Context: an optimization exercise on an open-source flow, tuned for small area. The choices shown serve that exercise and are no tape-out recipe. The RTL was checked by simulation tests, not by an equivalence proof against the original design. The series may have gaps, and a smaller design here may also do less where the tests do not look. No activity file was given, so power comes from the tool's default toggle rates.

run_1/pdn.png
Drawn at 0.5 px/um. Pins as bars on the die edge. Tap cells in grey.
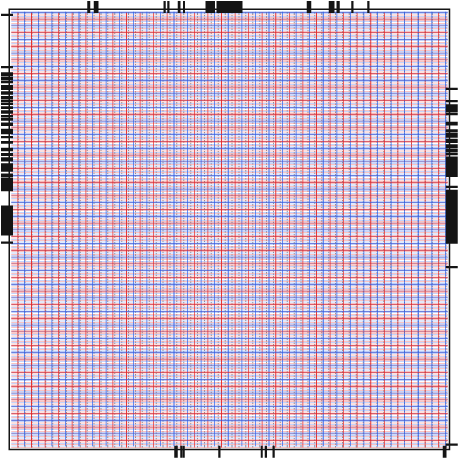
run_1/cell_classes.png
Fill, decap, tap and diode cells in grey.
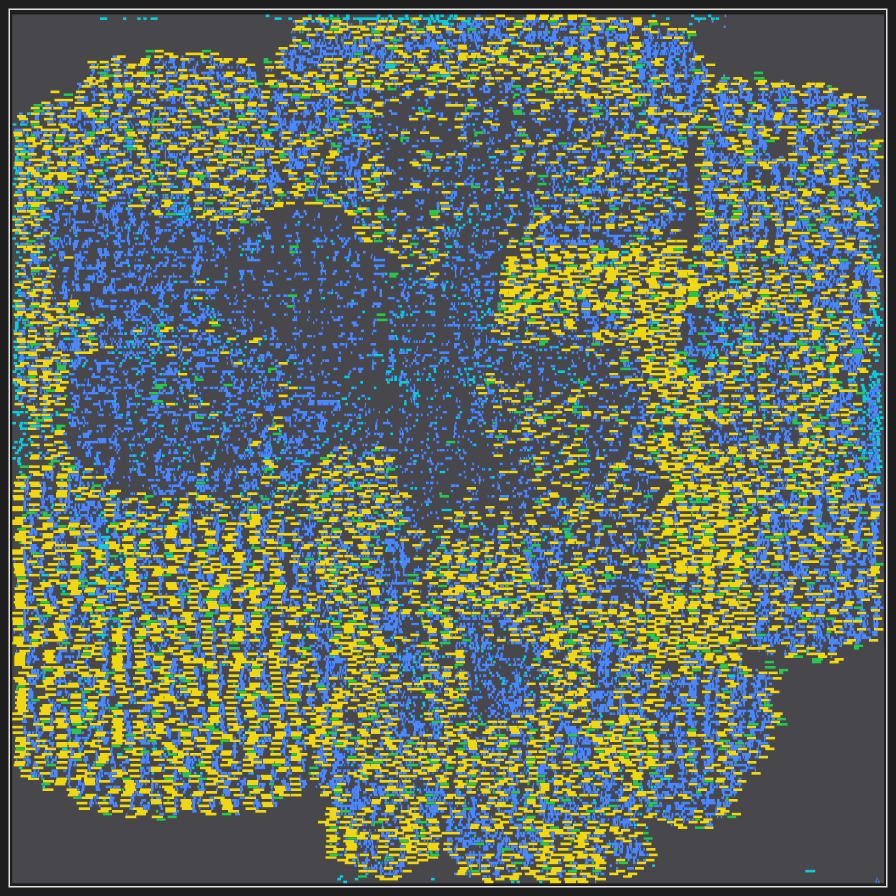
run_1/clock_map.png
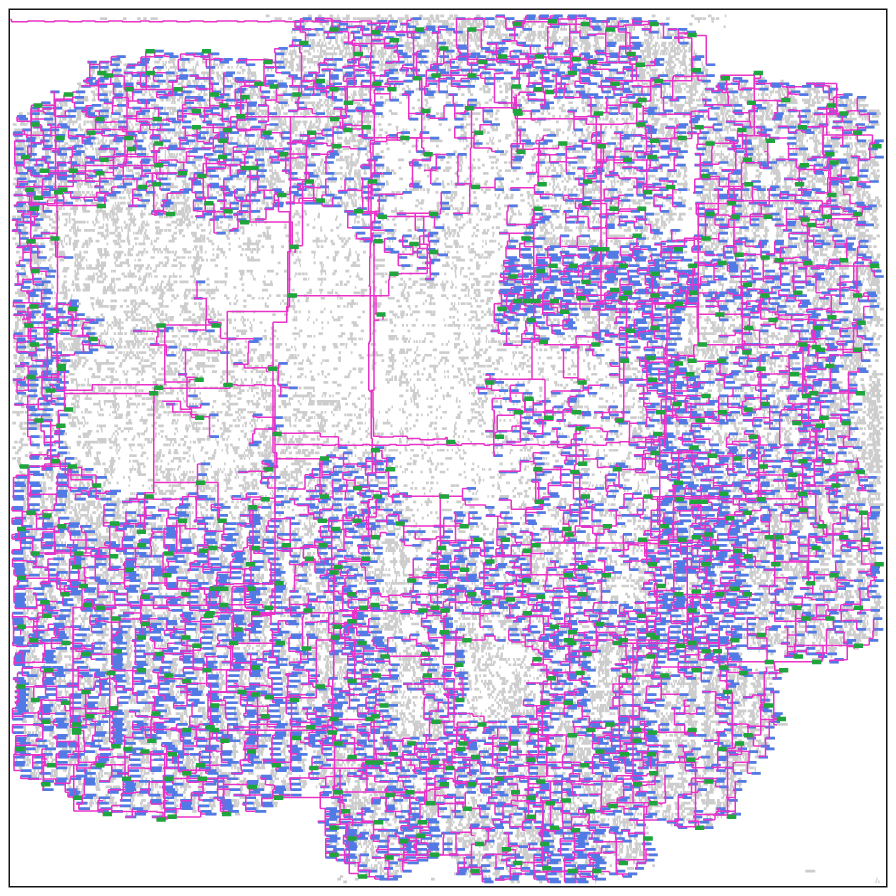
run_1/metal_stack.png
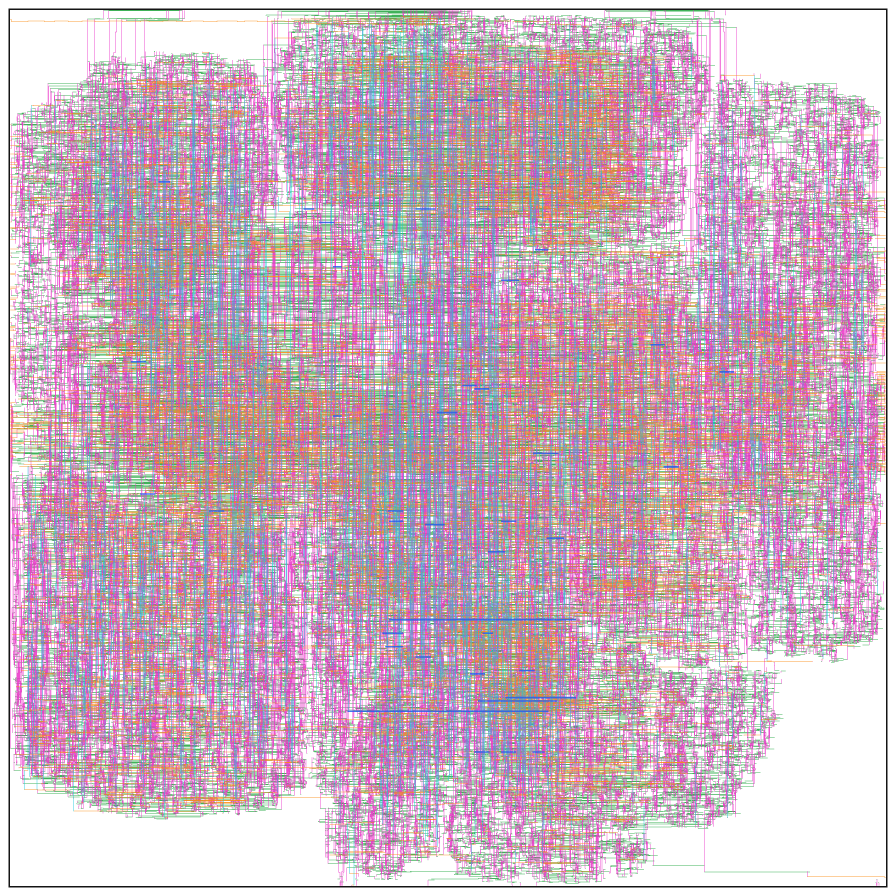
[design/flow/config.mk]
export PLATFORM = sky130hd
export DESIGN_NAME = qar_core
export DESIGN_NICKNAME = qar_core
export VERILOG_FILES = /design/flow/design.v
export SDC_FILE = /design/flow/constraint.sdc
export NUM_CORES = 8
export LEC_CHECK = 0
export CAP_MARGIN = 35
export CORE_MARGIN = 2
export CORE_UTILIZATION = 40
export SLEW_MARGIN = 30
[design/flow/constraint.sdc]
create_clock -name core_clock -period 13.0 [get_ports {clk}]
set_input_delay 2.6000 -clock core_clock [delete_from_list [all_inputs] [get_ports {clk}]]
set_output_delay 2.6000 -clock core_clock [all_outputs]
set_load 0.01 [all_outputs]
[design/flow/design.v]
`default_nettype none
module regfile (
    input  wire        clk,
    input  wire        we,             
    input  wire [4:0]  waddr,          
    input  wire [31:0] wdata,          
    input  wire [4:0]  raddr1,         
    input  wire [4:0]  raddr2,         
    output wire [31:0] rdata1,         
    output wire [31:0] rdata2          
);
    (* keep *) reg [31:0] regs [0:31];
    assign rdata1 = (raddr1 == 0) ? 32'b0 : regs[raddr1];
    assign rdata2 = (raddr2 == 0) ? 32'b0 : regs[raddr2];
    always @(posedge clk) begin
        if (we && waddr != 0)
            regs[waddr] <= wdata;
    end
endmodule
`default_nettype wire
`default_nettype none
module alu (
    input  wire [31:0] op_a,
    input  wire [31:0] op_b,
    input  wire [3:0]  alu_op,
    output reg  [31:0] result
);
    localparam ALU_ADD = 4'b0000;
    localparam ALU_SUB = 4'b0001;
    localparam ALU_AND = 4'b0010;
    localparam ALU_OR  = 4'b0011;
    localparam ALU_XOR = 4'b0100;
    localparam ALU_SLL = 4'b0101;
    localparam ALU_SRL = 4'b0110;
    always @(*) begin
        case (alu_op)
            ALU_ADD: result = op_a + op_b;
            ALU_SUB: result = op_a - op_b;
            ALU_AND: result = op_a & op_b;
            ALU_OR:  result = op_a | op_b;
            ALU_XOR: result = op_a ^ op_b;
            ALU_SLL: result = op_a << op_b[4:0];
            ALU_SRL: result = op_a >> op_b[4:0];
            default: result = 32'b0;
        endcase
    end
endmodule
`default_nettype wire
`default_nettype none
module qar_gpio #(
    parameter WIDTH = 32
) (
    input  wire             clk,
    input  wire             rst_n,
    input  wire             write_en,
    input  wire             read_en,
    input  wire [4:0]       addr_word,  
    input  wire [31:0]      wdata,
    output reg  [31:0]      rdata,
    input  wire [WIDTH-1:0] gpio_in,
    input  wire             alt_pwm0,
    input  wire             alt_pwm1,
    output wire [WIDTH-1:0] gpio_out,
    output reg  [WIDTH-1:0] gpio_dir,
    output wire             irq
);
    localparam ADDR_DIR     = 5'd0;
    localparam ADDR_OUT     = 5'd1;
    localparam ADDR_IN      = 5'd2;
    localparam ADDR_OUT_SET = 5'd3;
    localparam ADDR_OUT_CLR = 5'd4;
    localparam ADDR_IRQ_EN      = 5'd5;
    localparam ADDR_IRQ_STATUS  = 5'd6;
    localparam ADDR_ALT_PWM     = 5'd7;
    localparam ADDR_IRQ_RISE    = 5'd8;
    localparam ADDR_IRQ_FALL    = 5'd9;
    localparam ADDR_DB_EN       = 5'd10;
    localparam ADDR_DB_CYCLES   = 5'd11;
    reg  [WIDTH-1:0] gpio_out_reg;
    reg  [WIDTH-1:0] alt_pwm_sel;
    reg  [WIDTH-1:0] pwm_override_values;
    reg  [WIDTH-1:0] pwm_override_mask;
    always @(*) begin
        pwm_override_values = {WIDTH{1'b0}};
        pwm_override_mask   = {WIDTH{1'b0}};
        if (WIDTH > 0) begin
            pwm_override_values[0] = alt_pwm_sel[0] ? alt_pwm0 : 1'b0;
            pwm_override_mask[0]   = alt_pwm_sel[0];
        end
        if (WIDTH > 1) begin
            pwm_override_values[1] = alt_pwm_sel[1] ? alt_pwm1 : 1'b0;
            pwm_override_mask[1]   = alt_pwm_sel[1];
        end
    end
    wire [WIDTH-1:0] gpio_hw_out = (gpio_out_reg & ~pwm_override_mask) | pwm_override_values;
    reg  [WIDTH-1:0] irq_enable;
    reg  [WIDTH-1:0] irq_status;
    reg  [WIDTH-1:0] irq_rise_mask;
    reg  [WIDTH-1:0] irq_fall_mask;
    reg  [WIDTH-1:0] last_input;
    reg  [WIDTH-1:0] debounce_enable;
    reg  [15:0]      debounce_cycles;
    reg  [WIDTH-1:0] debounced_input;
    reg  [15:0]      debounce_counter [0:WIDTH-1];
    assign irq = |(irq_enable & irq_status);
    integer i;
    wire [WIDTH-1:0] input_only = (~gpio_dir) & gpio_in;
    wire [15:0] debounce_threshold = (debounce_cycles == 16'd0) ? 16'd1 : debounce_cycles;
    wire [WIDTH-1:0] filtered_input_only = (~gpio_dir) & debounced_input;
    wire [WIDTH-1:0] rising_edges = (~last_input) & filtered_input_only;
    wire [WIDTH-1:0] falling_edges = last_input & (~filtered_input_only);
    wire [WIDTH-1:0] irq_events = (rising_edges & irq_rise_mask) | (falling_edges & irq_fall_mask);
    wire [WIDTH-1:0] clear_irq_mask =
        (write_en && addr_word == ADDR_IRQ_STATUS) ? wdata[WIDTH-1:0] : {WIDTH{1'b0}};
    always @(posedge clk or negedge rst_n) begin
        if (!rst_n) begin
            gpio_dir    <= {WIDTH{1'b0}};
            gpio_out_reg<= {WIDTH{1'b0}};
            alt_pwm_sel <= {WIDTH{1'b0}};
            irq_enable  <= {WIDTH{1'b0}};
            irq_status  <= {WIDTH{1'b0}};
            irq_rise_mask <= {WIDTH{1'b1}};
            irq_fall_mask <= {WIDTH{1'b0}};
            last_input  <= {WIDTH{1'b0}};
            debounce_enable <= {WIDTH{1'b0}};
            debounce_cycles <= 16'd32;
            debounced_input <= {WIDTH{1'b0}};
            for (i = 0; i < WIDTH; i = i + 1)
                debounce_counter[i] <= 16'd0;
        end else begin
            if (write_en) begin
                case (addr_word)
                    ADDR_DIR:     gpio_dir <= wdata[WIDTH-1:0];
                    ADDR_OUT:     gpio_out_reg <= wdata[WIDTH-1:0];
                    ADDR_OUT_SET: gpio_out_reg <= gpio_out_reg | wdata[WIDTH-1:0];
                    ADDR_OUT_CLR: gpio_out_reg <= gpio_out_reg & ~wdata[WIDTH-1:0];
                    ADDR_IRQ_EN:  irq_enable <= wdata[WIDTH-1:0];
                    ADDR_IRQ_STATUS: ;  
                    ADDR_ALT_PWM: alt_pwm_sel <= wdata[WIDTH-1:0];
                    ADDR_IRQ_RISE: irq_rise_mask <= wdata[WIDTH-1:0];
                    ADDR_IRQ_FALL: irq_fall_mask <= wdata[WIDTH-1:0];
                    ADDR_DB_EN:    debounce_enable <= wdata[WIDTH-1:0];
                    ADDR_DB_CYCLES: debounce_cycles <= wdata[15:0];
                    default: ;
                endcase
            end
            for (i = 0; i < WIDTH; i = i + 1) begin
                if (gpio_dir[i]) begin
                    debounced_input[i] <= gpio_hw_out[i];
                    debounce_counter[i] <= 16'd0;
                end else if (!debounce_enable[i]) begin
                    debounced_input[i] <= input_only[i];
                    debounce_counter[i] <= 16'd0;
                end else begin
                    if (input_only[i] == debounced_input[i]) begin
                        debounce_counter[i] <= 16'd0;
                    end else if (debounce_counter[i] >= debounce_threshold) begin
                        debounced_input[i] <= input_only[i];
                        debounce_counter[i] <= 16'd0;
                    end else begin
                        debounce_counter[i] <= debounce_counter[i] + 16'd1;
                    end
                end
            end
            irq_status <= (irq_status & ~clear_irq_mask) | irq_events;
            last_input <= filtered_input_only;
        end
    end
    always @(*) begin
        if (!read_en) begin
            rdata = 32'b0;
        end else begin
            case (addr_word)
                ADDR_DIR: rdata = {{(32-WIDTH){1'b0}}, gpio_dir};
                ADDR_OUT: rdata = {{(32-WIDTH){1'b0}}, gpio_out_reg};
                ADDR_IN:  rdata = {{(32-WIDTH){1'b0}}, ((gpio_dir & gpio_hw_out) | filtered_input_only)};
                ADDR_IRQ_EN: rdata = {{(32-WIDTH){1'b0}}, irq_enable};
                ADDR_IRQ_STATUS: rdata = {{(32-WIDTH){1'b0}}, irq_status};
                ADDR_ALT_PWM: rdata = {{(32-WIDTH){1'b0}}, alt_pwm_sel};
                ADDR_IRQ_RISE: rdata = {{(32-WIDTH){1'b0}}, irq_rise_mask};
                ADDR_IRQ_FALL: rdata = {{(32-WIDTH){1'b0}}, irq_fall_mask};
                ADDR_DB_EN:    rdata = {{(32-WIDTH){1'b0}}, debounce_enable};
                ADDR_DB_CYCLES:rdata = {16'b0, debounce_cycles};
                default:  rdata = 32'b0;
            endcase
        end
    end
    assign gpio_out = gpio_hw_out;
endmodule
`default_nettype wire
`default_nettype none
module qar_uart #(
    parameter FIFO_DEPTH = 8,
    parameter CLOCK_HZ   = 50_000_000
) (
    input  wire        clk,
    input  wire        rst_n,
    input  wire        bus_write,
    input  wire        bus_read,
    input  wire [3:0]  addr_word,
    input  wire [31:0] wdata,
    output reg  [31:0] rdata,
    output reg         tx,
    input  wire        rx,
    output reg         rs485_de,
    output reg         rs485_re,
    output wire        irq
);
    function integer clog2;
        input integer value;
        integer i;
        begin
            value = value - 1;
            for (i = 0; value > 0; i = i + 1)
                value = value >> 1;
            clog2 = i;
        end
    endfunction
    localparam FIFO_ADDR_BITS = clog2(FIFO_DEPTH);
    localparam MAX_FRAME_BITS = 12;
    function [MAX_FRAME_BITS-1:0] build_tx_frame;
        input [7:0] data_in;
        input       parity_enable_in;
        input       parity_odd_in;
        input       two_stop_in;
        reg [MAX_FRAME_BITS-1:0] frame_tmp;
        reg parity_bit_val;
        integer idx;
        begin
            frame_tmp = {MAX_FRAME_BITS{1'b1}};
            frame_tmp[0] = 1'b0;
            frame_tmp[8:1] = data_in;
            idx = 9;
            if (parity_enable_in) begin
                parity_bit_val = ^data_in;
                if (parity_odd_in)
                    parity_bit_val = ~parity_bit_val;
                frame_tmp[idx] = parity_bit_val;
                idx = idx + 1;
            end
            frame_tmp[idx] = 1'b1;
            idx = idx + 1;
            if (two_stop_in)
                frame_tmp[idx] = 1'b1;
            build_tx_frame = frame_tmp;
        end
    endfunction
    function [4:0] calc_frame_bits;
        input parity_enable_in;
        input two_stop_in;
        begin
            calc_frame_bits = 5'd9;
            if (parity_enable_in)
                calc_frame_bits = calc_frame_bits + 5'd1;
            if (two_stop_in)
                calc_frame_bits = calc_frame_bits + 5'd2;
            else
                calc_frame_bits = calc_frame_bits + 5'd1;
        end
    endfunction
    function parity_match;
        input [7:0] data_in;
        input       parity_enable_in;
        input       parity_odd_in;
        input       sampled_parity;
        reg expected;
        begin
            if (!parity_enable_in) begin
                parity_match = 1'b1;
            end else begin
                expected = ^data_in;
                if (parity_odd_in)
                    expected = ~expected;
                parity_match = (sampled_parity == expected);
            end
        end
    endfunction
    reg [31:0] ctrl;
    reg [31:0] baud_div;
    reg [31:0] irq_en;
    reg [31:0] irq_status;
    reg [31:0] rs485_ctrl;
    reg [31:0] status;
    reg [31:0] idle_cfg;
    reg [31:0] lin_ctrl;
    reg [31:0] lin_cmd;
    reg [31:0] lin_slave_ctrl;
    reg [7:0]  lin_sync_byte;
    reg [7:0]  lin_id_byte;
    reg        lin_header_valid;
    reg        lin_sync_error;
    reg [1:0]  lin_header_state;
    reg        lin_wait_delimiter;
    reg [7:0]  lin_tx_header_id;
    reg        lin_auto_header_pending;
    reg [1:0]  lin_auto_state;
    reg        lin_slave_armed;
    reg        lin_slave_tx_pending;
    reg [7:0]  lin_slave_bytes_remaining;
    reg        lin_slave_underflow;
    reg [7:0] tx_fifo [0:FIFO_DEPTH-1];
    reg [FIFO_ADDR_BITS:0] tx_head, tx_tail;
    reg [7:0] rx_fifo [0:FIFO_DEPTH-1];
    reg [FIFO_ADDR_BITS:0] rx_head, rx_tail;
    wire tx_fifo_full  = (tx_head - tx_tail) == FIFO_DEPTH;
    wire tx_fifo_empty = (tx_head == tx_tail);
    wire rx_fifo_full  = (rx_head - rx_tail) == FIFO_DEPTH;
    wire rx_fifo_empty = (rx_head == rx_tail);
    assign irq = |(irq_en & irq_status);
    reg [MAX_FRAME_BITS-1:0] tx_shift;
    reg [4:0]  tx_bits_remaining;
    reg [31:0] tx_counter;
    reg [31:0] rx_counter;
    reg [31:0] idle_counter;
    reg        idle_irq_pending;
    reg        rx_busy;
    reg        rx_sync1, rx_sync2;
    reg [4:0]  rx_bit_index;
    reg [4:0]  rx_total_bits;
    reg [7:0]  rx_data_latch;
    reg        rx_parity_latch;
    reg        rx_parity_enable_latch;
    reg        rx_parity_odd_latch;
    reg        rx_two_stop_latch;
    reg        rx_stop_error;
    reg        rx_start_error;
    reg        lin_break_pending;
    reg        lin_break_active;
    reg [31:0] lin_break_counter;
    reg [31:0] lin_break_tick;
    reg [31:0] lin_rx_low_counter;
    reg [31:0] lin_rx_tick;
    wire ctrl_enable     = ctrl[0];
    wire ctrl_parity_en  = ctrl[1];
    wire ctrl_parity_odd = ctrl[2];
    wire ctrl_two_stop   = ctrl[3];
    wire ctrl_lin_mode   = ctrl[5];
    wire [15:0] lin_break_length = (lin_ctrl[15:0] == 16'd0) ? 16'd13 : lin_ctrl[15:0];
    wire        lin_slave_enable   = lin_slave_ctrl[16];
    wire [7:0] lin_slave_match_id  = lin_slave_ctrl[15:8];
    wire [7:0] lin_slave_resp_len  = lin_slave_ctrl[7:0];
    wire        lin_slave_gate_block = lin_slave_enable && lin_slave_armed && !lin_slave_tx_pending;
    always @(posedge clk or negedge rst_n) begin
        if (!rst_n) begin
            ctrl        <= 32'h0000_0001;
            baud_div    <= CLOCK_HZ / 115200;
            irq_en      <= 32'b0;
            irq_status  <= 32'b0;
            rs485_ctrl  <= 32'h0000_0001;
            status      <= 32'b0;
            idle_cfg    <= 32'b0;
            lin_ctrl    <= 32'd13;
            lin_cmd     <= 32'b0;
            lin_sync_byte <= 8'h55;
            lin_id_byte   <= 8'h00;
            lin_header_valid <= 1'b0;
            lin_sync_error   <= 1'b0;
            lin_header_state <= 2'b00;
            lin_wait_delimiter <= 1'b0;
            lin_tx_header_id <= 8'h00;
            lin_auto_header_pending <= 1'b0;
            lin_auto_state <= 2'b00;
            lin_slave_ctrl <= 32'b0;
            lin_slave_armed <= 1'b0;
            lin_slave_tx_pending <= 1'b0;
            lin_slave_bytes_remaining <= 8'd0;
            lin_slave_underflow <= 1'b0;
            tx_head     <= 0;
            tx_tail     <= 0;
            rx_head     <= 0;
            rx_tail     <= 0;
            tx          <= 1'b1;
            tx_shift    <= {MAX_FRAME_BITS{1'b1}};
            tx_bits_remaining <= 0;
            tx_counter  <= 0;
            rx_counter  <= 0;
            idle_counter <= 32'b0;
            idle_irq_pending <= 1'b0;
            rx_busy     <= 1'b0;
            rx_sync1    <= 1'b1;
            rx_sync2    <= 1'b1;
            rx_bit_index<= 0;
            rx_total_bits <= 0;
            rx_data_latch <= 8'b0;
            rx_parity_latch <= 1'b0;
            rx_parity_enable_latch <= 1'b0;
            rx_parity_odd_latch <= 1'b0;
            rx_two_stop_latch <= 1'b0;
            rx_stop_error <= 1'b0;
            rx_start_error <= 1'b0;
            lin_break_pending <= 1'b0;
            lin_break_active  <= 1'b0;
            lin_break_counter <= 32'b0;
            lin_break_tick    <= 32'b0;
            lin_rx_low_counter<= 32'b0;
            lin_rx_tick       <= 32'b0;
        end else begin
            rx_sync1 <= rx;
            rx_sync2 <= rx_sync1;
            if (bus_write) begin
                case (addr_word)
                    4'h0: if (!tx_fifo_full) begin
                        tx_fifo[tx_head[FIFO_ADDR_BITS-1:0]] <= wdata[7:0];
                        tx_head <= tx_head + 1;
                        irq_status[1] <= 1'b0;
                    end
                    4'h2: ctrl <= wdata;
                    4'h3: baud_div <= wdata;
                    4'h4: irq_en <= wdata;
                    4'h5: begin
                        irq_status <= irq_status & ~wdata;
                        if (wdata[2]) begin
                            status[2] <= 1'b0;
                            status[3] <= 1'b0;
                            status[5] <= 1'b0;
                        end
                        if (wdata[3]) begin
                            status[6] <= 1'b0;
                            idle_irq_pending <= 1'b0;
                            idle_counter <= 32'b0;
                        end
                        if (wdata[6]) begin
                            lin_slave_underflow <= 1'b0;
                        end
                    end
                    4'h6: rs485_ctrl <= wdata;
                    4'h7: idle_cfg <= wdata;
                    4'h8: lin_ctrl <= wdata;
                    4'h9: begin
                        lin_cmd <= wdata;
                        if (wdata[0]) begin
                            lin_break_pending <= 1'b1;
                            status[7] <= 1'b1;
                            irq_status[4] <= 1'b1;
                        end
                        if (wdata[1]) begin
                            status[7] <= 1'b0;
                            irq_status[4] <= 1'b0;
                        end
                        if (wdata[2]) begin
                            lin_header_state <= 2'b01;
                            lin_header_valid <= 1'b0;
                            lin_sync_error <= 1'b0;
                            lin_wait_delimiter <= 1'b1;
                            rx_head <= rx_tail;
                            irq_status[0] <= 1'b0;
                        end
                        if (wdata[3]) begin
                            lin_auto_header_pending <= 1'b1;
                            lin_break_pending <= 1'b1;
                        end
                        if (wdata[4]) begin
                            lin_slave_underflow <= 1'b0;
                            if (lin_slave_enable && lin_slave_resp_len != 8'd0) begin
                                lin_slave_armed <= 1'b1;
                                lin_slave_tx_pending <= 1'b0;
                            end else begin
                                lin_slave_armed <= 1'b0;
                                lin_slave_tx_pending <= 1'b0;
                            end
                        end
                        if (wdata[5]) begin
                            lin_slave_armed <= 1'b0;
                            lin_slave_tx_pending <= 1'b0;
                            lin_slave_underflow <= 1'b0;
                        end
                    end
                    4'hA: lin_tx_header_id <= wdata[7:0];
                    4'hC: begin
                        lin_slave_ctrl <= wdata;
                        if (!wdata[16]) begin
                            lin_slave_armed <= 1'b0;
                            lin_slave_tx_pending <= 1'b0;
                            lin_slave_underflow <= 1'b0;
                        end
                    end
                endcase
            end
            if (bus_read) begin
                if (addr_word == 4'h0 && !rx_fifo_empty) begin
                    rx_tail <= rx_tail + 1;
                    if ((rx_head - (rx_tail + 1)) == 0)
                        irq_status[0] <= 1'b0;
                end
            end
            status[0] <= !rx_fifo_empty;
            status[1] <= !tx_fifo_full;
            status[4] <= (tx_bits_remaining != 0) || lin_break_active;
            status[8] <= lin_header_valid;
            status[9] <= lin_sync_error;
            status[10] <= lin_slave_tx_pending;
            status[11] <= lin_slave_underflow;
            if (ctrl_lin_mode && !lin_break_active && lin_break_pending && ctrl_enable &&
                tx_bits_remaining == 0 && (tx_fifo_empty || lin_slave_gate_block)) begin
                lin_break_active <= 1'b1;
                lin_break_pending <= 1'b0;
                lin_break_counter <= 32'b0;
            end
            if (!ctrl_enable) begin
                tx_bits_remaining <= 0;
                tx <= 1'b1;
            end else if (lin_break_active) begin
                tx <= 1'b0;
                tx_bits_remaining <= 0;
                if (lin_break_tick >= baud_div) begin
                    lin_break_tick <= 32'b0;
                    if (lin_break_counter >= lin_break_length) begin
                        lin_break_active <= 1'b0;
                        lin_break_counter <= 32'b0;
                        tx <= 1'b1;
                        status[7] <= 1'b1;
                        irq_status[4] <= 1'b1;
                        if (lin_auto_header_pending) begin
                            lin_auto_state <= 2'b01;
                            lin_auto_header_pending <= 1'b0;
                        end
                        lin_break_pending <= 1'b0;
                    end else begin
                        lin_break_counter <= lin_break_counter + 1;
                    end
                end else begin
                    lin_break_tick <= lin_break_tick + 1;
                end
            end else if (tx_bits_remaining == 0) begin
                if (lin_auto_state != 2'b00) begin
                    tx_shift <= build_tx_frame(
                        (lin_auto_state == 2'b01) ? 8'h55 : lin_tx_header_id,
                        ctrl_parity_en,
                        ctrl_parity_odd,
                        ctrl_two_stop);
                    tx_bits_remaining <= calc_frame_bits(ctrl_parity_en, ctrl_two_stop);
                    tx_counter <= 0;
                    if (lin_auto_state == 2'b01)
                        lin_auto_state <= 2'b10;
                    else
                        lin_auto_state <= 2'b00;
                end else if (lin_slave_tx_pending && tx_fifo_empty) begin
                    lin_slave_tx_pending <= 1'b0;
                    lin_slave_underflow <= 1'b1;
                    irq_status[6] <= 1'b1;
                end else if (!tx_fifo_empty && !lin_slave_gate_block) begin
                    tx_shift <= build_tx_frame(
                        tx_fifo[tx_tail[FIFO_ADDR_BITS-1:0]],
                        ctrl_parity_en,
                        ctrl_parity_odd,
                        ctrl_two_stop);
                    tx_bits_remaining <= calc_frame_bits(ctrl_parity_en, ctrl_two_stop);
                    tx_counter <= 0;
                    tx_tail <= tx_tail + 1;
                    if (lin_slave_tx_pending) begin
                        if (lin_slave_bytes_remaining <= 8'd1) begin
                            lin_slave_tx_pending <= 1'b0;
                        end else begin
                            lin_slave_bytes_remaining <= lin_slave_bytes_remaining - 1;
                        end
                    end
                end
            end else begin
                if (tx_counter >= baud_div) begin
                    tx_counter <= 0;
                    tx <= tx_shift[0];
                    tx_shift <= {1'b1, tx_shift[MAX_FRAME_BITS-1:1]};
                    tx_bits_remaining <= tx_bits_remaining - 1;
                    if (tx_bits_remaining == 1 && tx_fifo_empty)
                        irq_status[1] <= 1'b1;
                end else begin
                    tx_counter <= tx_counter + 1;
                end
            end
            if (!ctrl_enable) begin
                rx_busy <= 1'b0;
                rx_bit_index <= 0;
                idle_counter <= 32'b0;
                idle_irq_pending <= 1'b0;
        end else if (!rx_busy) begin
            if (ctrl_lin_mode && lin_wait_delimiter) begin
                if (rx_sync2 == 1'b1)
                    lin_wait_delimiter <= 1'b0;
                idle_counter <= 32'b0;
                idle_irq_pending <= 1'b0;
            end else if (rx_sync2 == 1'b0) begin
                rx_busy <= 1'b1;
                rx_counter <= baud_div >> 1;
                rx_bit_index <= 0;
                    rx_total_bits <= calc_frame_bits(ctrl_parity_en, ctrl_two_stop);
                    rx_parity_enable_latch <= ctrl_parity_en;
                    rx_parity_odd_latch <= ctrl_parity_odd;
                    rx_two_stop_latch <= ctrl_two_stop;
                    rx_data_latch <= 8'b0;
                    rx_parity_latch <= 1'b0;
                    rx_stop_error <= 1'b0;
                    rx_start_error <= 1'b0;
                    idle_counter <= 32'b0;
                    idle_irq_pending <= 1'b0;
                end else if (idle_cfg != 0) begin
                    if (!idle_irq_pending) begin
                        idle_counter <= idle_counter + 1;
                        if (idle_counter >= idle_cfg) begin
                            idle_irq_pending <= 1'b1;
                            irq_status[3] <= 1'b1;
                            status[6] <= 1'b1;
                        end
                    end
                end else begin
                    idle_counter <= 32'b0;
                end
            end else begin
                if (rx_counter >= baud_div) begin
                    rx_counter <= 0;
                    case (rx_bit_index)
                        0: begin
                            if (rx_sync2 != 1'b0)
                                rx_start_error <= 1'b1;
                        end
                        1: rx_data_latch[0] <= rx_sync2;
                        2: rx_data_latch[1] <= rx_sync2;
                        3: rx_data_latch[2] <= rx_sync2;
                        4: rx_data_latch[3] <= rx_sync2;
                        5: rx_data_latch[4] <= rx_sync2;
                        6: rx_data_latch[5] <= rx_sync2;
                        7: rx_data_latch[6] <= rx_sync2;
                        8: rx_data_latch[7] <= rx_sync2;
                        default: begin
                            if (rx_parity_enable_latch && rx_bit_index == 5'd9) begin
                                rx_parity_latch <= rx_sync2;
                            end else begin
                                if (rx_sync2 != 1'b1)
                                    rx_stop_error <= 1'b1;
                            end
                        end
                    endcase
                    rx_bit_index <= rx_bit_index + 1;
                    if (rx_bit_index == rx_total_bits - 1) begin
                        rx_busy <= 1'b0;
                        if (rx_start_error || rx_stop_error) begin
                            status[2] <= 1'b1;
                            irq_status[2] <= 1'b1;
                        end else if (!parity_match(rx_data_latch, rx_parity_enable_latch, rx_parity_odd_latch, rx_parity_latch)) begin
                            status[5] <= 1'b1;
                            irq_status[2] <= 1'b1;
                        end else if (ctrl_lin_mode && lin_header_state != 2'b00) begin
                            if (lin_header_state == 2'b01) begin
                                lin_sync_byte <= rx_data_latch;
                                lin_sync_error <= (rx_data_latch != 8'h55);
                                lin_header_state <= 2'b10;
                            end else begin
                                lin_id_byte <= rx_data_latch;
                                lin_header_valid <= 1'b1;
                                lin_header_state <= 2'b00;
                                irq_status[5] <= 1'b1;
                                if (lin_slave_enable && lin_slave_armed && lin_slave_resp_len != 8'd0 &&
                                    rx_data_latch == lin_slave_match_id) begin
                                    lin_slave_tx_pending <= 1'b1;
                                    lin_slave_bytes_remaining <= lin_slave_resp_len;
                                    lin_slave_underflow <= 1'b0;
                                    lin_slave_armed <= 1'b0;
                                end
                            end
                        end else if (!rx_fifo_full) begin
                            rx_fifo[rx_head[FIFO_ADDR_BITS-1:0]] <= rx_data_latch;
                            rx_head <= rx_head + 1;
                            irq_status[0] <= 1'b1;
                        end else begin
                            status[3] <= 1'b1;
                            irq_status[2] <= 1'b1;
                        end
                    end
                end else begin
                    rx_counter <= rx_counter + 1;
                end
            end
            if (ctrl_lin_mode && ctrl_enable) begin
                if (rx_sync2 == 1'b0) begin
                    if (lin_rx_tick >= baud_div) begin
                        lin_rx_tick <= 32'b0;
                        if ((lin_rx_low_counter + 1) >= {16'b0, lin_break_length}) begin
                            if (!status[7]) begin
                                status[7] <= 1'b1;
                                irq_status[4] <= 1'b1;
                            end
                            lin_header_state <= 2'b01;
                            lin_header_valid <= 1'b0;
                            lin_sync_error <= 1'b0;
                            lin_wait_delimiter <= 1'b1;
                            rx_busy <= 1'b0;
                            rx_bit_index <= 5'b0;
                            rx_counter <= 32'b0;
                            rx_head <= rx_tail;
                            irq_status[0] <= 1'b0;
                        end
                        if (lin_rx_low_counter < 32'h0000FFFF)
                            lin_rx_low_counter <= lin_rx_low_counter + 1;
                    end else begin
                        lin_rx_tick <= lin_rx_tick + 1;
                    end
                end else begin
                    lin_rx_low_counter <= 32'b0;
                    lin_rx_tick <= 32'b0;
                end
            end else begin
                lin_rx_low_counter <= 32'b0;
                lin_rx_tick <= 32'b0;
            end
        end
    end
    reg drive_de_raw;
    reg drive_re_raw;
    always @(*) begin
        if (rs485_ctrl[0]) begin
            drive_de_raw = (tx_bits_remaining != 0) || !tx_fifo_empty;
            drive_re_raw = ~drive_de_raw;
        end else begin
            drive_de_raw = rs485_ctrl[3];
            drive_re_raw = rs485_ctrl[4];
        end
        rs485_de = rs485_ctrl[1] ? ~drive_de_raw : drive_de_raw;
        rs485_re = rs485_ctrl[2] ? ~drive_re_raw : drive_re_raw;
    end
    always @(*) begin
        rdata = 32'b0;
        if (bus_read) begin
            case (addr_word)
                4'h0: rdata = rx_fifo_empty ? 32'b0 : {24'b0, rx_fifo[rx_tail[FIFO_ADDR_BITS-1:0]]};
                4'h1: rdata = status;
                4'h2: rdata = ctrl;
                4'h3: rdata = baud_div;
                4'h4: rdata = irq_en;
                4'h5: rdata = irq_status;
                4'h6: rdata = rs485_ctrl;
                4'h7: rdata = idle_cfg;
                4'h8: rdata = lin_ctrl;
                4'h9: rdata = lin_cmd;
                4'hA: rdata = {24'b0, lin_tx_header_id};
                4'hB: rdata = {16'b0, lin_id_byte, lin_sync_byte};
                4'hC: rdata = lin_slave_ctrl;
                default: rdata = 32'b0;
            endcase
        end
    end
endmodule
`default_nettype wire
`default_nettype none
module qar_spi #(
    parameter FIFO_DEPTH = 4
) (
    input  wire        clk,
    input  wire        rst_n,
    input  wire        bus_write,
    input  wire        bus_read,
    input  wire [5:0]  addr_word,
    input  wire [31:0] wdata,
    output reg  [31:0] rdata,
    output wire        irq,
    output wire        spi_sck,
    output wire        spi_mosi,
    input  wire        spi_miso,
    output wire [3:0]  spi_cs_n
);
    function integer clog2;
        input integer value;
        integer i;
        begin
            value = value - 1;
            for (i = 0; value > 0; i = i + 1)
                value = value >> 1;
            clog2 = i;
        end
    endfunction
    localparam FIFO_ADDR_BITS = clog2(FIFO_DEPTH);
    reg [31:0] ctrl;
    reg [31:0] clkdiv;
    reg [31:0] cs_select;
    reg [31:0] irq_en;
    reg [31:0] irq_status;
    reg [3:0]  cs_active;
    reg [3:0]  cs_auto_count;
    reg        tx_overflow_flag;
    reg        rx_overflow_flag;
    reg        cs_error_flag;
    reg [2:0]  last_fault_code;
    reg [7:0]  last_fault_byte;
    reg [3:0]  last_fault_cs;
    reg [FIFO_ADDR_BITS:0] tx_head, tx_tail;
    reg [7:0]  tx_fifo [0:FIFO_DEPTH-1];
    reg [FIFO_ADDR_BITS:0] rx_head, rx_tail;
    reg [7:0]  rx_fifo [0:FIFO_DEPTH-1];
    wire tx_fifo_full  = (tx_head - tx_tail) == FIFO_DEPTH;
    wire tx_fifo_empty = (tx_head == tx_tail);
    wire rx_fifo_empty = (rx_head == rx_tail);
    wire rx_fifo_full  = (rx_head - rx_tail) == FIFO_DEPTH;
    reg        busy;
    reg [7:0]  tx_shift;
    reg [7:0]  active_tx_byte;
    reg [7:0]  rx_shift;
    reg [2:0]  bit_index;
    reg [15:0] div_counter;
    reg        sck_phase;
    wire       ctrl_enable   = ctrl[0];
    wire       ctrl_cpol     = ctrl[1];
    wire       ctrl_cpha     = ctrl[2];
    wire       ctrl_lsb      = ctrl[3];
    wire       ctrl_loopback = ctrl[4];
    wire [15:0] effective_div = (clkdiv[15:0] == 16'd0) ? 16'd1 : clkdiv[15:0];
    assign spi_sck  = ctrl_cpol ^ (busy ? sck_phase : 1'b0);
    assign spi_mosi = busy ? (ctrl_lsb ? tx_shift[0] : tx_shift[7]) : 1'b0;
    assign spi_cs_n = ~(busy ? cs_active : 4'b0000) | 4'b1111;
    wire tx_ready = !tx_fifo_full;
    wire rx_ready = !rx_fifo_empty;
    wire fault_flag = tx_overflow_flag | rx_overflow_flag | cs_error_flag;
    wire [31:0] status_value = {25'b0, cs_error_flag, rx_overflow_flag, tx_overflow_flag, fault_flag, busy, rx_ready, tx_ready};
    wire [31:0] fault_status_value = {8'b0, last_fault_byte, 4'b0, last_fault_cs, last_fault_code, cs_error_flag, rx_overflow_flag, tx_overflow_flag, 2'b0};
    assign irq = |(irq_en[5:0] & irq_status[5:0]);
    wire sample_bit_comb = ctrl_loopback ? (ctrl_lsb ? tx_shift[0] : tx_shift[7]) : spi_miso;
    wire [7:0] rx_shift_combined = ctrl_lsb ?
        {sample_bit_comb, rx_shift[7:1]} :
        {rx_shift[6:0], sample_bit_comb};
    always @(posedge clk or negedge rst_n) begin
        if (!rst_n) begin
            ctrl       <= 32'h1;
            clkdiv     <= 32'd1;
            cs_select  <= 32'h1;
            cs_auto_count <= 4'd1;
            irq_en     <= 32'h0;
            irq_status <= 32'h0;
            cs_active  <= 4'b0000;
            tx_overflow_flag <= 1'b0;
            rx_overflow_flag <= 1'b0;
            cs_error_flag <= 1'b0;
            last_fault_code <= 3'd0;
            last_fault_byte <= 8'd0;
            last_fault_cs <= 4'd0;
            tx_head    <= 0;
            tx_tail    <= 0;
            rx_head    <= 0;
            rx_tail    <= 0;
            busy       <= 1'b0;
            tx_shift   <= 8'h0;
            rx_shift   <= 8'h0;
            bit_index  <= 3'd0;
            div_counter<= 16'd0;
            sck_phase  <= 1'b0;
        end else begin
            if (bus_write) begin
                case (addr_word)
                    6'h0: ctrl <= wdata;
                    6'h2: clkdiv <= wdata;
                    6'h5: begin
                        cs_select <= wdata;
                        cs_auto_count <= 4'd1;
                    end
                    6'h6: irq_en <= wdata;
                    6'h7: begin
                        irq_status <= irq_status & ~wdata;
                        if (wdata[2]) begin
                            tx_overflow_flag <= 1'b0;
                            rx_overflow_flag <= 1'b0;
                            cs_error_flag <= 1'b0;
                        end
                        if (wdata[3])
                            tx_overflow_flag <= 1'b0;
                        if (wdata[4])
                            rx_overflow_flag <= 1'b0;
                        if (wdata[5])
                            cs_error_flag <= 1'b0;
                    end
                    6'h3: begin
                        if (!tx_fifo_full) begin
                            tx_fifo[tx_head[FIFO_ADDR_BITS-1:0]] <= wdata[7:0];
                            tx_head <= tx_head + 1;
                            irq_status[1] <= 1'b0;
                        end else begin
                            tx_overflow_flag <= 1'b1;
                            irq_status[2] <= 1'b1;
                            irq_status[3] <= 1'b1;
                            last_fault_code <= 3'd1;
                            last_fault_byte <= wdata[7:0];
                            last_fault_cs <= cs_select[3:0];
                        end
                    end
                    default: ;
                endcase
            end
            if (bus_read && addr_word == 6'h4 && !rx_fifo_empty) begin
                rx_tail <= rx_tail + 1;
                if ((rx_head - (rx_tail + 1)) == 0)
                    irq_status[0] <= 1'b0;
            end
            if (!busy && ctrl_enable && !tx_fifo_empty) begin
                if (cs_select[3:0] == 4'b0000) begin
                    cs_error_flag <= 1'b1;
                    irq_status[2] <= 1'b1;
                    irq_status[5] <= 1'b1;
                    last_fault_code <= 3'd3;
                    last_fault_byte <= tx_fifo[tx_tail[FIFO_ADDR_BITS-1:0]];
                    last_fault_cs <= 4'b0000;
                end else begin
                    busy      <= 1'b1;
                    cs_active <= cs_select[3:0];
                    cs_auto_count <= ctrl[8+:4];
                    tx_shift  <= tx_fifo[tx_tail[FIFO_ADDR_BITS-1:0]];
                    active_tx_byte <= tx_fifo[tx_tail[FIFO_ADDR_BITS-1:0]];
                    rx_shift  <= 8'h0;
                    tx_tail   <= tx_tail + 1;
                    bit_index <= 3'd7;
                    div_counter <= 16'd0;
                    sck_phase <= 1'b0;
                    if ((tx_head - (tx_tail + 1)) == 0)
                        irq_status[1] <= 1'b1;
                end
            end
            if (busy) begin
                if (div_counter >= effective_div) begin
                    div_counter <= 16'd0;
                    sck_phase   <= ~sck_phase;
                    if ((sck_phase ^ ctrl_cpha) == 1'b1) begin
                        rx_shift <= rx_shift_combined;
                        if (bit_index == 3'd0) begin
                            busy <= 1'b0;
                            if (cs_auto_count <= 1)
                                cs_active <= 4'b0000;
                            else
                                cs_auto_count <= cs_auto_count - 1;
                            if (!rx_fifo_full) begin
                                rx_fifo[rx_head[FIFO_ADDR_BITS-1:0]] <= ctrl_loopback ? active_tx_byte : rx_shift_combined;
                                rx_head <= rx_head + 1;
                                irq_status[0] <= 1'b1;
                            end else begin
                                rx_overflow_flag <= 1'b1;
                                irq_status[2] <= 1'b1;
                                irq_status[4] <= 1'b1;
                                last_fault_code <= 3'd2;
                                last_fault_byte <= ctrl_loopback ? active_tx_byte : rx_shift_combined;
                                last_fault_cs <= cs_active;
                            end
                        end else begin
                            bit_index <= bit_index - 1;
                        end
                    end else begin
                        if (ctrl_lsb)
                            tx_shift <= {1'b0, tx_shift[7:1]};
                        else
                            tx_shift <= {tx_shift[6:0], 1'b0};
                    end
                end else begin
                    div_counter <= div_counter + 1;
                end
            end else begin
                div_counter <= 16'd0;
                sck_phase   <= 1'b0;
            end
        end
    end
    always @(*) begin
        rdata = 32'h0;
        if (bus_read) begin
            case (addr_word)
                6'h0: rdata = ctrl;
                6'h1: rdata = status_value;
                6'h2: rdata = clkdiv;
                6'h3: rdata = {24'b0, tx_head - tx_tail};
                6'h4: rdata = rx_fifo_empty ? 32'b0 : {24'b0, rx_fifo[rx_tail[FIFO_ADDR_BITS-1:0]]};
                6'h5: rdata = cs_select;
                6'h6: rdata = irq_en;
                6'h7: rdata = irq_status;
                6'h8: rdata = fault_status_value;
                default: rdata = 32'b0;
            endcase
        end
    end
endmodule
`default_nettype wire
`default_nettype none
module qar_can #(
    parameter CLK_HZ = 50_000_000
) (
    input  wire        clk,
    input  wire        rst_n,
    input  wire        bus_write,
    input  wire        bus_read,
    input  wire [5:0]  addr_word,
    input  wire [31:0] wdata,
    output reg  [31:0] rdata,
    output wire        irq
);
    reg [31:0] ctrl;
    reg [31:0] status;
    reg [31:0] bittime;
    reg [31:0] err_counter;
    reg [31:0] irq_en;
    reg [31:0] irq_status;
    reg [31:0] filter_id;
    reg [31:0] filter_mask;
    reg [31:0] tx_id;
    reg [31:0] tx_dlc;
    reg [31:0] tx_data0;
    reg [31:0] tx_data1;
    reg [31:0] rx_fifo_id [0:3];
    reg [31:0] rx_fifo_dlc[0:3];
    reg [31:0] rx_fifo_data0[0:3];
    reg [31:0] rx_fifo_data1[0:3];
    reg [2:0]  rx_head;
    reg [2:0]  rx_tail;
    wire [2:0] rx_entries = rx_head - rx_tail;
    wire ctrl_enable      = ctrl[0];
    wire ctrl_loopback    = ctrl[1];
    wire ctrl_quiet       = ctrl[2];
    wire ctrl_filter_byp  = ctrl[3];
    assign irq = |(irq_en & irq_status);
    always @(posedge clk or negedge rst_n) begin
        if (!rst_n) begin
            ctrl        <= 32'h1;
            status      <= 32'h2;
            bittime     <= 32'h0000_0013;
            err_counter <= 32'h0;
            irq_en      <= 32'h0;
            irq_status  <= 32'h0;
            filter_id   <= 32'h0;
            filter_mask <= 32'h0;
            tx_id       <= 32'h0;
            tx_dlc      <= 32'h0;
            tx_data0    <= 32'h0;
            tx_data1    <= 32'h0;
            rx_head     <= 0;
            rx_tail     <= 0;
        end else begin
            if (bus_write) begin
                case (addr_word)
                    6'h0: ctrl <= wdata;
                    6'h2: bittime <= wdata;
                    6'h3: err_counter <= wdata;
                    6'h4: irq_en <= wdata;
                    6'h5: begin
                        irq_status <= irq_status & ~wdata;
                        if (wdata[0])
                            status[0] <= 1'b0;
                        if (wdata[1])
                            status[1] <= 1'b1;
                    end
                    6'h6: filter_id <= wdata;
                    6'h7: filter_mask <= wdata;
                    6'h8: tx_id <= wdata;
                    6'h9: tx_dlc <= wdata;
                    6'hA: tx_data0 <= wdata;
                    6'hB: tx_data1 <= wdata;
                    6'hC: begin
                        if (ctrl_enable) begin
                            status[1] <= 1'b0;
                            if (ctrl_loopback && !ctrl_quiet &&
                                (ctrl_filter_byp || ((tx_id & filter_mask) == (filter_id & filter_mask)))) begin
                                if (rx_entries < 4) begin
                                    rx_fifo_id[rx_head[1:0]]    <= tx_id;
                                    rx_fifo_dlc[rx_head[1:0]]   <= tx_dlc;
                                    rx_fifo_data0[rx_head[1:0]] <= tx_data0;
                                    rx_fifo_data1[rx_head[1:0]] <= tx_data1;
                                    rx_head <= rx_head + 1;
                                    status[0] <= 1'b1;
                                    irq_status[0] <= 1'b1;
                                end else begin
                                    err_counter <= err_counter + 1;
                                    status[2] <= 1'b1;
                                    irq_status[2] <= 1'b1;
                                end
                            end
                            status[1] <= 1'b1;
                            irq_status[1] <= 1'b1;
                        end
                    end
                    6'h11: begin
                        if (wdata[1]) begin
                            rx_tail <= rx_head;
                            status[0] <= 1'b0;
                        end else if (wdata[0] && rx_entries != 0) begin
                            rx_tail <= rx_tail + 1;
                            if (rx_entries == 1)
                                status[0] <= 1'b0;
                        end
                        if (wdata[2]) begin
                            status[2] <= 1'b0;
                            irq_status[2] <= 1'b0;
                        end
                    end
                    default: ;
                endcase
            end
        end
    end
    always @(*) begin
        if (!bus_read) begin
            rdata = 32'b0;
        end else begin
            case (addr_word)
                6'h0: rdata = ctrl;
                6'h1: rdata = status;
                6'h2: rdata = bittime;
                6'h3: rdata = err_counter;
                6'h4: rdata = irq_en;
                6'h5: rdata = irq_status;
                6'h6: rdata = filter_id;
                6'h7: rdata = filter_mask;
                6'h8: rdata = tx_id;
                6'h9: rdata = tx_dlc;
                6'hA: rdata = tx_data0;
                6'hB: rdata = tx_data1;
                6'hD: rdata = (rx_entries == 3'd0) ? 32'b0 : rx_fifo_id[rx_tail[1:0]];
                6'hE: rdata = (rx_entries == 3'd0) ? 32'b0 : rx_fifo_dlc[rx_tail[1:0]];
                6'hF: rdata = (rx_entries == 3'd0) ? 32'b0 : rx_fifo_data0[rx_tail[1:0]];
                6'h10:rdata = (rx_entries == 3'd0) ? 32'b0 : rx_fifo_data1[rx_tail[1:0]];
                6'h11:rdata = {28'b0, status[2], 1'b0, rx_entries};
                default: rdata = 32'b0;
            endcase
        end
    end
endmodule
`default_nettype wire
`default_nettype none
module qar_timer #(
    parameter CLK_HZ = 50_000_000
) (
    input  wire        clk,
    input  wire        rst_n,
    input  wire        bus_write,
    input  wire        bus_read,
    input  wire [5:0]  addr_word,
    input  wire [31:0] wdata,
    output reg  [31:0] rdata,
    output wire        irq,
    output wire        pwm0,
    output wire        pwm1
);
    reg [31:0] ctrl;
    reg [31:0] prescale;
    reg [31:0] counter;
    reg [31:0] status;
    reg [31:0] irq_en;
    reg [31:0] cmp0;
    reg [31:0] cmp0_period;
    reg [31:0] cmp1;
    reg [31:0] cmp1_period;
    reg [31:0] wdt_load;
    reg [31:0] wdt_counter;
    reg        wdt_enable;
    reg [31:0] pwm0_period;
    reg [31:0] pwm0_duty;
    reg [31:0] pwm1_period;
    reg [31:0] pwm1_duty;
    reg [31:0] capture_ctrl;
    reg [31:0] capture0_value;
    reg [31:0] capture1_value;
    reg [31:0] pwm0_counter;
    reg [31:0] pwm1_counter;
    reg        pwm0_out;
    reg        pwm1_out;
    reg [31:0] prescale_cnt;
    wire counter_enable     = ctrl[0];
    wire cmp0_auto_reload   = ctrl[1];
    wire cmp1_auto_reload   = ctrl[2];
    assign irq = |(status & irq_en);
    always @(posedge clk or negedge rst_n) begin
        if (!rst_n) begin
            ctrl         <= 32'h0;
            prescale     <= 32'h0;
            counter      <= 32'h0;
            status       <= 32'h0;
            irq_en       <= 32'h0;
            cmp0         <= 32'h0;
            cmp0_period  <= 32'h0;
            cmp1         <= 32'h0;
            cmp1_period  <= 32'h0;
            wdt_load     <= 32'h0;
            wdt_counter  <= 32'h0;
            wdt_enable   <= 1'b0;
            pwm0_period  <= 32'h0;
            pwm0_duty    <= 32'h0;
            pwm1_period  <= 32'h0;
            pwm1_duty    <= 32'h0;
            capture_ctrl <= 32'h0;
            capture0_value <= 32'h0;
            capture1_value <= 32'h0;
            pwm0_counter <= 32'h0;
            pwm1_counter <= 32'h0;
            pwm0_out     <= 1'b0;
            pwm1_out     <= 1'b0;
            prescale_cnt <= 32'h0;
        end else begin
            if (bus_write) begin
                case (addr_word)
                    6'h0: ctrl <= wdata;
                    6'h1: prescale <= wdata;
                    6'h2: counter <= wdata;
                    6'h3: status <= status & ~wdata;
                    6'h4: irq_en <= wdata;
                    6'h5: cmp0 <= wdata;
                    6'h6: cmp0_period <= wdata;
                    6'h7: cmp1 <= wdata;
                    6'h8: cmp1_period <= wdata;
                    6'h9: begin
                        wdt_load <= wdata;
                        if (wdt_enable) begin
                            wdt_counter <= wdata;
                            status[2] <= 1'b0;
                        end
                    end
                    6'hA: begin
                        if (!wdt_enable && wdata[0]) begin
                            wdt_counter <= wdt_load;
                            status[2] <= 1'b0;
                        end
                        wdt_enable <= wdata[0];
                        if (wdata[1]) begin
                            wdt_counter <= wdt_load;
                            status[2] <= 1'b0;
                        end
                    end
                    6'hC: begin
                        pwm0_period  <= wdata;
                        pwm0_counter <= 32'h0;
                    end
                    6'hD: pwm0_duty <= wdata;
                    6'hE: begin
                        pwm1_period  <= wdata;
                        pwm1_counter <= 32'h0;
                    end
                    6'hF: pwm1_duty <= wdata;
                    6'h11: begin
                        capture_ctrl <= wdata;
                        if (wdata[0]) begin
                            capture0_value <= counter;
                            status[3] <= 1'b1;
                        end
                        if (wdata[1]) begin
                            capture1_value <= counter;
                            status[4] <= 1'b1;
                        end
                    end
                    default: ;
                endcase
            end
            if (counter_enable) begin
                if (prescale_cnt >= prescale) begin
                    prescale_cnt <= 32'h0;
                    counter <= counter + 1;
                    if (wdt_enable && wdt_counter != 32'h0) begin
                        wdt_counter <= wdt_counter - 1;
                        if (wdt_counter == 32'h1) begin
                            status[2] <= 1'b1;
                        end
                    end
                    if (cmp0 != 32'h0 && counter == cmp0) begin
                        status[0] <= 1'b1;
                        if (cmp0_auto_reload && cmp0_period != 32'h0)
                            cmp0 <= cmp0 + cmp0_period;
                    end
                    if (cmp1 != 32'h0 && counter == cmp1) begin
                        status[1] <= 1'b1;
                        if (cmp1_auto_reload && cmp1_period != 32'h0)
                            cmp1 <= cmp1 + cmp1_period;
                    end
                    if (pwm0_period != 32'h0) begin
                        if (pwm0_counter + 1 >= pwm0_period)
                            pwm0_counter <= 32'h0;
                        else
                            pwm0_counter <= pwm0_counter + 1;
                    end else begin
                        pwm0_counter <= 32'h0;
                    end
                    if (pwm1_period != 32'h0) begin
                        if (pwm1_counter + 1 >= pwm1_period)
                            pwm1_counter <= 32'h0;
                        else
                            pwm1_counter <= pwm1_counter + 1;
                    end else begin
                        pwm1_counter <= 32'h0;
                    end
                    pwm0_out <= (pwm0_period != 32'h0) && (pwm0_counter < pwm0_duty);
                    pwm1_out <= (pwm1_period != 32'h0) && (pwm1_counter < pwm1_duty);
                end else begin
                    prescale_cnt <= prescale_cnt + 1;
                end
            end else begin
                prescale_cnt <= 32'h0;
                pwm0_counter <= 32'h0;
                pwm1_counter <= 32'h0;
                pwm0_out <= (pwm0_period != 32'h0) && (pwm0_duty != 32'h0);
                pwm1_out <= (pwm1_period != 32'h0) && (pwm1_duty != 32'h0);
            end
        end
    end
    always @(*) begin
        if (!bus_read) begin
            rdata = 32'h0;
        end else begin
            case (addr_word)
                6'h0: rdata = ctrl;
                6'h1: rdata = prescale;
                6'h2: rdata = counter;
                6'h3: rdata = status;
                6'h4: rdata = irq_en;
                6'h5: rdata = cmp0;
                6'h6: rdata = cmp0_period;
                6'h7: rdata = cmp1;
                6'h8: rdata = cmp1_period;
                6'h9: rdata = wdt_load;
                6'hA: rdata = {31'b0, wdt_enable};
                6'hB: rdata = wdt_counter;
                6'hC: rdata = pwm0_period;
                6'hD: rdata = pwm0_duty;
                6'hE: rdata = pwm1_period;
                6'hF: rdata = pwm1_duty;
                6'h10: rdata = {30'b0, pwm1_out, pwm0_out};
                6'h11: rdata = capture_ctrl;
                6'h12: rdata = capture0_value;
                6'h13: rdata = capture1_value;
                default: rdata = 32'h0;
            endcase
        end
    end
    assign pwm0 = pwm0_out;
    assign pwm1 = pwm1_out;
endmodule
`default_nettype wire
`default_nettype none
module qar_i2c #(
    parameter FIFO_DEPTH = 4
) (
    input  wire        clk,
    input  wire        rst_n,
    input  wire        bus_write,
    input  wire        bus_read,
    input  wire [5:0]  addr_word,
    input  wire [31:0] wdata,
    output reg  [31:0] rdata,
    output wire        irq,
    output wire        scl,
    output wire        sda_out,
    input  wire        sda_in,
    output wire        sda_oe
);
    function integer clog2;
        input integer value;
        integer i;
        begin
            value = value - 1;
            for (i = 0; value > 0; i = i + 1)
                value = value >> 1;
            clog2 = i;
        end
    endfunction
    localparam FIFO_ADDR_BITS = clog2(FIFO_DEPTH);
    reg [31:0] ctrl;
    reg [31:0] clkdiv;
    reg [31:0] irq_en;
    reg [31:0] irq_status;
    reg [31:0] cmd_reg;
    reg        ack_error_flag;
    reg        rx_overflow_flag;
    reg        tx_overflow_flag;
    reg [2:0]  last_fault_code;
    reg [2:0]  last_fault_cmd;
    reg [7:0]  last_fault_byte;
    reg [FIFO_ADDR_BITS:0] tx_head, tx_tail;
    reg [7:0] tx_fifo [0:FIFO_DEPTH-1];
    reg [FIFO_ADDR_BITS:0] rx_head, rx_tail;
    reg [7:0] rx_fifo [0:FIFO_DEPTH-1];
    wire tx_fifo_full  = (tx_head - tx_tail) == FIFO_DEPTH;
    wire tx_fifo_empty = (tx_head == tx_tail);
    wire rx_fifo_full  = (rx_head - rx_tail) == FIFO_DEPTH;
    wire rx_fifo_empty = (rx_head == rx_tail);
    reg [2:0]  state;
    reg        scl_state;
    reg        sda_state;
    reg        sda_drive;
    reg [3:0]  bit_index;
    reg [7:0]  shift_reg;
    reg [15:0] div_counter;
    localparam STATE_IDLE  = 3'd0;
    localparam STATE_START = 3'd1;
    localparam STATE_WRITE = 3'd2;
    localparam STATE_ACK   = 3'd3;
    localparam STATE_READ  = 3'd4;
    localparam STATE_STOP  = 3'd5;
    assign scl    = scl_state;
    assign sda_out = sda_state;
    assign sda_oe = sda_drive;
    wire ctrl_enable   = ctrl[0];
    wire ctrl_loopback = ctrl[4];
    assign irq = |(irq_en[5:0] & irq_status[5:0]);
    wire busy_flag    = (state != STATE_IDLE);
    wire rx_ready_flag = (rx_head != rx_tail);
    wire tx_empty_flag = (tx_head == tx_tail);
    wire [31:0] status_value = {26'b0, tx_overflow_flag, rx_overflow_flag, ack_error_flag, tx_empty_flag, rx_ready_flag, busy_flag};
    wire [31:0] fault_status_value = {8'b0, last_fault_byte, 4'b0, last_fault_cmd, last_fault_code, ack_error_flag, rx_overflow_flag, tx_overflow_flag, 3'b0};
    always @(posedge clk or negedge rst_n) begin
        if (!rst_n) begin
            ctrl        <= 32'h1;
            clkdiv      <= 32'd100;
            irq_en      <= 32'h0;
            irq_status  <= 32'h0;
            cmd_reg     <= 32'h0;
            ack_error_flag <= 1'b0;
            rx_overflow_flag <= 1'b0;
            tx_overflow_flag <= 1'b0;
            last_fault_code <= 3'd0;
            last_fault_cmd  <= 3'd0;
            last_fault_byte <= 8'd0;
            tx_head     <= 0;
            tx_tail     <= 0;
            rx_head     <= 0;
            rx_tail     <= 0;
            state       <= STATE_IDLE;
            scl_state   <= 1'b1;
            sda_state   <= 1'b1;
            sda_drive   <= 1'b0;
            bit_index   <= 4'd0;
            shift_reg   <= 8'h0;
            div_counter <= 16'd0;
        end else begin
            if (bus_write) begin
                case (addr_word)
                    6'h0: ctrl <= wdata;
                    6'h1: clkdiv <= wdata;
                    6'h2: begin
                        if (wdata[3])
                            ack_error_flag <= 1'b0;
                        if (wdata[4])
                            rx_overflow_flag <= 1'b0;
                        if (wdata[5])
                            tx_overflow_flag <= 1'b0;
                    end
                    6'h3: irq_en <= wdata;
                    6'h4: begin
                        irq_status <= irq_status & ~wdata;
                        if (wdata[2]) begin
                            ack_error_flag <= 1'b0;
                            rx_overflow_flag <= 1'b0;
                            tx_overflow_flag <= 1'b0;
                        end
                        if (wdata[3])
                            tx_overflow_flag <= 1'b0;
                        if (wdata[4])
                            rx_overflow_flag <= 1'b0;
                        if (wdata[5])
                            ack_error_flag <= 1'b0;
                    end
                    6'h5: begin
                        if (!tx_fifo_full) begin
                            tx_fifo[tx_head[FIFO_ADDR_BITS-1:0]] <= wdata[7:0];
                            tx_head <= tx_head + 1;
                            irq_status[1] <= 1'b0;
                        end else begin
                            tx_overflow_flag <= 1'b1;
                            irq_status[2] <= 1'b1;
                            irq_status[3] <= 1'b1;
                            last_fault_code <= 3'd1;
                            last_fault_cmd <= 3'd2;
                            last_fault_byte <= wdata[7:0];
                        end
                    end
                    6'h7: cmd_reg <= wdata;
                    default: ;
                endcase
            end
            if (bus_read && addr_word == 6'h6 && !rx_fifo_empty) begin
                rx_tail <= rx_tail + 1;
                if ((rx_head - (rx_tail + 1)) == 0)
                    irq_status[0] <= 1'b0;
            end
            case (state)
                STATE_IDLE: begin
                    sda_drive <= 1'b0;
                    sda_state <= 1'b1;
                    scl_state <= 1'b1;
                    div_counter <= 16'd0;
                    if (ctrl_enable) begin
                        if (cmd_reg[0]) begin
                            cmd_reg[0] <= 1'b0;
                            sda_drive <= 1'b1;
                            sda_state <= 1'b0;
                            last_fault_cmd <= 3'd1;
                            state <= STATE_START;
                        end else if (cmd_reg[2] && !tx_fifo_empty) begin
                            cmd_reg[2] <= 1'b0;
                            shift_reg <= tx_fifo[tx_tail[FIFO_ADDR_BITS-1:0]];
                            tx_tail <= tx_tail + 1;
                            bit_index <= 4'd7;
                            sda_drive <= 1'b1;
                            sda_state <= tx_fifo[tx_tail[FIFO_ADDR_BITS-1:0]][7];
                            scl_state <= 1'b0;
                            last_fault_cmd <= 3'd2;
                            state <= STATE_WRITE;
                        end else if (cmd_reg[3]) begin
                            cmd_reg[3] <= 1'b0;
                            bit_index <= 4'd7;
                            sda_drive <= 1'b0;
                            scl_state <= 1'b0;
                            last_fault_cmd <= 3'd3;
                            state <= STATE_READ;
                        end else if (cmd_reg[1]) begin
                            cmd_reg[1] <= 1'b0;
                            sda_drive <= 1'b1;
                            sda_state <= 1'b0;
                            last_fault_cmd <= 3'd4;
                            state <= STATE_STOP;
                        end
                    end
                end
                STATE_START: begin
                    if (div_counter >= clkdiv[15:0]) begin
                        div_counter <= 16'd0;
                        sda_state <= 1'b0;
                        scl_state <= 1'b0;
                        state <= STATE_IDLE;
                    end else begin
                        div_counter <= div_counter + 1;
                    end
                end
                STATE_WRITE: begin
                    if (div_counter >= clkdiv[15:0]) begin
                        div_counter <= 16'd0;
                        scl_state <= ~scl_state;
                        if (scl_state) begin
                            if (bit_index == 4'd0) begin
                                sda_drive <= 1'b0;
                                state <= STATE_ACK;
                            end else begin
                                bit_index <= bit_index - 1;
                                sda_state <= shift_reg[bit_index-1];
                            end
                        end
                    end else begin
                        div_counter <= div_counter + 1;
                    end
                end
                STATE_ACK: begin
                    if (div_counter >= clkdiv[15:0]) begin
                        div_counter <= 16'd0;
                        scl_state <= ~scl_state;
                        if (scl_state) begin
                            if (!(ctrl_loopback ? 1'b0 : sda_in)) begin
                                ack_error_flag <= 1'b0;
                            end else begin
                                ack_error_flag <= 1'b1;
                                irq_status[2] <= 1'b1;
                                irq_status[5] <= 1'b1;
                                last_fault_code <= 3'd3;
                                last_fault_byte <= shift_reg;
                            end
                        end else begin
                            state <= STATE_IDLE;
                            if ((tx_head - tx_tail) == 0)
                                irq_status[1] <= 1'b1;
                        end
                    end else begin
                        div_counter <= div_counter + 1;
                    end
                end
                STATE_READ: begin
                    if (div_counter >= clkdiv[15:0]) begin
                        div_counter <= 16'd0;
                        scl_state <= ~scl_state;
                        if (scl_state) begin
                            shift_reg[bit_index] <= ctrl_loopback ? sda_state : sda_in;
                            if (bit_index == 4'd0) begin
                                if (!rx_fifo_full) begin
                                    rx_fifo[rx_head[FIFO_ADDR_BITS-1:0]] <= shift_reg;
                                    rx_head <= rx_head + 1;
                                    irq_status[0] <= 1'b1;
                                end else begin
                                    rx_overflow_flag <= 1'b1;
                                    irq_status[2] <= 1'b1;
                                    irq_status[4] <= 1'b1;
                                    last_fault_code <= 3'd2;
                                    last_fault_byte <= shift_reg;
                                end
                                state <= STATE_IDLE;
                            end else begin
                                bit_index <= bit_index - 1;
                            end
                        end
                    end else begin
                        div_counter <= div_counter + 1;
                    end
                end
                STATE_STOP: begin
                    if (div_counter >= clkdiv[15:0]) begin
                        div_counter <= 16'd0;
                        scl_state <= 1'b1;
                        sda_state <= 1'b1;
                        state <= STATE_IDLE;
                    end else begin
                        div_counter <= div_counter + 1;
                    end
                end
                default: state <= STATE_IDLE;
            endcase
        end
    end
    always @(*) begin
        rdata = 32'h0;
        if (bus_read) begin
            case (addr_word)
                6'h0: rdata = ctrl;
                6'h1: rdata = clkdiv;
                6'h2: rdata = status_value;
                6'h3: rdata = irq_en;
                6'h4: rdata = irq_status;
                6'h5: rdata = 32'b0;
                6'h6: rdata = rx_fifo_empty ? 32'b0 : {24'b0, rx_fifo[rx_tail[FIFO_ADDR_BITS-1:0]]};
                6'h7: rdata = cmd_reg;
                6'h8: rdata = fault_status_value;
                default: rdata = 32'b0;
            endcase
        end
    end
endmodule
`default_nettype wire
`default_nettype none
module qar_adc #(
    parameter integer CHANNELS = 4,
    parameter integer WIDTH    = 12,
    parameter integer CONV_LATENCY = 8
) (
    input  wire                     clk,
    input  wire                     rst_n,
    input  wire                     bus_write,
    input  wire                     bus_read,
    input  wire [4:0]               addr_word,
    input  wire [31:0]              wdata,
    output reg  [31:0]              rdata,
    input  wire [WIDTH-1:0]         ch0,
    input  wire [WIDTH-1:0]         ch1,
    input  wire [WIDTH-1:0]         ch2,
    input  wire [WIDTH-1:0]         ch3,
    output wire                     irq
);
    localparam integer CH_BITS = 2;
    reg        ctrl_enable;
    reg        ctrl_continuous;
    reg [CH_BITS-1:0] ctrl_channel;
    reg        manual_start_pending;
    reg [CHANNELS-1:0] seq_mask;
    reg [15:0]         sample_div;
    reg [15:0]         sample_counter;
    reg [CH_BITS-1:0]  seq_channel;
    reg        busy;
    reg [CH_BITS-1:0] active_channel;
    reg [WIDTH-1:0]   sample_hold;
    reg [7:0]         conv_counter;
    reg        data_valid;
    reg [WIDTH-1:0] result_value;
    reg [CH_BITS-1:0] result_channel;
    reg        data_overrun;
    reg [31:0] irq_en;
    reg [31:0] irq_status;
    wire [15:0] effective_sample_div = (sample_div == 16'd0) ? 16'd1 : sample_div;
    wire continuous_ready = ctrl_enable && ctrl_continuous && (seq_mask != 0);
    assign irq = |(irq_en & irq_status);
    function [WIDTH-1:0] channel_value;
        input [CH_BITS-1:0] idx;
        begin
            case (idx)
                2'd0: channel_value = ch0;
                2'd1: channel_value = ch1;
                2'd2: channel_value = ch2;
                default: channel_value = ch3;
            endcase
        end
    endfunction
    function [CH_BITS-1:0] first_channel;
        input [CHANNELS-1:0] mask;
        begin
            if (mask[0]) first_channel = 2'd0;
            else if (mask[1]) first_channel = 2'd1;
            else if (mask[2]) first_channel = 2'd2;
            else first_channel = 2'd3;
        end
    endfunction
    function [CH_BITS-1:0] next_channel;
        input [CHANNELS-1:0] mask;
        input [CH_BITS-1:0]  curr;
        begin
            case (curr)
                2'd0: begin
                    if (mask[1]) next_channel = 2'd1;
                    else if (mask[2]) next_channel = 2'd2;
                    else if (mask[3]) next_channel = 2'd3;
                    else next_channel = 2'd0;
                end
                2'd1: begin
                    if (mask[2]) next_channel = 2'd2;
                    else if (mask[3]) next_channel = 2'd3;
                    else if (mask[0]) next_channel = 2'd0;
                    else next_channel = 2'd1;
                end
                2'd2: begin
                    if (mask[3]) next_channel = 2'd3;
                    else if (mask[0]) next_channel = 2'd0;
                    else if (mask[1]) next_channel = 2'd1;
                    else next_channel = 2'd2;
                end
                default: begin
                    if (mask[0]) next_channel = 2'd0;
                    else if (mask[1]) next_channel = 2'd1;
                    else if (mask[2]) next_channel = 2'd2;
                    else next_channel = 2'd3;
                end
            endcase
        end
    endfunction
    always @(posedge clk or negedge rst_n) begin
        if (!rst_n) begin
            ctrl_enable          <= 1'b0;
            ctrl_continuous      <= 1'b0;
            ctrl_channel         <= {CH_BITS{1'b0}};
            manual_start_pending <= 1'b0;
            seq_mask             <= 4'b0001;
            sample_div           <= 16'd16;
            sample_counter       <= 16'd0;
            seq_channel          <= 2'd0;
            busy                 <= 1'b0;
            active_channel       <= 2'd0;
            sample_hold          <= {WIDTH{1'b0}};
            conv_counter         <= 8'd0;
            data_valid           <= 1'b0;
            result_value         <= {WIDTH{1'b0}};
            result_channel       <= {CH_BITS{1'b0}};
            data_overrun         <= 1'b0;
            irq_en               <= 32'b0;
            irq_status           <= 32'b0;
        end else begin
            if (bus_write) begin
                case (addr_word)
                    5'h0: begin
                        ctrl_enable     <= wdata[0];
                        ctrl_continuous <= wdata[1];
                        ctrl_channel    <= wdata[5:4];
                        if (wdata[2])
                            manual_start_pending <= 1'b1;
                    end
                    5'h3: irq_en <= wdata;
                    5'h4: begin
                        irq_status <= irq_status & ~wdata;
                        if (wdata[1])
                            data_overrun <= 1'b0;
                        if (wdata[0])
                            data_valid <= 1'b0;
                    end
                    5'h5: begin
                        seq_mask <= wdata[CHANNELS-1:0];
                        seq_channel <= first_channel(wdata[CHANNELS-1:0]);
                    end
                    5'h6: sample_div <= wdata[15:0];
                    default: ;
                endcase
            end
            if (bus_read && addr_word == 5'h2) begin
                data_valid <= 1'b0;
                irq_status[0] <= 1'b0;
            end
            if (!ctrl_continuous)
                sample_counter <= 16'd0;
            if (!busy) begin
                if (manual_start_pending && ctrl_enable) begin
                    manual_start_pending <= 1'b0;
                    busy           <= 1'b1;
                    active_channel <= ctrl_channel;
                    sample_hold    <= channel_value(ctrl_channel);
                    conv_counter   <= 8'd0;
                    data_valid     <= 1'b0;
                end else if (continuous_ready) begin
                    if (seq_mask == 0) begin
                        sample_counter <= 16'd0;
                    end else if (sample_counter >= effective_sample_div) begin
                        sample_counter <= 16'd0;
                        busy           <= 1'b1;
                        active_channel <= seq_channel;
                        sample_hold    <= channel_value(seq_channel);
                        conv_counter   <= 8'd0;
                        data_valid     <= 1'b0;
                        seq_channel    <= next_channel(seq_mask, seq_channel);
                    end else begin
                        sample_counter <= sample_counter + 1;
                    end
                end else begin
                    sample_counter <= 16'd0;
                end
            end else begin
                if (conv_counter >= (CONV_LATENCY - 1)) begin
                    busy         <= 1'b0;
                    result_value <= sample_hold;
                    result_channel <= active_channel;
                    if (data_valid) begin
                        data_overrun <= 1'b1;
                        irq_status[1] <= 1'b1;
                    end
                    data_valid   <= 1'b1;
                    irq_status[0] <= 1'b1;
                    conv_counter <= 8'd0;
                end else begin
                    conv_counter <= conv_counter + 1;
                end
            end
        end
    end
    always @(*) begin
        rdata = 32'b0;
        if (bus_read) begin
            case (addr_word)
                5'h0: rdata = {26'b0, ctrl_channel, ctrl_continuous, ctrl_enable};
                5'h1: rdata = {28'b0, data_overrun, continuous_ready, data_valid, busy};
                5'h2: rdata = {12'b0, result_channel, 4'b0, result_value};
                5'h3: rdata = irq_en;
                5'h4: rdata = irq_status;
                5'h5: rdata = {28'b0, seq_mask};
                5'h6: rdata = {16'b0, sample_div};
                default: rdata = 32'b0;
            endcase
        end
    end
endmodule
`default_nettype wire
`default_nettype none
module qar_core #(
    parameter IMEM_DEPTH        = 64,
    parameter DMEM_DEPTH        = 256,
    parameter USE_INTERNAL_IMEM = 0,
    parameter USE_INTERNAL_DMEM = 0,
    parameter IMEM_DATA_WIDTH   = 32,
    parameter DMEM_DATA_WIDTH   = 32,
    parameter ICACHE_ENTRIES    = 0
) (
    input  wire        clk,
    input  wire        rst_n,
    output wire        imem_valid,
    output wire [31:0] imem_addr,
    input  wire        imem_ready,
    input  wire [IMEM_DATA_WIDTH-1:0] imem_rdata,
    output wire        mem_valid,
    output wire        mem_we,
    output wire [31:0] mem_addr,
    output wire [DMEM_DATA_WIDTH-1:0] mem_wdata,
    input  wire        mem_ready,
    input  wire [DMEM_DATA_WIDTH-1:0] mem_rdata,
    input  wire        irq_timer,
    input  wire        irq_external,
    output reg         irq_timer_ack,
    output reg         irq_external_ack,
    input  wire [31:0] gpio_in,
    output wire [31:0] gpio_out,
    output wire [31:0] gpio_dir,
    output wire        gpio_irq,
    output wire        uart_tx,
    input  wire        uart_rx,
    output wire        uart_de,
    output wire        uart_re,
    output wire        spi_sck,
    output wire        spi_mosi,
    input  wire        spi_miso,
    output wire [3:0]  spi_cs_n,
    output wire        i2c_scl,
    output wire        i2c_sda_out,
    input  wire        i2c_sda_in,
    output wire        i2c_sda_oe,
    input  wire [11:0] adc_ch0,
    input  wire [11:0] adc_ch1,
    input  wire [11:0] adc_ch2,
    input  wire [11:0] adc_ch3
);
    function integer clog2;
        input integer value;
        integer i;
        begin
            value = value - 1;
            for (i = 0; value > 0; i = i + 1)
                value = value >> 1;
            clog2 = i;
        end
    endfunction
    localparam IMEM_ADDR_WIDTH = clog2(IMEM_DEPTH);
    localparam IMEM_ADDR_MSB   = IMEM_ADDR_WIDTH + 1;
    localparam DMEM_ADDR_WIDTH = clog2(DMEM_DEPTH);
    localparam DMEM_ADDR_MSB   = DMEM_ADDR_WIDTH + 1;
    localparam PREFETCH_DEPTH = 2;
    localparam ICACHE_ENABLED      = (ICACHE_ENTRIES > 0) ? 1 : 0;
    localparam ICACHE_INDEX_BITS   = (ICACHE_ENTRIES > 0) ? clog2(ICACHE_ENTRIES) : 1;
    localparam ICACHE_TAG_BITS     = 32 - 2 - ICACHE_INDEX_BITS;
    localparam REAL_ICACHE_ENTRIES = (ICACHE_ENTRIES > 0) ? ICACHE_ENTRIES : 1;
    localparam GPIO_BASE_ADDR      = 32'h4000_0000;
    localparam GPIO_ADDR_MASK      = 32'hFFFF_FF00;
    localparam UART0_BASE_ADDR     = 32'h4000_1000;
    localparam UART_ADDR_MASK      = 32'hFFFF_FF00;
    localparam SPI0_BASE_ADDR      = 32'h4000_4000;
    localparam SPI_ADDR_MASK       = 32'hFFFF_FF00;
    localparam CAN0_BASE_ADDR      = 32'h4000_3000;
    localparam CAN_ADDR_MASK       = 32'hFFFF_FF00;
    localparam TIMER0_BASE_ADDR    = 32'h4000_5000;
    localparam TIMER_ADDR_MASK     = 32'hFFFF_FF00;
    localparam I2C0_BASE_ADDR      = 32'h4000_4400;
    localparam I2C_ADDR_MASK       = 32'hFFFF_FF00;
    localparam ADC0_BASE_ADDR      = 32'h4000_6000;
    localparam ADC_ADDR_MASK       = 32'hFFFF_FF00;
    reg [31:0] pc_fetch;
    reg        fetch_req_pending;
    reg [31:0] fetch_req_addr;
    reg        if_valid;
    reg [31:0] if_instr;
    reg [31:0] if_pc;
    reg        prefetch_slot_valid;
    reg [31:0] prefetch_slot_instr;
    reg [31:0] prefetch_slot_pc;
    integer icache_init_idx;
    reg        start_gpio;
    reg        start_gpio_is_load;
    reg [31:0] start_gpio_addr;
    reg [31:0] start_gpio_wdata;
    reg        start_uart0;
    reg        start_uart0_is_load;
    reg [31:0] start_uart0_addr;
    reg [31:0] start_uart0_wdata;
    reg        start_spi0;
    reg        start_spi0_is_load;
    reg [31:0] start_spi0_addr;
    reg [31:0] start_spi0_wdata;
    reg        start_i2c0;
    reg        start_i2c0_is_load;
    reg [31:0] start_i2c0_addr;
    reg [31:0] start_i2c0_wdata;
    reg        start_adc0;
    reg        start_adc0_is_load;
    reg [31:0] start_adc0_addr;
    reg [31:0] start_adc0_wdata;
    reg        start_can0;
    reg        start_can0_is_load;
    reg [31:0] start_can0_addr;
    reg [31:0] start_can0_wdata;
    reg        start_timer0;
    reg        start_timer0_is_load;
    reg [31:0] start_timer0_addr;
    reg [31:0] start_timer0_wdata;
    reg [31:0] icache_data [0:REAL_ICACHE_ENTRIES-1];
    reg [ICACHE_TAG_BITS-1:0] icache_tag [0:REAL_ICACHE_ENTRIES-1];
    reg                       icache_valid [0:REAL_ICACHE_ENTRIES-1];
    wire        gpio_write_en    = start_gpio && !start_gpio_is_load;
    wire        gpio_read_en     = start_gpio && start_gpio_is_load;
    wire [4:0]  gpio_addr_word   = start_gpio_addr[6:2];
    wire [31:0] gpio_read_data;
    wire        uart0_write_en = start_uart0 && !start_uart0_is_load;
    wire        uart0_read_en  = start_uart0 && start_uart0_is_load;
    wire [3:0]  uart0_addr_word = start_uart0_addr[5:2];
    wire [31:0] uart0_read_data;
    wire        uart0_irq;
    wire        spi0_write_en = start_spi0 && !start_spi0_is_load;
    wire        spi0_read_en  = start_spi0 && start_spi0_is_load;
    wire [5:0]  spi0_addr_word = start_spi0_addr[7:2];
    wire [31:0] spi0_read_data;
    wire        spi0_irq;
    wire        can0_write_en = start_can0 && !start_can0_is_load;
    wire        can0_read_en  = start_can0 && start_can0_is_load;
    wire [5:0]  can0_addr_word = start_can0_addr[7:2];
    wire [31:0] can0_read_data;
    wire        can0_irq;
    wire        i2c0_write_en = start_i2c0 && !start_i2c0_is_load;
    wire        i2c0_read_en  = start_i2c0 && start_i2c0_is_load;
    wire [5:0]  i2c0_addr_word = start_i2c0_addr[7:2];
    wire [31:0] i2c0_read_data;
    wire        i2c0_irq;
    wire        adc0_write_en = start_adc0 && !start_adc0_is_load;
    wire        adc0_read_en  = start_adc0 && start_adc0_is_load;
    wire [4:0]  adc0_addr_word = start_adc0_addr[6:2];
    wire [31:0] adc0_read_data;
    wire        adc0_irq;
    wire        timer0_write_en = start_timer0 && !start_timer0_is_load;
    wire        timer0_read_en  = start_timer0 && start_timer0_is_load;
    wire [5:0]  timer0_addr_word = start_timer0_addr[7:2];
    wire [31:0] timer0_read_data;
    wire        timer0_irq;
    wire        timer_pwm0;
    wire        timer_pwm1;
    always @(*) begin
        if ((ICACHE_ENABLED != 0) &&
            icache_valid[next_cache_index] &&
            (icache_tag[next_cache_index] == next_cache_tag)) begin
            icache_lookup_hit  = 1'b1;
            icache_lookup_word = icache_data[next_cache_index];
        end else begin
            icache_lookup_hit  = 1'b0;
            icache_lookup_word = 32'b0;
        end
    end
    reg [ICACHE_INDEX_BITS-1:0] icache_fill_index;
    reg [ICACHE_TAG_BITS-1:0]   icache_fill_tag;
    reg                         fetch_req_cacheable;
    reg        id_valid;
    reg [31:0] id_instr;
    reg [31:0] id_pc;
    reg        ex_valid;
    reg [31:0] ex_instr;
    reg [31:0] ex_pc;
    reg [31:0] ex_rs1_val;
    reg [31:0] ex_rs2_val;
    wire       imem_ready_in;
    wire [IMEM_DATA_WIDTH-1:0] imem_rdata_in;
    wire [31:0] imem_instr_word = imem_rdata_in[31:0];
    wire [31:0] next_fetch_addr = pc_fetch;
    wire [ICACHE_INDEX_BITS-1:0] next_cache_index = (ICACHE_ENABLED != 0) ?
        next_fetch_addr[ICACHE_INDEX_BITS+1:2] : {ICACHE_INDEX_BITS{1'b0}};
    wire [ICACHE_TAG_BITS-1:0]   next_cache_tag   = next_fetch_addr[ICACHE_INDEX_BITS+ICACHE_TAG_BITS+1:ICACHE_INDEX_BITS+2];
    reg                          icache_lookup_hit;
    reg  [31:0]                  icache_lookup_word;
    assign imem_ready_in = imem_ready;
    assign imem_rdata_in = imem_rdata;
    assign imem_valid = fetch_req_pending;
    assign imem_addr  = fetch_req_addr;
    reg                  mem_req_valid;
    reg                  mem_req_we;
    reg  [31:0]          mem_req_addr;
    reg  [DMEM_DATA_WIDTH-1:0] mem_req_wdata;
    reg                  dmem_pending;
    reg                  dmem_is_load;
    reg  [4:0]           dmem_rd;
    wire                 mem_ready_in;
    wire [DMEM_DATA_WIDTH-1:0] mem_rdata_in;
    wire [31:0]          mem_rdata_word = mem_rdata_in[31:0];
    assign mem_ready_in = mem_ready;
    assign mem_rdata_in = mem_rdata;
    assign mem_valid  = mem_req_valid;
    assign mem_we     = mem_req_we;
    assign mem_addr   = mem_req_addr;
    assign mem_wdata  = mem_req_wdata;
    reg         rf_we;
    reg  [4:0]  rf_waddr;
    reg  [31:0] rf_wdata;
    reg  [4:0]  rf_raddr1;
    reg  [4:0]  rf_raddr2;
    wire [31:0] rf_rdata1;
    wire [31:0] rf_rdata2;
    regfile rf_inst (
        .clk   (clk),
        .we    (rf_we),
        .waddr (rf_waddr),
        .wdata (rf_wdata),
        .raddr1(rf_raddr1),
        .raddr2(rf_raddr2),
        .rdata1(rf_rdata1),
        .rdata2(rf_rdata2)
    );
    qar_gpio #(
        .WIDTH(32)
    ) gpio_inst (
        .clk      (clk),
        .rst_n    (rst_n),
        .write_en (gpio_write_en),
        .read_en  (gpio_read_en),
        .addr_word(gpio_addr_word),
        .wdata    (start_gpio_wdata),
        .rdata    (gpio_read_data),
        .gpio_in  (gpio_in),
        .alt_pwm0 (timer_pwm0),
        .alt_pwm1 (timer_pwm1),
        .gpio_out (gpio_out),
        .gpio_dir (gpio_dir),
        .irq      (gpio_irq)
    );
    qar_uart uart0 (
        .clk       (clk),
        .rst_n     (rst_n),
        .bus_write (uart0_write_en),
        .bus_read  (uart0_read_en),
        .addr_word (uart0_addr_word),
        .wdata     (start_uart0_wdata),
        .rdata     (uart0_read_data),
        .tx        (uart_tx),
        .rx        (uart_rx),
        .rs485_de  (uart_de),
        .rs485_re  (uart_re),
        .irq       (uart0_irq)
    );
    qar_spi spi0 (
        .clk       (clk),
        .rst_n     (rst_n),
        .bus_write (spi0_write_en),
        .bus_read  (spi0_read_en),
        .addr_word (spi0_addr_word),
        .wdata     (start_spi0_wdata),
        .rdata     (spi0_read_data),
        .irq       (spi0_irq),
        .spi_sck   (spi_sck),
        .spi_mosi  (spi_mosi),
        .spi_miso  (spi_miso),
        .spi_cs_n  (spi_cs_n)
    );
    qar_can can0 (
        .clk       (clk),
        .rst_n     (rst_n),
        .bus_write (can0_write_en),
        .bus_read  (can0_read_en),
        .addr_word (can0_addr_word),
        .wdata     (start_can0_wdata),
        .rdata     (can0_read_data),
        .irq       (can0_irq)
    );
    qar_timer timer0 (
        .clk       (clk),
        .rst_n     (rst_n),
        .bus_write (timer0_write_en),
        .bus_read  (timer0_read_en),
        .addr_word (timer0_addr_word),
        .wdata     (start_timer0_wdata),
        .rdata     (timer0_read_data),
        .irq       (timer0_irq),
        .pwm0      (timer_pwm0),
        .pwm1      (timer_pwm1)
    );
    qar_i2c i2c0 (
        .clk       (clk),
        .rst_n     (rst_n),
        .bus_write (i2c0_write_en),
        .bus_read  (i2c0_read_en),
        .addr_word (i2c0_addr_word),
        .wdata     (start_i2c0_wdata),
        .rdata     (i2c0_read_data),
        .irq       (i2c0_irq),
        .scl       (i2c_scl),
        .sda_out   (i2c_sda_out),
        .sda_in    (i2c_sda_in),
        .sda_oe    (i2c_sda_oe)
    );
    qar_adc adc0 (
        .clk       (clk),
        .rst_n     (rst_n),
        .bus_write (adc0_write_en),
        .bus_read  (adc0_read_en),
        .addr_word (adc0_addr_word),
        .wdata     (start_adc0_wdata),
        .rdata     (adc0_read_data),
        .ch0       (adc_ch0),
        .ch1       (adc_ch1),
        .ch2       (adc_ch2),
        .ch3       (adc_ch3),
        .irq       (adc0_irq)
    );
    reg  [31:0] alu_op_a;
    reg  [31:0] alu_op_b;
    reg  [3:0]  alu_op_sel;
    wire [31:0] alu_result;
    alu alu_inst (
        .op_a  (alu_op_a),
        .op_b  (alu_op_b),
        .alu_op(alu_op_sel),
        .result(alu_result)
    );
    localparam ALU_ADD = 4'b0000;
    localparam ALU_SUB = 4'b0001;
    localparam ALU_AND = 4'b0010;
    localparam ALU_OR  = 4'b0011;
    localparam ALU_XOR = 4'b0100;
    localparam ALU_SLL = 4'b0101;
    localparam ALU_SRL = 4'b0110;
    reg [31:0] csr_mstatus;
    reg [31:0] csr_mtvec;
    reg [31:0] csr_mepc;
    reg [31:0] csr_mcause;
    reg [31:0] csr_mie;
    reg [31:0] csr_mip;
    reg [31:0] csr_mtimecmp;
    reg [31:0] csr_mtime;
    reg        csr_irq_priority;
    localparam CSR_ADDR_MSTATUS  = 12'h300;
    localparam CSR_ADDR_MIE      = 12'h304;
    localparam CSR_ADDR_MTVEC    = 12'h305;
    localparam CSR_ADDR_MEPC     = 12'h341;
    localparam CSR_ADDR_MCAUSE   = 12'h342;
    localparam CSR_ADDR_MIP      = 12'h344;
    localparam CSR_ADDR_MTIME    = 12'h701;
    localparam CSR_ADDR_MTIMECMP = 12'h720;
    localparam CSR_ADDR_IRQ_PRIORITY = 12'hBC0;
    localparam CSR_ADDR_IRQ_ACK      = 12'hBC1;
    localparam MCAUSE_ECALL = 32'd11;
    localparam MCAUSE_ILLEGAL = 32'd2;
    localparam MCAUSE_TIMER_IRQ = 32'h8000_0007;
    localparam MCAUSE_EXT_IRQ   = 32'h8000_000B;
    wire [6:0]  id_opcode  = id_instr[6:0];
    wire [2:0]  id_funct3  = id_instr[14:12];
    wire [6:0]  id_funct7  = id_instr[31:25];
    wire [4:0]  id_rs1     = id_instr[19:15];
    wire [4:0]  id_rs2     = id_instr[24:20];
    wire [4:0]  id_rd      = id_instr[11:7];
    wire id_uses_rs1 = (id_opcode == 7'b0110011) ||  
                       (id_opcode == 7'b0010011) ||  
                       (id_opcode == 7'b0000011) ||  
                       (id_opcode == 7'b0100011) ||  
                       (id_opcode == 7'b1100011) ||  
                       (id_opcode == 7'b1100111) ||  
                       (id_opcode == 7'b1110011 && id_funct3 != 3'b000);  
    wire id_uses_rs2 = (id_opcode == 7'b0110011) ||  
                       (id_opcode == 7'b0100011) ||  
                       (id_opcode == 7'b1100011);    
    wire [31:0] id_rs1_raw = rf_rdata1;
    wire [31:0] id_rs2_raw = rf_rdata2;
    wire [6:0]  opcode  = ex_instr[6:0];
    wire [4:0]  rd      = ex_instr[11:7];
    wire [2:0]  funct3  = ex_instr[14:12];
    wire [4:0]  rs1     = ex_instr[19:15];
    wire [4:0]  rs2     = ex_instr[24:20];
    wire [6:0]  funct7  = ex_instr[31:25];
    wire [31:0] imm_i = {{20{ex_instr[31]}}, ex_instr[31:20]};
    wire [31:0] imm_s = {{20{ex_instr[31]}}, ex_instr[31:25], ex_instr[11:7]};
    wire [31:0] imm_b = {{19{ex_instr[31]}}, ex_instr[31], ex_instr[7], ex_instr[30:25], ex_instr[11:8], 1'b0};
    wire [31:0] imm_j = {{11{ex_instr[31]}}, ex_instr[31], ex_instr[19:12], ex_instr[20], ex_instr[30:21], 1'b0};
    wire [31:0] imm_u = {ex_instr[31:12], 12'b0};
    wire [31:0] jalr_sum = ex_rs1_val + imm_i;
    wire [31:0] addr_load_candidate  = ex_rs1_val + imm_i;
    wire [31:0] addr_store_candidate = ex_rs1_val + imm_s;
    wire        load_hits_gpio  = ((addr_load_candidate & GPIO_ADDR_MASK) == GPIO_BASE_ADDR);
    wire        store_hits_gpio = ((addr_store_candidate & GPIO_ADDR_MASK) == GPIO_BASE_ADDR);
    wire        load_hits_uart0  = ((addr_load_candidate & UART_ADDR_MASK) == UART0_BASE_ADDR);
    wire        store_hits_uart0 = ((addr_store_candidate & UART_ADDR_MASK) == UART0_BASE_ADDR);
    wire        load_hits_can0   = ((addr_load_candidate & CAN_ADDR_MASK) == CAN0_BASE_ADDR);
    wire        store_hits_can0  = ((addr_store_candidate & CAN_ADDR_MASK) == CAN0_BASE_ADDR);
    wire        load_hits_spi0   = ((addr_load_candidate & SPI_ADDR_MASK) == SPI0_BASE_ADDR);
    wire        store_hits_spi0  = ((addr_store_candidate & SPI_ADDR_MASK) == SPI0_BASE_ADDR);
    wire        load_hits_timer0 = ((addr_load_candidate & TIMER_ADDR_MASK) == TIMER0_BASE_ADDR);
    wire        store_hits_timer0= ((addr_store_candidate & TIMER_ADDR_MASK) == TIMER0_BASE_ADDR);
    wire        load_hits_i2c0   = ((addr_load_candidate & I2C_ADDR_MASK) == I2C0_BASE_ADDR);
    wire        store_hits_i2c0  = ((addr_store_candidate & I2C_ADDR_MASK) == I2C0_BASE_ADDR);
    wire        load_hits_adc0   = ((addr_load_candidate & ADC_ADDR_MASK) == ADC0_BASE_ADDR);
    wire        store_hits_adc0  = ((addr_store_candidate & ADC_ADDR_MASK) == ADC0_BASE_ADDR);
    wire [31:0] pc_plus4 = ex_pc + 32'd4;
    reg        stall_ex;
    reg        branch_taken;
    reg [31:0] branch_target;
    reg        flush_pipe;
    reg        csr_write_en;
    reg [11:0] csr_write_addr;
    reg [31:0] csr_write_data;
    reg [31:0] csr_read_data;
    reg        trap_request;
    reg [31:0] trap_target;
    reg [31:0] trap_cause;
    reg [31:0] trap_mepc_value;
    reg        start_mem;
    reg        start_mem_is_load;
    reg [31:0] start_mem_addr;
    reg [31:0] start_mem_wdata;
    reg [4:0]  start_mem_rd;
    reg        load_commit;
    reg [4:0]  load_commit_rd;
    reg        illegal_instr;
    wire       ex_active = ex_valid;
    wire       wb_en_forward = ex_active && !stall_ex && rf_we && (rf_waddr != 0);
    wire [31:0] forward_rs1 = (wb_en_forward && (rf_waddr == id_rs1) && id_uses_rs1) ? rf_wdata : id_rs1_raw;
    wire [31:0] forward_rs2 = (wb_en_forward && (rf_waddr == id_rs2) && id_uses_rs2) ? rf_wdata : id_rs2_raw;
    wire hazard_load_rs1 = dmem_pending && dmem_is_load && id_uses_rs1 && (id_rs1 != 0) && (id_rs1 == dmem_rd);
    wire hazard_load_rs2 = dmem_pending && dmem_is_load && id_uses_rs2 && (id_rs2 != 0) && (id_rs2 == dmem_rd);
    wire load_use_hazard = id_valid && (hazard_load_rs1 || hazard_load_rs2);
    always @(*) begin
        case (ex_instr[31:20])
            CSR_ADDR_MSTATUS:  csr_read_data = csr_mstatus;
            CSR_ADDR_MTVEC:    csr_read_data = csr_mtvec;
            CSR_ADDR_MEPC:     csr_read_data = csr_mepc;
            CSR_ADDR_MCAUSE:   csr_read_data = csr_mcause;
            CSR_ADDR_MIE:      csr_read_data = csr_mie;
            CSR_ADDR_MIP:      csr_read_data = csr_mip;
            CSR_ADDR_MTIME:    csr_read_data = csr_mtime;
            CSR_ADDR_MTIMECMP: csr_read_data = csr_mtimecmp;
            CSR_ADDR_IRQ_PRIORITY: csr_read_data = {31'b0, csr_irq_priority};
            CSR_ADDR_IRQ_ACK:      csr_read_data = 32'b0;
            default:           csr_read_data = 32'b0;
        endcase
    end
    always @(*) begin
        rf_we        = 1'b0;
        rf_waddr     = rd;
        rf_wdata     = alu_result;
        rf_raddr1    = id_valid ? id_rs1 : 5'd0;
        rf_raddr2    = id_valid ? id_rs2 : 5'd0;
        alu_op_a     = ex_rs1_val;
        alu_op_b     = ex_rs2_val;
        alu_op_sel   = ALU_ADD;
        branch_taken = 1'b0;
        branch_target= pc_plus4;
        flush_pipe   = 1'b0;
        stall_ex     = 1'b0;
        start_mem         = 1'b0;
        start_mem_is_load = 1'b0;
        start_mem_addr    = 32'b0;
        start_mem_wdata   = 32'b0;
        start_mem_rd      = rd;
        start_gpio         = 1'b0;
        start_gpio_is_load = 1'b0;
        start_gpio_addr    = 32'b0;
        start_gpio_wdata   = 32'b0;
        start_uart0         = 1'b0;
        start_uart0_is_load = 1'b0;
        start_uart0_addr    = 32'b0;
        start_uart0_wdata   = 32'b0;
        start_spi0          = 1'b0;
        start_spi0_is_load  = 1'b0;
        start_spi0_addr     = 32'b0;
        start_spi0_wdata    = 32'b0;
        start_i2c0          = 1'b0;
        start_i2c0_is_load  = 1'b0;
        start_i2c0_addr     = 32'b0;
        start_i2c0_wdata    = 32'b0;
        start_adc0          = 1'b0;
        start_adc0_is_load  = 1'b0;
        start_adc0_addr     = 32'b0;
        start_adc0_wdata    = 32'b0;
        start_can0          = 1'b0;
        start_can0_is_load  = 1'b0;
        start_can0_addr     = 32'b0;
        start_can0_wdata    = 32'b0;
        start_timer0        = 1'b0;
        start_timer0_is_load= 1'b0;
        start_timer0_addr   = 32'b0;
        start_timer0_wdata  = 32'b0;
        load_commit       = 1'b0;
        load_commit_rd    = dmem_rd;
        csr_write_en      = 1'b0;
        csr_write_addr    = 12'b0;
        csr_write_data    = 32'b0;
        trap_request      = 1'b0;
        trap_target       = csr_mtvec;
        trap_cause        = 32'd0;
        trap_mepc_value   = ex_pc;
        illegal_instr     = 1'b0;
        if (dmem_pending && mem_ready_in && dmem_is_load) begin
            load_commit    = 1'b1;
            load_commit_rd = dmem_rd;
        end
        if (dmem_pending && !mem_ready_in)
            stall_ex = 1'b1;
        if (start_mem)
            stall_ex = 1'b1;
        if (ex_active) begin
            case (opcode)
                7'b0010011: begin  
                    rf_we    = 1'b1;
                    rf_waddr = rd;
                    alu_op_a = ex_rs1_val;
                    alu_op_sel = ALU_ADD;
                    alu_op_b = imm_i;
                end
                7'b0110011: begin  
                    rf_we    = 1'b1;
                    rf_waddr = rd;
                    case (funct3)
                        3'b000: begin
                            if (funct7 == 7'b0000000)
                                alu_op_sel = ALU_ADD;
                            else if (funct7 == 7'b0100000)
                                alu_op_sel = ALU_SUB;
                            else
                                illegal_instr = 1'b1;
                        end
                        3'b111: alu_op_sel = ALU_AND;
                        3'b110: alu_op_sel = ALU_OR;
                        3'b100: alu_op_sel = ALU_XOR;
                        3'b001: alu_op_sel = ALU_SLL;
                        3'b101: begin
                            if (funct7 == 7'b0000000)
                                alu_op_sel = ALU_SRL;
                            else
                                illegal_instr = 1'b1;
                        end
                        default: illegal_instr = 1'b1;
                    endcase
                end
                7'b0000011: begin  
                    if (funct3 == 3'b010) begin
                        if (load_hits_gpio) begin
                            start_gpio         = 1'b1;
                            start_gpio_is_load = 1'b1;
                            start_gpio_addr    = addr_load_candidate;
                            rf_we              = 1'b1;
                            rf_waddr           = rd;
                            rf_wdata           = gpio_read_data;
                        end else if (load_hits_uart0) begin
                            start_uart0         = 1'b1;
                            start_uart0_is_load = 1'b1;
                            start_uart0_addr    = addr_load_candidate;
                            rf_we               = 1'b1;
                            rf_waddr            = rd;
                            rf_wdata            = uart0_read_data;
                        end else if (load_hits_spi0) begin
                            start_spi0         = 1'b1;
                            start_spi0_is_load = 1'b1;
                            start_spi0_addr    = addr_load_candidate;
                            rf_we              = 1'b1;
                            rf_waddr           = rd;
                            rf_wdata           = spi0_read_data;
                        end else if (load_hits_i2c0) begin
                            start_i2c0         = 1'b1;
                            start_i2c0_is_load = 1'b1;
                            start_i2c0_addr    = addr_load_candidate;
                            rf_we              = 1'b1;
                            rf_waddr           = rd;
                            rf_wdata           = i2c0_read_data;
                        end else if (load_hits_can0) begin
                            start_can0         = 1'b1;
                            start_can0_is_load = 1'b1;
                            start_can0_addr    = addr_load_candidate;
                            rf_we              = 1'b1;
                            rf_waddr           = rd;
                            rf_wdata           = can0_read_data;
                        end else if (load_hits_timer0) begin
                            start_timer0         = 1'b1;
                            start_timer0_is_load = 1'b1;
                            start_timer0_addr    = addr_load_candidate;
                            rf_we                = 1'b1;
                            rf_waddr             = rd;
                            rf_wdata             = timer0_read_data;
                        end else if (load_hits_adc0) begin
                            start_adc0         = 1'b1;
                            start_adc0_is_load = 1'b1;
                            start_adc0_addr    = addr_load_candidate;
                            rf_we              = 1'b1;
                            rf_waddr           = rd;
                            rf_wdata           = adc0_read_data;
                        end else if (!dmem_pending) begin
                            start_mem         = 1'b1;
                            start_mem_is_load = 1'b1;
                            start_mem_addr    = addr_load_candidate;
                            start_mem_rd      = rd;
                        end
                        if (!load_hits_gpio && !load_hits_uart0 && !load_hits_spi0 && !load_hits_i2c0 && !load_hits_can0 && !load_hits_timer0 && !load_hits_adc0)
                            stall_ex = (dmem_pending && !mem_ready_in) || start_mem;
                    end else begin
                        illegal_instr = 1'b1;
                    end
                end
                7'b0100011: begin  
                    if (funct3 == 3'b010) begin
                        if (store_hits_gpio) begin
                            start_gpio         = 1'b1;
                            start_gpio_is_load = 1'b0;
                            start_gpio_addr    = addr_store_candidate;
                            start_gpio_wdata   = ex_rs2_val;
                        end else if (store_hits_uart0) begin
                            start_uart0         = 1'b1;
                            start_uart0_is_load = 1'b0;
                            start_uart0_addr    = addr_store_candidate;
                            start_uart0_wdata   = ex_rs2_val;
                        end else if (store_hits_spi0) begin
                            start_spi0         = 1'b1;
                            start_spi0_is_load = 1'b0;
                            start_spi0_addr    = addr_store_candidate;
                            start_spi0_wdata   = ex_rs2_val;
                        end else if (store_hits_i2c0) begin
                            start_i2c0         = 1'b1;
                            start_i2c0_is_load = 1'b0;
                            start_i2c0_addr    = addr_store_candidate;
                            start_i2c0_wdata   = ex_rs2_val;
                        end else if (store_hits_can0) begin
                            start_can0         = 1'b1;
                            start_can0_is_load = 1'b0;
                            start_can0_addr    = addr_store_candidate;
                            start_can0_wdata   = ex_rs2_val;
                        end else if (store_hits_timer0) begin
                            start_timer0         = 1'b1;
                            start_timer0_is_load = 1'b0;
                            start_timer0_addr    = addr_store_candidate;
                            start_timer0_wdata   = ex_rs2_val;
                        end else if (store_hits_adc0) begin
                            start_adc0         = 1'b1;
                            start_adc0_is_load = 1'b0;
                            start_adc0_addr    = addr_store_candidate;
                            start_adc0_wdata   = ex_rs2_val;
                        end else if (!dmem_pending) begin
                            start_mem         = 1'b1;
                            start_mem_is_load = 1'b0;
                            start_mem_addr    = addr_store_candidate;
                            start_mem_wdata   = ex_rs2_val;
                        end
                        if (!store_hits_gpio && !store_hits_uart0 && !store_hits_spi0 && !store_hits_i2c0 && !store_hits_can0 && !store_hits_timer0 && !store_hits_adc0)
                            stall_ex = (dmem_pending && !mem_ready_in) || start_mem;
                    end else begin
                        illegal_instr = 1'b1;
                    end
                end
                7'b1100011: begin  
                    case (funct3)
                        3'b000: branch_taken = (ex_rs1_val == ex_rs2_val);  
                        3'b001: branch_taken = (ex_rs1_val != ex_rs2_val);  
                        3'b100: branch_taken = ($signed(ex_rs1_val) < $signed(ex_rs2_val));  
                        3'b101: branch_taken = ($signed(ex_rs1_val) >= $signed(ex_rs2_val));  
                        3'b110: branch_taken = (ex_rs1_val < ex_rs2_val);    
                        3'b111: branch_taken = (ex_rs1_val >= ex_rs2_val);   
                        default: illegal_instr = 1'b1;
                    endcase
                    if (branch_taken) begin
                        branch_target = ex_pc + imm_b;
                        flush_pipe    = 1'b1;
                    end
                end
                7'b1101111: begin  
                    rf_we        = 1'b1;
                    rf_waddr     = rd;
                    rf_wdata     = pc_plus4;
                    branch_taken = 1'b1;
                    branch_target= ex_pc + imm_j;
                    flush_pipe   = 1'b1;
                end
                7'b1100111: begin  
                    if (funct3 == 3'b000) begin
                        rf_we        = 1'b1;
                        rf_waddr     = rd;
                        rf_wdata     = pc_plus4;
                        branch_taken = 1'b1;
                        branch_target= { jalr_sum[31:1], 1'b0 };
                        flush_pipe   = 1'b1;
                    end else begin
                        illegal_instr = 1'b1;
                    end
                end
                7'b1110011: begin  
                    if (funct3 == 3'b001) begin
                        rf_we        = (rd != 0);
                        rf_waddr     = rd;
                        rf_wdata     = csr_read_data;
                        csr_write_en   = 1'b1;
                        csr_write_addr = ex_instr[31:20];
                        csr_write_data = ex_rs1_val;
                    end else if (funct3 == 3'b010) begin
                        rf_we        = (rd != 0);
                        rf_waddr     = rd;
                        rf_wdata     = csr_read_data;
                        csr_write_en   = (rs1 != 0);
                        csr_write_addr = ex_instr[31:20];
                        csr_write_data = csr_read_data | ex_rs1_val;
                    end else if (funct3 == 3'b011) begin
                        rf_we        = (rd != 0);
                        rf_waddr     = rd;
                        rf_wdata     = csr_read_data;
                        csr_write_en   = (rs1 != 0);
                        csr_write_addr = ex_instr[31:20];
                        csr_write_data = csr_read_data & ~ex_rs1_val;
                    end else if (funct3 == 3'b000 && ex_instr[31:20] == 12'b0) begin
                        trap_request    = 1'b1;
                        trap_target     = csr_mtvec;
                        trap_cause      = MCAUSE_ECALL;
                        trap_mepc_value = ex_pc;
                    end else if (funct3 == 3'b000 && ex_instr[31:20] == 12'h302) begin
                        branch_taken = 1'b1;
                        branch_target= csr_mepc;
                        flush_pipe   = 1'b1;
                    end else begin
                        illegal_instr = 1'b1;
                    end
                end
                7'b0110111: begin  
                    rf_we    = 1'b1;
                    rf_waddr = rd;
                    rf_wdata = imm_u;
                end
                7'b0010111: begin  
                    rf_we    = 1'b1;
                    rf_waddr = rd;
                    rf_wdata = ex_pc + imm_u;
                end
                default: begin
                    if (ex_instr != 32'b0)
                        illegal_instr = 1'b1;
                end
            endcase
        end
        if (load_commit) begin
            rf_we    = 1'b1;
        rf_waddr = load_commit_rd;
        rf_wdata = mem_rdata_word;
        end
        if (illegal_instr && ex_active) begin
            trap_request    = 1'b1;
            trap_target     = csr_mtvec;
            trap_cause      = MCAUSE_ILLEGAL;
            trap_mepc_value = ex_pc;
        end
        if (!trap_request) begin
            if (take_timer_irq) begin
                trap_request    = 1'b1;
                trap_target     = csr_mtvec;
                trap_cause      = MCAUSE_TIMER_IRQ;
                if (ex_valid)
                    trap_mepc_value = ex_pc;
                else if (id_valid)
                    trap_mepc_value = id_pc;
                else if (if_valid)
                    trap_mepc_value = if_pc;
                else
                    trap_mepc_value = pc_fetch;
            end else if (take_ext_irq) begin
                trap_request    = 1'b1;
                trap_target     = csr_mtvec;
                trap_cause      = MCAUSE_EXT_IRQ;
                if (ex_valid)
                    trap_mepc_value = ex_pc;
                else if (id_valid)
                    trap_mepc_value = id_pc;
                else if (if_valid)
                    trap_mepc_value = if_pc;
                else
                    trap_mepc_value = pc_fetch;
            end
        end
    end
    wire timer_trigger_level = ((csr_mtime >= csr_mtimecmp) || irq_timer || timer0_irq);
    wire external_trigger_level = irq_external | uart0_irq | can0_irq | gpio_irq | spi0_irq | i2c0_irq | adc0_irq;
    wire timer_pending   = csr_mip[7];
    wire external_pending= csr_mip[11];
    wire global_mie = csr_mstatus[3];
    wire timer_enabled = csr_mie[7];
    wire ext_enabled   = csr_mie[11];
    wire timer_can_fire = global_mie && timer_enabled && timer_pending;
    wire ext_can_fire   = global_mie && ext_enabled && external_pending;
    wire take_timer_irq = timer_can_fire && (!ext_can_fire || !csr_irq_priority);
    wire take_ext_irq   = ext_can_fire && (!timer_can_fire || csr_irq_priority);
    wire ex_can_accept = !ex_valid || !stall_ex;
    wire id_stall = load_use_hazard || (!ex_can_accept && id_valid);
    wire id_accept = if_valid && !id_valid && !id_stall;
    wire [1:0] if_buf_count = if_valid ? 2'd1 : 2'd0;
    wire [1:0] slot_buf_count = prefetch_slot_valid ? 2'd1 : 2'd0;
    wire [1:0] fetch_buffer_occupancy = if_buf_count + slot_buf_count;
    wire slot_to_if = prefetch_slot_valid && (!if_valid || id_accept);
    wire if_fetch_target = (!if_valid || id_accept) && !slot_to_if;
    always @(posedge clk or negedge rst_n) begin
        if (!rst_n) begin
            pc_fetch          <= 32'b0;
            fetch_req_pending <= 1'b0;
            fetch_req_addr    <= 32'b0;
            if_valid          <= 1'b0;
            if_instr          <= 32'b0;
            if_pc             <= 32'b0;
            prefetch_slot_valid <= 1'b0;
            prefetch_slot_instr <= 32'b0;
            prefetch_slot_pc  <= 32'b0;
            fetch_req_cacheable <= 1'b0;
            icache_fill_index <= {ICACHE_INDEX_BITS{1'b0}};
            icache_fill_tag   <= {ICACHE_TAG_BITS{1'b0}};
            id_valid          <= 1'b0;
            id_instr          <= 32'b0;
            id_pc             <= 32'b0;
            ex_valid          <= 1'b0;
            ex_instr          <= 32'b0;
            ex_pc             <= 32'b0;
            ex_rs1_val        <= 32'b0;
            ex_rs2_val        <= 32'b0;
            dmem_pending      <= 1'b0;
            dmem_is_load      <= 1'b0;
            dmem_rd           <= 5'd0;
            mem_req_valid     <= 1'b0;
            mem_req_we        <= 1'b0;
            mem_req_addr      <= 32'b0;
            mem_req_wdata     <= {DMEM_DATA_WIDTH{1'b0}};
            csr_mstatus       <= 32'b0;
            csr_mtvec         <= 32'h00000100;
            csr_mepc          <= 32'b0;
            csr_mcause        <= 32'b0;
            csr_mie           <= 32'b0;
            csr_mip           <= 32'b0;
            csr_mtime         <= 32'b0;
            csr_mtimecmp      <= 32'd200;
            csr_irq_priority  <= 1'b0;
            irq_timer_ack     <= 1'b0;
            irq_external_ack  <= 1'b0;
            for (icache_init_idx = 0; icache_init_idx < REAL_ICACHE_ENTRIES; icache_init_idx = icache_init_idx + 1) begin
                icache_valid[icache_init_idx] <= 1'b0;
                icache_data[icache_init_idx]  <= 32'b0;
                icache_tag[icache_init_idx]   <= {ICACHE_TAG_BITS{1'b0}};
            end
        end else begin
            irq_timer_ack    <= 1'b0;
            irq_external_ack <= 1'b0;
            csr_mtime <= csr_mtime + 32'd1;
            if (csr_write_en && csr_write_addr == CSR_ADDR_MIP) begin
                csr_mip <= csr_write_data;
            end else begin
                csr_mip[7]  <= timer_trigger_level;
                csr_mip[11] <= external_trigger_level;
            end
            if (trap_request || flush_pipe) begin
                pc_fetch            <= trap_request ? trap_target : branch_target;
                fetch_req_pending   <= 1'b0;
                fetch_req_cacheable <= 1'b0;
                if_valid            <= 1'b0;
                prefetch_slot_valid <= 1'b0;
                id_valid            <= 1'b0;
                ex_valid            <= 1'b0;
            end else begin
                if (!fetch_req_pending && (fetch_buffer_occupancy < PREFETCH_DEPTH)) begin
                    if (icache_lookup_hit) begin
                        if (if_fetch_target) begin
                            if_valid <= 1'b1;
                            if_instr <= icache_lookup_word;
                            if_pc    <= pc_fetch;
                        end else begin
                            prefetch_slot_valid <= 1'b1;
                            prefetch_slot_instr <= icache_lookup_word;
                            prefetch_slot_pc    <= pc_fetch;
                        end
                        pc_fetch <= pc_fetch + 32'd4;
                    end else begin
                        fetch_req_pending   <= 1'b1;
                        fetch_req_addr      <= pc_fetch;
                        fetch_req_cacheable <= (ICACHE_ENABLED != 0);
                        icache_fill_index   <= next_cache_index;
                        icache_fill_tag     <= next_cache_tag;
                        pc_fetch            <= pc_fetch + 32'd4;
                    end
                end
                if (id_accept) begin
                    id_valid <= 1'b1;
                    id_instr <= if_instr;
                    id_pc    <= if_pc;
                    if_valid <= 1'b0;
                end
                if (slot_to_if) begin
                    if_valid            <= 1'b1;
                    if_instr            <= prefetch_slot_instr;
                    if_pc               <= prefetch_slot_pc;
                    prefetch_slot_valid <= 1'b0;
                end
                if (fetch_req_pending && imem_ready_in) begin
                    fetch_req_pending <= 1'b0;
                    if (if_fetch_target) begin
                        if_valid <= 1'b1;
                        if_instr <= imem_instr_word;
                        if_pc    <= fetch_req_addr;
                    end else begin
                        prefetch_slot_valid <= 1'b1;
                        prefetch_slot_instr <= imem_instr_word;
                        prefetch_slot_pc    <= fetch_req_addr;
                    end
                    if (fetch_req_cacheable && (ICACHE_ENABLED != 0)) begin
                        icache_data[icache_fill_index]  <= imem_instr_word;
                        icache_tag[icache_fill_index]   <= icache_fill_tag;
                        icache_valid[icache_fill_index] <= 1'b1;
                    end
                    fetch_req_cacheable <= 1'b0;
                end
                if (id_valid && !id_stall && ex_can_accept) begin
                    ex_valid   <= 1'b1;
                    ex_instr   <= id_instr;
                    ex_pc      <= id_pc;
                    ex_rs1_val <= forward_rs1;
                    ex_rs2_val <= forward_rs2;
                    id_valid   <= 1'b0;
                end else if (ex_valid && !stall_ex) begin
                    ex_valid <= 1'b0;
                end
            end
            if (start_mem && !dmem_pending) begin
                mem_req_valid <= 1'b1;
                mem_req_we    <= !start_mem_is_load;
                mem_req_addr  <= start_mem_addr;
                mem_req_wdata <= start_mem_wdata;
                dmem_pending  <= 1'b1;
                dmem_is_load  <= start_mem_is_load;
                dmem_rd       <= start_mem_rd;
            end else if (dmem_pending && mem_ready_in) begin
                mem_req_valid <= 1'b0;
                dmem_pending  <= 1'b0;
            end
            if (csr_write_en) begin
                case (csr_write_addr)
                    CSR_ADDR_MSTATUS:  csr_mstatus <= csr_write_data;
                    CSR_ADDR_MTVEC:    csr_mtvec   <= csr_write_data;
                    CSR_ADDR_MEPC:     csr_mepc    <= csr_write_data;
                    CSR_ADDR_MCAUSE:   csr_mcause  <= csr_write_data;
                    CSR_ADDR_MIE:      csr_mie     <= csr_write_data;
                    CSR_ADDR_MTIME:    csr_mtime   <= csr_write_data;
                    CSR_ADDR_MTIMECMP: csr_mtimecmp<= csr_write_data;
                    CSR_ADDR_IRQ_PRIORITY: csr_irq_priority <= csr_write_data[0];
                    CSR_ADDR_IRQ_ACK: begin
                        if (csr_write_data[0])
                            irq_timer_ack <= 1'b1;
                        if (csr_write_data[1]) begin
                            irq_external_ack <= 1'b1;
                            csr_mip[11] <= 1'b0;
                        end
                    end
                    default: ;
                endcase
            end
            if (trap_request) begin
                csr_mepc   <= trap_mepc_value;
                csr_mcause <= trap_cause;
                csr_mstatus[7] <= csr_mstatus[3];
                csr_mstatus[3] <= 1'b0;
            end else if (ex_active && opcode == 7'b1110011 && funct3 == 3'b000 && ex_instr[31:20] == 12'h302 && !illegal_instr) begin
                csr_mstatus[3] <= csr_mstatus[7];
                csr_mstatus[7] <= 1'b1;
            end
        end
    end
endmodule
`default_nettype wire
[design/flow/run.sh]
#!/bin/bash
# synth_recipe.tcl (not shown) runs the flow's synth.tcl, then flattens the netlist and writes it again
# the make line also repeats each setting of config.mk as NAME=value (left out here)
make -C /OpenROAD-flow-scripts/flow DESIGN_CONFIG=/design/flow/config.mk WORK_HOME=/design/flow/orfs CLKGATE_MAP_FILE= SYNTH_SCRIPT=/design/flow/synth_recipe.tcl finish
==> out/results.txt, run 1 <==
The total wire length is 1508000 um, and the highest net fanout along the worst path is 26. Effective utilization at floorplan: 40.18%. For this run, design rule violations remaining after detail routing come to 0. The largest registers in the layout are rf_inst.regs x1024, gpio_inst.debounce_counter x512. Counting the fill cells in the layout gives 71450. In the final routed layout, each cell accounts on average for 35.73 um. During I/O placement, the number of pins put on the boundary was 331. For the worst-skew pair, the clock arrives at the later sink with an insertion delay of 1.21 ns. The post-synthesis cell area is 305300 um^2. Counting tap cells, the placed design contains a total of 40790 instances. The run gives 0 as the count of final hold-check violations. The combinational family with the most area after synthesis is compound AO/OA/AOI/OAI gates. The final critical path takes up 87.13% of the cycle.

CTS saw 5634 sinks. The kind of cell with the highest combined delay along the critical path is compound AO/OA/AOI/OAI gates. The fraction of synthesized cell area taken by the top area cell type works out to 30.77%.

The worst setup path is launched from a flip-flop. The worst hold path passes through 0 cells. For the endpoint arrival time on the critical path, the log shows 12.28 ns. Timing would allow up to 88.29 MHz. The synthesized netlist devotes 15.53% of its cell area to simple gates. Critical path depth in cells: 26. The tools report the sink of the worst hold path as uart0.rx_sync2.

CTS placed an instance of sky130_fd_sc_hd__clkbuf_16 at the clock tree root. The xor/xnor share of the synthesized area was 3.477%. Leaving out fill and tap cells, the most frequent cells in the layout are sky130_fd_sc_hd__nand2_1, sky130_fd_sc_hd__dfrtp_1, sky130_fd_sc_hd__o21ai_0. The worst reg2reg path depth works out to 26. The layout-stage area growth over the synthesis result was 13.78%. In the post-route analysis, the smallest setup slack over all paths is 1.673 ns.

Number of antenna violations at the first check in global routing: 220. Sorting the synthesized cells by area gives the leading types as sky130_fd_sc_hd__dfrtp_1, sky130_fd_sc_hd__edfxtp_1, sky130_fd_sc_hd__ha_1. The worst setup path is captured at a flip-flop. For this run, the register share of the synthesized area comes to 49.16%. For this run, the number of Yosys warnings is 24. The run gives 40010 as the violation count after the first detailed-route iteration. The hold buffer count at CTS is 0. The run gives 0 as the number of pins with negative max-slew slack in the final report.

Dividing total power by cell area gives a power density of 184.8 nW/um^2. The max-capacitance violation count came out at 0. The headroom to the max-slew limit came out at 23.10%.

In this run the post-CTS setup repair buffer count came out at 0. Across every metal layer, demand over resource in global routing totals 37.69%. The number of synthesized register bits was 5634; the number of flip-flops under the largest register name was 1024.

After global routing the overflow that remains totals 0. The endpoint of the worst register-to-register path is rf_inst.regs[31][30]. For the register-to-register setup slack, the log shows 1.67 ns. The synthesized design contains 1800 enable-type register cells. The accumulated negative setup slack was 0 ns.

The transition time of the tightest slew-check pin is 1.148 ns. The level count of the clock H-tree was 6. sky130_fd_sc_hd__nand2_1 is the most common cell in the netlist. The largest individual stage delay along the critical path comes from the cell sky130_fd_sc_hd__o21ai_1.

The half-perimeter wire length after placement was 1079000 um. The critical register-to-register path startpoint was ex_instr[29]. The run finished with no timing, DRC or antenna violations.

Dividing the detail-routed via count by the number of cells gives 6.440. The mean instance size in the synthesized netlist came out at 9.763 um^2. The core region is 759900 um^2. Setup repair after global routing left no endpoint under its margin.

The number of buffers created by CTS was 641; the complex-gate fraction of the synthesized area was 18.82%. The run gives 253300 as the via count of the first global-routing pass. The post-synthesis instance total was 31270; the die area was 770300 um^2.

For the number of nets at the end of the flow, the log shows 32910. For this run, the slowest stage of the critical path takes 0.83 ns. The post-route netlist has 10.36% of its cells at a drive strength greater than 1. The start point of the worst hold path is uart0.rx_sync1. The count of buffers from port buffering is 326, and the number of endpoints failing setup at the final stage is 0. Measured against the total synthesized area, the mux share comes to 3.635%. The share of synthesized cell area in full adder, half adder and majority cells came out at 5.845%.

TritonCTS built the clock tree. The time the worst path needs with I/O delays and setup came out at 11.33 ns. The number of gates resized after CTS was 0; the worst clock skew was 0.08280 ns. In this run the static leakage power is 141.7 nW. Sorting the synthesized cells by how often they occur yields sky130_fd_sc_hd__nand2_1, sky130_fd_sc_hd__dfrtp_1, sky130_fd_sc_hd__o21ai_0, sky130_fd_sc_hd__nor2_1, sky130_fd_sc_hd__edfxtp_1.

By instance count, the cell type seen most on the critical path is sky130_fd_sc_hd__buf_4. The tools report the highest ir drop seen on vdd as 0.0001778 V.
Back to the opening pictures, pdn.png:
| colour | net |
|---|---|
| blue | VDD |
| red | VSS |
rows: 320
met4 straps: 64
met1 rails: 321
met5 straps: 64
Horiz. Die Dim: 877.7 um
y dimension of the die: 877.7 um

Back to the opening pictures, cell_classes.png:
| colour | class | cells | share of their area |
|---|---|---|---|
| blue | all other logic | 23641 | 45% |
| cyan | other buffers and delay cells | 1420 | 3.9% |
| green | clock drivers and dummy loads | 1185 | 6.5% |
| yellow | flip-flops | 5634 | 45% |

Back to the opening pictures, clock_map.png:
[green] cells driving clock nets | count: 641
[magenta] clock wires | length: 78.8 mm
[blue] flip-flops | count: 5634
flops lie: all over the die

Back to the opening pictures, metal_stack.png:
| colour | layer | wire length |
|---|---|---|
| orange | met3 | 176 mm |
| blue | met5 | 1040 um |
| magenta | met2 | 622 mm |
| cyan | met4 | 125 mm |
| green | met1 | 584 mm |

## run 1: layout make-up
type | instances | area [um^2] | area share, %
Antenna cell | 185 | 462.9 | 0.1333
Clock buffer | 878 | 18100 | 5.210
Clock inverter | 307 | 3598 | 1.036
Inverter | 745 | 2801 | 0.8065
Multi-Input combinational cell | 22900 | 146700 | 42.23
Sequential cell | 5634 | 150200 | 43.23
Tap cell | 10140 | 12690 | 3.653
Timing Repair Buffer | 1420 | 12880 | 3.708
## run 1: power by group
part           switching, mW  internal (mW)  leakage [nW]
clock                   8.06           10.9          10.6
combinational           17.9           5.93          60.8
sequential              1.00           20.4          70.2
## run 1: cell families (layout without fill, tap and decap cells)
kind of cell,Yosys count,count (layout)
multiplexers,992,992
buffers and inverters,2776,3350
adder cells (fa/ha/maj),1418,1418
XOR/XNOR,1212,1212
other,2,221
AND/OR/NAND/NOR,10390,10390
flip-flops,5634,5634
AO/OA/AOI/OAI,8852,8852
## run 1: stage by stage
stage	power [mW]	cell area (um^2)	hold WS [ns]	util (%)
finish	64.20	347400	0.3808	45.71
floorplan	31.89	305400	0.3452	-
global route	65.20	347000	0.3794	45.66
global placement	43.57	322600	0.3562	42.45
CTS	62.75	346100	0.3739	45.54
detailed placement	43.88	324400	0.3615	42.69
## run 1: layer usage
metal	wire length (um)	GRT usage [%]	vias up
met5	1037	0.1600	-
met4	124600	25.88	80
met3	176500	11.67	4107
met2	622100	53.67	17410
met1	584000	48.94	135600
li1	-	-	114600
## run 1: how the worst max path moves through the flow
stage                             from                  endpoint  slack (ns)
after global routing      ex_instr[29]       rf_inst.regs[3][13]        1.79
after floorplan           ex_instr[31]  can0.rx_fifo_data0[0][0]        4.07
after detailed placement  ex_instr[21]       rf_inst.regs[6][18]        2.10
final                     ex_instr[29]      rf_inst.regs[31][30]        1.67
after global placement    ex_instr[29]       rf_inst.regs[6][18]        1.19
after CTS                 ex_instr[21]       rf_inst.regs[6][18]        2.06
--- run 2 (diff from run 1) ---
--- a/design/flow/config.mk
+++ b/design/flow/config.mk
@@ -8,4 +8,5 @@
 export CAP_MARGIN = 35
 export CORE_MARGIN = 2
-export CORE_UTILIZATION = 40
+export CORE_UTILIZATION = 65
+export CTS_BUF_LIST = sky130_fd_sc_hd__clkbuf_8
 export SLEW_MARGIN = 30
==> run 2 against run 1 <==
  * The run now fails in global routing
  * Area after synthesis did not move
  * Synthesized cell count did not move
==> out/results.txt, run 2 <==
The flow did not finish. Progress stopped at global routing. The tool reported: "[ERROR GRT-0232] Routing congestion too high. Check the congestion heatmap in the GUI". By instance count, the leading cell after synthesis is sky130_fd_sc_hd__nand2_1.

The count of buffers from port buffering works out to 326. The HPWL after detailed placement is 1049000 um. The count of unique library cells instantiated by Yosys came out at 129. The number of antenna violations at the first check in global routing is 388, and the number of synthesized register bits is 5634.

The die is 689.4 um wide. During I/O placement, the number of pins put on the boundary was 331. The flip-flop cell with the highest count after synthesis is sky130_fd_sc_hd__dfrtp_1. After clock tree synthesis, the setup repair step added 0 buffers. The die is 689.4 um tall.

Number of enable flip-flop cells after synthesis: 1800. The number of buffers on the longest clock path is 4, and the final weighted congestion in routability-driven placement is 1.221. Once the floorplan was initialized, standard cells occupied 65.29% of the core. The async set-reset flop share out of synthesis came out at 68.05%. For this run, the total global-route usage over all layers was measured as 73.80%. Of all cell types, the one taking the most synthesized area is sky130_fd_sc_hd__dfrtp_1.

The fraction of synthesized cell area taken by the top area cell type was 30.77%. Counting every sink on the clock net gives 5634. The share of the yosys chip area belonging to registers is 49.16%, and the mean instance size in the synthesized netlist is 9.763 um^2. CTS built an H-tree with a depth of 6.

The commonest cells after synthesis are sky130_fd_sc_hd__nand2_1, sky130_fd_sc_hd__dfrtp_1, sky130_fd_sc_hd__o21ai_0, sky130_fd_sc_hd__nor2_1, sky130_fd_sc_hd__edfxtp_1. The post-synthesis instance total came out at 31270. The tools report the post-synthesis cell area as 305300 um^2. Yosys printed 24 warnings.

The total overflow left after global routing is 34. The number of clock buffers added by TritonCTS is 882. The logs give 0 for the number of gates resized after CTS and 251 for the row count.

The hold buffer count at CTS came out at 0. The clock root buffer was sky130_fd_sc_hd__clkbuf_8. Sorting the synthesized cells by area gives the leading types as sky130_fd_sc_hd__dfrtp_1, sky130_fd_sc_hd__edfxtp_1, sky130_fd_sc_hd__ha_1. Entering global routing, the biggest net connects 188 pins.
[run 2: worst min-delay path by stage]
stage | to | cells past startpoint
after CTS | uart0.rx_sync2 | 0
after detailed placement | uart0.rx_sync2 | 0
after global placement | uart0.status[11] | 0
after floorplan | uart0.rx_sync2 | 0
[run 2: cells by family after synthesis]
| kind of cell | Yosys count | share of synthesized area (%) |
|---|---|---|
| AOI/OAI and AO/OA | 8852 | 18.82 |
| xor gates and xnor gates | 1212 | 3.477 |
| adders and majority gates | 1418 | 5.845 |
| buffers and inverters | 2776 | 3.529 |
| DFF | 5634 | 49.16 |
| muxes | 992 | 3.635 |
| other | 2 | 0.002460 |
| and+or+nand+nor | 10390 | 15.53 |
[run 2: power groups by stage]
stage          clock, mW  sequential [mW]  combinational, mW
4_1_cts             16.2             21.4               20.9
3_5_place_dp           0             21.8               20.6
3_3_place_gp           0             21.7               20.1
2_1_floorplan          0             21.2               10.7
[run 2: metrics by stage]
stage          instances  worst slack (ns)  area (um^2)  util [%]  power (mW)
2_1_floorplan      31310             4.070       305400         -       31.89
3_3_place_gp       36660             2.216       317000     67.78       41.79
3_5_place_dp       36740             2.557       318300     68.06       42.33
4_1_cts            38390             2.504       337200     72.10       58.54
[run 2: routing by layer]
layer	GRT overflow	track usage, %
met1	2	77.26
met2	7	86.95
met3	6	61.16
met4	19	66.74
met5	0	33.44
--- run 3: outline of the changes from run 2 ---
design/flow/design.v: 2795 -> 1961 lines; modules unchanged: 0
  regfile: edited, 18 -> 25 lines
  qar_gpio: edited, 140 -> 111 lines
  qar_uart: edited, 549 -> 405 lines
  qar_spi: edited, 228 -> 182 lines
  qar_can: edited, 141 -> 139 lines
  qar_timer: edited, 204 -> 172 lines
  qar_i2c: edited, 293 -> 289 lines
  qar_adc: edited, 203 -> 159 lines
  qar_core: edited, 973 -> 461 lines
  removed: alu
==> module qar_timer as of run 3 <==
module qar_timer #(
    parameter CLK_HZ = 50_000_000
) (
    input  wire        clk,
    input  wire        rst_n,
    input  wire        bus_write,
    input  wire        bus_read,
    input  wire [5:0]  addr_word,
    input  wire [31:0] wdata,
    output reg  [31:0] rdata,
    output wire        irq,
    output wire        pwm0,
    output wire        pwm1
);
    reg [31:0] ctrl;
    reg [31:0] prescale;
    reg [31:0] counter;
    reg [4:0]  status;           
    reg [31:0] irq_en;
    reg [31:0] cmp0;
    reg [31:0] cmp0_period;
    reg [31:0] cmp1;
    reg [31:0] cmp1_period;
    reg [31:0] wdt_load;
    reg [31:0] wdt_counter;
    reg        wdt_enable;
    reg [31:0] pwm0_period;
    reg [31:0] pwm0_duty;
    reg [31:0] pwm1_period;
    reg [31:0] pwm1_duty;
    reg [31:0] capture_ctrl;
    reg [31:0] capture0_value;
    reg [31:0] capture1_value;
    reg        pwm0_out;
    reg        pwm1_out;
    reg [31:0] pwm0_counter;
    reg [31:0] pwm1_counter;
    reg [31:0] prescale_cnt;
    wire counter_enable   = ctrl[0];
    wire cmp0_auto_reload = ctrl[1];
    wire cmp1_auto_reload = ctrl[2];
    assign irq = |(status & irq_en[4:0]);
    assign pwm0 = pwm0_out;
    assign pwm1 = pwm1_out;
    wire wr = bus_write;
    wire wr_ctrl  = wr && addr_word == 6'h0;
    wire wr_wload = wr && addr_word == 6'h9;
    wire wr_wctl  = wr && addr_word == 6'hA;
    wire wr_p0    = wr && addr_word == 6'hC;
    wire wr_p1    = wr && addr_word == 6'hE;
    wire wr_cap   = wr && addr_word == 6'h11;
    wire wr_stat  = wr && addr_word == 6'h3;
    wire tick = counter_enable && (prescale_cnt >= prescale);
    wire p0_on = pwm0_period != 32'h0;
    wire p1_on = pwm1_period != 32'h0;
    wire [31:0] pwm0_inc = pwm0_counter + 32'd1;
    wire [31:0] pwm1_inc = pwm1_counter + 32'd1;
    wire wdt_dec  = tick && wdt_enable && (wdt_counter != 32'h0);
    wire wdt_hit  = wdt_dec && (wdt_counter == 32'h1);
    wire wdt_load_now = (wr_wload && wdt_enable) || (wr_wctl && ((!wdt_enable && wdata[0]) || wdata[1]));
    wire cmp0_hit = tick && (cmp0 != 32'h0) && (counter == cmp0);
    wire cmp1_hit = tick && (cmp1 != 32'h0) && (counter == cmp1);
    always @(posedge clk) begin
        if (!counter_enable || tick)
            prescale_cnt <= 32'h0;
        else
            prescale_cnt <= prescale_cnt + 32'd1;
        if (tick) begin
            pwm0_counter <= (!p0_on || pwm0_inc >= pwm0_period) ? 32'h0 : pwm0_inc;
            pwm1_counter <= (!p1_on || pwm1_inc >= pwm1_period) ? 32'h0 : pwm1_inc;
        end else if (!counter_enable) begin
            pwm0_counter <= 32'h0;
            pwm1_counter <= 32'h0;
        end else begin
            if (wr_p0) pwm0_counter <= 32'h0;
            if (wr_p1) pwm1_counter <= 32'h0;
        end
    end
    always @(posedge clk or negedge rst_n) begin
        if (!rst_n) begin
            ctrl         <= 32'h0;
            prescale     <= 32'h0;
            counter      <= 32'h0;
            status       <= 5'h0;
            irq_en       <= 32'h0;
            cmp0         <= 32'h0;
            cmp0_period  <= 32'h0;
            cmp1         <= 32'h0;
            cmp1_period  <= 32'h0;
            wdt_load     <= 32'h0;
            wdt_counter  <= 32'h0;
            wdt_enable   <= 1'b0;
            pwm0_period  <= 32'h0;
            pwm0_duty    <= 32'h0;
            pwm1_period  <= 32'h0;
            pwm1_duty    <= 32'h0;
            capture_ctrl <= 32'h0;
            capture0_value <= 32'h0;
            capture1_value <= 32'h0;
            pwm0_out     <= 1'b0;
            pwm1_out     <= 1'b0;
        end else begin
            if (wr_ctrl)                  ctrl <= wdata;
            if (wr && addr_word == 6'h1)  prescale <= wdata;
            if (wr && addr_word == 6'h4)  irq_en <= wdata;
            if (wr && addr_word == 6'h6)  cmp0_period <= wdata;
            if (wr && addr_word == 6'h8)  cmp1_period <= wdata;
            if (wr_wload)                 wdt_load <= wdata;
            if (wr_wctl)                  wdt_enable <= wdata[0];
            if (wr_p0)                    pwm0_period <= wdata;
            if (wr && addr_word == 6'hD)  pwm0_duty <= wdata;
            if (wr_p1)                    pwm1_period <= wdata;
            if (wr && addr_word == 6'hF)  pwm1_duty <= wdata;
            if (wr_cap)                   capture_ctrl <= wdata;
            if (wr_cap && wdata[0])       capture0_value <= counter;
            if (wr_cap && wdata[1])       capture1_value <= counter;
            if (tick)
                counter <= counter + 32'd1;
            else if (wr && addr_word == 6'h2)
                counter <= wdata;
            if (wdt_dec)
                wdt_counter <= wdt_counter - 32'd1;
            else if (wdt_load_now)
                wdt_counter <= wr_wload ? wdata : wdt_load;
            if (cmp0_hit && cmp0_auto_reload && cmp0_period != 32'h0)
                cmp0 <= cmp0 + cmp0_period;
            else if (wr && addr_word == 6'h5)
                cmp0 <= wdata;
            if (cmp1_hit && cmp1_auto_reload && cmp1_period != 32'h0)
                cmp1 <= cmp1 + cmp1_period;
            else if (wr && addr_word == 6'h7)
                cmp1 <= wdata;
            status[0] <= cmp0_hit || (status[0] && !(wr_stat && wdata[0]));
            status[1] <= cmp1_hit || (status[1] && !(wr_stat && wdata[1]));
            status[2] <= wdt_hit  || (status[2] && !(wr_stat && wdata[2]) && !wdt_load_now);
            status[3] <= (wr_cap && wdata[0]) || (status[3] && !(wr_stat && wdata[3]));
            status[4] <= (wr_cap && wdata[1]) || (status[4] && !(wr_stat && wdata[4]));
            if (tick) begin
                pwm0_out <= p0_on && (pwm0_counter < pwm0_duty);
                pwm1_out <= p1_on && (pwm1_counter < pwm1_duty);
            end else if (!counter_enable) begin
                pwm0_out <= p0_on && (pwm0_duty != 32'h0);
                pwm1_out <= p1_on && (pwm1_duty != 32'h0);
            end
        end
    end
    always @(*) begin
        case (addr_word)
            6'h0: rdata = ctrl;
            6'h1: rdata = prescale;
            6'h2: rdata = counter;
            6'h3: rdata = {27'b0, status};
            6'h4: rdata = irq_en;
            6'h5: rdata = cmp0;
            6'h6: rdata = cmp0_period;
            6'h7: rdata = cmp1;
            6'h8: rdata = cmp1_period;
            6'h9: rdata = wdt_load;
            6'hA: rdata = {31'b0, wdt_enable};
            6'hB: rdata = wdt_counter;
            6'hC: rdata = pwm0_period;
            6'hD: rdata = pwm0_duty;
            6'hE: rdata = pwm1_period;
            6'hF: rdata = pwm1_duty;
            6'h10: rdata = {30'b0, pwm1_out, pwm0_out};
            6'h11: rdata = capture_ctrl;
            6'h12: rdata = capture0_value;
            6'h13: rdata = capture1_value;
            default: rdata = 32'h0;
        endcase
    end
endmodule
==> module qar_gpio as of run 3 <==
module qar_gpio #(
    parameter WIDTH = 32
) (
    input  wire             clk,
    input  wire             rst_n,
    input  wire             write_en,
    input  wire             read_en,
    input  wire [4:0]       addr_word,  
    input  wire [31:0]      wdata,
    output reg  [31:0]      rdata,
    input  wire [WIDTH-1:0] gpio_in,
    input  wire             alt_pwm0,
    input  wire             alt_pwm1,
    output wire [WIDTH-1:0] gpio_out,
    output reg  [WIDTH-1:0] gpio_dir,
    output wire             irq
);
    reg  [31:0] gpio_out_reg;
    reg  [31:0] alt_pwm_sel;
    reg  [31:0] irq_enable;
    reg  [31:0] irq_status;
    reg  [31:0] irq_rise_mask;
    reg  [31:0] irq_fall_mask;
    reg  [31:0] last_input;
    reg  [31:0] debounce_enable;
    reg  [15:0] debounce_cycles;
    reg  [31:0] debounced_input;
    reg  [15:0] debounce_counter [0:31];
    wire [31:0] gpio_hw_out = {gpio_out_reg[31:2],
                               alt_pwm_sel[1] ? alt_pwm1 : gpio_out_reg[1],
                               alt_pwm_sel[0] ? alt_pwm0 : gpio_out_reg[0]};
    assign gpio_out = gpio_hw_out;
    assign irq = |(irq_enable & irq_status);
    wire [31:0] filtered_input_only = (~gpio_dir) & debounced_input;
    wire [31:0] irq_events = ((~last_input) & filtered_input_only & irq_rise_mask) |
                             (last_input & (~filtered_input_only) & irq_fall_mask);
    wire wr_dir  = write_en && addr_word == 5'd0;
    wire wr_out  = write_en && addr_word == 5'd1;
    wire wr_set  = write_en && addr_word == 5'd3;
    wire wr_clr  = write_en && addr_word == 5'd4;
    wire wr_ien  = write_en && addr_word == 5'd5;
    wire wr_ist  = write_en && addr_word == 5'd6;
    wire wr_alt  = write_en && addr_word == 5'd7;
    wire wr_rise = write_en && addr_word == 5'd8;
    wire wr_fall = write_en && addr_word == 5'd9;
    wire wr_dben = write_en && addr_word == 5'd10;
    wire wr_dbc  = write_en && addr_word == 5'd11;
    reg [31:0] db_reached;
    integer i;
    always @(*) begin
        for (i = 0; i < 32; i = i + 1)
            db_reached[i] = (debounce_counter[i] >= debounce_cycles) && (debounce_counter[i] != 16'd0);
    end
    always @(posedge clk) begin
        for (i = 0; i < 32; i = i + 1) begin
            if (gpio_dir[i] || !debounce_enable[i] || (gpio_in[i] == debounced_input[i]) || db_reached[i])
                debounce_counter[i] <= 16'd0;
            else
                debounce_counter[i] <= debounce_counter[i] + 16'd1;
        end
    end
    always @(posedge clk or negedge rst_n) begin
        if (!rst_n) begin
            gpio_dir        <= 32'b0;
            gpio_out_reg    <= 32'b0;
            alt_pwm_sel     <= 32'b0;
            irq_enable      <= 32'b0;
            irq_status      <= 32'b0;
            irq_rise_mask   <= 32'hFFFF_FFFF;
            irq_fall_mask   <= 32'b0;
            last_input      <= 32'b0;
            debounce_enable <= 32'b0;
            debounce_cycles <= 16'd32;
            debounced_input <= 32'b0;
        end else begin
            if (wr_dir)  gpio_dir <= wdata;
            if (wr_out)       gpio_out_reg <= wdata;
            else if (wr_set)  gpio_out_reg <= gpio_out_reg | wdata;
            else if (wr_clr)  gpio_out_reg <= gpio_out_reg & ~wdata;
            if (wr_ien)  irq_enable <= wdata;
            if (wr_alt)  alt_pwm_sel <= wdata;
            if (wr_rise) irq_rise_mask <= wdata;
            if (wr_fall) irq_fall_mask <= wdata;
            if (wr_dben) debounce_enable <= wdata;
            if (wr_dbc)  debounce_cycles <= wdata[15:0];
            for (i = 0; i < 32; i = i + 1) begin
                if (gpio_dir[i])
                    debounced_input[i] <= gpio_hw_out[i];
                else if (!debounce_enable[i] || db_reached[i])
                    debounced_input[i] <= gpio_in[i];
            end
            irq_status <= (irq_status & ~({32{wr_ist}} & wdata)) | irq_events;
            last_input <= filtered_input_only;
        end
    end
    always @(*) begin
        case (addr_word)
            5'd0:  rdata = gpio_dir;
            5'd1:  rdata = gpio_out_reg;
            5'd2:  rdata = (gpio_dir & gpio_hw_out) | filtered_input_only;
            5'd5:  rdata = irq_enable;
            5'd6:  rdata = irq_status;
            5'd7:  rdata = alt_pwm_sel;
            5'd8:  rdata = irq_rise_mask;
            5'd9:  rdata = irq_fall_mask;
            5'd10: rdata = debounce_enable;
            5'd11: rdata = {16'b0, debounce_cycles};
            default: rdata = 32'b0;
        endcase
    end
endmodule
==> module qar_can as of run 3 <==
module qar_can #(
    parameter CLK_HZ = 50_000_000
) (
    input  wire        clk,
    input  wire        rst_n,
    input  wire        bus_write,
    input  wire        bus_read,
    input  wire [5:0]  addr_word,
    input  wire [31:0] wdata,
    output reg  [31:0] rdata,
    output wire        irq
);
    reg [31:0] ctrl;
    reg [2:0]  status;           
    reg [31:0] bittime;
    reg [31:0] err_counter;
    reg [31:0] irq_en;
    reg [2:0]  irq_status;       
    reg [31:0] filter_id;
    reg [31:0] filter_mask;
    reg [31:0] tx_id;
    reg [31:0] tx_dlc;
    reg [31:0] tx_data0;
    reg [31:0] tx_data1;
    reg [31:0] rx_fifo_id [0:3];
    reg [31:0] rx_fifo_dlc[0:3];
    reg [31:0] rx_fifo_data0[0:3];
    reg [31:0] rx_fifo_data1[0:3];
    reg [2:0]  rx_head;
    reg [2:0]  rx_tail;
    wire [2:0] rx_entries = rx_head - rx_tail;
    wire ctrl_enable      = ctrl[0];
    wire ctrl_loopback    = ctrl[1];
    wire ctrl_quiet       = ctrl[2];
    wire ctrl_filter_byp  = ctrl[3];
    assign irq = |(irq_en[2:0] & irq_status);
    always @(posedge clk or negedge rst_n) begin
        if (!rst_n) begin
            ctrl        <= 32'h1;
            status      <= 3'h2;
            bittime     <= 32'h0000_0013;
            err_counter <= 32'h0;
            irq_en      <= 32'h0;
            irq_status  <= 3'h0;
            filter_id   <= 32'h0;
            filter_mask <= 32'h0;
            tx_id       <= 32'h0;
            tx_dlc      <= 32'h0;
            tx_data0    <= 32'h0;
            tx_data1    <= 32'h0;
            rx_head     <= 0;
            rx_tail     <= 0;
        end else begin
            if (bus_write) begin
                case (addr_word)
                    6'h0: ctrl <= wdata;
                    6'h2: bittime <= wdata;
                    6'h3: err_counter <= wdata;
                    6'h4: irq_en <= wdata;
                    6'h5: begin
                        irq_status <= irq_status & ~wdata[2:0];
                        if (wdata[0])
                            status[0] <= 1'b0;
                        if (wdata[1])
                            status[1] <= 1'b1;
                    end
                    6'h6: filter_id <= wdata;
                    6'h7: filter_mask <= wdata;
                    6'h8: tx_id <= wdata;
                    6'h9: tx_dlc <= wdata;
                    6'hA: tx_data0 <= wdata;
                    6'hB: tx_data1 <= wdata;
                    6'hC: begin
                        if (ctrl_enable) begin
                            status[1] <= 1'b0;
                            if (ctrl_loopback && !ctrl_quiet &&
                                (ctrl_filter_byp || ((tx_id & filter_mask) == (filter_id & filter_mask)))) begin
                                if (rx_entries < 4) begin
                                    rx_fifo_id[rx_head[1:0]]    <= tx_id;
                                    rx_fifo_dlc[rx_head[1:0]]   <= tx_dlc;
                                    rx_fifo_data0[rx_head[1:0]] <= tx_data0;
                                    rx_fifo_data1[rx_head[1:0]] <= tx_data1;
                                    rx_head <= rx_head + 1;
                                    status[0] <= 1'b1;
                                    irq_status[0] <= 1'b1;
                                end else begin
                                    err_counter <= err_counter + 1;
                                    status[2] <= 1'b1;
                                    irq_status[2] <= 1'b1;
                                end
                            end
                            status[1] <= 1'b1;
                            irq_status[1] <= 1'b1;
                        end
                    end
                    6'h11: begin
                        if (wdata[1]) begin
                            rx_tail <= rx_head;
                            status[0] <= 1'b0;
                        end else if (wdata[0] && rx_entries != 0) begin
                            rx_tail <= rx_tail + 1;
                            if (rx_entries == 1)
                                status[0] <= 1'b0;
                        end
                        if (wdata[2]) begin
                            status[2] <= 1'b0;
                            irq_status[2] <= 1'b0;
                        end
                    end
                    default: ;
                endcase
            end
        end
    end
    always @(*) begin
        begin
            case (addr_word)
                6'h0: rdata = ctrl;
                6'h1: rdata = {29'b0, status[2], 1'b1, status[0]};
                6'h2: rdata = bittime;
                6'h3: rdata = err_counter;
                6'h4: rdata = irq_en;
                6'h5: rdata = {29'b0, irq_status};
                6'h6: rdata = filter_id;
                6'h7: rdata = filter_mask;
                6'h8: rdata = tx_id;
                6'h9: rdata = tx_dlc;
                6'hA: rdata = tx_data0;
                6'hB: rdata = tx_data1;
                6'hD: rdata = (rx_entries == 3'd0) ? 32'b0 : rx_fifo_id[rx_tail[1:0]];
                6'hE: rdata = (rx_entries == 3'd0) ? 32'b0 : rx_fifo_dlc[rx_tail[1:0]];
                6'hF: rdata = (rx_entries == 3'd0) ? 32'b0 : rx_fifo_data0[rx_tail[1:0]];
                6'h10:rdata = (rx_entries == 3'd0) ? 32'b0 : rx_fifo_data1[rx_tail[1:0]];
                6'h11:rdata = {28'b0, status[2], 1'b0, rx_entries};
                default: rdata = 32'b0;
            endcase
        end
    end
endmodule
==> module regfile as of run 3 <==
module regfile (
    input  wire        clk,
    input  wire        we,
    input  wire [4:0]  waddr,
    input  wire [31:0] wdata,
    input  wire [4:0]  raddr1,
    input  wire [4:0]  raddr2,
    output reg  [31:0] rdata1,
    output reg  [31:0] rdata2
);
    reg [31:0] regs [1:31];
    integer i;
    always @(*) begin
        rdata1 = 32'b0;
        rdata2 = 32'b0;
        for (i = 1; i < 32; i = i + 1) begin
            rdata1 = rdata1 | ({32{raddr1 == i}} & regs[i]);
            rdata2 = rdata2 | ({32{raddr2 == i}} & regs[i]);
        end
    end
    always @(posedge clk) begin
        if (we && waddr != 5'd0)
            regs[waddr] <= wdata;
    end
endmodule
--- a/design/flow/config.mk
+++ b/design/flow/config.mk
@@ -8,5 +8,4 @@
 export CAP_MARGIN = 35
 export CORE_MARGIN = 2
-export CORE_UTILIZATION = 65
-export CTS_BUF_LIST = sky130_fd_sc_hd__clkbuf_8
+export CORE_UTILIZATION = 40
 export SLEW_MARGIN = 30
run_3/final_congestion.png
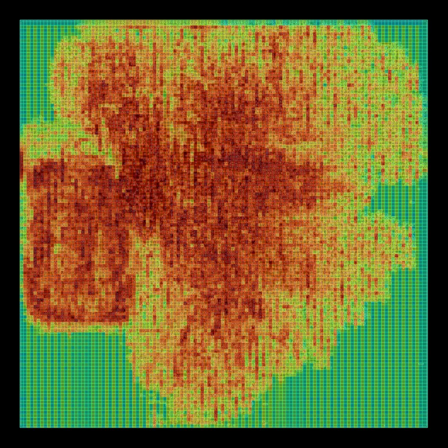
met3 usage in global routing: 13.17%
GR met2 Demand/Resource: 49.76%
WL/cell: 35.88 um

run_3/metal_stack.png
Drawn at 1 px/um.
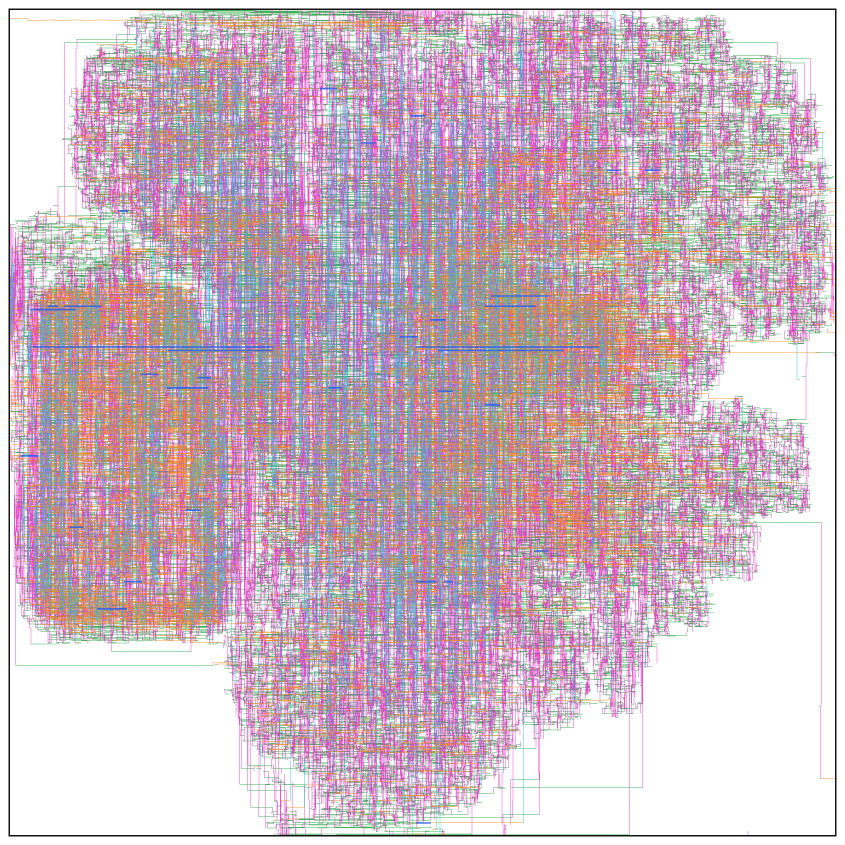
| colour | layer | wire length |
|---|---|---|
| orange | met3 | 164 mm |
| blue | met5 | 1220 um |
| green | met1 | 454 mm |
| magenta | met2 | 505 mm |
| cyan | met4 | 114 mm |

==> run 3 against run 2 <==
  * The run now finishes clean
  * Synthesized cell count fell by 21%
  * Area after synthesis down 12%
==> out/results.txt, run 3 <==
Count of buffers from port buffering: 326. The clock passes through at most 4 buffers. Global routing used 35.06% of the available tracks. The internal portion of the total power is 34.66 mW. The logs give 24660 for the post-synthesis instance total and 8938 for the number of tap cells inserted. Setup repair after global routing left no endpoint under its margin. At the pin with the least slew margin, the transition time is 1.209 ns. Max-cap violations in this run came to 0. Pin placement for this block handled 331 I/O pins. The met1 track demand over resource came out at 43.63%. The run gives 5361 as the TritonCTS sink count. The headroom to the max-slew limit was 19.40%.

The sink of the worst hold path was uart0.status[9]. A synthesized cell averages 10.93 um^2. The tools report the clock root buffer as sky130_fd_sc_hd__clkbuf_16. Row count: 301. The worst register-to-register path has a depth of 24. At the worst endpoint, the arrival time is 11.83 ns. The flow ran to the end and the layout has no timing, DRC or antenna violations. The synthesized netlist occupies a cell area of 269600 um^2. The remaining global-route overflow was 0. From synthesis to final layout, the design area changed by 14.51%.

For this design the static power due to leakage is 119.1 nW. The accumulated negative setup slack is 0 ns, and the number of antenna violations at the first check in global routing is 148. The fraction of final cell area spent on clock buffers and inverters in this run is 6.642%. The flip-flop cell with the highest count after synthesis was sky130_fd_sc_hd__edfxtp_1. The via count of the first global-routing pass was 211400; the highest net fanout along the worst path was 31. The tools report the number of gates resized after CTS as 0. The tools report the type of destination of the critical path as a flip-flop.

For the post-route worst setup slack, the log shows 1.944 ns. The core region is 671900 um^2. TritonCTS built the clock tree. The logs give 0.0003856 V for the highest ir drop seen on vdd and 6 for the level count of the clock H-tree.

The global routing stage identified its most utilized layer as met2. The final design utilization was 45.95%; the number of flip-flops under the largest register name was 992. Summed over all nets, wire length on met3 after detailed routing comes to 163700 um.

The die is 825.0 um tall. Synthesis inferred 5361 register bits. The area taken by flip-flops and latches is 142400 um^2. The tools report the beginning of the critical path as ex_instr[13]. The largest area contributor in the netlist was sky130_fd_sc_hd__edfxtp_1. The depth of the worst hold-timing path is 0.

The largest registers in the layout are rf_inst.regs x992, gpio_inst.debounce_counter x512. The Yosys step of the flow raised 16 warnings. Setup violations remaining at the end of the flow were counted as 0.
-- run 3: cell count changes after synthesis, moves of 527 or more --
| cell | delta |
|---|---|
| sky130_fd_sc_hd__dfxtp_1 | +704 |
| sky130_fd_sc_hd__mux2_2 | +605 |
| sky130_fd_sc_hd__o21ai_0 | -1494 |
| sky130_fd_sc_hd__dfrtp_1 | -1499 |
| sky130_fd_sc_hd__nor2b_1 | -527 |
| sky130_fd_sc_hd__edfxtp_1 | +533 |
| sky130_fd_sc_hd__nand2_1 | -2262 |
-- run 3: cell families after synthesis --
logic type               after synthesis  synth area share (%)
XOR/XNOR                            1125                 3.666
other                                  1              0.001391
AO/OA/AOI/OAI                       6200                 15.68
AND/OR/NAND/NOR                     6996                 12.16
adder cells (fa/ha/maj)             1267                 5.900
flip-flops                          5361                 52.82
buffers and inverters               2191                 3.206
multiplexers                        1523                 6.568
-- run 3: critical path: stages, from the launching register on --
cell and delay [ns]:
sky130_fd_sc_hd__edfxtp_1 0.58, sky130_fd_sc_hd__nor3_1 0.61, sky130_fd_sc_hd__nand4_1 0.47, sky130_fd_sc_hd__nand2_2 0.58, sky130_fd_sc_hd__xnor2_1 0.15, sky130_fd_sc_hd__nand2_1 0.09
sky130_fd_sc_hd__o21ai_0 0.20, sky130_fd_sc_hd__ha_1 0.80, sky130_fd_sc_hd__o211ai_1 0.19, sky130_fd_sc_hd__o211ai_1 0.43, sky130_fd_sc_hd__nand4_1 0.28, sky130_fd_sc_hd__a21o_1 0.25
sky130_fd_sc_hd__and4_1 0.23, sky130_fd_sc_hd__nor4_1 0.55, sky130_fd_sc_hd__o22a_1 0.31, sky130_fd_sc_hd__mux2i_1 0.25, sky130_fd_sc_hd__nor2_1 0.09, sky130_fd_sc_hd__inv_1 0.30
sky130_fd_sc_hd__nand3_1 0.72, sky130_fd_sc_hd__or2_2 0.85, sky130_fd_sc_hd__buf_4 0.34, sky130_fd_sc_hd__a31oi_2 0.75, sky130_fd_sc_hd__or4_1 0.47, sky130_fd_sc_hd__o21ai_2 0.30
sky130_fd_sc_hd__inv_1 0.82
-- run 3: power by group through the flow --
stage / combinational (mW) / clock, mW / sequential, mW
after floorplan: 8.11 / 0 / 21.0
after global placement: 19.6 / 0 / 21.3
after detailed placement: 19.8 / 0 / 21.3
after global routing: 21.1 / 18.6 / 21.0
after CTS: 19.9 / 17.9 / 20.9
final: 21.6 / 17.9 / 21.0
run_3/pdn.png
Drawn at 0.5 px/um. Pins as bars on the die edge. Tap cells in grey.
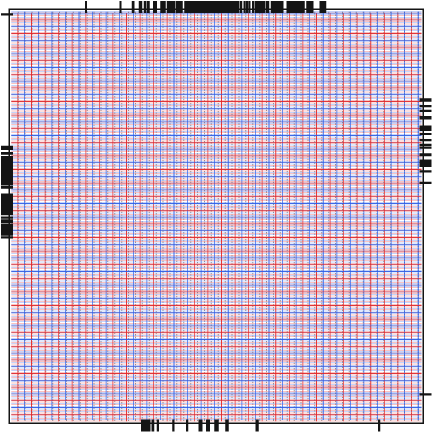

==> run 4: too many edits to list; what changed since run 3 <==
design/flow/design.v: 1961 -> 2219 lines; modules unchanged: 1
  qar_gpio: edited, 111 -> 130 lines
  qar_uart: edited, 405 -> 450 lines
  qar_spi: edited, 182 -> 214 lines
  qar_can: edited, 139 -> 158 lines
  qar_timer: edited, 172 -> 220 lines
  qar_i2c: edited, 289 -> 317 lines
  qar_adc: edited, 159 -> 168 lines
  qar_core: edited, 461 -> 519 lines
==> module qar_adc as of run 4 <==
module qar_adc #(
    parameter integer CHANNELS = 4,
    parameter integer WIDTH    = 12,
    parameter integer CONV_LATENCY = 8
) (
    input  wire                     clk,
    input  wire                     rst_n,
    input  wire                     bus_write,
    input  wire                     bus_read,
    input  wire [4:0]               addr_word,
    input  wire [31:0]              wdata,
    output reg  [31:0]              rdata,
    input  wire [WIDTH-1:0]         ch0,
    input  wire [WIDTH-1:0]         ch1,
    input  wire [WIDTH-1:0]         ch2,
    input  wire [WIDTH-1:0]         ch3,
    output wire                     irq
);
    reg        ctrl_enable;
    reg        ctrl_continuous;
    reg [1:0]  ctrl_channel;
    reg        manual_start_pending;
    reg [3:0]  seq_mask;
    reg [15:0] sample_div;
    reg [15:0] sample_counter;    
    reg [1:0]  seq_channel;
    reg        busy;
    reg [1:0]  active_channel;    
    reg [WIDTH-1:0] sample_hold;  
    reg [2:0]  conv_counter;      
    reg        data_valid;
    reg [WIDTH-1:0] result_value;
    reg [1:0]  result_channel;
    reg        data_overrun;
    reg [1:0] irq_en;
    reg [31:2] irq_en_hi;         
    reg        irq_en_hi_written;
    reg [1:0]  irq_status;        
    wire continuous_ready = ctrl_enable && ctrl_continuous && (seq_mask != 4'd0);
    wire div_reached = (sample_counter >= sample_div) && (sample_counter != 16'd0);
    assign irq = |(irq_en[1:0] & irq_status);
    wire wr0 = bus_write && addr_word == 5'h0;
    wire wr4 = bus_write && addr_word == 5'h4;
    wire wr5 = bus_write && addr_word == 5'h5;
    wire rd2 = bus_read  && addr_word == 5'h2;
    wire manual_start = !busy && manual_start_pending && ctrl_enable;
    wire seq_start    = !busy && !(manual_start_pending && ctrl_enable) && continuous_ready && div_reached;
    wire start        = manual_start || seq_start;
    wire done         = busy && (conv_counter == 3'd7);
    wire [1:0] start_channel = manual_start_pending ? ctrl_channel : seq_channel;
    reg [WIDTH-1:0] start_value;
    always @(*) begin
        case (start_channel)
            2'd0: start_value = ch0;
            2'd1: start_value = ch1;
            2'd2: start_value = ch2;
            default: start_value = ch3;
        endcase
    end
    reg [1:0] next_seq;
    always @(*) begin
        case (seq_channel)
            2'd0: next_seq = seq_mask[1] ? 2'd1 : seq_mask[2] ? 2'd2 : seq_mask[3] ? 2'd3 : 2'd0;
            2'd1: next_seq = seq_mask[2] ? 2'd2 : seq_mask[3] ? 2'd3 : seq_mask[0] ? 2'd0 : 2'd1;
            2'd2: next_seq = seq_mask[3] ? 2'd3 : seq_mask[0] ? 2'd0 : seq_mask[1] ? 2'd1 : 2'd2;
            default: next_seq = seq_mask[0] ? 2'd0 : seq_mask[1] ? 2'd1 : seq_mask[2] ? 2'd2 : 2'd3;
        endcase
    end
    always @(posedge clk) begin
        if (busy)
            conv_counter <= conv_counter + 3'd1;
        else
            conv_counter <= 3'd0;
        if (start) begin
            active_channel <= start_channel;
            sample_hold    <= start_value;
        end
        if (!ctrl_continuous)
            sample_counter <= 16'd0;
        else if (!busy && !(manual_start_pending && ctrl_enable)) begin
            if (continuous_ready && !div_reached)
                sample_counter <= sample_counter + 16'd1;
            else
                sample_counter <= 16'd0;
        end
    end
    always @(posedge clk) begin
        if (bus_write && addr_word == 5'h3)
            irq_en_hi <= wdata[31:2];
    end
    always @(posedge clk or negedge rst_n) begin
        if (!rst_n) begin
            ctrl_enable          <= 1'b0;
            ctrl_continuous      <= 1'b0;
            ctrl_channel         <= 2'd0;
            manual_start_pending <= 1'b0;
            seq_mask             <= 4'b0001;
            sample_div           <= 16'd16;
            seq_channel          <= 2'd0;
            busy                 <= 1'b0;
            data_valid           <= 1'b0;
            result_value         <= {WIDTH{1'b0}};
            result_channel       <= 2'd0;
            data_overrun         <= 1'b0;
            irq_en               <= 2'd0;
            irq_en_hi_written <= 1'b0;
            irq_status           <= 2'b0;
        end else begin
            if (wr0) begin
                ctrl_enable     <= wdata[0];
                ctrl_continuous <= wdata[1];
                ctrl_channel    <= wdata[5:4];
            end
            if (bus_write && addr_word == 5'h3)
                irq_en <= wdata[1:0];
            if (bus_write && addr_word == 5'h3)
                irq_en_hi_written <= 1'b1;
            if (bus_write && addr_word == 5'h6)
                sample_div <= wdata[15:0];
            if (manual_start)
                manual_start_pending <= 1'b0;
            else if (wr0 && wdata[2])
                manual_start_pending <= 1'b1;
            if (seq_start)
                seq_channel <= next_seq;
            else if (wr5)
                seq_channel <= wdata[0] ? 2'd0 : wdata[1] ? 2'd1 : wdata[2] ? 2'd2 : 2'd3;
            if (wr5)
                seq_mask <= wdata[3:0];
            if (start)
                busy <= 1'b1;
            else if (done)
                busy <= 1'b0;
            if (done) begin
                result_value   <= sample_hold;
                result_channel <= active_channel;
            end
            if (done)
                data_valid <= 1'b1;
            else if (start || rd2 || (wr4 && wdata[0]))
                data_valid <= 1'b0;
            if (done && data_valid)
                data_overrun <= 1'b1;
            else if (wr4 && wdata[1])
                data_overrun <= 1'b0;
            if (done)
                irq_status[0] <= 1'b1;
            else if (rd2 || (wr4 && wdata[0]))
                irq_status[0] <= 1'b0;
            if (done && data_valid)
                irq_status[1] <= 1'b1;
            else if (wr4 && wdata[1])
                irq_status[1] <= 1'b0;
        end
    end
    always @(*) begin
        case (addr_word)
            5'h0: rdata = {26'b0, ctrl_channel, ctrl_continuous, ctrl_enable};
            5'h1: rdata = {28'b0, data_overrun, continuous_ready, data_valid, busy};
            5'h2: rdata = {12'b0, result_channel, 4'b0, result_value};
            5'h3: rdata = {(irq_en_hi_written ? irq_en_hi : 30'b0), irq_en};
            5'h4: rdata = {30'b0, irq_status};
            5'h5: rdata = {28'b0, seq_mask};
            5'h6: rdata = {16'b0, sample_div};
            default: rdata = 32'b0;
        endcase
    end
endmodule
==> module qar_spi as of run 4 <==
module qar_spi #(
    parameter FIFO_DEPTH = 4
) (
    input  wire        clk,
    input  wire        rst_n,
    input  wire        bus_write,
    input  wire        bus_read,
    input  wire [5:0]  addr_word,
    input  wire [31:0] wdata,
    output reg  [31:0] rdata,
    output wire        irq,
    output wire        spi_sck,
    output wire        spi_mosi,
    input  wire        spi_miso,
    output wire [3:0]  spi_cs_n
);
    reg [4:0] ctrl;
    reg [31:5] ctrl_hi;         
    reg        ctrl_hi_written;
    reg [15:0] clkdiv;
    reg [31:16] clkdiv_hi;         
    reg        clkdiv_hi_written;
    reg [3:0] cs_select;
    reg [31:4] cs_select_hi;         
    reg        cs_select_hi_written;
    reg [5:0] irq_en;
    reg [31:6] irq_en_hi;         
    reg        irq_en_hi_written;
    reg [5:0]  irq_status;       
    reg        tx_overflow_flag;
    reg        rx_overflow_flag;
    reg        cs_error_flag;
    reg [2:0]  last_fault_code;
    reg [7:0]  last_fault_byte;
    reg [3:0]  last_fault_cs;
    reg [2:0]  tx_head, tx_tail;
    reg [2:0]  rx_head, rx_tail;
    reg        busy;
    reg [7:0]  tx_fifo [0:3];
    reg [7:0]  rx_fifo [0:3];
    reg [3:0]  cs_active;
    reg [7:0]  tx_shift;
    reg [7:0]  active_tx_byte;
    reg [7:0]  rx_shift;
    reg [2:0]  bit_index;
    reg [15:0] div_counter;
    reg        sck_phase;
    wire tx_fifo_full  = {1'b0, tx_head} == {1'b0, tx_tail} + 4'd4;   
    wire tx_fifo_empty = (tx_head == tx_tail);
    wire rx_fifo_empty = (rx_head == rx_tail);
    wire rx_fifo_full  = {1'b0, rx_head} == {1'b0, rx_tail} + 4'd4;
    wire ctrl_enable   = ctrl[0];
    wire ctrl_cpol     = ctrl[1];
    wire ctrl_cpha     = ctrl[2];
    wire ctrl_lsb      = ctrl[3];
    wire ctrl_loopback = ctrl[4];
    wire tx_bit = ctrl_lsb ? tx_shift[0] : tx_shift[7];
    assign spi_sck  = ctrl_cpol ^ (busy & sck_phase);
    assign spi_mosi = busy & tx_bit;
    assign spi_cs_n = 4'b1111;
    assign irq = |(irq_en[5:0] & irq_status);
    wire sample_bit = ctrl_loopback ? tx_bit : spi_miso;
    wire [7:0] rx_shift_combined = ctrl_lsb ? {sample_bit, rx_shift[7:1]} : {rx_shift[6:0], sample_bit};
    wire [7:0] rx_byte = ctrl_loopback ? active_tx_byte : rx_shift_combined;
    wire [7:0] tx_head_byte = tx_fifo[tx_tail[1:0]];
    wire wr_fifo  = bus_write && addr_word == 6'h3;
    wire tx_push  = wr_fifo && !tx_fifo_full;
    wire tx_ovf   = wr_fifo && tx_fifo_full;
    wire wr_irqst = bus_write && addr_word == 6'h7;
    wire rx_pop   = bus_read && addr_word == 6'h4 && !rx_fifo_empty;
    wire try_start = !busy && ctrl_enable && !tx_fifo_empty;
    wire cs_err   = try_start && cs_select[3:0] == 4'b0000;
    wire start    = try_start && cs_select[3:0] != 4'b0000;
    wire edge_now = busy && (div_counter >= clkdiv[15:0]) && (div_counter != 16'd0);
    wire sample_now = edge_now && (sck_phase ^ ctrl_cpha);
    wire done     = sample_now && bit_index == 3'd0;
    wire rx_push  = done && !rx_fifo_full;
    wire rx_ovf   = done && rx_fifo_full;
    always @(posedge clk) begin
        if (tx_push)
            tx_fifo[tx_head[1:0]] <= wdata[7:0];
        if (rx_push)
            rx_fifo[rx_head[1:0]] <= rx_byte;
        if (start) begin
            cs_active      <= cs_select[3:0];
            tx_shift       <= tx_head_byte;
            active_tx_byte <= tx_head_byte;
            rx_shift       <= 8'h0;
            bit_index      <= 3'd7;
        end else begin
            if (edge_now && !(sck_phase ^ ctrl_cpha))
                tx_shift <= ctrl_lsb ? {1'b0, tx_shift[7:1]} : {tx_shift[6:0], 1'b0};
            if (sample_now) begin
                rx_shift <= rx_shift_combined;
                bit_index <= bit_index - 3'd1;
            end
        end
        if (!busy || edge_now)
            div_counter <= 16'd0;
        else
            div_counter <= div_counter + 16'd1;
        if (!busy)
            sck_phase <= 1'b0;
        else if (edge_now)
            sck_phase <= ~sck_phase;
    end
    always @(posedge clk) begin
        if (bus_write && addr_word == 6'h0)
            ctrl_hi <= wdata[31:5];
    end
    always @(posedge clk) begin
        if (bus_write && addr_word == 6'h2)
            clkdiv_hi <= wdata[31:16];
    end
    always @(posedge clk) begin
        if (bus_write && addr_word == 6'h5)
            cs_select_hi <= wdata[31:4];
    end
    always @(posedge clk) begin
        if (bus_write && addr_word == 6'h6)
            irq_en_hi <= wdata[31:6];
    end
    always @(posedge clk or negedge rst_n) begin
        if (!rst_n) begin
            ctrl       <= 5'd1;
            ctrl_hi_written <= 1'b0;
            clkdiv     <= 16'd1;
            clkdiv_hi_written <= 1'b0;
            cs_select  <= 4'd1;
            cs_select_hi_written <= 1'b0;
            irq_en     <= 6'd0;
            irq_en_hi_written <= 1'b0;
            irq_status <= 6'h0;
            tx_overflow_flag <= 1'b0;
            rx_overflow_flag <= 1'b0;
            cs_error_flag <= 1'b0;
            last_fault_code <= 3'd0;
            last_fault_byte <= 8'd0;
            last_fault_cs <= 4'd0;
            tx_head    <= 3'd0;
            tx_tail    <= 3'd0;
            rx_head    <= 3'd0;
            rx_tail    <= 3'd0;
            busy       <= 1'b0;
        end else begin
            if (bus_write && addr_word == 6'h0) ctrl <= wdata[4:0];
            if (bus_write && addr_word == 6'h0) ctrl_hi_written <= 1'b1;
            if (bus_write && addr_word == 6'h2) clkdiv <= wdata[15:0];
            if (bus_write && addr_word == 6'h2) clkdiv_hi_written <= 1'b1;
            if (bus_write && addr_word == 6'h5) cs_select <= wdata[3:0];
            if (bus_write && addr_word == 6'h5) cs_select_hi_written <= 1'b1;
            if (bus_write && addr_word == 6'h6) irq_en <= wdata[5:0];
            if (bus_write && addr_word == 6'h6) irq_en_hi_written <= 1'b1;
            if (tx_ovf)
                tx_overflow_flag <= 1'b1;
            else if (wr_irqst && (wdata[2] || wdata[3]))
                tx_overflow_flag <= 1'b0;
            if (rx_ovf)
                rx_overflow_flag <= 1'b1;
            else if (wr_irqst && (wdata[2] || wdata[4]))
                rx_overflow_flag <= 1'b0;
            if (cs_err)
                cs_error_flag <= 1'b1;
            else if (wr_irqst && (wdata[2] || wdata[5]))
                cs_error_flag <= 1'b0;
            if (cs_err) begin
                last_fault_code <= 3'd3;
                last_fault_byte <= tx_head_byte;
                last_fault_cs   <= 4'b0000;
            end else if (rx_ovf) begin
                last_fault_code <= 3'd2;
                last_fault_byte <= rx_byte;
                last_fault_cs   <= cs_active;
            end else if (tx_ovf) begin
                last_fault_code <= 3'd1;
                last_fault_byte <= wdata[7:0];
                last_fault_cs   <= cs_select[3:0];
            end
            irq_status[0] <= rx_push ? 1'b1 :
                             (rx_pop && {1'b0, rx_head} == {1'b0, rx_tail} + 4'd1) ? 1'b0 :
                             irq_status[0] && !(wr_irqst && wdata[0]);
            irq_status[1] <= (start && {1'b0, tx_head} == {1'b0, tx_tail} + 4'd1) ? 1'b1 :
                             tx_push ? 1'b0 :
                             irq_status[1] && !(wr_irqst && wdata[1]);
            irq_status[2] <= tx_ovf || cs_err || rx_ovf || (irq_status[2] && !(wr_irqst && wdata[2]));
            irq_status[3] <= tx_ovf || (irq_status[3] && !(wr_irqst && wdata[3]));
            irq_status[4] <= rx_ovf || (irq_status[4] && !(wr_irqst && wdata[4]));
            irq_status[5] <= cs_err || (irq_status[5] && !(wr_irqst && wdata[5]));
            if (tx_push) tx_head <= tx_head + 3'd1;
            if (start)   tx_tail <= tx_tail + 3'd1;
            if (rx_push) rx_head <= rx_head + 3'd1;
            if (rx_pop)  rx_tail <= rx_tail + 3'd1;
            if (start)
                busy <= 1'b1;
            else if (done)
                busy <= 1'b0;
        end
    end
    wire fault_flag = tx_overflow_flag | rx_overflow_flag | cs_error_flag;
    always @(*) begin
        case (addr_word)
            6'h0: rdata = {(ctrl_hi_written ? ctrl_hi : 27'b0), ctrl};
            6'h1: rdata = {25'b0, cs_error_flag, rx_overflow_flag, tx_overflow_flag, fault_flag, busy, !rx_fifo_empty, !tx_fifo_full};
            6'h2: rdata = {(clkdiv_hi_written ? clkdiv_hi : 16'b0), clkdiv};
            6'h3: rdata = {29'b0, tx_head - tx_tail};
            6'h4: rdata = rx_fifo_empty ? 32'b0 : {24'b0, rx_fifo[rx_tail[1:0]]};
            6'h5: rdata = {(cs_select_hi_written ? cs_select_hi : 28'b0), cs_select};
            6'h6: rdata = {(irq_en_hi_written ? irq_en_hi : 26'b0), irq_en};
            6'h7: rdata = {26'b0, irq_status};
            6'h8: rdata = {8'b0, last_fault_byte, 4'b0, last_fault_cs, last_fault_code, cs_error_flag, rx_overflow_flag, tx_overflow_flag, 2'b0};
            default: rdata = 32'b0;
        endcase
    end
endmodule
==> design/flow/flow/run.sh (new file) <==
#!/bin/bash
# Layout flow: the standard ORFS flow (standard.sh), with these changes:
#  1. synthesis maps the combinational logic with an area-oriented ABC script
#     (flow/area.abc) instead of ORFS's delay-oriented one. Everything else in
#     synthesis is the standard flow's own script, so the registers (names, count, cell
#     types) are exactly those of the standard synthesis: ABC only maps the
#     logic between them.
#  2. clock tree: clkbuf_16 buffers, sink clusters of at most 24 sinks within
#     100 um, no dummy loads (CTS_ARGS below).
#  3. (optional, OWN_PORT_BUFFER) the cell used for the port buffers.
# Every tool's output goes to the ORFS logs under orfs/logs/, and make's
# output to flow_make.log in this folder.
set -euo pipefail
W=$(pwd)

# ORFS synth.tcl, with the ABC call given our script
sed 's|^  log_cmd abc {\*}\$abc_args$|  lset abc_args 1 $::env(OWN_ABC_SCRIPT)\n  log_cmd abc {*}$abc_args|' \
    "$FLOW_HOME/scripts/synth.tcl" > "$W/own_synth_core.tcl"
grep -q 'OWN_ABC_SCRIPT' "$W/own_synth_core.tcl"
# The standard flow's synthesis wrapper, sourcing the synth.tcl above
sed "s|source \$::env(SCRIPTS_DIR)/synth.tcl|source $W/own_synth_core.tcl|" \
    "$W/synth_recipe.tcl" > "$W/own_synth.tcl"
grep -q 'own_synth_core' "$W/own_synth.tcl"

export OWN_ABC_SCRIPT="$W/flow/area.abc"
export CTS_ARGS="-sink_clustering_enable -repair_clock_nets -sink_clustering_size 24 -sink_clustering_max_diameter 100 -buf_list sky130_fd_sc_hd__clkbuf_16 -dont_use_dummy_load"

if [[ -f "$W/flow/port_buffer" ]]; then
    export BUFFER_PORTS_ARGS="-buffer_cell $(cat "$W/flow/port_buffer")"
fi

bash "$W/standard.sh" SYNTH_SCRIPT="$W/own_synth.tcl" finish > "$W/flow_make.log" 2>&1
==> design/flow/flow/area.abc (new file) <==
&get -n
&st
&dc2
&dch -f
&nf -R 1000 -a
&put
topo
stime -c
dnsize -c
==> design/flow/flow/port_buffer (new file) <==
sky130_fd_sc_hd__buf_1
==> design/flow/standard.sh (new file) <==
#!/bin/bash
# synth_recipe.tcl (not shown) runs the flow's synth.tcl, then flattens the netlist and writes it again
# the make line also repeats each setting of config.mk as NAME=value (left out here)
make -C /OpenROAD-flow-scripts/flow DESIGN_CONFIG=/design/flow/config.mk WORK_HOME=/design/flow/orfs CLKGATE_MAP_FILE= SYNTH_SCRIPT=/design/flow/synth_recipe.tcl "${@:-finish}"
--- a/design/flow/config.mk
+++ b/design/flow/config.mk
@@ -8,4 +8,5 @@
 export CAP_MARGIN = 35
 export CORE_MARGIN = 2
-export CORE_UTILIZATION = 40
+export CORE_UTILIZATION = 52
+export SETUP_SLACK_MARGIN = 0.1
 export SLEW_MARGIN = 30
removed: design/flow/run.sh
run_4/pdn.png
Pins as bars on the die edge. Tap cells in grey.
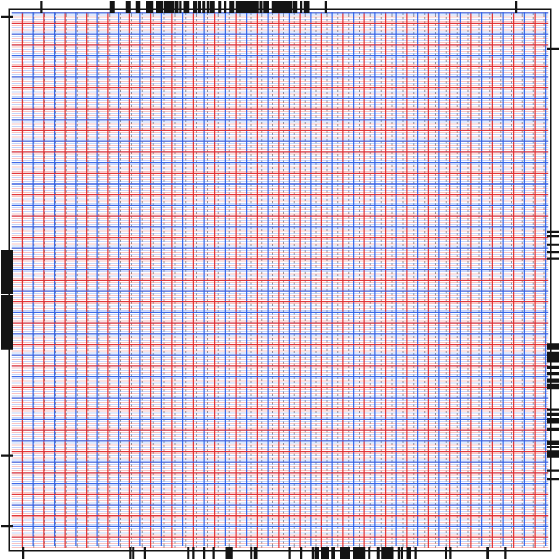
| colour | net |
|---|---|
| blue | VDD |
| red | VSS |
rows: 250
met5 straps: 50
met4 straps: 50

==> run 4 against run 3 <==
  * Sequential power fell by 3%
  * Clock power fell by 49%
  * Combinational power fell by about 30%
  * Count of clock-buffer cells in the layout fell by 571
  * Synthesized cell count fell by 13%
  * Die area fell by 31%
  * Highest routed layer unchanged
  * Area after synthesis fell by 10%
  * Still clean on timing, DRC and antenna
  * Flip-flop and latch count fell by 132
==> out/results.txt, run 4 <==
After synthesis, the cell types taking the most area are sky130_fd_sc_hd__edfxtp_1, sky130_fd_sc_hd__dfrtp_1, sky130_fd_sc_hd__dfxtp_1. Final hold analysis gives a worst-case slack of 0.3635 ns. The tools report the critical register-to-register path startpoint as ex_instr[5]. For the achievable frequency, the log shows 79.62 MHz. The clock-pin transition on the worst setup and hold timing paths was 0.10 ns. The worst setup path is captured at a flip-flop. Row count: 250.

The run gives 5 as the level count of the clock H-tree. The synthesized netlist contains 79 unique library cells. The post-synthesis mux area share works out to 1.569%. Averaged over all synthesized cells, the footprint is 11.25 um^2.

After routing, the total negative slack on setup checks comes to 0 ns. Summed over all cells, the static leakage comes to 96.11 nW. In the routed layout, each cell is associated on average with a via count of 7.152. Number of enable flip-flop cells after synthesis: 2931.

For the violation count after the first detailed-route iteration, the log shows 40210. The total non-filler cell area in the finished layout is 266300 um^2, and the worst stage delay on the critical path is 0.89 ns. The endpoint identified for the worst register-to-register timing path is ex_rs2_val[27]. The run gives 16 as the number of warnings reported in the yosys synthesis log. Power spread over the standard cell area amounts to 167.4 nW/um^2. The clock root buffer was sky130_fd_sc_hd__clkbuf_16.

Data on the critical path arrives at its endpoint at 13.33 ns. The number of cells on the worst reg-to-reg path is 42. On the critical path, the stage with the largest delay is an instance of sky130_fd_sc_hd__nor2_4. The aggregate global-route resource usage is 44.86%, and the highest net fanout along the worst path is 25. The clock period could shrink to 12.56 ns. In this run the cell area measured after placement is 258900 um^2. Of the total synthesized cell area, the portion taken by AND, OR, NAND and NOR gates is 13.33%. The hold buffer count at CTS was 0; the fraction of synthesized cell area taken by the top area cell type was 36.36%.

Entering global routing, the biggest net connects 157 pins. Counting buffers and inverters, the worst setup path is 42 cells deep. The most common cell in the synthesized netlist is sky130_fd_sc_hd__edfxtp_1. The run gives 0.1122 ns as the worst clock skew. For this run, the register share of the synthesized area comes to 58.70%. The run finished with no timing, DRC or antenna violations.

The count of final hold-check violations was 0; the share of the clock period used by the worst path was 96.61%. The pre-CTS worst setup slack is 0.4290 ns, and the number of pins with negative max-slew slack in the final report is 0. sky130_fd_sc_hd__edfxtp_1 takes more of the synthesized area than any other cell. IR analysis of the VDD net gives a maximum drop of 0.0003022 V.

Family with the most delay on the worst path: compound AO/OA/AOI/OAI gates. The top cell types in the final layout, fill and taps aside, are sky130_fd_sc_hd__edfxtp_1, sky130_fd_sc_hd__nand2_1, sky130_fd_sc_hd__o21ai_0. By count the netlist is led by sky130_fd_sc_hd__edfxtp_1, sky130_fd_sc_hd__nand2_1, sky130_fd_sc_hd__o21ai_0, sky130_fd_sc_hd__dfrtp_1, sky130_fd_sc_hd__a21oi_1.

The total wire length was 1089000 um; the effective utilization at floorplan was 52.21%. The logs give 0 for the final routed DRC violation total and 208400 for the number of vias in the routed layout. Compared with the post-synthesis result, the final layout area differs by 10.01%. In the final layout, the registers with the most flip-flops are rf_inst.regs x992, gpio_inst.debounce_counter x512.

The number of synthesized register bits works out to 5229. In the final routed layout, each cell accounts on average for 37.36 um. STA classifies the critical path startpoint as a flip-flop. Combinational family with the most area after synthesis: compound AO/OA/AOI/OAI gates. Counting every instance in the synthesized netlist gives 21510.

The worst hold path passes through 0 cells. The number of antenna violations at the first check in global routing was 120; the x dimension of the die was 686.2 um. The complex-gate fraction of the synthesized area came out at 18.03%. Across the run, the number of max-cap violations was 0. The final design utilization is 57.44%, and the share of final-layout standard cells stronger than drive strength 1 is 6.651%. The logs give 188500 for the via count of the first global-routing pass and 331 for the boundary pin count. The sink of the worst hold path was uart0.rx_sync2. Global routing finished with a remaining overflow of 0. The floorplan step defined a core boundary enclosing 463600 um^2. Counting the buffers created by CTS gives 262. The TritonCTS sink count came out at 5229.

In the final design database the tool counted 23810 nets. At the end of routability-driven placement, the weighted congestion stood at 1.091. The post-route worst setup slack was 0.4408 ns; the chip height was 686.2 um. The count of buffers from port buffering was 326; the number of buffers on the longest clock path was 4. Setup repair after global routing left no endpoint under its margin.

For the register-to-register setup slack, the log shows 0.44 ns. Measured against its own limit, the worst slew margin works out to 19.57%. The die covers 470900 um^2. The xor/xnor share of the synthesized area is 2.283%, and the transition time of the tightest slew-check pin is 1.206 ns. Number of placed cells counting well taps: 28730.

The number of flip-flops under the largest register name was 992; the overall power consumption was 44.57 mW. Detailed placement ended at an HPWL of 738900 um. The clock latency reported for the late side of the worst-skew pair is 1.05 ns. The tools report the start point of the worst hold path as uart0.rx_sync1. The tools report the number of endpoints failing setup at the final stage as 0. The flip-flop cell with the highest count after synthesis was sky130_fd_sc_hd__edfxtp_1.

The synthesized netlist devotes 4.508% of its cell area to adder and majority cells. Of all flip-flops after synthesis, the portion carrying an async set or reset was 30.48%. Together, buffers and inverters on the worst path number 5. The synthesized netlist occupies a cell area of 242000 um^2. TritonCTS built the clock tree.
run_4/metal_stack.png
Drawn at 1 px/um.
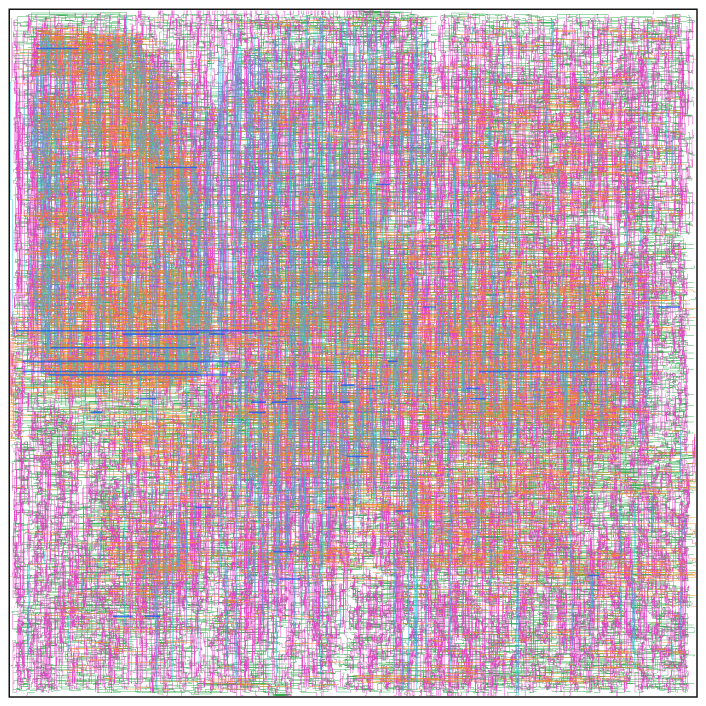
| colour | layer | wire length |
|---|---|---|
| green | met1 | 394 mm |
| orange | met3 | 156 mm |
| cyan | met4 | 92.8 mm |
| blue | met5 | 1640 um |
| magenta | met2 | 445 mm |

run 4: timing repair:
item,in CTS,in global routing
gates resized for setup,0,3
setup buffers,0,5
endpoints found under the hold margin,0,0
setup endpoints to repair,0,704
run 4: cells by family after synthesis:
kind of cell,count (synthesis)
AO/OA/AOI/OAI,6609
XOR/XNOR,631
adder cells (fa/ha/maj),839
buffers and inverters,979
flip-flops,5229
multiplexers,303
other,1
AND/OR/NAND/NOR,6916
run 4: per-layer routing:
| layer | share of wire [%] | GRT usage (%) | vias up |
|---|---|---|---|
| li1 | - | - | 86420 |
| met3 | 14 | 16.55 | 4102 |
| met4 | 8.5 | 29.83 | 81 |
| met2 | 41 | 63.18 | 16060 |
| met1 | 36 | 57.74 | 101800 |
| met5 | 0.15 | 1.867 | - |
run 4: final cells by class:
class	count	area, um^2
multi-input cells	15300	97930
diodes	116	290.3
inverters	943	3545
flip-flops and latches	5229	142100
well taps	6174	7725
fillers	39630	197300
repair buffers	1117	8127
clock buffers	262	6556
run 4: worst max path at each step:
| stage | startpoint | endpoint | slack (ns) |
|---|---|---|---|
| 3_5_place_dp | ex_instr[5] | rf_inst.regs[11][8] | 0.43 |
| 3_3_place_gp | ex_instr[5] | rf_inst.regs[11][24] | 0.67 |
| 2_1_floorplan | ex_rs2_val[0] | timer0.cmp0[1] | -0.03 |
| 4_1_cts | ex_instr[5] | rf_inst.regs[11][20] | 0.39 |
| 6_report | ex_instr[5] | ex_rs2_val[27] | 0.44 |
| 5_1_grt | ex_instr[5] | ex_rs2_val[27] | 0.10 |
run 4: report_power, final:
| part | internal, mW | total [mW] | leakage, nW | switching [mW] |
|---|---|---|---|---|
| Sequential | 19.8 | 20.4 | 54.6 | 0.620 |
| Clock | 3.63 | 9.10 | 3.23 | 5.47 |
| Combinational | 3.03 | 15.1 | 38.3 | 12.1 |
| Total | 26.4 | 44.6 | 96.1 | 18.1 |
run_4/final_congestion.png
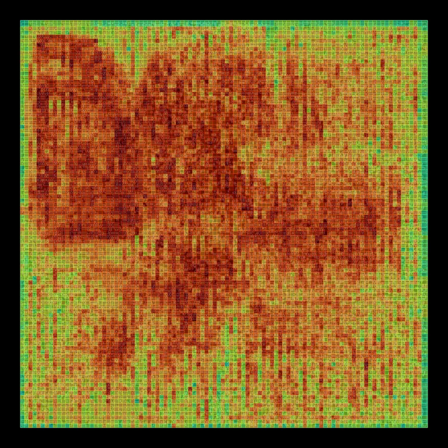

--- run 5 (diff from run 4) ---
--- a/design/flow/flow/run.sh
+++ b/design/flow/flow/run.sh
@@ -6,5 +6,5 @@
 #     types) are exactly those of the standard synthesis: ABC only maps the
 #     logic between them.
-#  2. clock tree: clkbuf_16 buffers, sink clusters of at most 24 sinks within
+#  2. clock tree: clkbuf_16 buffers, sink clusters of at most 20 sinks within
 #     100 um, no dummy loads (CTS_ARGS below).
 #  3. (optional, OWN_PORT_BUFFER) the cell used for the port buffers.
@@ -24,5 +24,5 @@
 
 export OWN_ABC_SCRIPT="$W/flow/area.abc"
-export CTS_ARGS="-sink_clustering_enable -repair_clock_nets -sink_clustering_size 24 -sink_clustering_max_diameter 100 -buf_list sky130_fd_sc_hd__clkbuf_16 -dont_use_dummy_load"
+export CTS_ARGS="-sink_clustering_enable -repair_clock_nets -sink_clustering_size 20 -sink_clustering_max_diameter 100 -buf_list sky130_fd_sc_hd__clkbuf_16 -dont_use_dummy_load"
 
 if [[ -f "$W/flow/port_buffer" ]]; then
--- a/design/flow/config.mk
+++ b/design/flow/config.mk
@@ -9,4 +9,4 @@
 export CORE_MARGIN = 2
 export CORE_UTILIZATION = 52
-export SETUP_SLACK_MARGIN = 0.1
+export SETUP_SLACK_MARGIN = 0.3
 export SLEW_MARGIN = 30
run_5/final_congestion.png
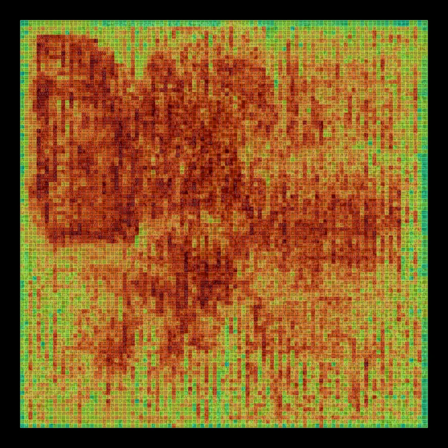
GR Util All Layers: 44.92%
met3 usage in global routing: 16.68%
fin util: 57.76%
met1 capacity usage during global routing: 57.72%

run_5/metal_stack.png
Drawn at 1 px/um.
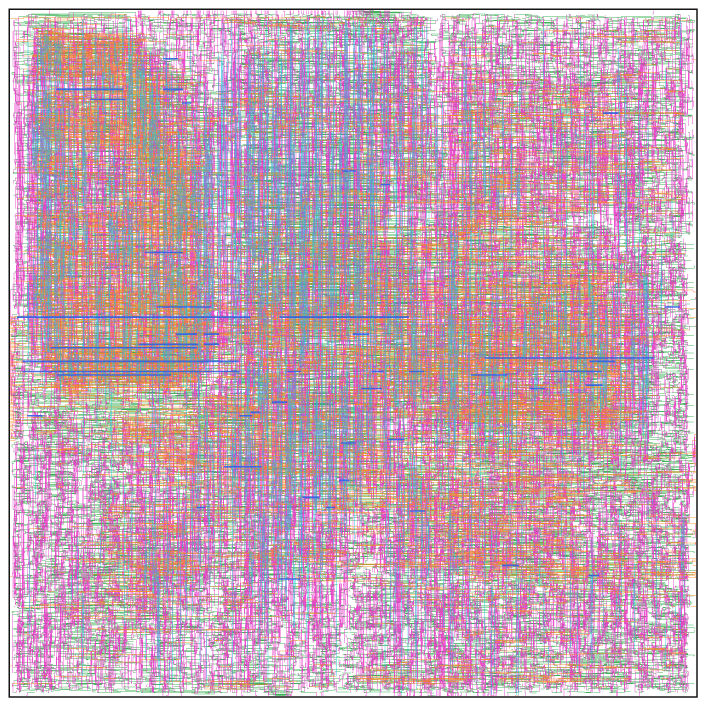
| colour | layer | wire length |
|---|---|---|
| blue | met5 | 2010 um |
| cyan | met4 | 91.5 mm |
| magenta | met2 | 447 mm |
| orange | met3 | 159 mm |
| green | met1 | 391 mm |

==> run 5 against run 4 <==
  * Still clean
  * Register-to-register slack gained 0.39 ns
  * Global-route usage up 0.062 points
  * Combinational power about the same
  * Worst hold slack worse by 0.0022 ns
  * Fmax grew 3.2%
  * Clock skew grew 0.024 ns
  * Clock power increased by 7.6%
  * Critical endpoint is now ex_rs1_val[26]
==> out/results.txt, run 5 <==
The flow ran to the end and the layout has no timing, DRC or antenna violations. The highest net fanout along the worst path is 33, and the worst stage delay on the critical path is 0.79 ns. The floorplan step set the die height to 686.2 um.

Yosys mapped a number of flops with a built-in enable equal to 2931. In this run the tool buffered the top-level ports with 326 buffer cells. The count of unique library cells instantiated by Yosys came out at 79. At the worst endpoint, the arrival time is 12.91 ns. The commonest non-fill, non-tap cell in the layout was sky130_fd_sc_hd__edfxtp_1. In this run the static leakage power is 96.84 nW. After detailed routing, the met2 layer carries 446700 um of wire. In this run, CTS created clock tree buffers numbering 306.

The worst clock skew was 0.1362 ns. By instance count, the leading cell after synthesis is sky130_fd_sc_hd__edfxtp_1. For the post-synthesis instance total, the log shows 21510.

The later pin in the worst-skew pair is clocked with a latency of 1.09 ns. The critical path depth in cells is 42, and the transition time of the tightest slew-check pin is 1.149 ns. The mean instance size in the synthesized netlist was 11.25 um^2; the headroom to the max-slew limit was 23.39%. TritonCTS built the clock tree. The die covers 470900 um^2. Among all flip-flop cells after synthesis, the most frequent one is sky130_fd_sc_hd__edfxtp_1. For this design the top-level I/O count stands at 331.

The congestion estimate from routability-driven global placement came to 1.091. Number of antenna violations at the first check in global routing: 136. The mapped netlist covers 242000 um^2.

In the finished design, the share of the clock period the worst path needs comes to 93.64%. The slowest library cell on the worst path is sky130_fd_sc_hd__nor3_1. Once placement completed, the tool counted placed cells totaling 28730. Setup repair after global routing could not meet its margin everywhere.

Of the post-synthesis cell area, the dominant cell type holds 36.36%. After detailed routing, the total wire length is 1090000 um. The share of final-layout standard cells stronger than drive strength 1 works out to 6.968%.

Type of destination of the critical path: a flip-flop. For this block, wires on met1 add up to 391100 um. Summed over all nets, wire length on met3 after detailed routing comes to 158600 um. Clock-pin slew was measured on the worst setup and hold paths at 0.08 ns.

The tools report the clock root buffer as sky130_fd_sc_hd__clkbuf_16. The number of search-and-repair iterations in the first detailed-routing pass is 15. Largest area contributor in the netlist: sky130_fd_sc_hd__edfxtp_1. Max-cap violations in this run came to 0. In this design, the largest share of critical-path delay is due to compound AO/OA/AOI/OAI gates. The largest registers in the layout are rf_inst.regs x992, gpio_inst.debounce_counter x512. The critical register-to-register path startpoint was ex_instr[5].

For this design, the CTS-stage hold fixing added 0 buffers. The type of element launching the critical path was a flip-flop. Counting flops and latches in the post-synthesis netlist gives 5229.

Pre-CTS worst setup slack: 0.4290 ns. The class of the tightest hold or removal check is flip-flop to flip-flop. Of all flip-flops after synthesis, the portion carrying an async set or reset was 30.48%. Yosys attributes the largest share of cell area to sky130_fd_sc_hd__edfxtp_1, sky130_fd_sc_hd__dfrtp_1, sky130_fd_sc_hd__dfxtp_1. Tracing the worst setup path back leads to its startpoint at ex_instr[5]. After detailed routing, the average wire length per cell comes to 37.25 um.

Detailed routing inserted a total of 209300 vias. The achievable frequency came out at 82.15 MHz. For the finished layout, the period the worst path requires is 12.17 ns. The critical path is of the flip-flop to flip-flop type.

The depth of the worst hold-timing path was 0; the layout-stage area growth over the synthesis result was 10.63%. Number of pins with negative max-slew slack in the final report: 0. X dimension of the die: 686.2 um.

Leaving out fill and tap cells, the most frequent cells in the layout are sky130_fd_sc_hd__edfxtp_1, sky130_fd_sc_hd__nand2_1, sky130_fd_sc_hd__o21ai_0. The share of the yosys chip area belonging to registers was 58.70%. Power comes to 45.21 mW.

The top layer reached by signal wires is met5. Yosys printed 16 warnings. The filler cells instantiated in the layout total 39480. The register with the most flip-flops in the final layout is rf_inst.regs. Excluding fillers, the count of instances in the completed layout stands at 29260. The final layout contains 23890 nets. In the synthesized netlist, the cells that appear most often are sky130_fd_sc_hd__edfxtp_1, sky130_fd_sc_hd__nand2_1, sky130_fd_sc_hd__o21ai_0, sky130_fd_sc_hd__dfrtp_1, sky130_fd_sc_hd__a21oi_1. For this run, design rule violations remaining after detail routing come to 0. Data on the critical path is required at its endpoint by 13.74 ns. Entering global routing, the biggest net connects 157 pins. After floorplanning, the core was sized to cover 463600 um^2.

The via count of the first global-routing pass is 188900. Start point of the worst hold path: uart0.rx_sync1. The global-route wire length before repair is 1496000 um, and the power per cell area is 168.9 nW/um^2. The register with the most flip-flops in the layout has 992 of them. The count of nets left with antenna violations once routing finished came out at 0. The logs give 0 for the remaining global-route overflow and 0.0003166 V for the highest ir drop seen on vdd. The number of cells on the worst reg-to-reg path is 42. The TritonCTS sink count was 5229. Effective utilization at floorplan: 52.21%. After detailed routing, the number of vias per cell comes to 7.154. Together, buffers and inverters on the worst path number 4. The violation count after the first detailed-route iteration was 40260; the half-perimeter wire length after placement was 738900 um.

The number of endpoints failing setup at the final stage came out at 0. The clock passes through at most 4 buffers. The floorplan has 250 rows.

The post-route worst setup slack is 0.8270 ns. For the count of final hold-check violations, the log shows 0. CTS built an H-tree with a depth of 5.
==> run 5: cell types whose count changed in the layout (fill, tap and decap cells not counted), sizes merged <==
cell / delta
clkbuf: +44
nor2: +2
buf: +34
diode: +34
==> run 5: stage by stage <==
| stage | hold slack, ns | cell area [um^2] | setup TNS (ns) | util, % |
|---|---|---|---|---|
| after floorplan | 0.3452 | 242100 | -0.03390 | - |
| after global placement | 0.3467 | 257800 | 0 | 55.61 |
| after detailed placement | 0.3488 | 258900 | 0 | 55.84 |
| after CTS | 0.3611 | 266500 | 0 | 57.49 |
| after global routing | 0.3672 | 267500 | 0 | 57.70 |
| final | 0.3613 | 267800 | 0 | 57.76 |
==> run 5: power by group <==
group | leakage, nW | switching [mW] | internal, mW | total [mW]
sequential | 54.6 | 0.622 | 19.8 | 20.4
clock | 3.77 | 5.59 | 4.20 | 9.79
combinational | 38.4 | 12.0 | 3.02 | 15.0
==> run 5: timing repair <==
item / 4_1_cts / 5_1_grt
setup buffers: 0 / 37
endpoints found under the setup margin: 0 / 518
gates resized for setup: 0 / 8
==> run 5: final cells by class <==
type / instances / area (um^2) / area share [%]
well taps: 6174 / 7725 / 2.885
multi-input cells: 15300 / 97950 / 36.58
repair buffers: 1151 / 8428 / 3.148
flip-flops and latches: 5229 / 142100 / 53.06
diodes: 150 / 375.4 / 0.1402
inverters: 943 / 3545 / 1.324
clock buffers: 306 / 7657 / 2.860
==> run 5: cell families (layout without fill, tap and decap cells) <==
family | count (synthesis) | count (layout) | share of synthesized area (%)
buf+inv | 979 | 2400 | 1.574
xor+xnor | 631 | 631 | 2.283
other cells | 1 | 154 | 0.001549
flops | 5229 | 5229 | 58.70
fa+ha+maj | 839 | 839 | 4.508
simple gates | 6916 | 6918 | 13.33
mux | 303 | 303 | 1.569
compound gates | 6609 | 6609 | 18.03
==> run 5: final timing paths <==
check                                    endpoint  slack [ns]
worst min register to register     uart0.rx_sync2        0.36
worst min-delay path               uart0.rx_sync2        0.36
max in group asynchronous       can0.tx_data0[20]        8.33
worst max-delay path               ex_rs1_val[26]        0.83
worst max register to register     ex_rs1_val[26]        0.83
min in group asynchronous        uart0.tx_tick[0]        2.08
==> run 5: per-layer routing <==
layer  up-vias  global-route usage (%)
met3      4132                   16.68
met1    101900                   57.72
met5         -                   2.143
li1      86660                       -
met4        94                   30.03
met2     16520                   63.21
run_5/clock_map.png
Drawn at 1 px/um.
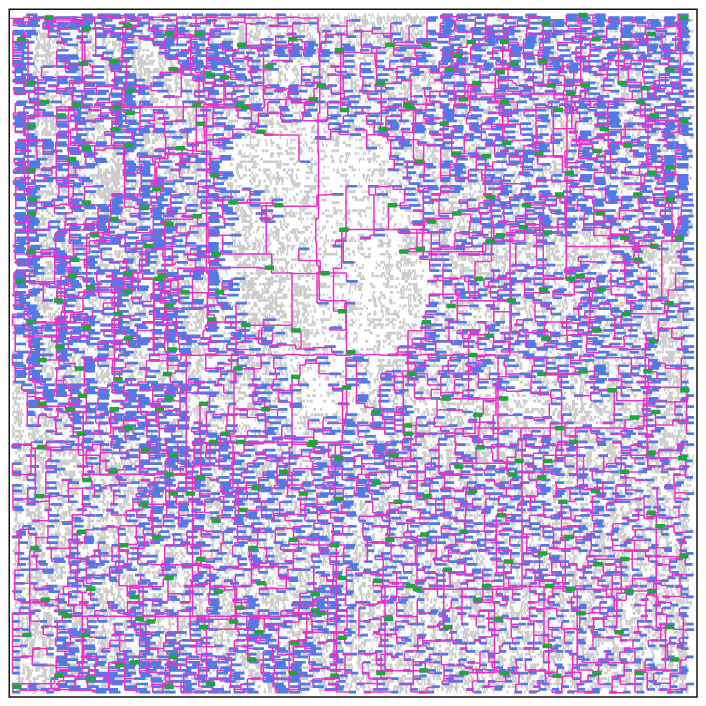

--- run 6 (diff from run 5) ---
--- a/design/flow/design.v
+++ b/design/flow/design.v
@@ -35,5 +35,6 @@
     input  wire             read_en,
     input  wire [4:0]       addr_word,  
-    input  wire [31:0]      wdata,
+    input  wire [31:0]      wdata,      
+    input  wire [31:0]      wdata_s,    
     output reg  [31:0]      rdata,
     input  wire [WIDTH-1:0] gpio_in,
@@ -105,4 +106,24 @@
             alt_pwm_sel_hi <= wdata[31:2];
     end
+    always @(posedge clk) begin
+        if ((wr_ien) || !rst_n)
+            irq_enable <= wdata[31:0];
+    end
+    always @(posedge clk) begin
+        if ((wr_rise) || !rst_n)
+            irq_rise_mask <= (wdata[31:0] & ~32'hFFFFFFFF) | (wdata_s[31:0] & 32'hFFFFFFFF);
+    end
+    always @(posedge clk) begin
+        if ((wr_fall) || !rst_n)
+            irq_fall_mask <= wdata[31:0];
+    end
+    always @(posedge clk) begin
+        if ((wr_dben) || !rst_n)
+            debounce_enable <= wdata[31:0];
+    end
+    always @(posedge clk) begin
+        if ((wr_dbc) || !rst_n)
+            debounce_cycles <= (wdata[15:0] & ~16'h20) | (wdata_s[15:0] & 16'h20);
+    end
     always @(posedge clk or negedge rst_n) begin
         if (!rst_n) begin
@@ -111,11 +132,6 @@
             alt_pwm_sel     <= 2'd0;
             alt_pwm_sel_hi_written <= 1'b0;
-            irq_enable      <= 32'b0;
             irq_status      <= 32'b0;
-            irq_rise_mask   <= 32'hFFFF_FFFF;
-            irq_fall_mask   <= 32'b0;
             last_input      <= 32'b0;
-            debounce_enable <= 32'b0;
-            debounce_cycles <= 16'd32;
             debounced_input <= 32'b0;
         end else begin
@@ -124,11 +140,6 @@
                 if (wr_out || ((wr_set || wr_clr) && wdata[i]))
                     gpio_out_reg[i] <= wr_out ? wdata[i] : wr_set;
-            if (wr_ien)  irq_enable <= wdata;
             if (wr_alt)  alt_pwm_sel <= wdata[1:0];
             if (wr_alt)  alt_pwm_sel_hi_written <= 1'b1;
-            if (wr_rise) irq_rise_mask <= wdata;
-            if (wr_fall) irq_fall_mask <= wdata;
-            if (wr_dben) debounce_enable <= wdata;
-            if (wr_dbc)  debounce_cycles <= wdata[15:0];
             for (i = 0; i < 32; i = i + 1) begin
                 if (gpio_dir[i])
@@ -168,5 +179,6 @@
     input  wire        bus_read,
     input  wire [3:0]  addr_word,
-    input  wire [31:0] wdata,
+    input  wire [31:0] wdata,     
+    input  wire [31:0] wdata_s,   
     output reg  [31:0] rdata,
     output reg         tx,
@@ -398,10 +410,35 @@
             lin_slave_ctrl_hi <= wdata[31:17];
     end
+    always @(posedge clk) begin
+        if ((bus_write && addr_word == 4'h2) || !rst_n)
+            ctrl <= (wdata[5:0] & ~6'h1) | (wdata_s[5:0] & 6'h1);
+    end
+    always @(posedge clk) begin
+        if ((bus_write && addr_word == 4'h3) || !rst_n)
+            baud_div <= (wdata[31:0] & ~32'h1B2) | (wdata_s[31:0] & 32'h1B2);
+    end
+    always @(posedge clk) begin
+        if ((bus_write && addr_word == 4'h4) || !rst_n)
+            irq_en <= wdata[6:0];
+    end
+    always @(posedge clk) begin
+        if ((bus_write && addr_word == 4'h7) || !rst_n)
+            idle_cfg <= wdata[31:0];
+    end
+    always @(posedge clk) begin
+        if ((bus_write && addr_word == 4'h8) || !rst_n)
+            lin_ctrl <= (wdata[15:0] & ~16'hD) | (wdata_s[15:0] & 16'hD);
+    end
+    always @(posedge clk) begin
+        if ((bus_write && addr_word == 4'hA) || !rst_n)
+            lin_tx_header_id <= wdata[7:0];
+    end
+    always @(posedge clk) begin
+        if ((wr_slave) || !rst_n)
+            lin_slave_ctrl <= wdata[16:0];
+    end
     always @(posedge clk or negedge rst_n) begin
         if (!rst_n) begin
-            ctrl        <= 6'd1;
             ctrl_hi_written <= 1'b0;
-            baud_div    <= CLOCK_HZ / 115200;
-            irq_en      <= 7'd0;
             irq_en_hi_written <= 1'b0;
             irq_status  <= 7'b0;
@@ -409,6 +446,4 @@
             rs485_ctrl_hi_written <= 1'b0;
             status      <= 12'b0;
-            idle_cfg    <= 32'b0;
-            lin_ctrl    <= 16'd13;
             lin_ctrl_hi_written <= 1'b0;
             lin_cmd_hi_written <= 1'b0;
@@ -419,8 +454,6 @@
             lin_header_state <= 2'b00;
             lin_wait_delimiter <= 1'b0;
-            lin_tx_header_id <= 8'h00;
             lin_auto_header_pending <= 1'b0;
             lin_auto_state <= 2'b00;
-            lin_slave_ctrl <= 17'd0;
             lin_slave_ctrl_hi_written <= 1'b0;
             lin_slave_armed <= 1'b0;
@@ -443,17 +476,10 @@
             rx_sync1 <= rx;
             rx_sync2 <= rx_sync1;
-            if (bus_write && addr_word == 4'h2) ctrl <= wdata[5:0];
             if (bus_write && addr_word == 4'h2) ctrl_hi_written <= 1'b1;
-            if (bus_write && addr_word == 4'h3) baud_div <= wdata;
-            if (bus_write && addr_word == 4'h4) irq_en <= wdata[6:0];
             if (bus_write && addr_word == 4'h4) irq_en_hi_written <= 1'b1;
             if (bus_write && addr_word == 4'h6) rs485_ctrl <= wdata[4:0];
             if (bus_write && addr_word == 4'h6) rs485_ctrl_hi_written <= 1'b1;
-            if (bus_write && addr_word == 4'h7) idle_cfg <= wdata;
-            if (bus_write && addr_word == 4'h8) lin_ctrl <= wdata[15:0];
             if (bus_write && addr_word == 4'h8) lin_ctrl_hi_written <= 1'b1;
             if (wr_cmd)                         lin_cmd_hi_written <= 1'b1;
-            if (bus_write && addr_word == 4'hA) lin_tx_header_id <= wdata[7:0];
-            if (wr_slave)                       lin_slave_ctrl <= wdata[16:0];
             if (wr_slave)                       lin_slave_ctrl_hi_written <= 1'b1;
             if (tx_push) tx_head <= tx_head + 4'd1;
@@ -619,5 +645,6 @@
     input  wire        bus_read,
     input  wire [5:0]  addr_word,
-    input  wire [31:0] wdata,
+    input  wire [31:0] wdata,     
+    input  wire [31:0] wdata_s,   
     output reg  [31:0] rdata,
     output wire        irq,
@@ -733,13 +760,22 @@
             irq_en_hi <= wdata[31:6];
     end
+    always @(posedge clk) begin
+        if ((bus_write && addr_word == 6'h2) || !rst_n)
+            clkdiv <= (wdata[15:0] & ~16'h1) | (wdata_s[15:0] & 16'h1);
+    end
+    always @(posedge clk) begin
+        if ((bus_write && addr_word == 6'h5) || !rst_n)
+            cs_select <= (wdata[3:0] & ~4'h1) | (wdata_s[3:0] & 4'h1);
+    end
+    always @(posedge clk) begin
+        if ((bus_write && addr_word == 6'h6) || !rst_n)
+            irq_en <= wdata[5:0];
+    end
     always @(posedge clk or negedge rst_n) begin
         if (!rst_n) begin
             ctrl       <= 5'd1;
             ctrl_hi_written <= 1'b0;
-            clkdiv     <= 16'd1;
             clkdiv_hi_written <= 1'b0;
-            cs_select  <= 4'd1;
             cs_select_hi_written <= 1'b0;
-            irq_en     <= 6'd0;
             irq_en_hi_written <= 1'b0;
             irq_status <= 6'h0;
@@ -758,9 +794,6 @@
             if (bus_write && addr_word == 6'h0) ctrl <= wdata[4:0];
             if (bus_write && addr_word == 6'h0) ctrl_hi_written <= 1'b1;
-            if (bus_write && addr_word == 6'h2) clkdiv <= wdata[15:0];
             if (bus_write && addr_word == 6'h2) clkdiv_hi_written <= 1'b1;
-            if (bus_write && addr_word == 6'h5) cs_select <= wdata[3:0];
             if (bus_write && addr_word == 6'h5) cs_select_hi_written <= 1'b1;
-            if (bus_write && addr_word == 6'h6) irq_en <= wdata[5:0];
             if (bus_write && addr_word == 6'h6) irq_en_hi_written <= 1'b1;
             if (tx_ovf)
@@ -835,5 +868,6 @@
     input  wire        bus_read,
     input  wire [5:0]  addr_word,
-    input  wire [31:0] wdata,
+    input  wire [31:0] wdata,     
+    input  wire [31:0] wdata_s,   
     output reg  [31:0] rdata,
     output wire        irq
@@ -880,20 +914,44 @@
             bittime <= wdata;
     end
+    always @(posedge clk) begin
+        if ((bus_write && addr_word == 6'h0) || !rst_n)
+            ctrl <= (wdata[3:0] & ~4'h1) | (wdata_s[3:0] & 4'h1);
+    end
+    always @(posedge clk) begin
+        if ((bus_write && addr_word == 6'h4) || !rst_n)
+            irq_en <= wdata[2:0];
+    end
+    always @(posedge clk) begin
+        if ((bus_write && addr_word == 6'h6) || !rst_n)
+            filter_id <= wdata[31:0];
+    end
+    always @(posedge clk) begin
+        if ((bus_write && addr_word == 6'h7) || !rst_n)
+            filter_mask <= wdata[31:0];
+    end
+    always @(posedge clk) begin
+        if ((bus_write && addr_word == 6'h8) || !rst_n)
+            tx_id <= wdata[31:0];
+    end
+    always @(posedge clk) begin
+        if ((bus_write && addr_word == 6'h9) || !rst_n)
+            tx_dlc <= wdata[31:0];
+    end
+    always @(posedge clk) begin
+        if ((bus_write && addr_word == 6'hA) || !rst_n)
+            tx_data0 <= wdata[31:0];
+    end
+    always @(posedge clk) begin
+        if ((bus_write && addr_word == 6'hB) || !rst_n)
+            tx_data1 <= wdata[31:0];
+    end
     always @(posedge clk or negedge rst_n) begin
         if (!rst_n) begin
-            ctrl        <= 4'd1;
             ctrl_hi_written <= 1'b0;
             status      <= 3'h2;
             bittime_written <= 1'b0;
             err_counter <= 32'h0;
-            irq_en      <= 3'd0;
             irq_en_hi_written <= 1'b0;
             irq_status  <= 3'h0;
-            filter_id   <= 32'h0;
-            filter_mask <= 32'h0;
-            tx_id       <= 32'h0;
-            tx_dlc      <= 32'h0;
-            tx_data0    <= 32'h0;
-            tx_data1    <= 32'h0;
             rx_head     <= 0;
             rx_tail     <= 0;
@@ -901,8 +959,8 @@
             if (bus_write) begin
                 case (addr_word)
-                    6'h0: begin ctrl <= wdata[3:0]; ctrl_hi_written <= 1'b1; end
+                    6'h0: ctrl_hi_written <= 1'b1;
                     6'h2: bittime_written <= 1'b1;
                     6'h3: err_counter <= wdata;
-                    6'h4: begin irq_en <= wdata[2:0]; irq_en_hi_written <= 1'b1; end
+                    6'h4: irq_en_hi_written <= 1'b1;
                     6'h5: begin
                         irq_status <= irq_status & ~wdata[2:0];
@@ -912,10 +970,4 @@
                             status[1] <= 1'b1;
                     end
-                    6'h6: filter_id <= wdata;
-                    6'h7: filter_mask <= wdata;
-                    6'h8: tx_id <= wdata;
-                    6'h9: tx_dlc <= wdata;
-                    6'hA: tx_data0 <= wdata;
-                    6'hB: tx_data1 <= wdata;
                     6'hC: begin
                         if (ctrl_enable) begin
@@ -1109,24 +1161,54 @@
         end
     end
+    always @(posedge clk) begin
+        if ((wr_ctrl) || !rst_n)
+            ctrl <= wdata[2:0];
+    end
+    always @(posedge clk) begin
+        if ((wr && addr_word == 6'h1) || !rst_n)
+            prescale <= wdata[31:0];
+    end
+    always @(posedge clk) begin
+        if ((wr && addr_word == 6'h4) || !rst_n)
+            irq_en <= wdata[4:0];
+    end
+    always @(posedge clk) begin
+        if ((wr && addr_word == 6'h6) || !rst_n)
+            cmp0_period <= wdata[31:0];
+    end
+    always @(posedge clk) begin
+        if ((wr && addr_word == 6'h8) || !rst_n)
+            cmp1_period <= wdata[31:0];
+    end
+    always @(posedge clk) begin
+        if ((wr_wload) || !rst_n)
+            wdt_load <= wdata[31:0];
+    end
+    always @(posedge clk) begin
+        if ((wr_p0) || !rst_n)
+            pwm0_period <= wdata[31:0];
+    end
+    always @(posedge clk) begin
+        if ((wr && addr_word == 6'hD) || !rst_n)
+            pwm0_duty <= wdata[31:0];
+    end
+    always @(posedge clk) begin
+        if ((wr_p1) || !rst_n)
+            pwm1_period <= wdata[31:0];
+    end
+    always @(posedge clk) begin
+        if ((wr && addr_word == 6'hF) || !rst_n)
+            pwm1_duty <= wdata[31:0];
+    end
     always @(posedge clk or negedge rst_n) begin
         if (!rst_n) begin
-            ctrl         <= 3'h0;
             ctrl_hi_written <= 1'b0;
-            prescale     <= 32'h0;
             counter      <= 32'h0;
             status       <= 5'h0;
-            irq_en       <= 5'h0;
             irq_en_hi_written <= 1'b0;
             cmp0         <= 32'h0;
-            cmp0_period  <= 32'h0;
             cmp1         <= 32'h0;
-            cmp1_period  <= 32'h0;
-            wdt_load     <= 32'h0;
             wdt_counter  <= 32'h0;
             wdt_enable   <= 1'b0;
-            pwm0_period  <= 32'h0;
-            pwm0_duty    <= 32'h0;
-            pwm1_period  <= 32'h0;
-            pwm1_duty    <= 32'h0;
             capture_ctrl_written <= 1'b0;
             capture0_written <= 1'b0;
@@ -1135,17 +1217,7 @@
             pwm1_out     <= 1'b0;
         end else begin
-            if (wr_ctrl)                  ctrl <= wdata[2:0];
             if (wr_ctrl)                  ctrl_hi_written <= 1'b1;
-            if (wr && addr_word == 6'h1)  prescale <= wdata;
-            if (wr && addr_word == 6'h4)  irq_en <= wdata[4:0];
             if (wr && addr_word == 6'h4)  irq_en_hi_written <= 1'b1;
-            if (wr && addr_word == 6'h6)  cmp0_period <= wdata;
-            if (wr && addr_word == 6'h8)  cmp1_period <= wdata;
-            if (wr_wload)                 wdt_load <= wdata;
             if (wr_wctl)                  wdt_enable <= wdata[0];
-            if (wr_p0)                    pwm0_period <= wdata;
-            if (wr && addr_word == 6'hD)  pwm0_duty <= wdata;
-            if (wr_p1)                    pwm1_period <= wdata;
-            if (wr && addr_word == 6'hF)  pwm1_duty <= wdata;
             if (wr_cap)                   capture_ctrl_written <= 1'b1;
             if (wr_cap && wdata[0])       capture0_written <= 1'b1;
@@ -1217,5 +1289,6 @@
     input  wire        bus_read,
     input  wire [5:0]  addr_word,
-    input  wire [31:0] wdata,
+    input  wire [31:0] wdata,     
+    input  wire [31:0] wdata_s,   
     output reg  [31:0] rdata,
     output wire        irq,
@@ -1303,11 +1376,20 @@
             cmd_reg_hi <= wdata[31:4];
     end
+    always @(posedge clk) begin
+        if ((bus_write && addr_word == 6'h0) || !rst_n)
+            ctrl <= (wdata[4:0] & ~5'h1) | (wdata_s[4:0] & 5'h1);
+    end
+    always @(posedge clk) begin
+        if ((bus_write && addr_word == 6'h1) || !rst_n)
+            clkdiv <= (wdata[15:0] & ~16'h64) | (wdata_s[15:0] & 16'h64);
+    end
+    always @(posedge clk) begin
+        if ((bus_write && addr_word == 6'h3) || !rst_n)
+            irq_en <= wdata[5:0];
+    end
     always @(posedge clk or negedge rst_n) begin
         if (!rst_n) begin
-            ctrl        <= 5'd1;
             ctrl_hi_written <= 1'b0;
-            clkdiv      <= 16'd100;
             clkdiv_hi_written <= 1'b0;
-            irq_en      <= 6'd0;
             irq_en_hi_written <= 1'b0;
             irq_status  <= 6'h0;
@@ -1334,6 +1416,6 @@
             if (bus_write) begin
                 case (addr_word)
-                    6'h0: begin ctrl <= wdata[4:0]; ctrl_hi_written <= 1'b1; end
-                    6'h1: begin clkdiv <= wdata[15:0]; clkdiv_hi_written <= 1'b1; end
+                    6'h0: ctrl_hi_written <= 1'b1;
+                    6'h1: clkdiv_hi_written <= 1'b1;
                     6'h2: begin
                         if (wdata[3])
@@ -1344,5 +1426,5 @@
                             tx_overflow_flag <= 1'b0;
                     end
-                    6'h3: begin irq_en <= wdata[5:0]; irq_en_hi_written <= 1'b1; end
+                    6'h3: irq_en_hi_written <= 1'b1;
                     6'h4: begin
                         irq_status <= irq_status & ~wdata[5:0];
@@ -1929,5 +2011,6 @@
     wire p_read   = ls_word && op_load;
     wire p_write  = ls_word && !op_load;
-    wire [31:0] bus_wdata = ex_rs2_val;
+    wire [31:0] bus_wdata   = ex_rs2_val & {32{rst_n}};
+    wire [31:0] bus_wdata_s = ex_rs2_val | {32{~rst_n}};
     wire [31:0] gpio_read_data, uart0_read_data, spi0_read_data, can0_read_data;
     wire [31:0] i2c0_read_data, adc0_read_data, timer0_read_data;
@@ -1937,5 +2020,5 @@
         .clk(clk), .rst_n(rst_n),
         .write_en(p_write && hit_gpio), .read_en(p_read && hit_gpio),
-        .addr_word(sum[6:2]), .wdata(bus_wdata), .rdata(gpio_read_data),
+        .addr_word(sum[6:2]), .wdata(bus_wdata), .wdata_s(bus_wdata_s), .rdata(gpio_read_data),
         .gpio_in(gpio_in), .alt_pwm0(timer_pwm0), .alt_pwm1(timer_pwm1),
         .gpio_out(gpio_out), .gpio_dir(gpio_dir), .irq(gpio_irq)
@@ -1944,5 +2027,5 @@
         .clk(clk), .rst_n(rst_n),
         .bus_write(p_write && hit_uart), .bus_read(p_read && hit_uart),
-        .addr_word(sum[5:2]), .wdata(bus_wdata), .rdata(uart0_read_data),
+        .addr_word(sum[5:2]), .wdata(bus_wdata), .wdata_s(bus_wdata_s), .rdata(uart0_read_data),
         .tx(uart_tx), .rx(uart_rx), .rs485_de(uart_de), .rs485_re(uart_re), .irq(uart0_irq)
     );
@@ -1950,5 +2033,5 @@
         .clk(clk), .rst_n(rst_n),
         .bus_write(p_write && hit_spi), .bus_read(p_read && hit_spi),
-        .addr_word(sum[7:2]), .wdata(bus_wdata), .rdata(spi0_read_data), .irq(spi0_irq),
+        .addr_word(sum[7:2]), .wdata(bus_wdata), .wdata_s(bus_wdata_s), .rdata(spi0_read_data), .irq(spi0_irq),
         .spi_sck(spi_sck), .spi_mosi(spi_mosi), .spi_miso(spi_miso), .spi_cs_n(spi_cs_n)
     );
@@ -1956,5 +2039,5 @@
         .clk(clk), .rst_n(rst_n),
         .bus_write(p_write && hit_can), .bus_read(p_read && hit_can),
-        .addr_word(sum[7:2]), .wdata(bus_wdata), .rdata(can0_read_data), .irq(can0_irq)
+        .addr_word(sum[7:2]), .wdata(bus_wdata), .wdata_s(bus_wdata_s), .rdata(can0_read_data), .irq(can0_irq)
     );
     qar_timer timer0 (
@@ -1967,5 +2050,5 @@
         .clk(clk), .rst_n(rst_n),
         .bus_write(p_write && hit_i2c), .bus_read(p_read && hit_i2c),
-        .addr_word(sum[7:2]), .wdata(bus_wdata), .rdata(i2c0_read_data), .irq(i2c0_irq),
+        .addr_word(sum[7:2]), .wdata(bus_wdata), .wdata_s(bus_wdata_s), .rdata(i2c0_read_data), .irq(i2c0_irq),
         .scl(i2c_scl), .sda_out(i2c_sda_out), .sda_in(i2c_sda_in), .sda_oe(i2c_sda_oe)
     );
--- a/design/flow/flow/run.sh
+++ b/design/flow/flow/run.sh
@@ -6,5 +6,5 @@
 #     types) are exactly those of the standard synthesis: ABC only maps the
 #     logic between them.
-#  2. clock tree: clkbuf_16 buffers, sink clusters of at most 20 sinks within
+#  2. clock tree: clkbuf_16 buffers, sink clusters of at most 24 sinks within
 #     100 um, no dummy loads (CTS_ARGS below).
 #  3. (optional, OWN_PORT_BUFFER) the cell used for the port buffers.
@@ -24,5 +24,5 @@
 
 export OWN_ABC_SCRIPT="$W/flow/area.abc"
-export CTS_ARGS="-sink_clustering_enable -repair_clock_nets -sink_clustering_size 20 -sink_clustering_max_diameter 100 -buf_list sky130_fd_sc_hd__clkbuf_16 -dont_use_dummy_load"
+export CTS_ARGS="-sink_clustering_enable -repair_clock_nets -sink_clustering_size 24 -sink_clustering_max_diameter 100 -buf_list sky130_fd_sc_hd__clkbuf_16 -dont_use_dummy_load"
 
 if [[ -f "$W/flow/port_buffer" ]]; then
--- a/design/flow/config.mk
+++ b/design/flow/config.mk
@@ -9,4 +9,4 @@
 export CORE_MARGIN = 2
 export CORE_UTILIZATION = 52
-export SETUP_SLACK_MARGIN = 0.3
+export SETUP_SLACK_MARGIN = 0.1
 export SLEW_MARGIN = 30
run_6/clock_map.png
Drawn at 1 px/um.
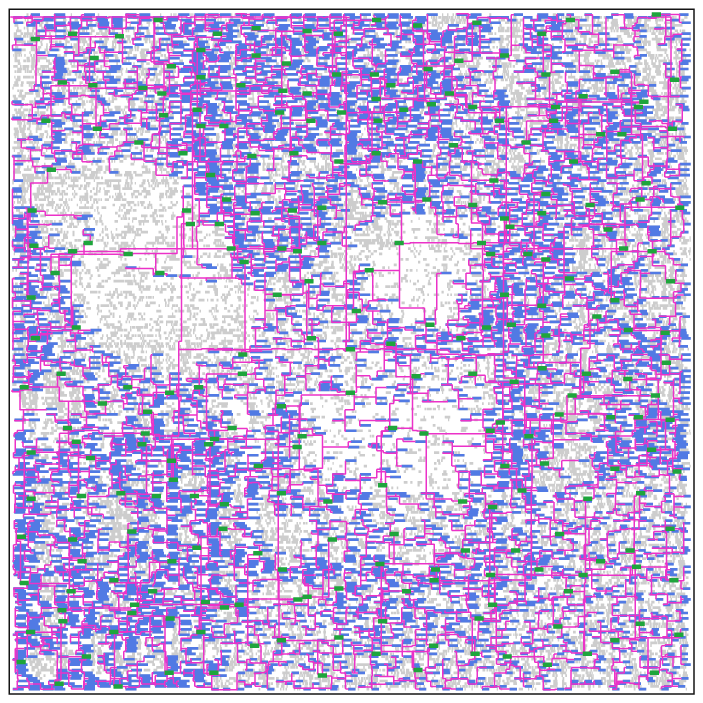
[blue] flip-flops | count: 5229
[green] cells driving clock nets | count: 266
[magenta] clock wires | length: 58.9 mm
flops lie: all over the die

==> run 6 against run 5 <==
  * Die area down 0.87%
  * Worst hold slack gained 0.0022 ns
  * Fmax down 2.9%
  * First-iteration DRC count increased by 4.6%
  * Critical path depth is the same
  * Via count shrank 2.2%
  * Wire length rose by 3.9%
  * Critical path type unchanged
  * Synthesized cell count shrank 5.7%
  * Combinational power is 35% higher
  * Count of clock-buffer cells in the layout shrank 40
  * Largest power group unchanged
  * Global-route usage up 2.1 points
  * Cell area fell by 1.2%
==> out/results.txt, run 6 <==
The run finished with no timing, DRC or antenna violations. The finished cells cover 264600 um^2. The accumulated negative setup slack is 0 ns, and the x dimension of the die is 683.2 um. Hold repair after CTS inserted 0 buffers. For this run, asynchronously set or reset flops after synthesis account for 15.61%.

In this run the deepest clock path goes through 4 buffers. The fraction of area in clock buffers and inverters was 2.516%; the transition time of the tightest slew-check pin was 1.266 ns. Counting the buffers created by CTS gives 266. The count of non-CTS buffers in the layout was 1157; the remaining global-route overflow was 0. The run gives 0 as the remaining antenna violation count. Endpoint of the worst register-to-register path: rf_inst.regs[4][6].

Chip height: 683.2 um. Once placement finished, the instance area stood at 257200 um^2. The share of total power dissipated in combinational logic is 39.4%. The share of cell area taken by flip-flops and latches was 55.15%; the register-to-register setup slack was 0.46 ns. For the number of pins with negative max-slew slack in the final report, the log shows 0. The internal power of the cells totals 28.74 mW. For the aggregate global-route resource usage, the log shows 47.02%.

In this run the standard cell core region covers 459500 um^2. The number of antenna diodes in the final layout is 138. The family with the most delay on the worst path was compound AO/OA/AOI/OAI gates. The total wire length is 1133000 um. The count of multi-input gates is 13960.

On the final layout, the worst clock skew is 0.1885 ns. The worst reg2reg path depth is 42. More flip-flops sit in one register than any other, and that register is rf_inst.regs. Summed over all instances, the cell type with the most area after synthesis is sky130_fd_sc_hd__edfxtp_1. Startpoint-to-endpoint class of the critical path: flip-flop to flip-flop.

The number of flip-flops under the largest register name is 992, and the non-clock inverter instance count of the final layout is 1055. The clock reaches the later pin of the worst-skew pair after 1.07 ns. The final weighted congestion in routability-driven placement came out at 1.092. The via count of the first global-routing pass was 184100. Multi-input gates account for 34.65% of the area.

For the half-perimeter wire length after placement, the log shows 783000 um. Yosys attributes the largest share of cell area to sky130_fd_sc_hd__edfxtp_1, sky130_fd_sc_hd__dfrtp_1, sky130_fd_sc_hd__dfxtp_1. The worst setup path is launched from a flip-flop. Setup repair after global routing left no endpoint under its margin. The global-route wire length before repair was 1529000 um.

The library cell used most frequently in the layout, excluding fill and tap cells, is sky130_fd_sc_hd__edfxtp_1. Clock-pin slew was measured on the worst setup and hold paths at 0.10 ns. The run gives 0 as the count of final hold-check violations. The first detailed-routing pass ran for 15 iterations.

For the power share of the clock group, the log shows 17.8%. The logs give 266 for the number of clock-tree buffers in the layout and 6149 for the number of tap cells inserted. Share of the clock period used by the worst path: 96.43%. Synthesis handed over a netlist of 20280 instances.

The worst pin sits at a relative slew slack of 15.44%. The critical register-to-register path startpoint is ex_instr[4]. The depth of the worst hold-timing path was 0; the power per cell area was 193.7 nW/um^2. The tools report the number of nets at the end of the flow as 22620. Counting every sink on the clock net gives 5229. Of the total power, registers draw 42.7%. The largest individual stage delay along the critical path comes from the cell sky130_fd_sc_hd__clkinv_1. After synthesis, flip-flops and latches occupy 60.82% of the total area. TritonCTS built the clock tree.

Registers take 145900 um^2. For the number of vias in the routed layout, the log shows 204800. Cell group occupying the most layout area: registers. The most numerous cell in the Yosys netlist is sky130_fd_sc_hd__edfxtp_1. The die covers 466800 um^2.

The effective utilization at floorplan came out at 52.21%. Setup violations remaining at the end of the flow were counted as 0. The time the worst path needs with I/O delays and setup was 12.54 ns. Relative to the synthesized area, the layout overhead comes to 10.28%. Fill cells in the final layout number 38180. In this run the worst path has a maximum fanout of 31. Sequential cells placed in the final layout were counted as 5229. During placement, the flow inserted port buffers numbering 326. The flip-flop cell with the highest count after synthesis was sky130_fd_sc_hd__edfxtp_1.

By instance count, the cell type seen most on the critical path is sky130_fd_sc_hd__nand3_1. In the final layout, the multi-input gates occupy 91670 um^2. The row count was 249; the achievable frequency was 79.77 MHz. The boundary pin count is 331.

The logs give 90.08 nW for the static leakage and 0 for the number of gates resized after CTS. In the final routed layout, each cell accounts on average for 40.51 um. The level count of the clock H-tree was 5.

The switching power is 22.50 mW, and the post-synthesis cell area is 239900 um^2. The tool flagged a number of max-cap violations equal to 0. In this run, synthesis inferred 3709 flip-flops with an integrated enable. Buffers added to address setup during post-CTS repair amount to 0.
run_6/pdn.png
Pins as bars on the die edge. Tap cells in grey.
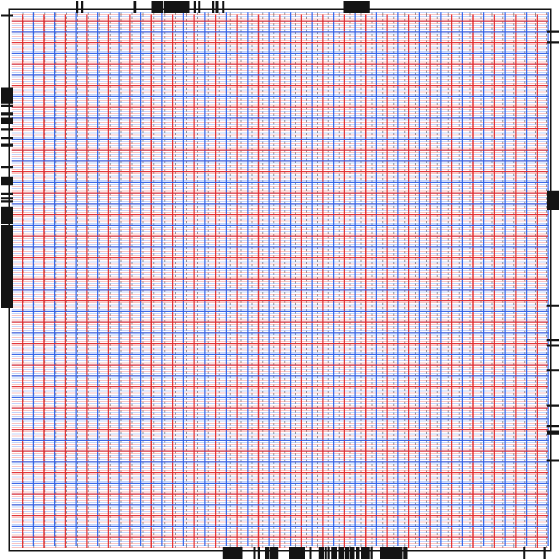
| colour | net |
|---|---|
| red | VSS |
| blue | VDD |
met5 straps: 49
rows: 249
met4 straps: 50
met1 rails: 250
signal pins: 331

==> run 6: cell types whose count changed after synthesis, sizes merged, moves of 40 or more <==
cell / change
clkinv: +112
a22oi: -56
nor3: -79
nand2: -776
dfrtp: -729
nor2: +127
xnor2: +44
dfstp: -49
mux2: -40
o21ai: -524
edfxtp: +778
a222oi: +56
==> run 6: metal layers <==
layer  up-vias  track usage, %  wire (um)
met5         -          0.1939        546
met4        60           37.09     112500
met3      4507           17.09     164000
met2     17430           65.95     462600
met1    100000           58.78     393000
li1      82770               -          -
==> run 6: worst max path at each step <==
stage                      from                   to  slack (ns)  cells past startpoint
global placement    ex_instr[4]  rf_inst.regs[18][4]        0.68                     42
floorplan           ex_instr[3]       ex_rs1_val[10]        0.28                     41
CTS                 ex_instr[4]  rf_inst.regs[21][9]        0.80                     42
finish              ex_instr[4]   rf_inst.regs[4][6]        0.46                     42
global route        ex_instr[3]  rf_inst.regs[13][6]        0.14                     43
detailed placement  ex_instr[4]  rf_inst.regs[12][8]        0.80                     42
==> run 6: kinds of logic (layout without fill, tap and decap cells) <==
kind of cell	after synthesis	after routing	share of synthesized area (%)
AND/OR/NAND/NOR	6158	6158	12.16
AO/OA/AOI/OAI	6070	6070	17.05
flip-flops	5229	5229	60.82
buffers and inverters	1091	2478	1.763
adder cells (fa/ha/maj)	838	838	4.544
XOR/XNOR	666	666	2.431
multiplexers	225	225	1.232
other	1	142	0.001563
==> run 6: metrics by stage <==
step	std cells	hold WS (ns)	setup WS (ns)	power, mW	util (%)
floorplan	20280	0.3452	0.2752	29.37	-
global placement	27440	0.3514	0.6784	40.71	55.67
detailed placement	27520	0.3501	0.7959	40.85	55.96
CTS	27790	0.3665	0.7961	49.60	57.41
global route	27840	0.3681	0.1362	51.46	57.51
finish	27960	0.3635	0.4641	51.24	57.58
==> run 6: power by group through the flow <==
| stage | sequential (mW) | combinational [mW] | clock (mW) |
|---|---|---|---|
| 5_1_grt | 21.9 | 19.9 | 9.62 |
| 6_report | 21.9 | 20.2 | 9.14 |
| 3_3_place_gp | 22.2 | 18.5 | 0 |
| 2_1_floorplan | 21.8 | 7.53 | 0 |
| 3_5_place_dp | 22.2 | 18.6 | 0 |
| 4_1_cts | 21.8 | 18.7 | 9.11 |
run_6/final_congestion.png
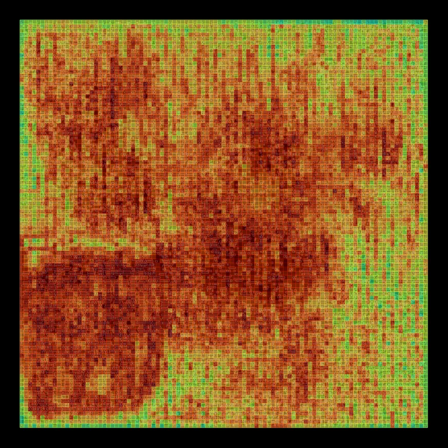

--- run 7 (diff from run 6) ---
--- a/design/flow/flow/run.sh
+++ b/design/flow/flow/run.sh
@@ -6,5 +6,5 @@
 #     types) are exactly those of the standard synthesis: ABC only maps the
 #     logic between them.
-#  2. clock tree: clkbuf_16 buffers, sink clusters of at most 24 sinks within
+#  2. clock tree: clkbuf_16 buffers, sink clusters of at most 20 sinks within
 #     100 um, no dummy loads (CTS_ARGS below).
 #  3. (optional, OWN_PORT_BUFFER) the cell used for the port buffers.
@@ -24,5 +24,5 @@
 
 export OWN_ABC_SCRIPT="$W/flow/area.abc"
-export CTS_ARGS="-sink_clustering_enable -repair_clock_nets -sink_clustering_size 24 -sink_clustering_max_diameter 100 -buf_list sky130_fd_sc_hd__clkbuf_16 -dont_use_dummy_load"
+export CTS_ARGS="-sink_clustering_enable -repair_clock_nets -sink_clustering_size 20 -sink_clustering_max_diameter 100 -buf_list sky130_fd_sc_hd__clkbuf_16 -dont_use_dummy_load"
 
 if [[ -f "$W/flow/port_buffer" ]]; then
--- a/design/flow/config.mk
+++ b/design/flow/config.mk
@@ -9,4 +9,4 @@
 export CORE_MARGIN = 2
 export CORE_UTILIZATION = 52
-export SETUP_SLACK_MARGIN = 0.1
+export SETUP_SLACK_MARGIN = 0.3
 export SLEW_MARGIN = 30
run_7/final_congestion.png
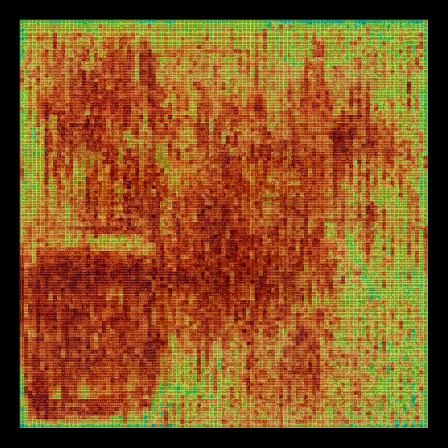
WL/cell: 40.22 um
GR Util All Layers: 46.75%
fin util: 57.82%
busiest layer in global routing: met2

run_7/clock_map.png
Drawn at 1 px/um.
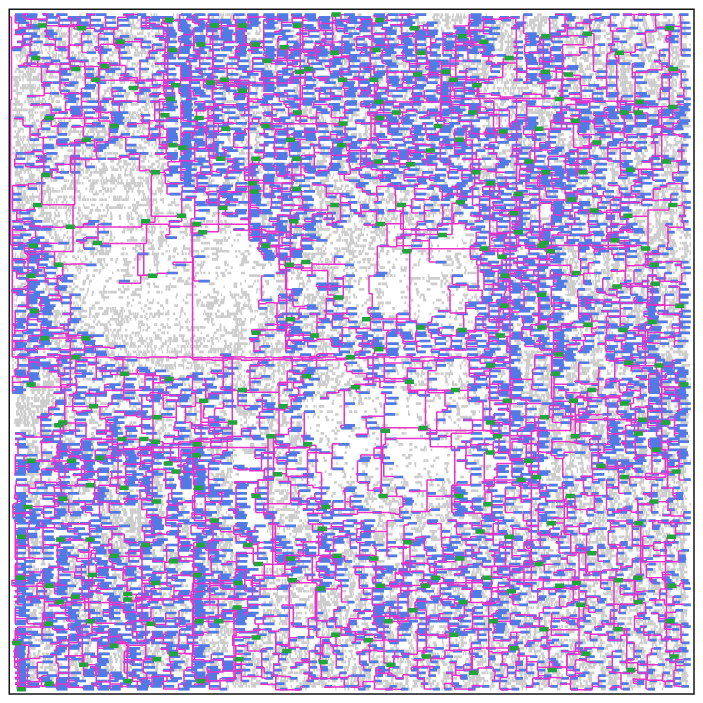
[blue] flip-flops | count: 5229
[green] cells driving clock nets | count: 306
[magenta] clock wires | length: 59.8 mm
routed clock nets: 307
clock power share: 18.9%
post-route clock skew: 0.1971 ns

==> run 7 against run 6 <==
  * Cell area grew 0.42%
  * Critical path depth decreased by 1
  * Die area unchanged
  * Combinational power barely moved
  * Via count down 0.49%
  * Flip-flop and latch count did not move
  * Worst hold slack worse by 0.027 ns
  * Wire length decreased by 0.58%
  * Area after synthesis stayed put
  * First-iteration DRC count decreased by 4.7%
  * Largest cell class unchanged
==> out/results.txt, run 7 <==
The fraction of synthesized cell area taken by the top area cell type is 46.42%, and the achievable frequency is 80.71 MHz. The x dimension of the die works out to 683.2 um. The critical path in this run is classified as flip-flop to flip-flop. The critical path ends at rf_inst.regs[13][0]. For this run, global-route usage on met1 was measured as 58.75%. The run gives 0.6384 ns as the pre-CTS worst setup slack.

The library cell used most frequently in the layout, excluding fill and tap cells, is sky130_fd_sc_hd__edfxtp_1. The commonest cells after synthesis are sky130_fd_sc_hd__edfxtp_1, sky130_fd_sc_hd__nand2_1, sky130_fd_sc_hd__a21oi_1, sky130_fd_sc_hd__nor2_1, sky130_fd_sc_hd__o21ai_0. Chip height: 683.2 um.

In this run the worst hold path is classified as flip-flop to flip-flop. At the end of routability-driven placement, the weighted congestion stood at 1.099. Counting tap cells, the placed design contains a total of 27520 instances. CTS saw 5229 sinks. Across all register-to-register paths, the minimum setup slack is 0.61 ns. Of the total power, registers draw 42.2%. The combinational cell fraction of total power came out at 38.9%.

Net switching is 43.48% of the power. The endpoint identified for the worst register-to-register timing path is rf_inst.regs[13][0]. Total power for the finished layout comes to 51.79 mW. The remaining antenna violation count was 0.

The share of final-layout standard cells stronger than drive strength 1 is 7.386%, and the critical path data required time is 13.66 ns. Depth of the worst hold-timing path: 0. The share of the yosys chip area belonging to registers was 60.82%. The run gives 1.12 ns as the clock latency reported for the late side of the worst-skew pair. The number of search-and-repair iterations in the first detailed-routing pass came out at 17. Of all cell types, the one taking the most synthesized area is sky130_fd_sc_hd__edfxtp_1. Once the floorplan was initialized, standard cells occupied 52.21% of the core.

After clock tree synthesis, the flow added hold-fix buffers numbering 0. 331 I/O pins were placed. The analysis attributes to cell leakage a power of 90.67 nW. The time the worst path needs with I/O delays and setup is 12.39 ns. The most numerous cell in the Yosys netlist was sky130_fd_sc_hd__edfxtp_1. Entering global routing, the biggest net connects 164 pins. The worst register-to-register path begins at ex_instr[4].

TritonCTS built the clock tree. Counting flops and latches in the post-synthesis netlist gives 5229. TritonCTS created 306 clock buffers. The number of warnings reported in the yosys synthesis log was 16; the via density per instance was 7.280. Global routing used 16.52% of the available met3 tracks.

The total area inside the core boundary comes to 459500 um^2. For this run, the post-layout net count is 22680. STA classifies the critical path startpoint as a flip-flop. The number of flip-flops under the largest register name came out at 992. The power per cell area works out to 194.9 nW/um^2.

Input and output buffers added on the ports amount to 326. The row count is 249, and the half-perimeter wire length after placement is 785100 um. The slowest library cell on the worst path is sky130_fd_sc_hd__nor4_2. For the count of unique library cells instantiated by Yosys, the log shows 75. The largest registers in the layout are rf_inst.regs x992, gpio_inst.debounce_counter x512.

After detailed routing, the number of remaining DRC violations is 0. VDD sags by at most 0.0002825 V. The met2 demand-to-capacity share in global routing came out at 65.46%.

For the endpoint arrival time on the critical path, the log shows 13.05 ns. The total wire length came out at 1126000 um. The remaining global-route overflow was 0. After technology mapping, the gate count stands at 20280. The detailed router finished its first iteration with 40130 violations.

In this run the clock root is driven by a sky130_fd_sc_hd__clkbuf_16. For the pin with the worst max-slew slack, the measured transition is 1.210 ns. In the synthesized netlist the async set-or-reset flop fraction comes to 15.61%. The number of enable flip-flop cells after synthesis works out to 3709. Setup slack on the critical path of the routed design comes to 0.6101 ns. The number of pins with negative max-slew slack in the final report is 0, and the post-synthesis cell area is 239900 um^2. In this run the mean area of a mapped cell was 11.83 um^2. Of all nets on the critical path, the largest fanout is 15.

Dividing the final minimum period by the clock period gives 95.31%. The worst setup path is captured at a flip-flop. The run gives 466800 um^2 as the die area. The flow ran to the end and the layout has no timing, DRC or antenna violations.

The run gives 19.36% as the headroom to the max-slew limit. For the number of standard cells in the final layout excluding fillers, the log shows 27990. The first global-routing pass estimated 1521000 um of wire. Ranked by total cell area, the synthesized netlist is headed by sky130_fd_sc_hd__edfxtp_1, sky130_fd_sc_hd__dfrtp_1, sky130_fd_sc_hd__dfxtp_1.

Number of buffers on the longest clock path: 4. The area growth from synthesis to layout is 10.74%. After clock tree synthesis, the clock-pin slew on the worst setup and hold paths is 0.09 ns. In this design, the stage delay of the slowest critical-path cell is 0.96 ns. The internal power of the cells totals 29.28 mW. For the via count of the first global-routing pass, the log shows 183900.

In this run the power spent charging and discharging nets is 22.52 mW. The register bank with the most flops was rf_inst.regs. The tool flagged a number of max-cap violations equal to 0. In the layout the commonest cells are sky130_fd_sc_hd__edfxtp_1, sky130_fd_sc_hd__nand2_1, sky130_fd_sc_hd__a21oi_1. The run gives 203800 as the number of vias in the routed layout. For the level count of the clock H-tree, the log shows 5. The tools report the beginning of the critical path as ex_instr[4]. Count of final hold-check violations: 0. Measured in cells, the most critical reg-to-reg path has a length of 41.

The number of antenna violations at the first check in global routing was 144. The run gives 0 as the number of endpoints failing setup at the final stage. The flip-flop cell with the highest count after synthesis was sky130_fd_sc_hd__edfxtp_1. Setup repair after global routing could not meet its margin everywhere.
==> run 7: power by group through the flow <==
stage	logic (mW)	registers [mW]	clock network (mW)
3_3_place_gp	18.5	22.2	0
4_1_cts	18.7	21.8	9.75
2_1_floorplan	7.53	21.8	0
5_1_grt	19.9	21.9	10.3
6_report	20.2	21.9	9.78
3_5_place_dp	18.7	22.2	0
==> run 7: worst min-delay path by stage <==
stage                                start              end  slack [ns]
floorplan                   uart0.rx_sync1   uart0.rx_sync2        0.35
global placement    uart0.lin_header_valid  uart0.status[8]        0.35
detailed placement  uart0.lin_header_valid  uart0.status[8]        0.36
CTS                           if_instr[18]     id_instr[18]        0.37
global route                  if_instr[18]     id_instr[18]        0.38
finish                        if_instr[18]     id_instr[18]        0.34
==> run 7: critical path, delay by kind of cell, from the launching register on <==
kind	cells	cell delay, ns
AOI/OAI and AO/OA	14	3.72
and+or+nand+nor	19	5.81
adders and majority gates	2	0.52
DFF	1	0.58
buffers and inverters	5	1.10
muxes	1	0.25
==> run 7: kinds of logic after synthesis <==
logic type	Yosys count	synth area share, %
AOI/OAI and AO/OA	6070	17.05
xor gates and xnor gates	666	2.431
adders and majority gates	838	4.544
buffers and inverters	1091	1.763
DFF	5229	60.82
muxes	225	1.232
other	1	0.001563
and+or+nand+nor	6158	12.16
==> run 7: cell type report <==
| type | count | area [um^2] |
|---|---|---|
| antenna | 113 | 282.8 |
| clock buffer | 306 | 7657 |
| fill | 38260 | 193800 |
| inverter | 1055 | 3984 |
| multi-input combinational | 13960 | 91710 |
| sequential | 5229 | 145900 |
| tap | 6149 | 7694 |
| timing repair buffer | 1180 | 8452 |
==> run 7: timing repair <==
action                                  CTS  global route
gates resized for setup                   0             1
endpoints found under the setup margin    0           108
setup buffers                             0            17
==> run 7: stage by stage <==
step                      cell area [um^2]  hold slack (ns)
after detailed placement            257100           0.3606
after floorplan                     239900           0.3452
after global routing                265400           0.3751
final                               265700           0.3367
after global placement              256000           0.3521
after CTS                           264800           0.3727
==> run 7: per-layer routing <==
| layer | share of wire (%) | wire length [um] |
|---|---|---|
| met4 | 10 | 113500 |
| met1 | 35 | 391300 |
| met5 | 0.077 | 865 |
| met3 | 14 | 162500 |
| met2 | 41 | 457800 |

[port drivers added, routing unchanged]
The flow's constraints put no driver on any port. The routed layouts listed below were extracted and timed again, unchanged, in two steps.
Step 1, drivers: a clkbuf_16 drives clk and a buf_2 each remaining input, both assumed.
Step 2 adds t to the input delays and takes it off the output delays; t is the mean of the earliest and latest rising clock arrival at the registers after step 1. Input paths then give back, and output paths get back, about the clock's delay inside the block.
a / b / c = ideal / step 1 / step 2; a / b = the first two.
| run | t (ns) | setup slack, ns | worst register clock-pin slew, ns |
|---|---|---|---|
| run 1 | 1.312 | 1.673 / 1.673 / 1.673 | 0.08 / 0.08 |
| run 3 | 1.285 | 1.944 / 1.944 / 1.944 | 0.07 / 0.07 |
| run 4 | 1.135 | 0.441 / 0.441 / 0.441 | 0.11 / 0.11 |
| run 5 | 1.147 | 0.827 / 0.827 / 0.827 | 0.10 / 0.10 |
| run 6 | 1.107 | 0.464 / 0.464 / 0.464 | 0.12 / 0.12 |
| run 7 | 1.153 | 0.610 / 0.610 / 0.610 | 0.10 / 0.10 |
After both steps every run listed still meets setup and hold.
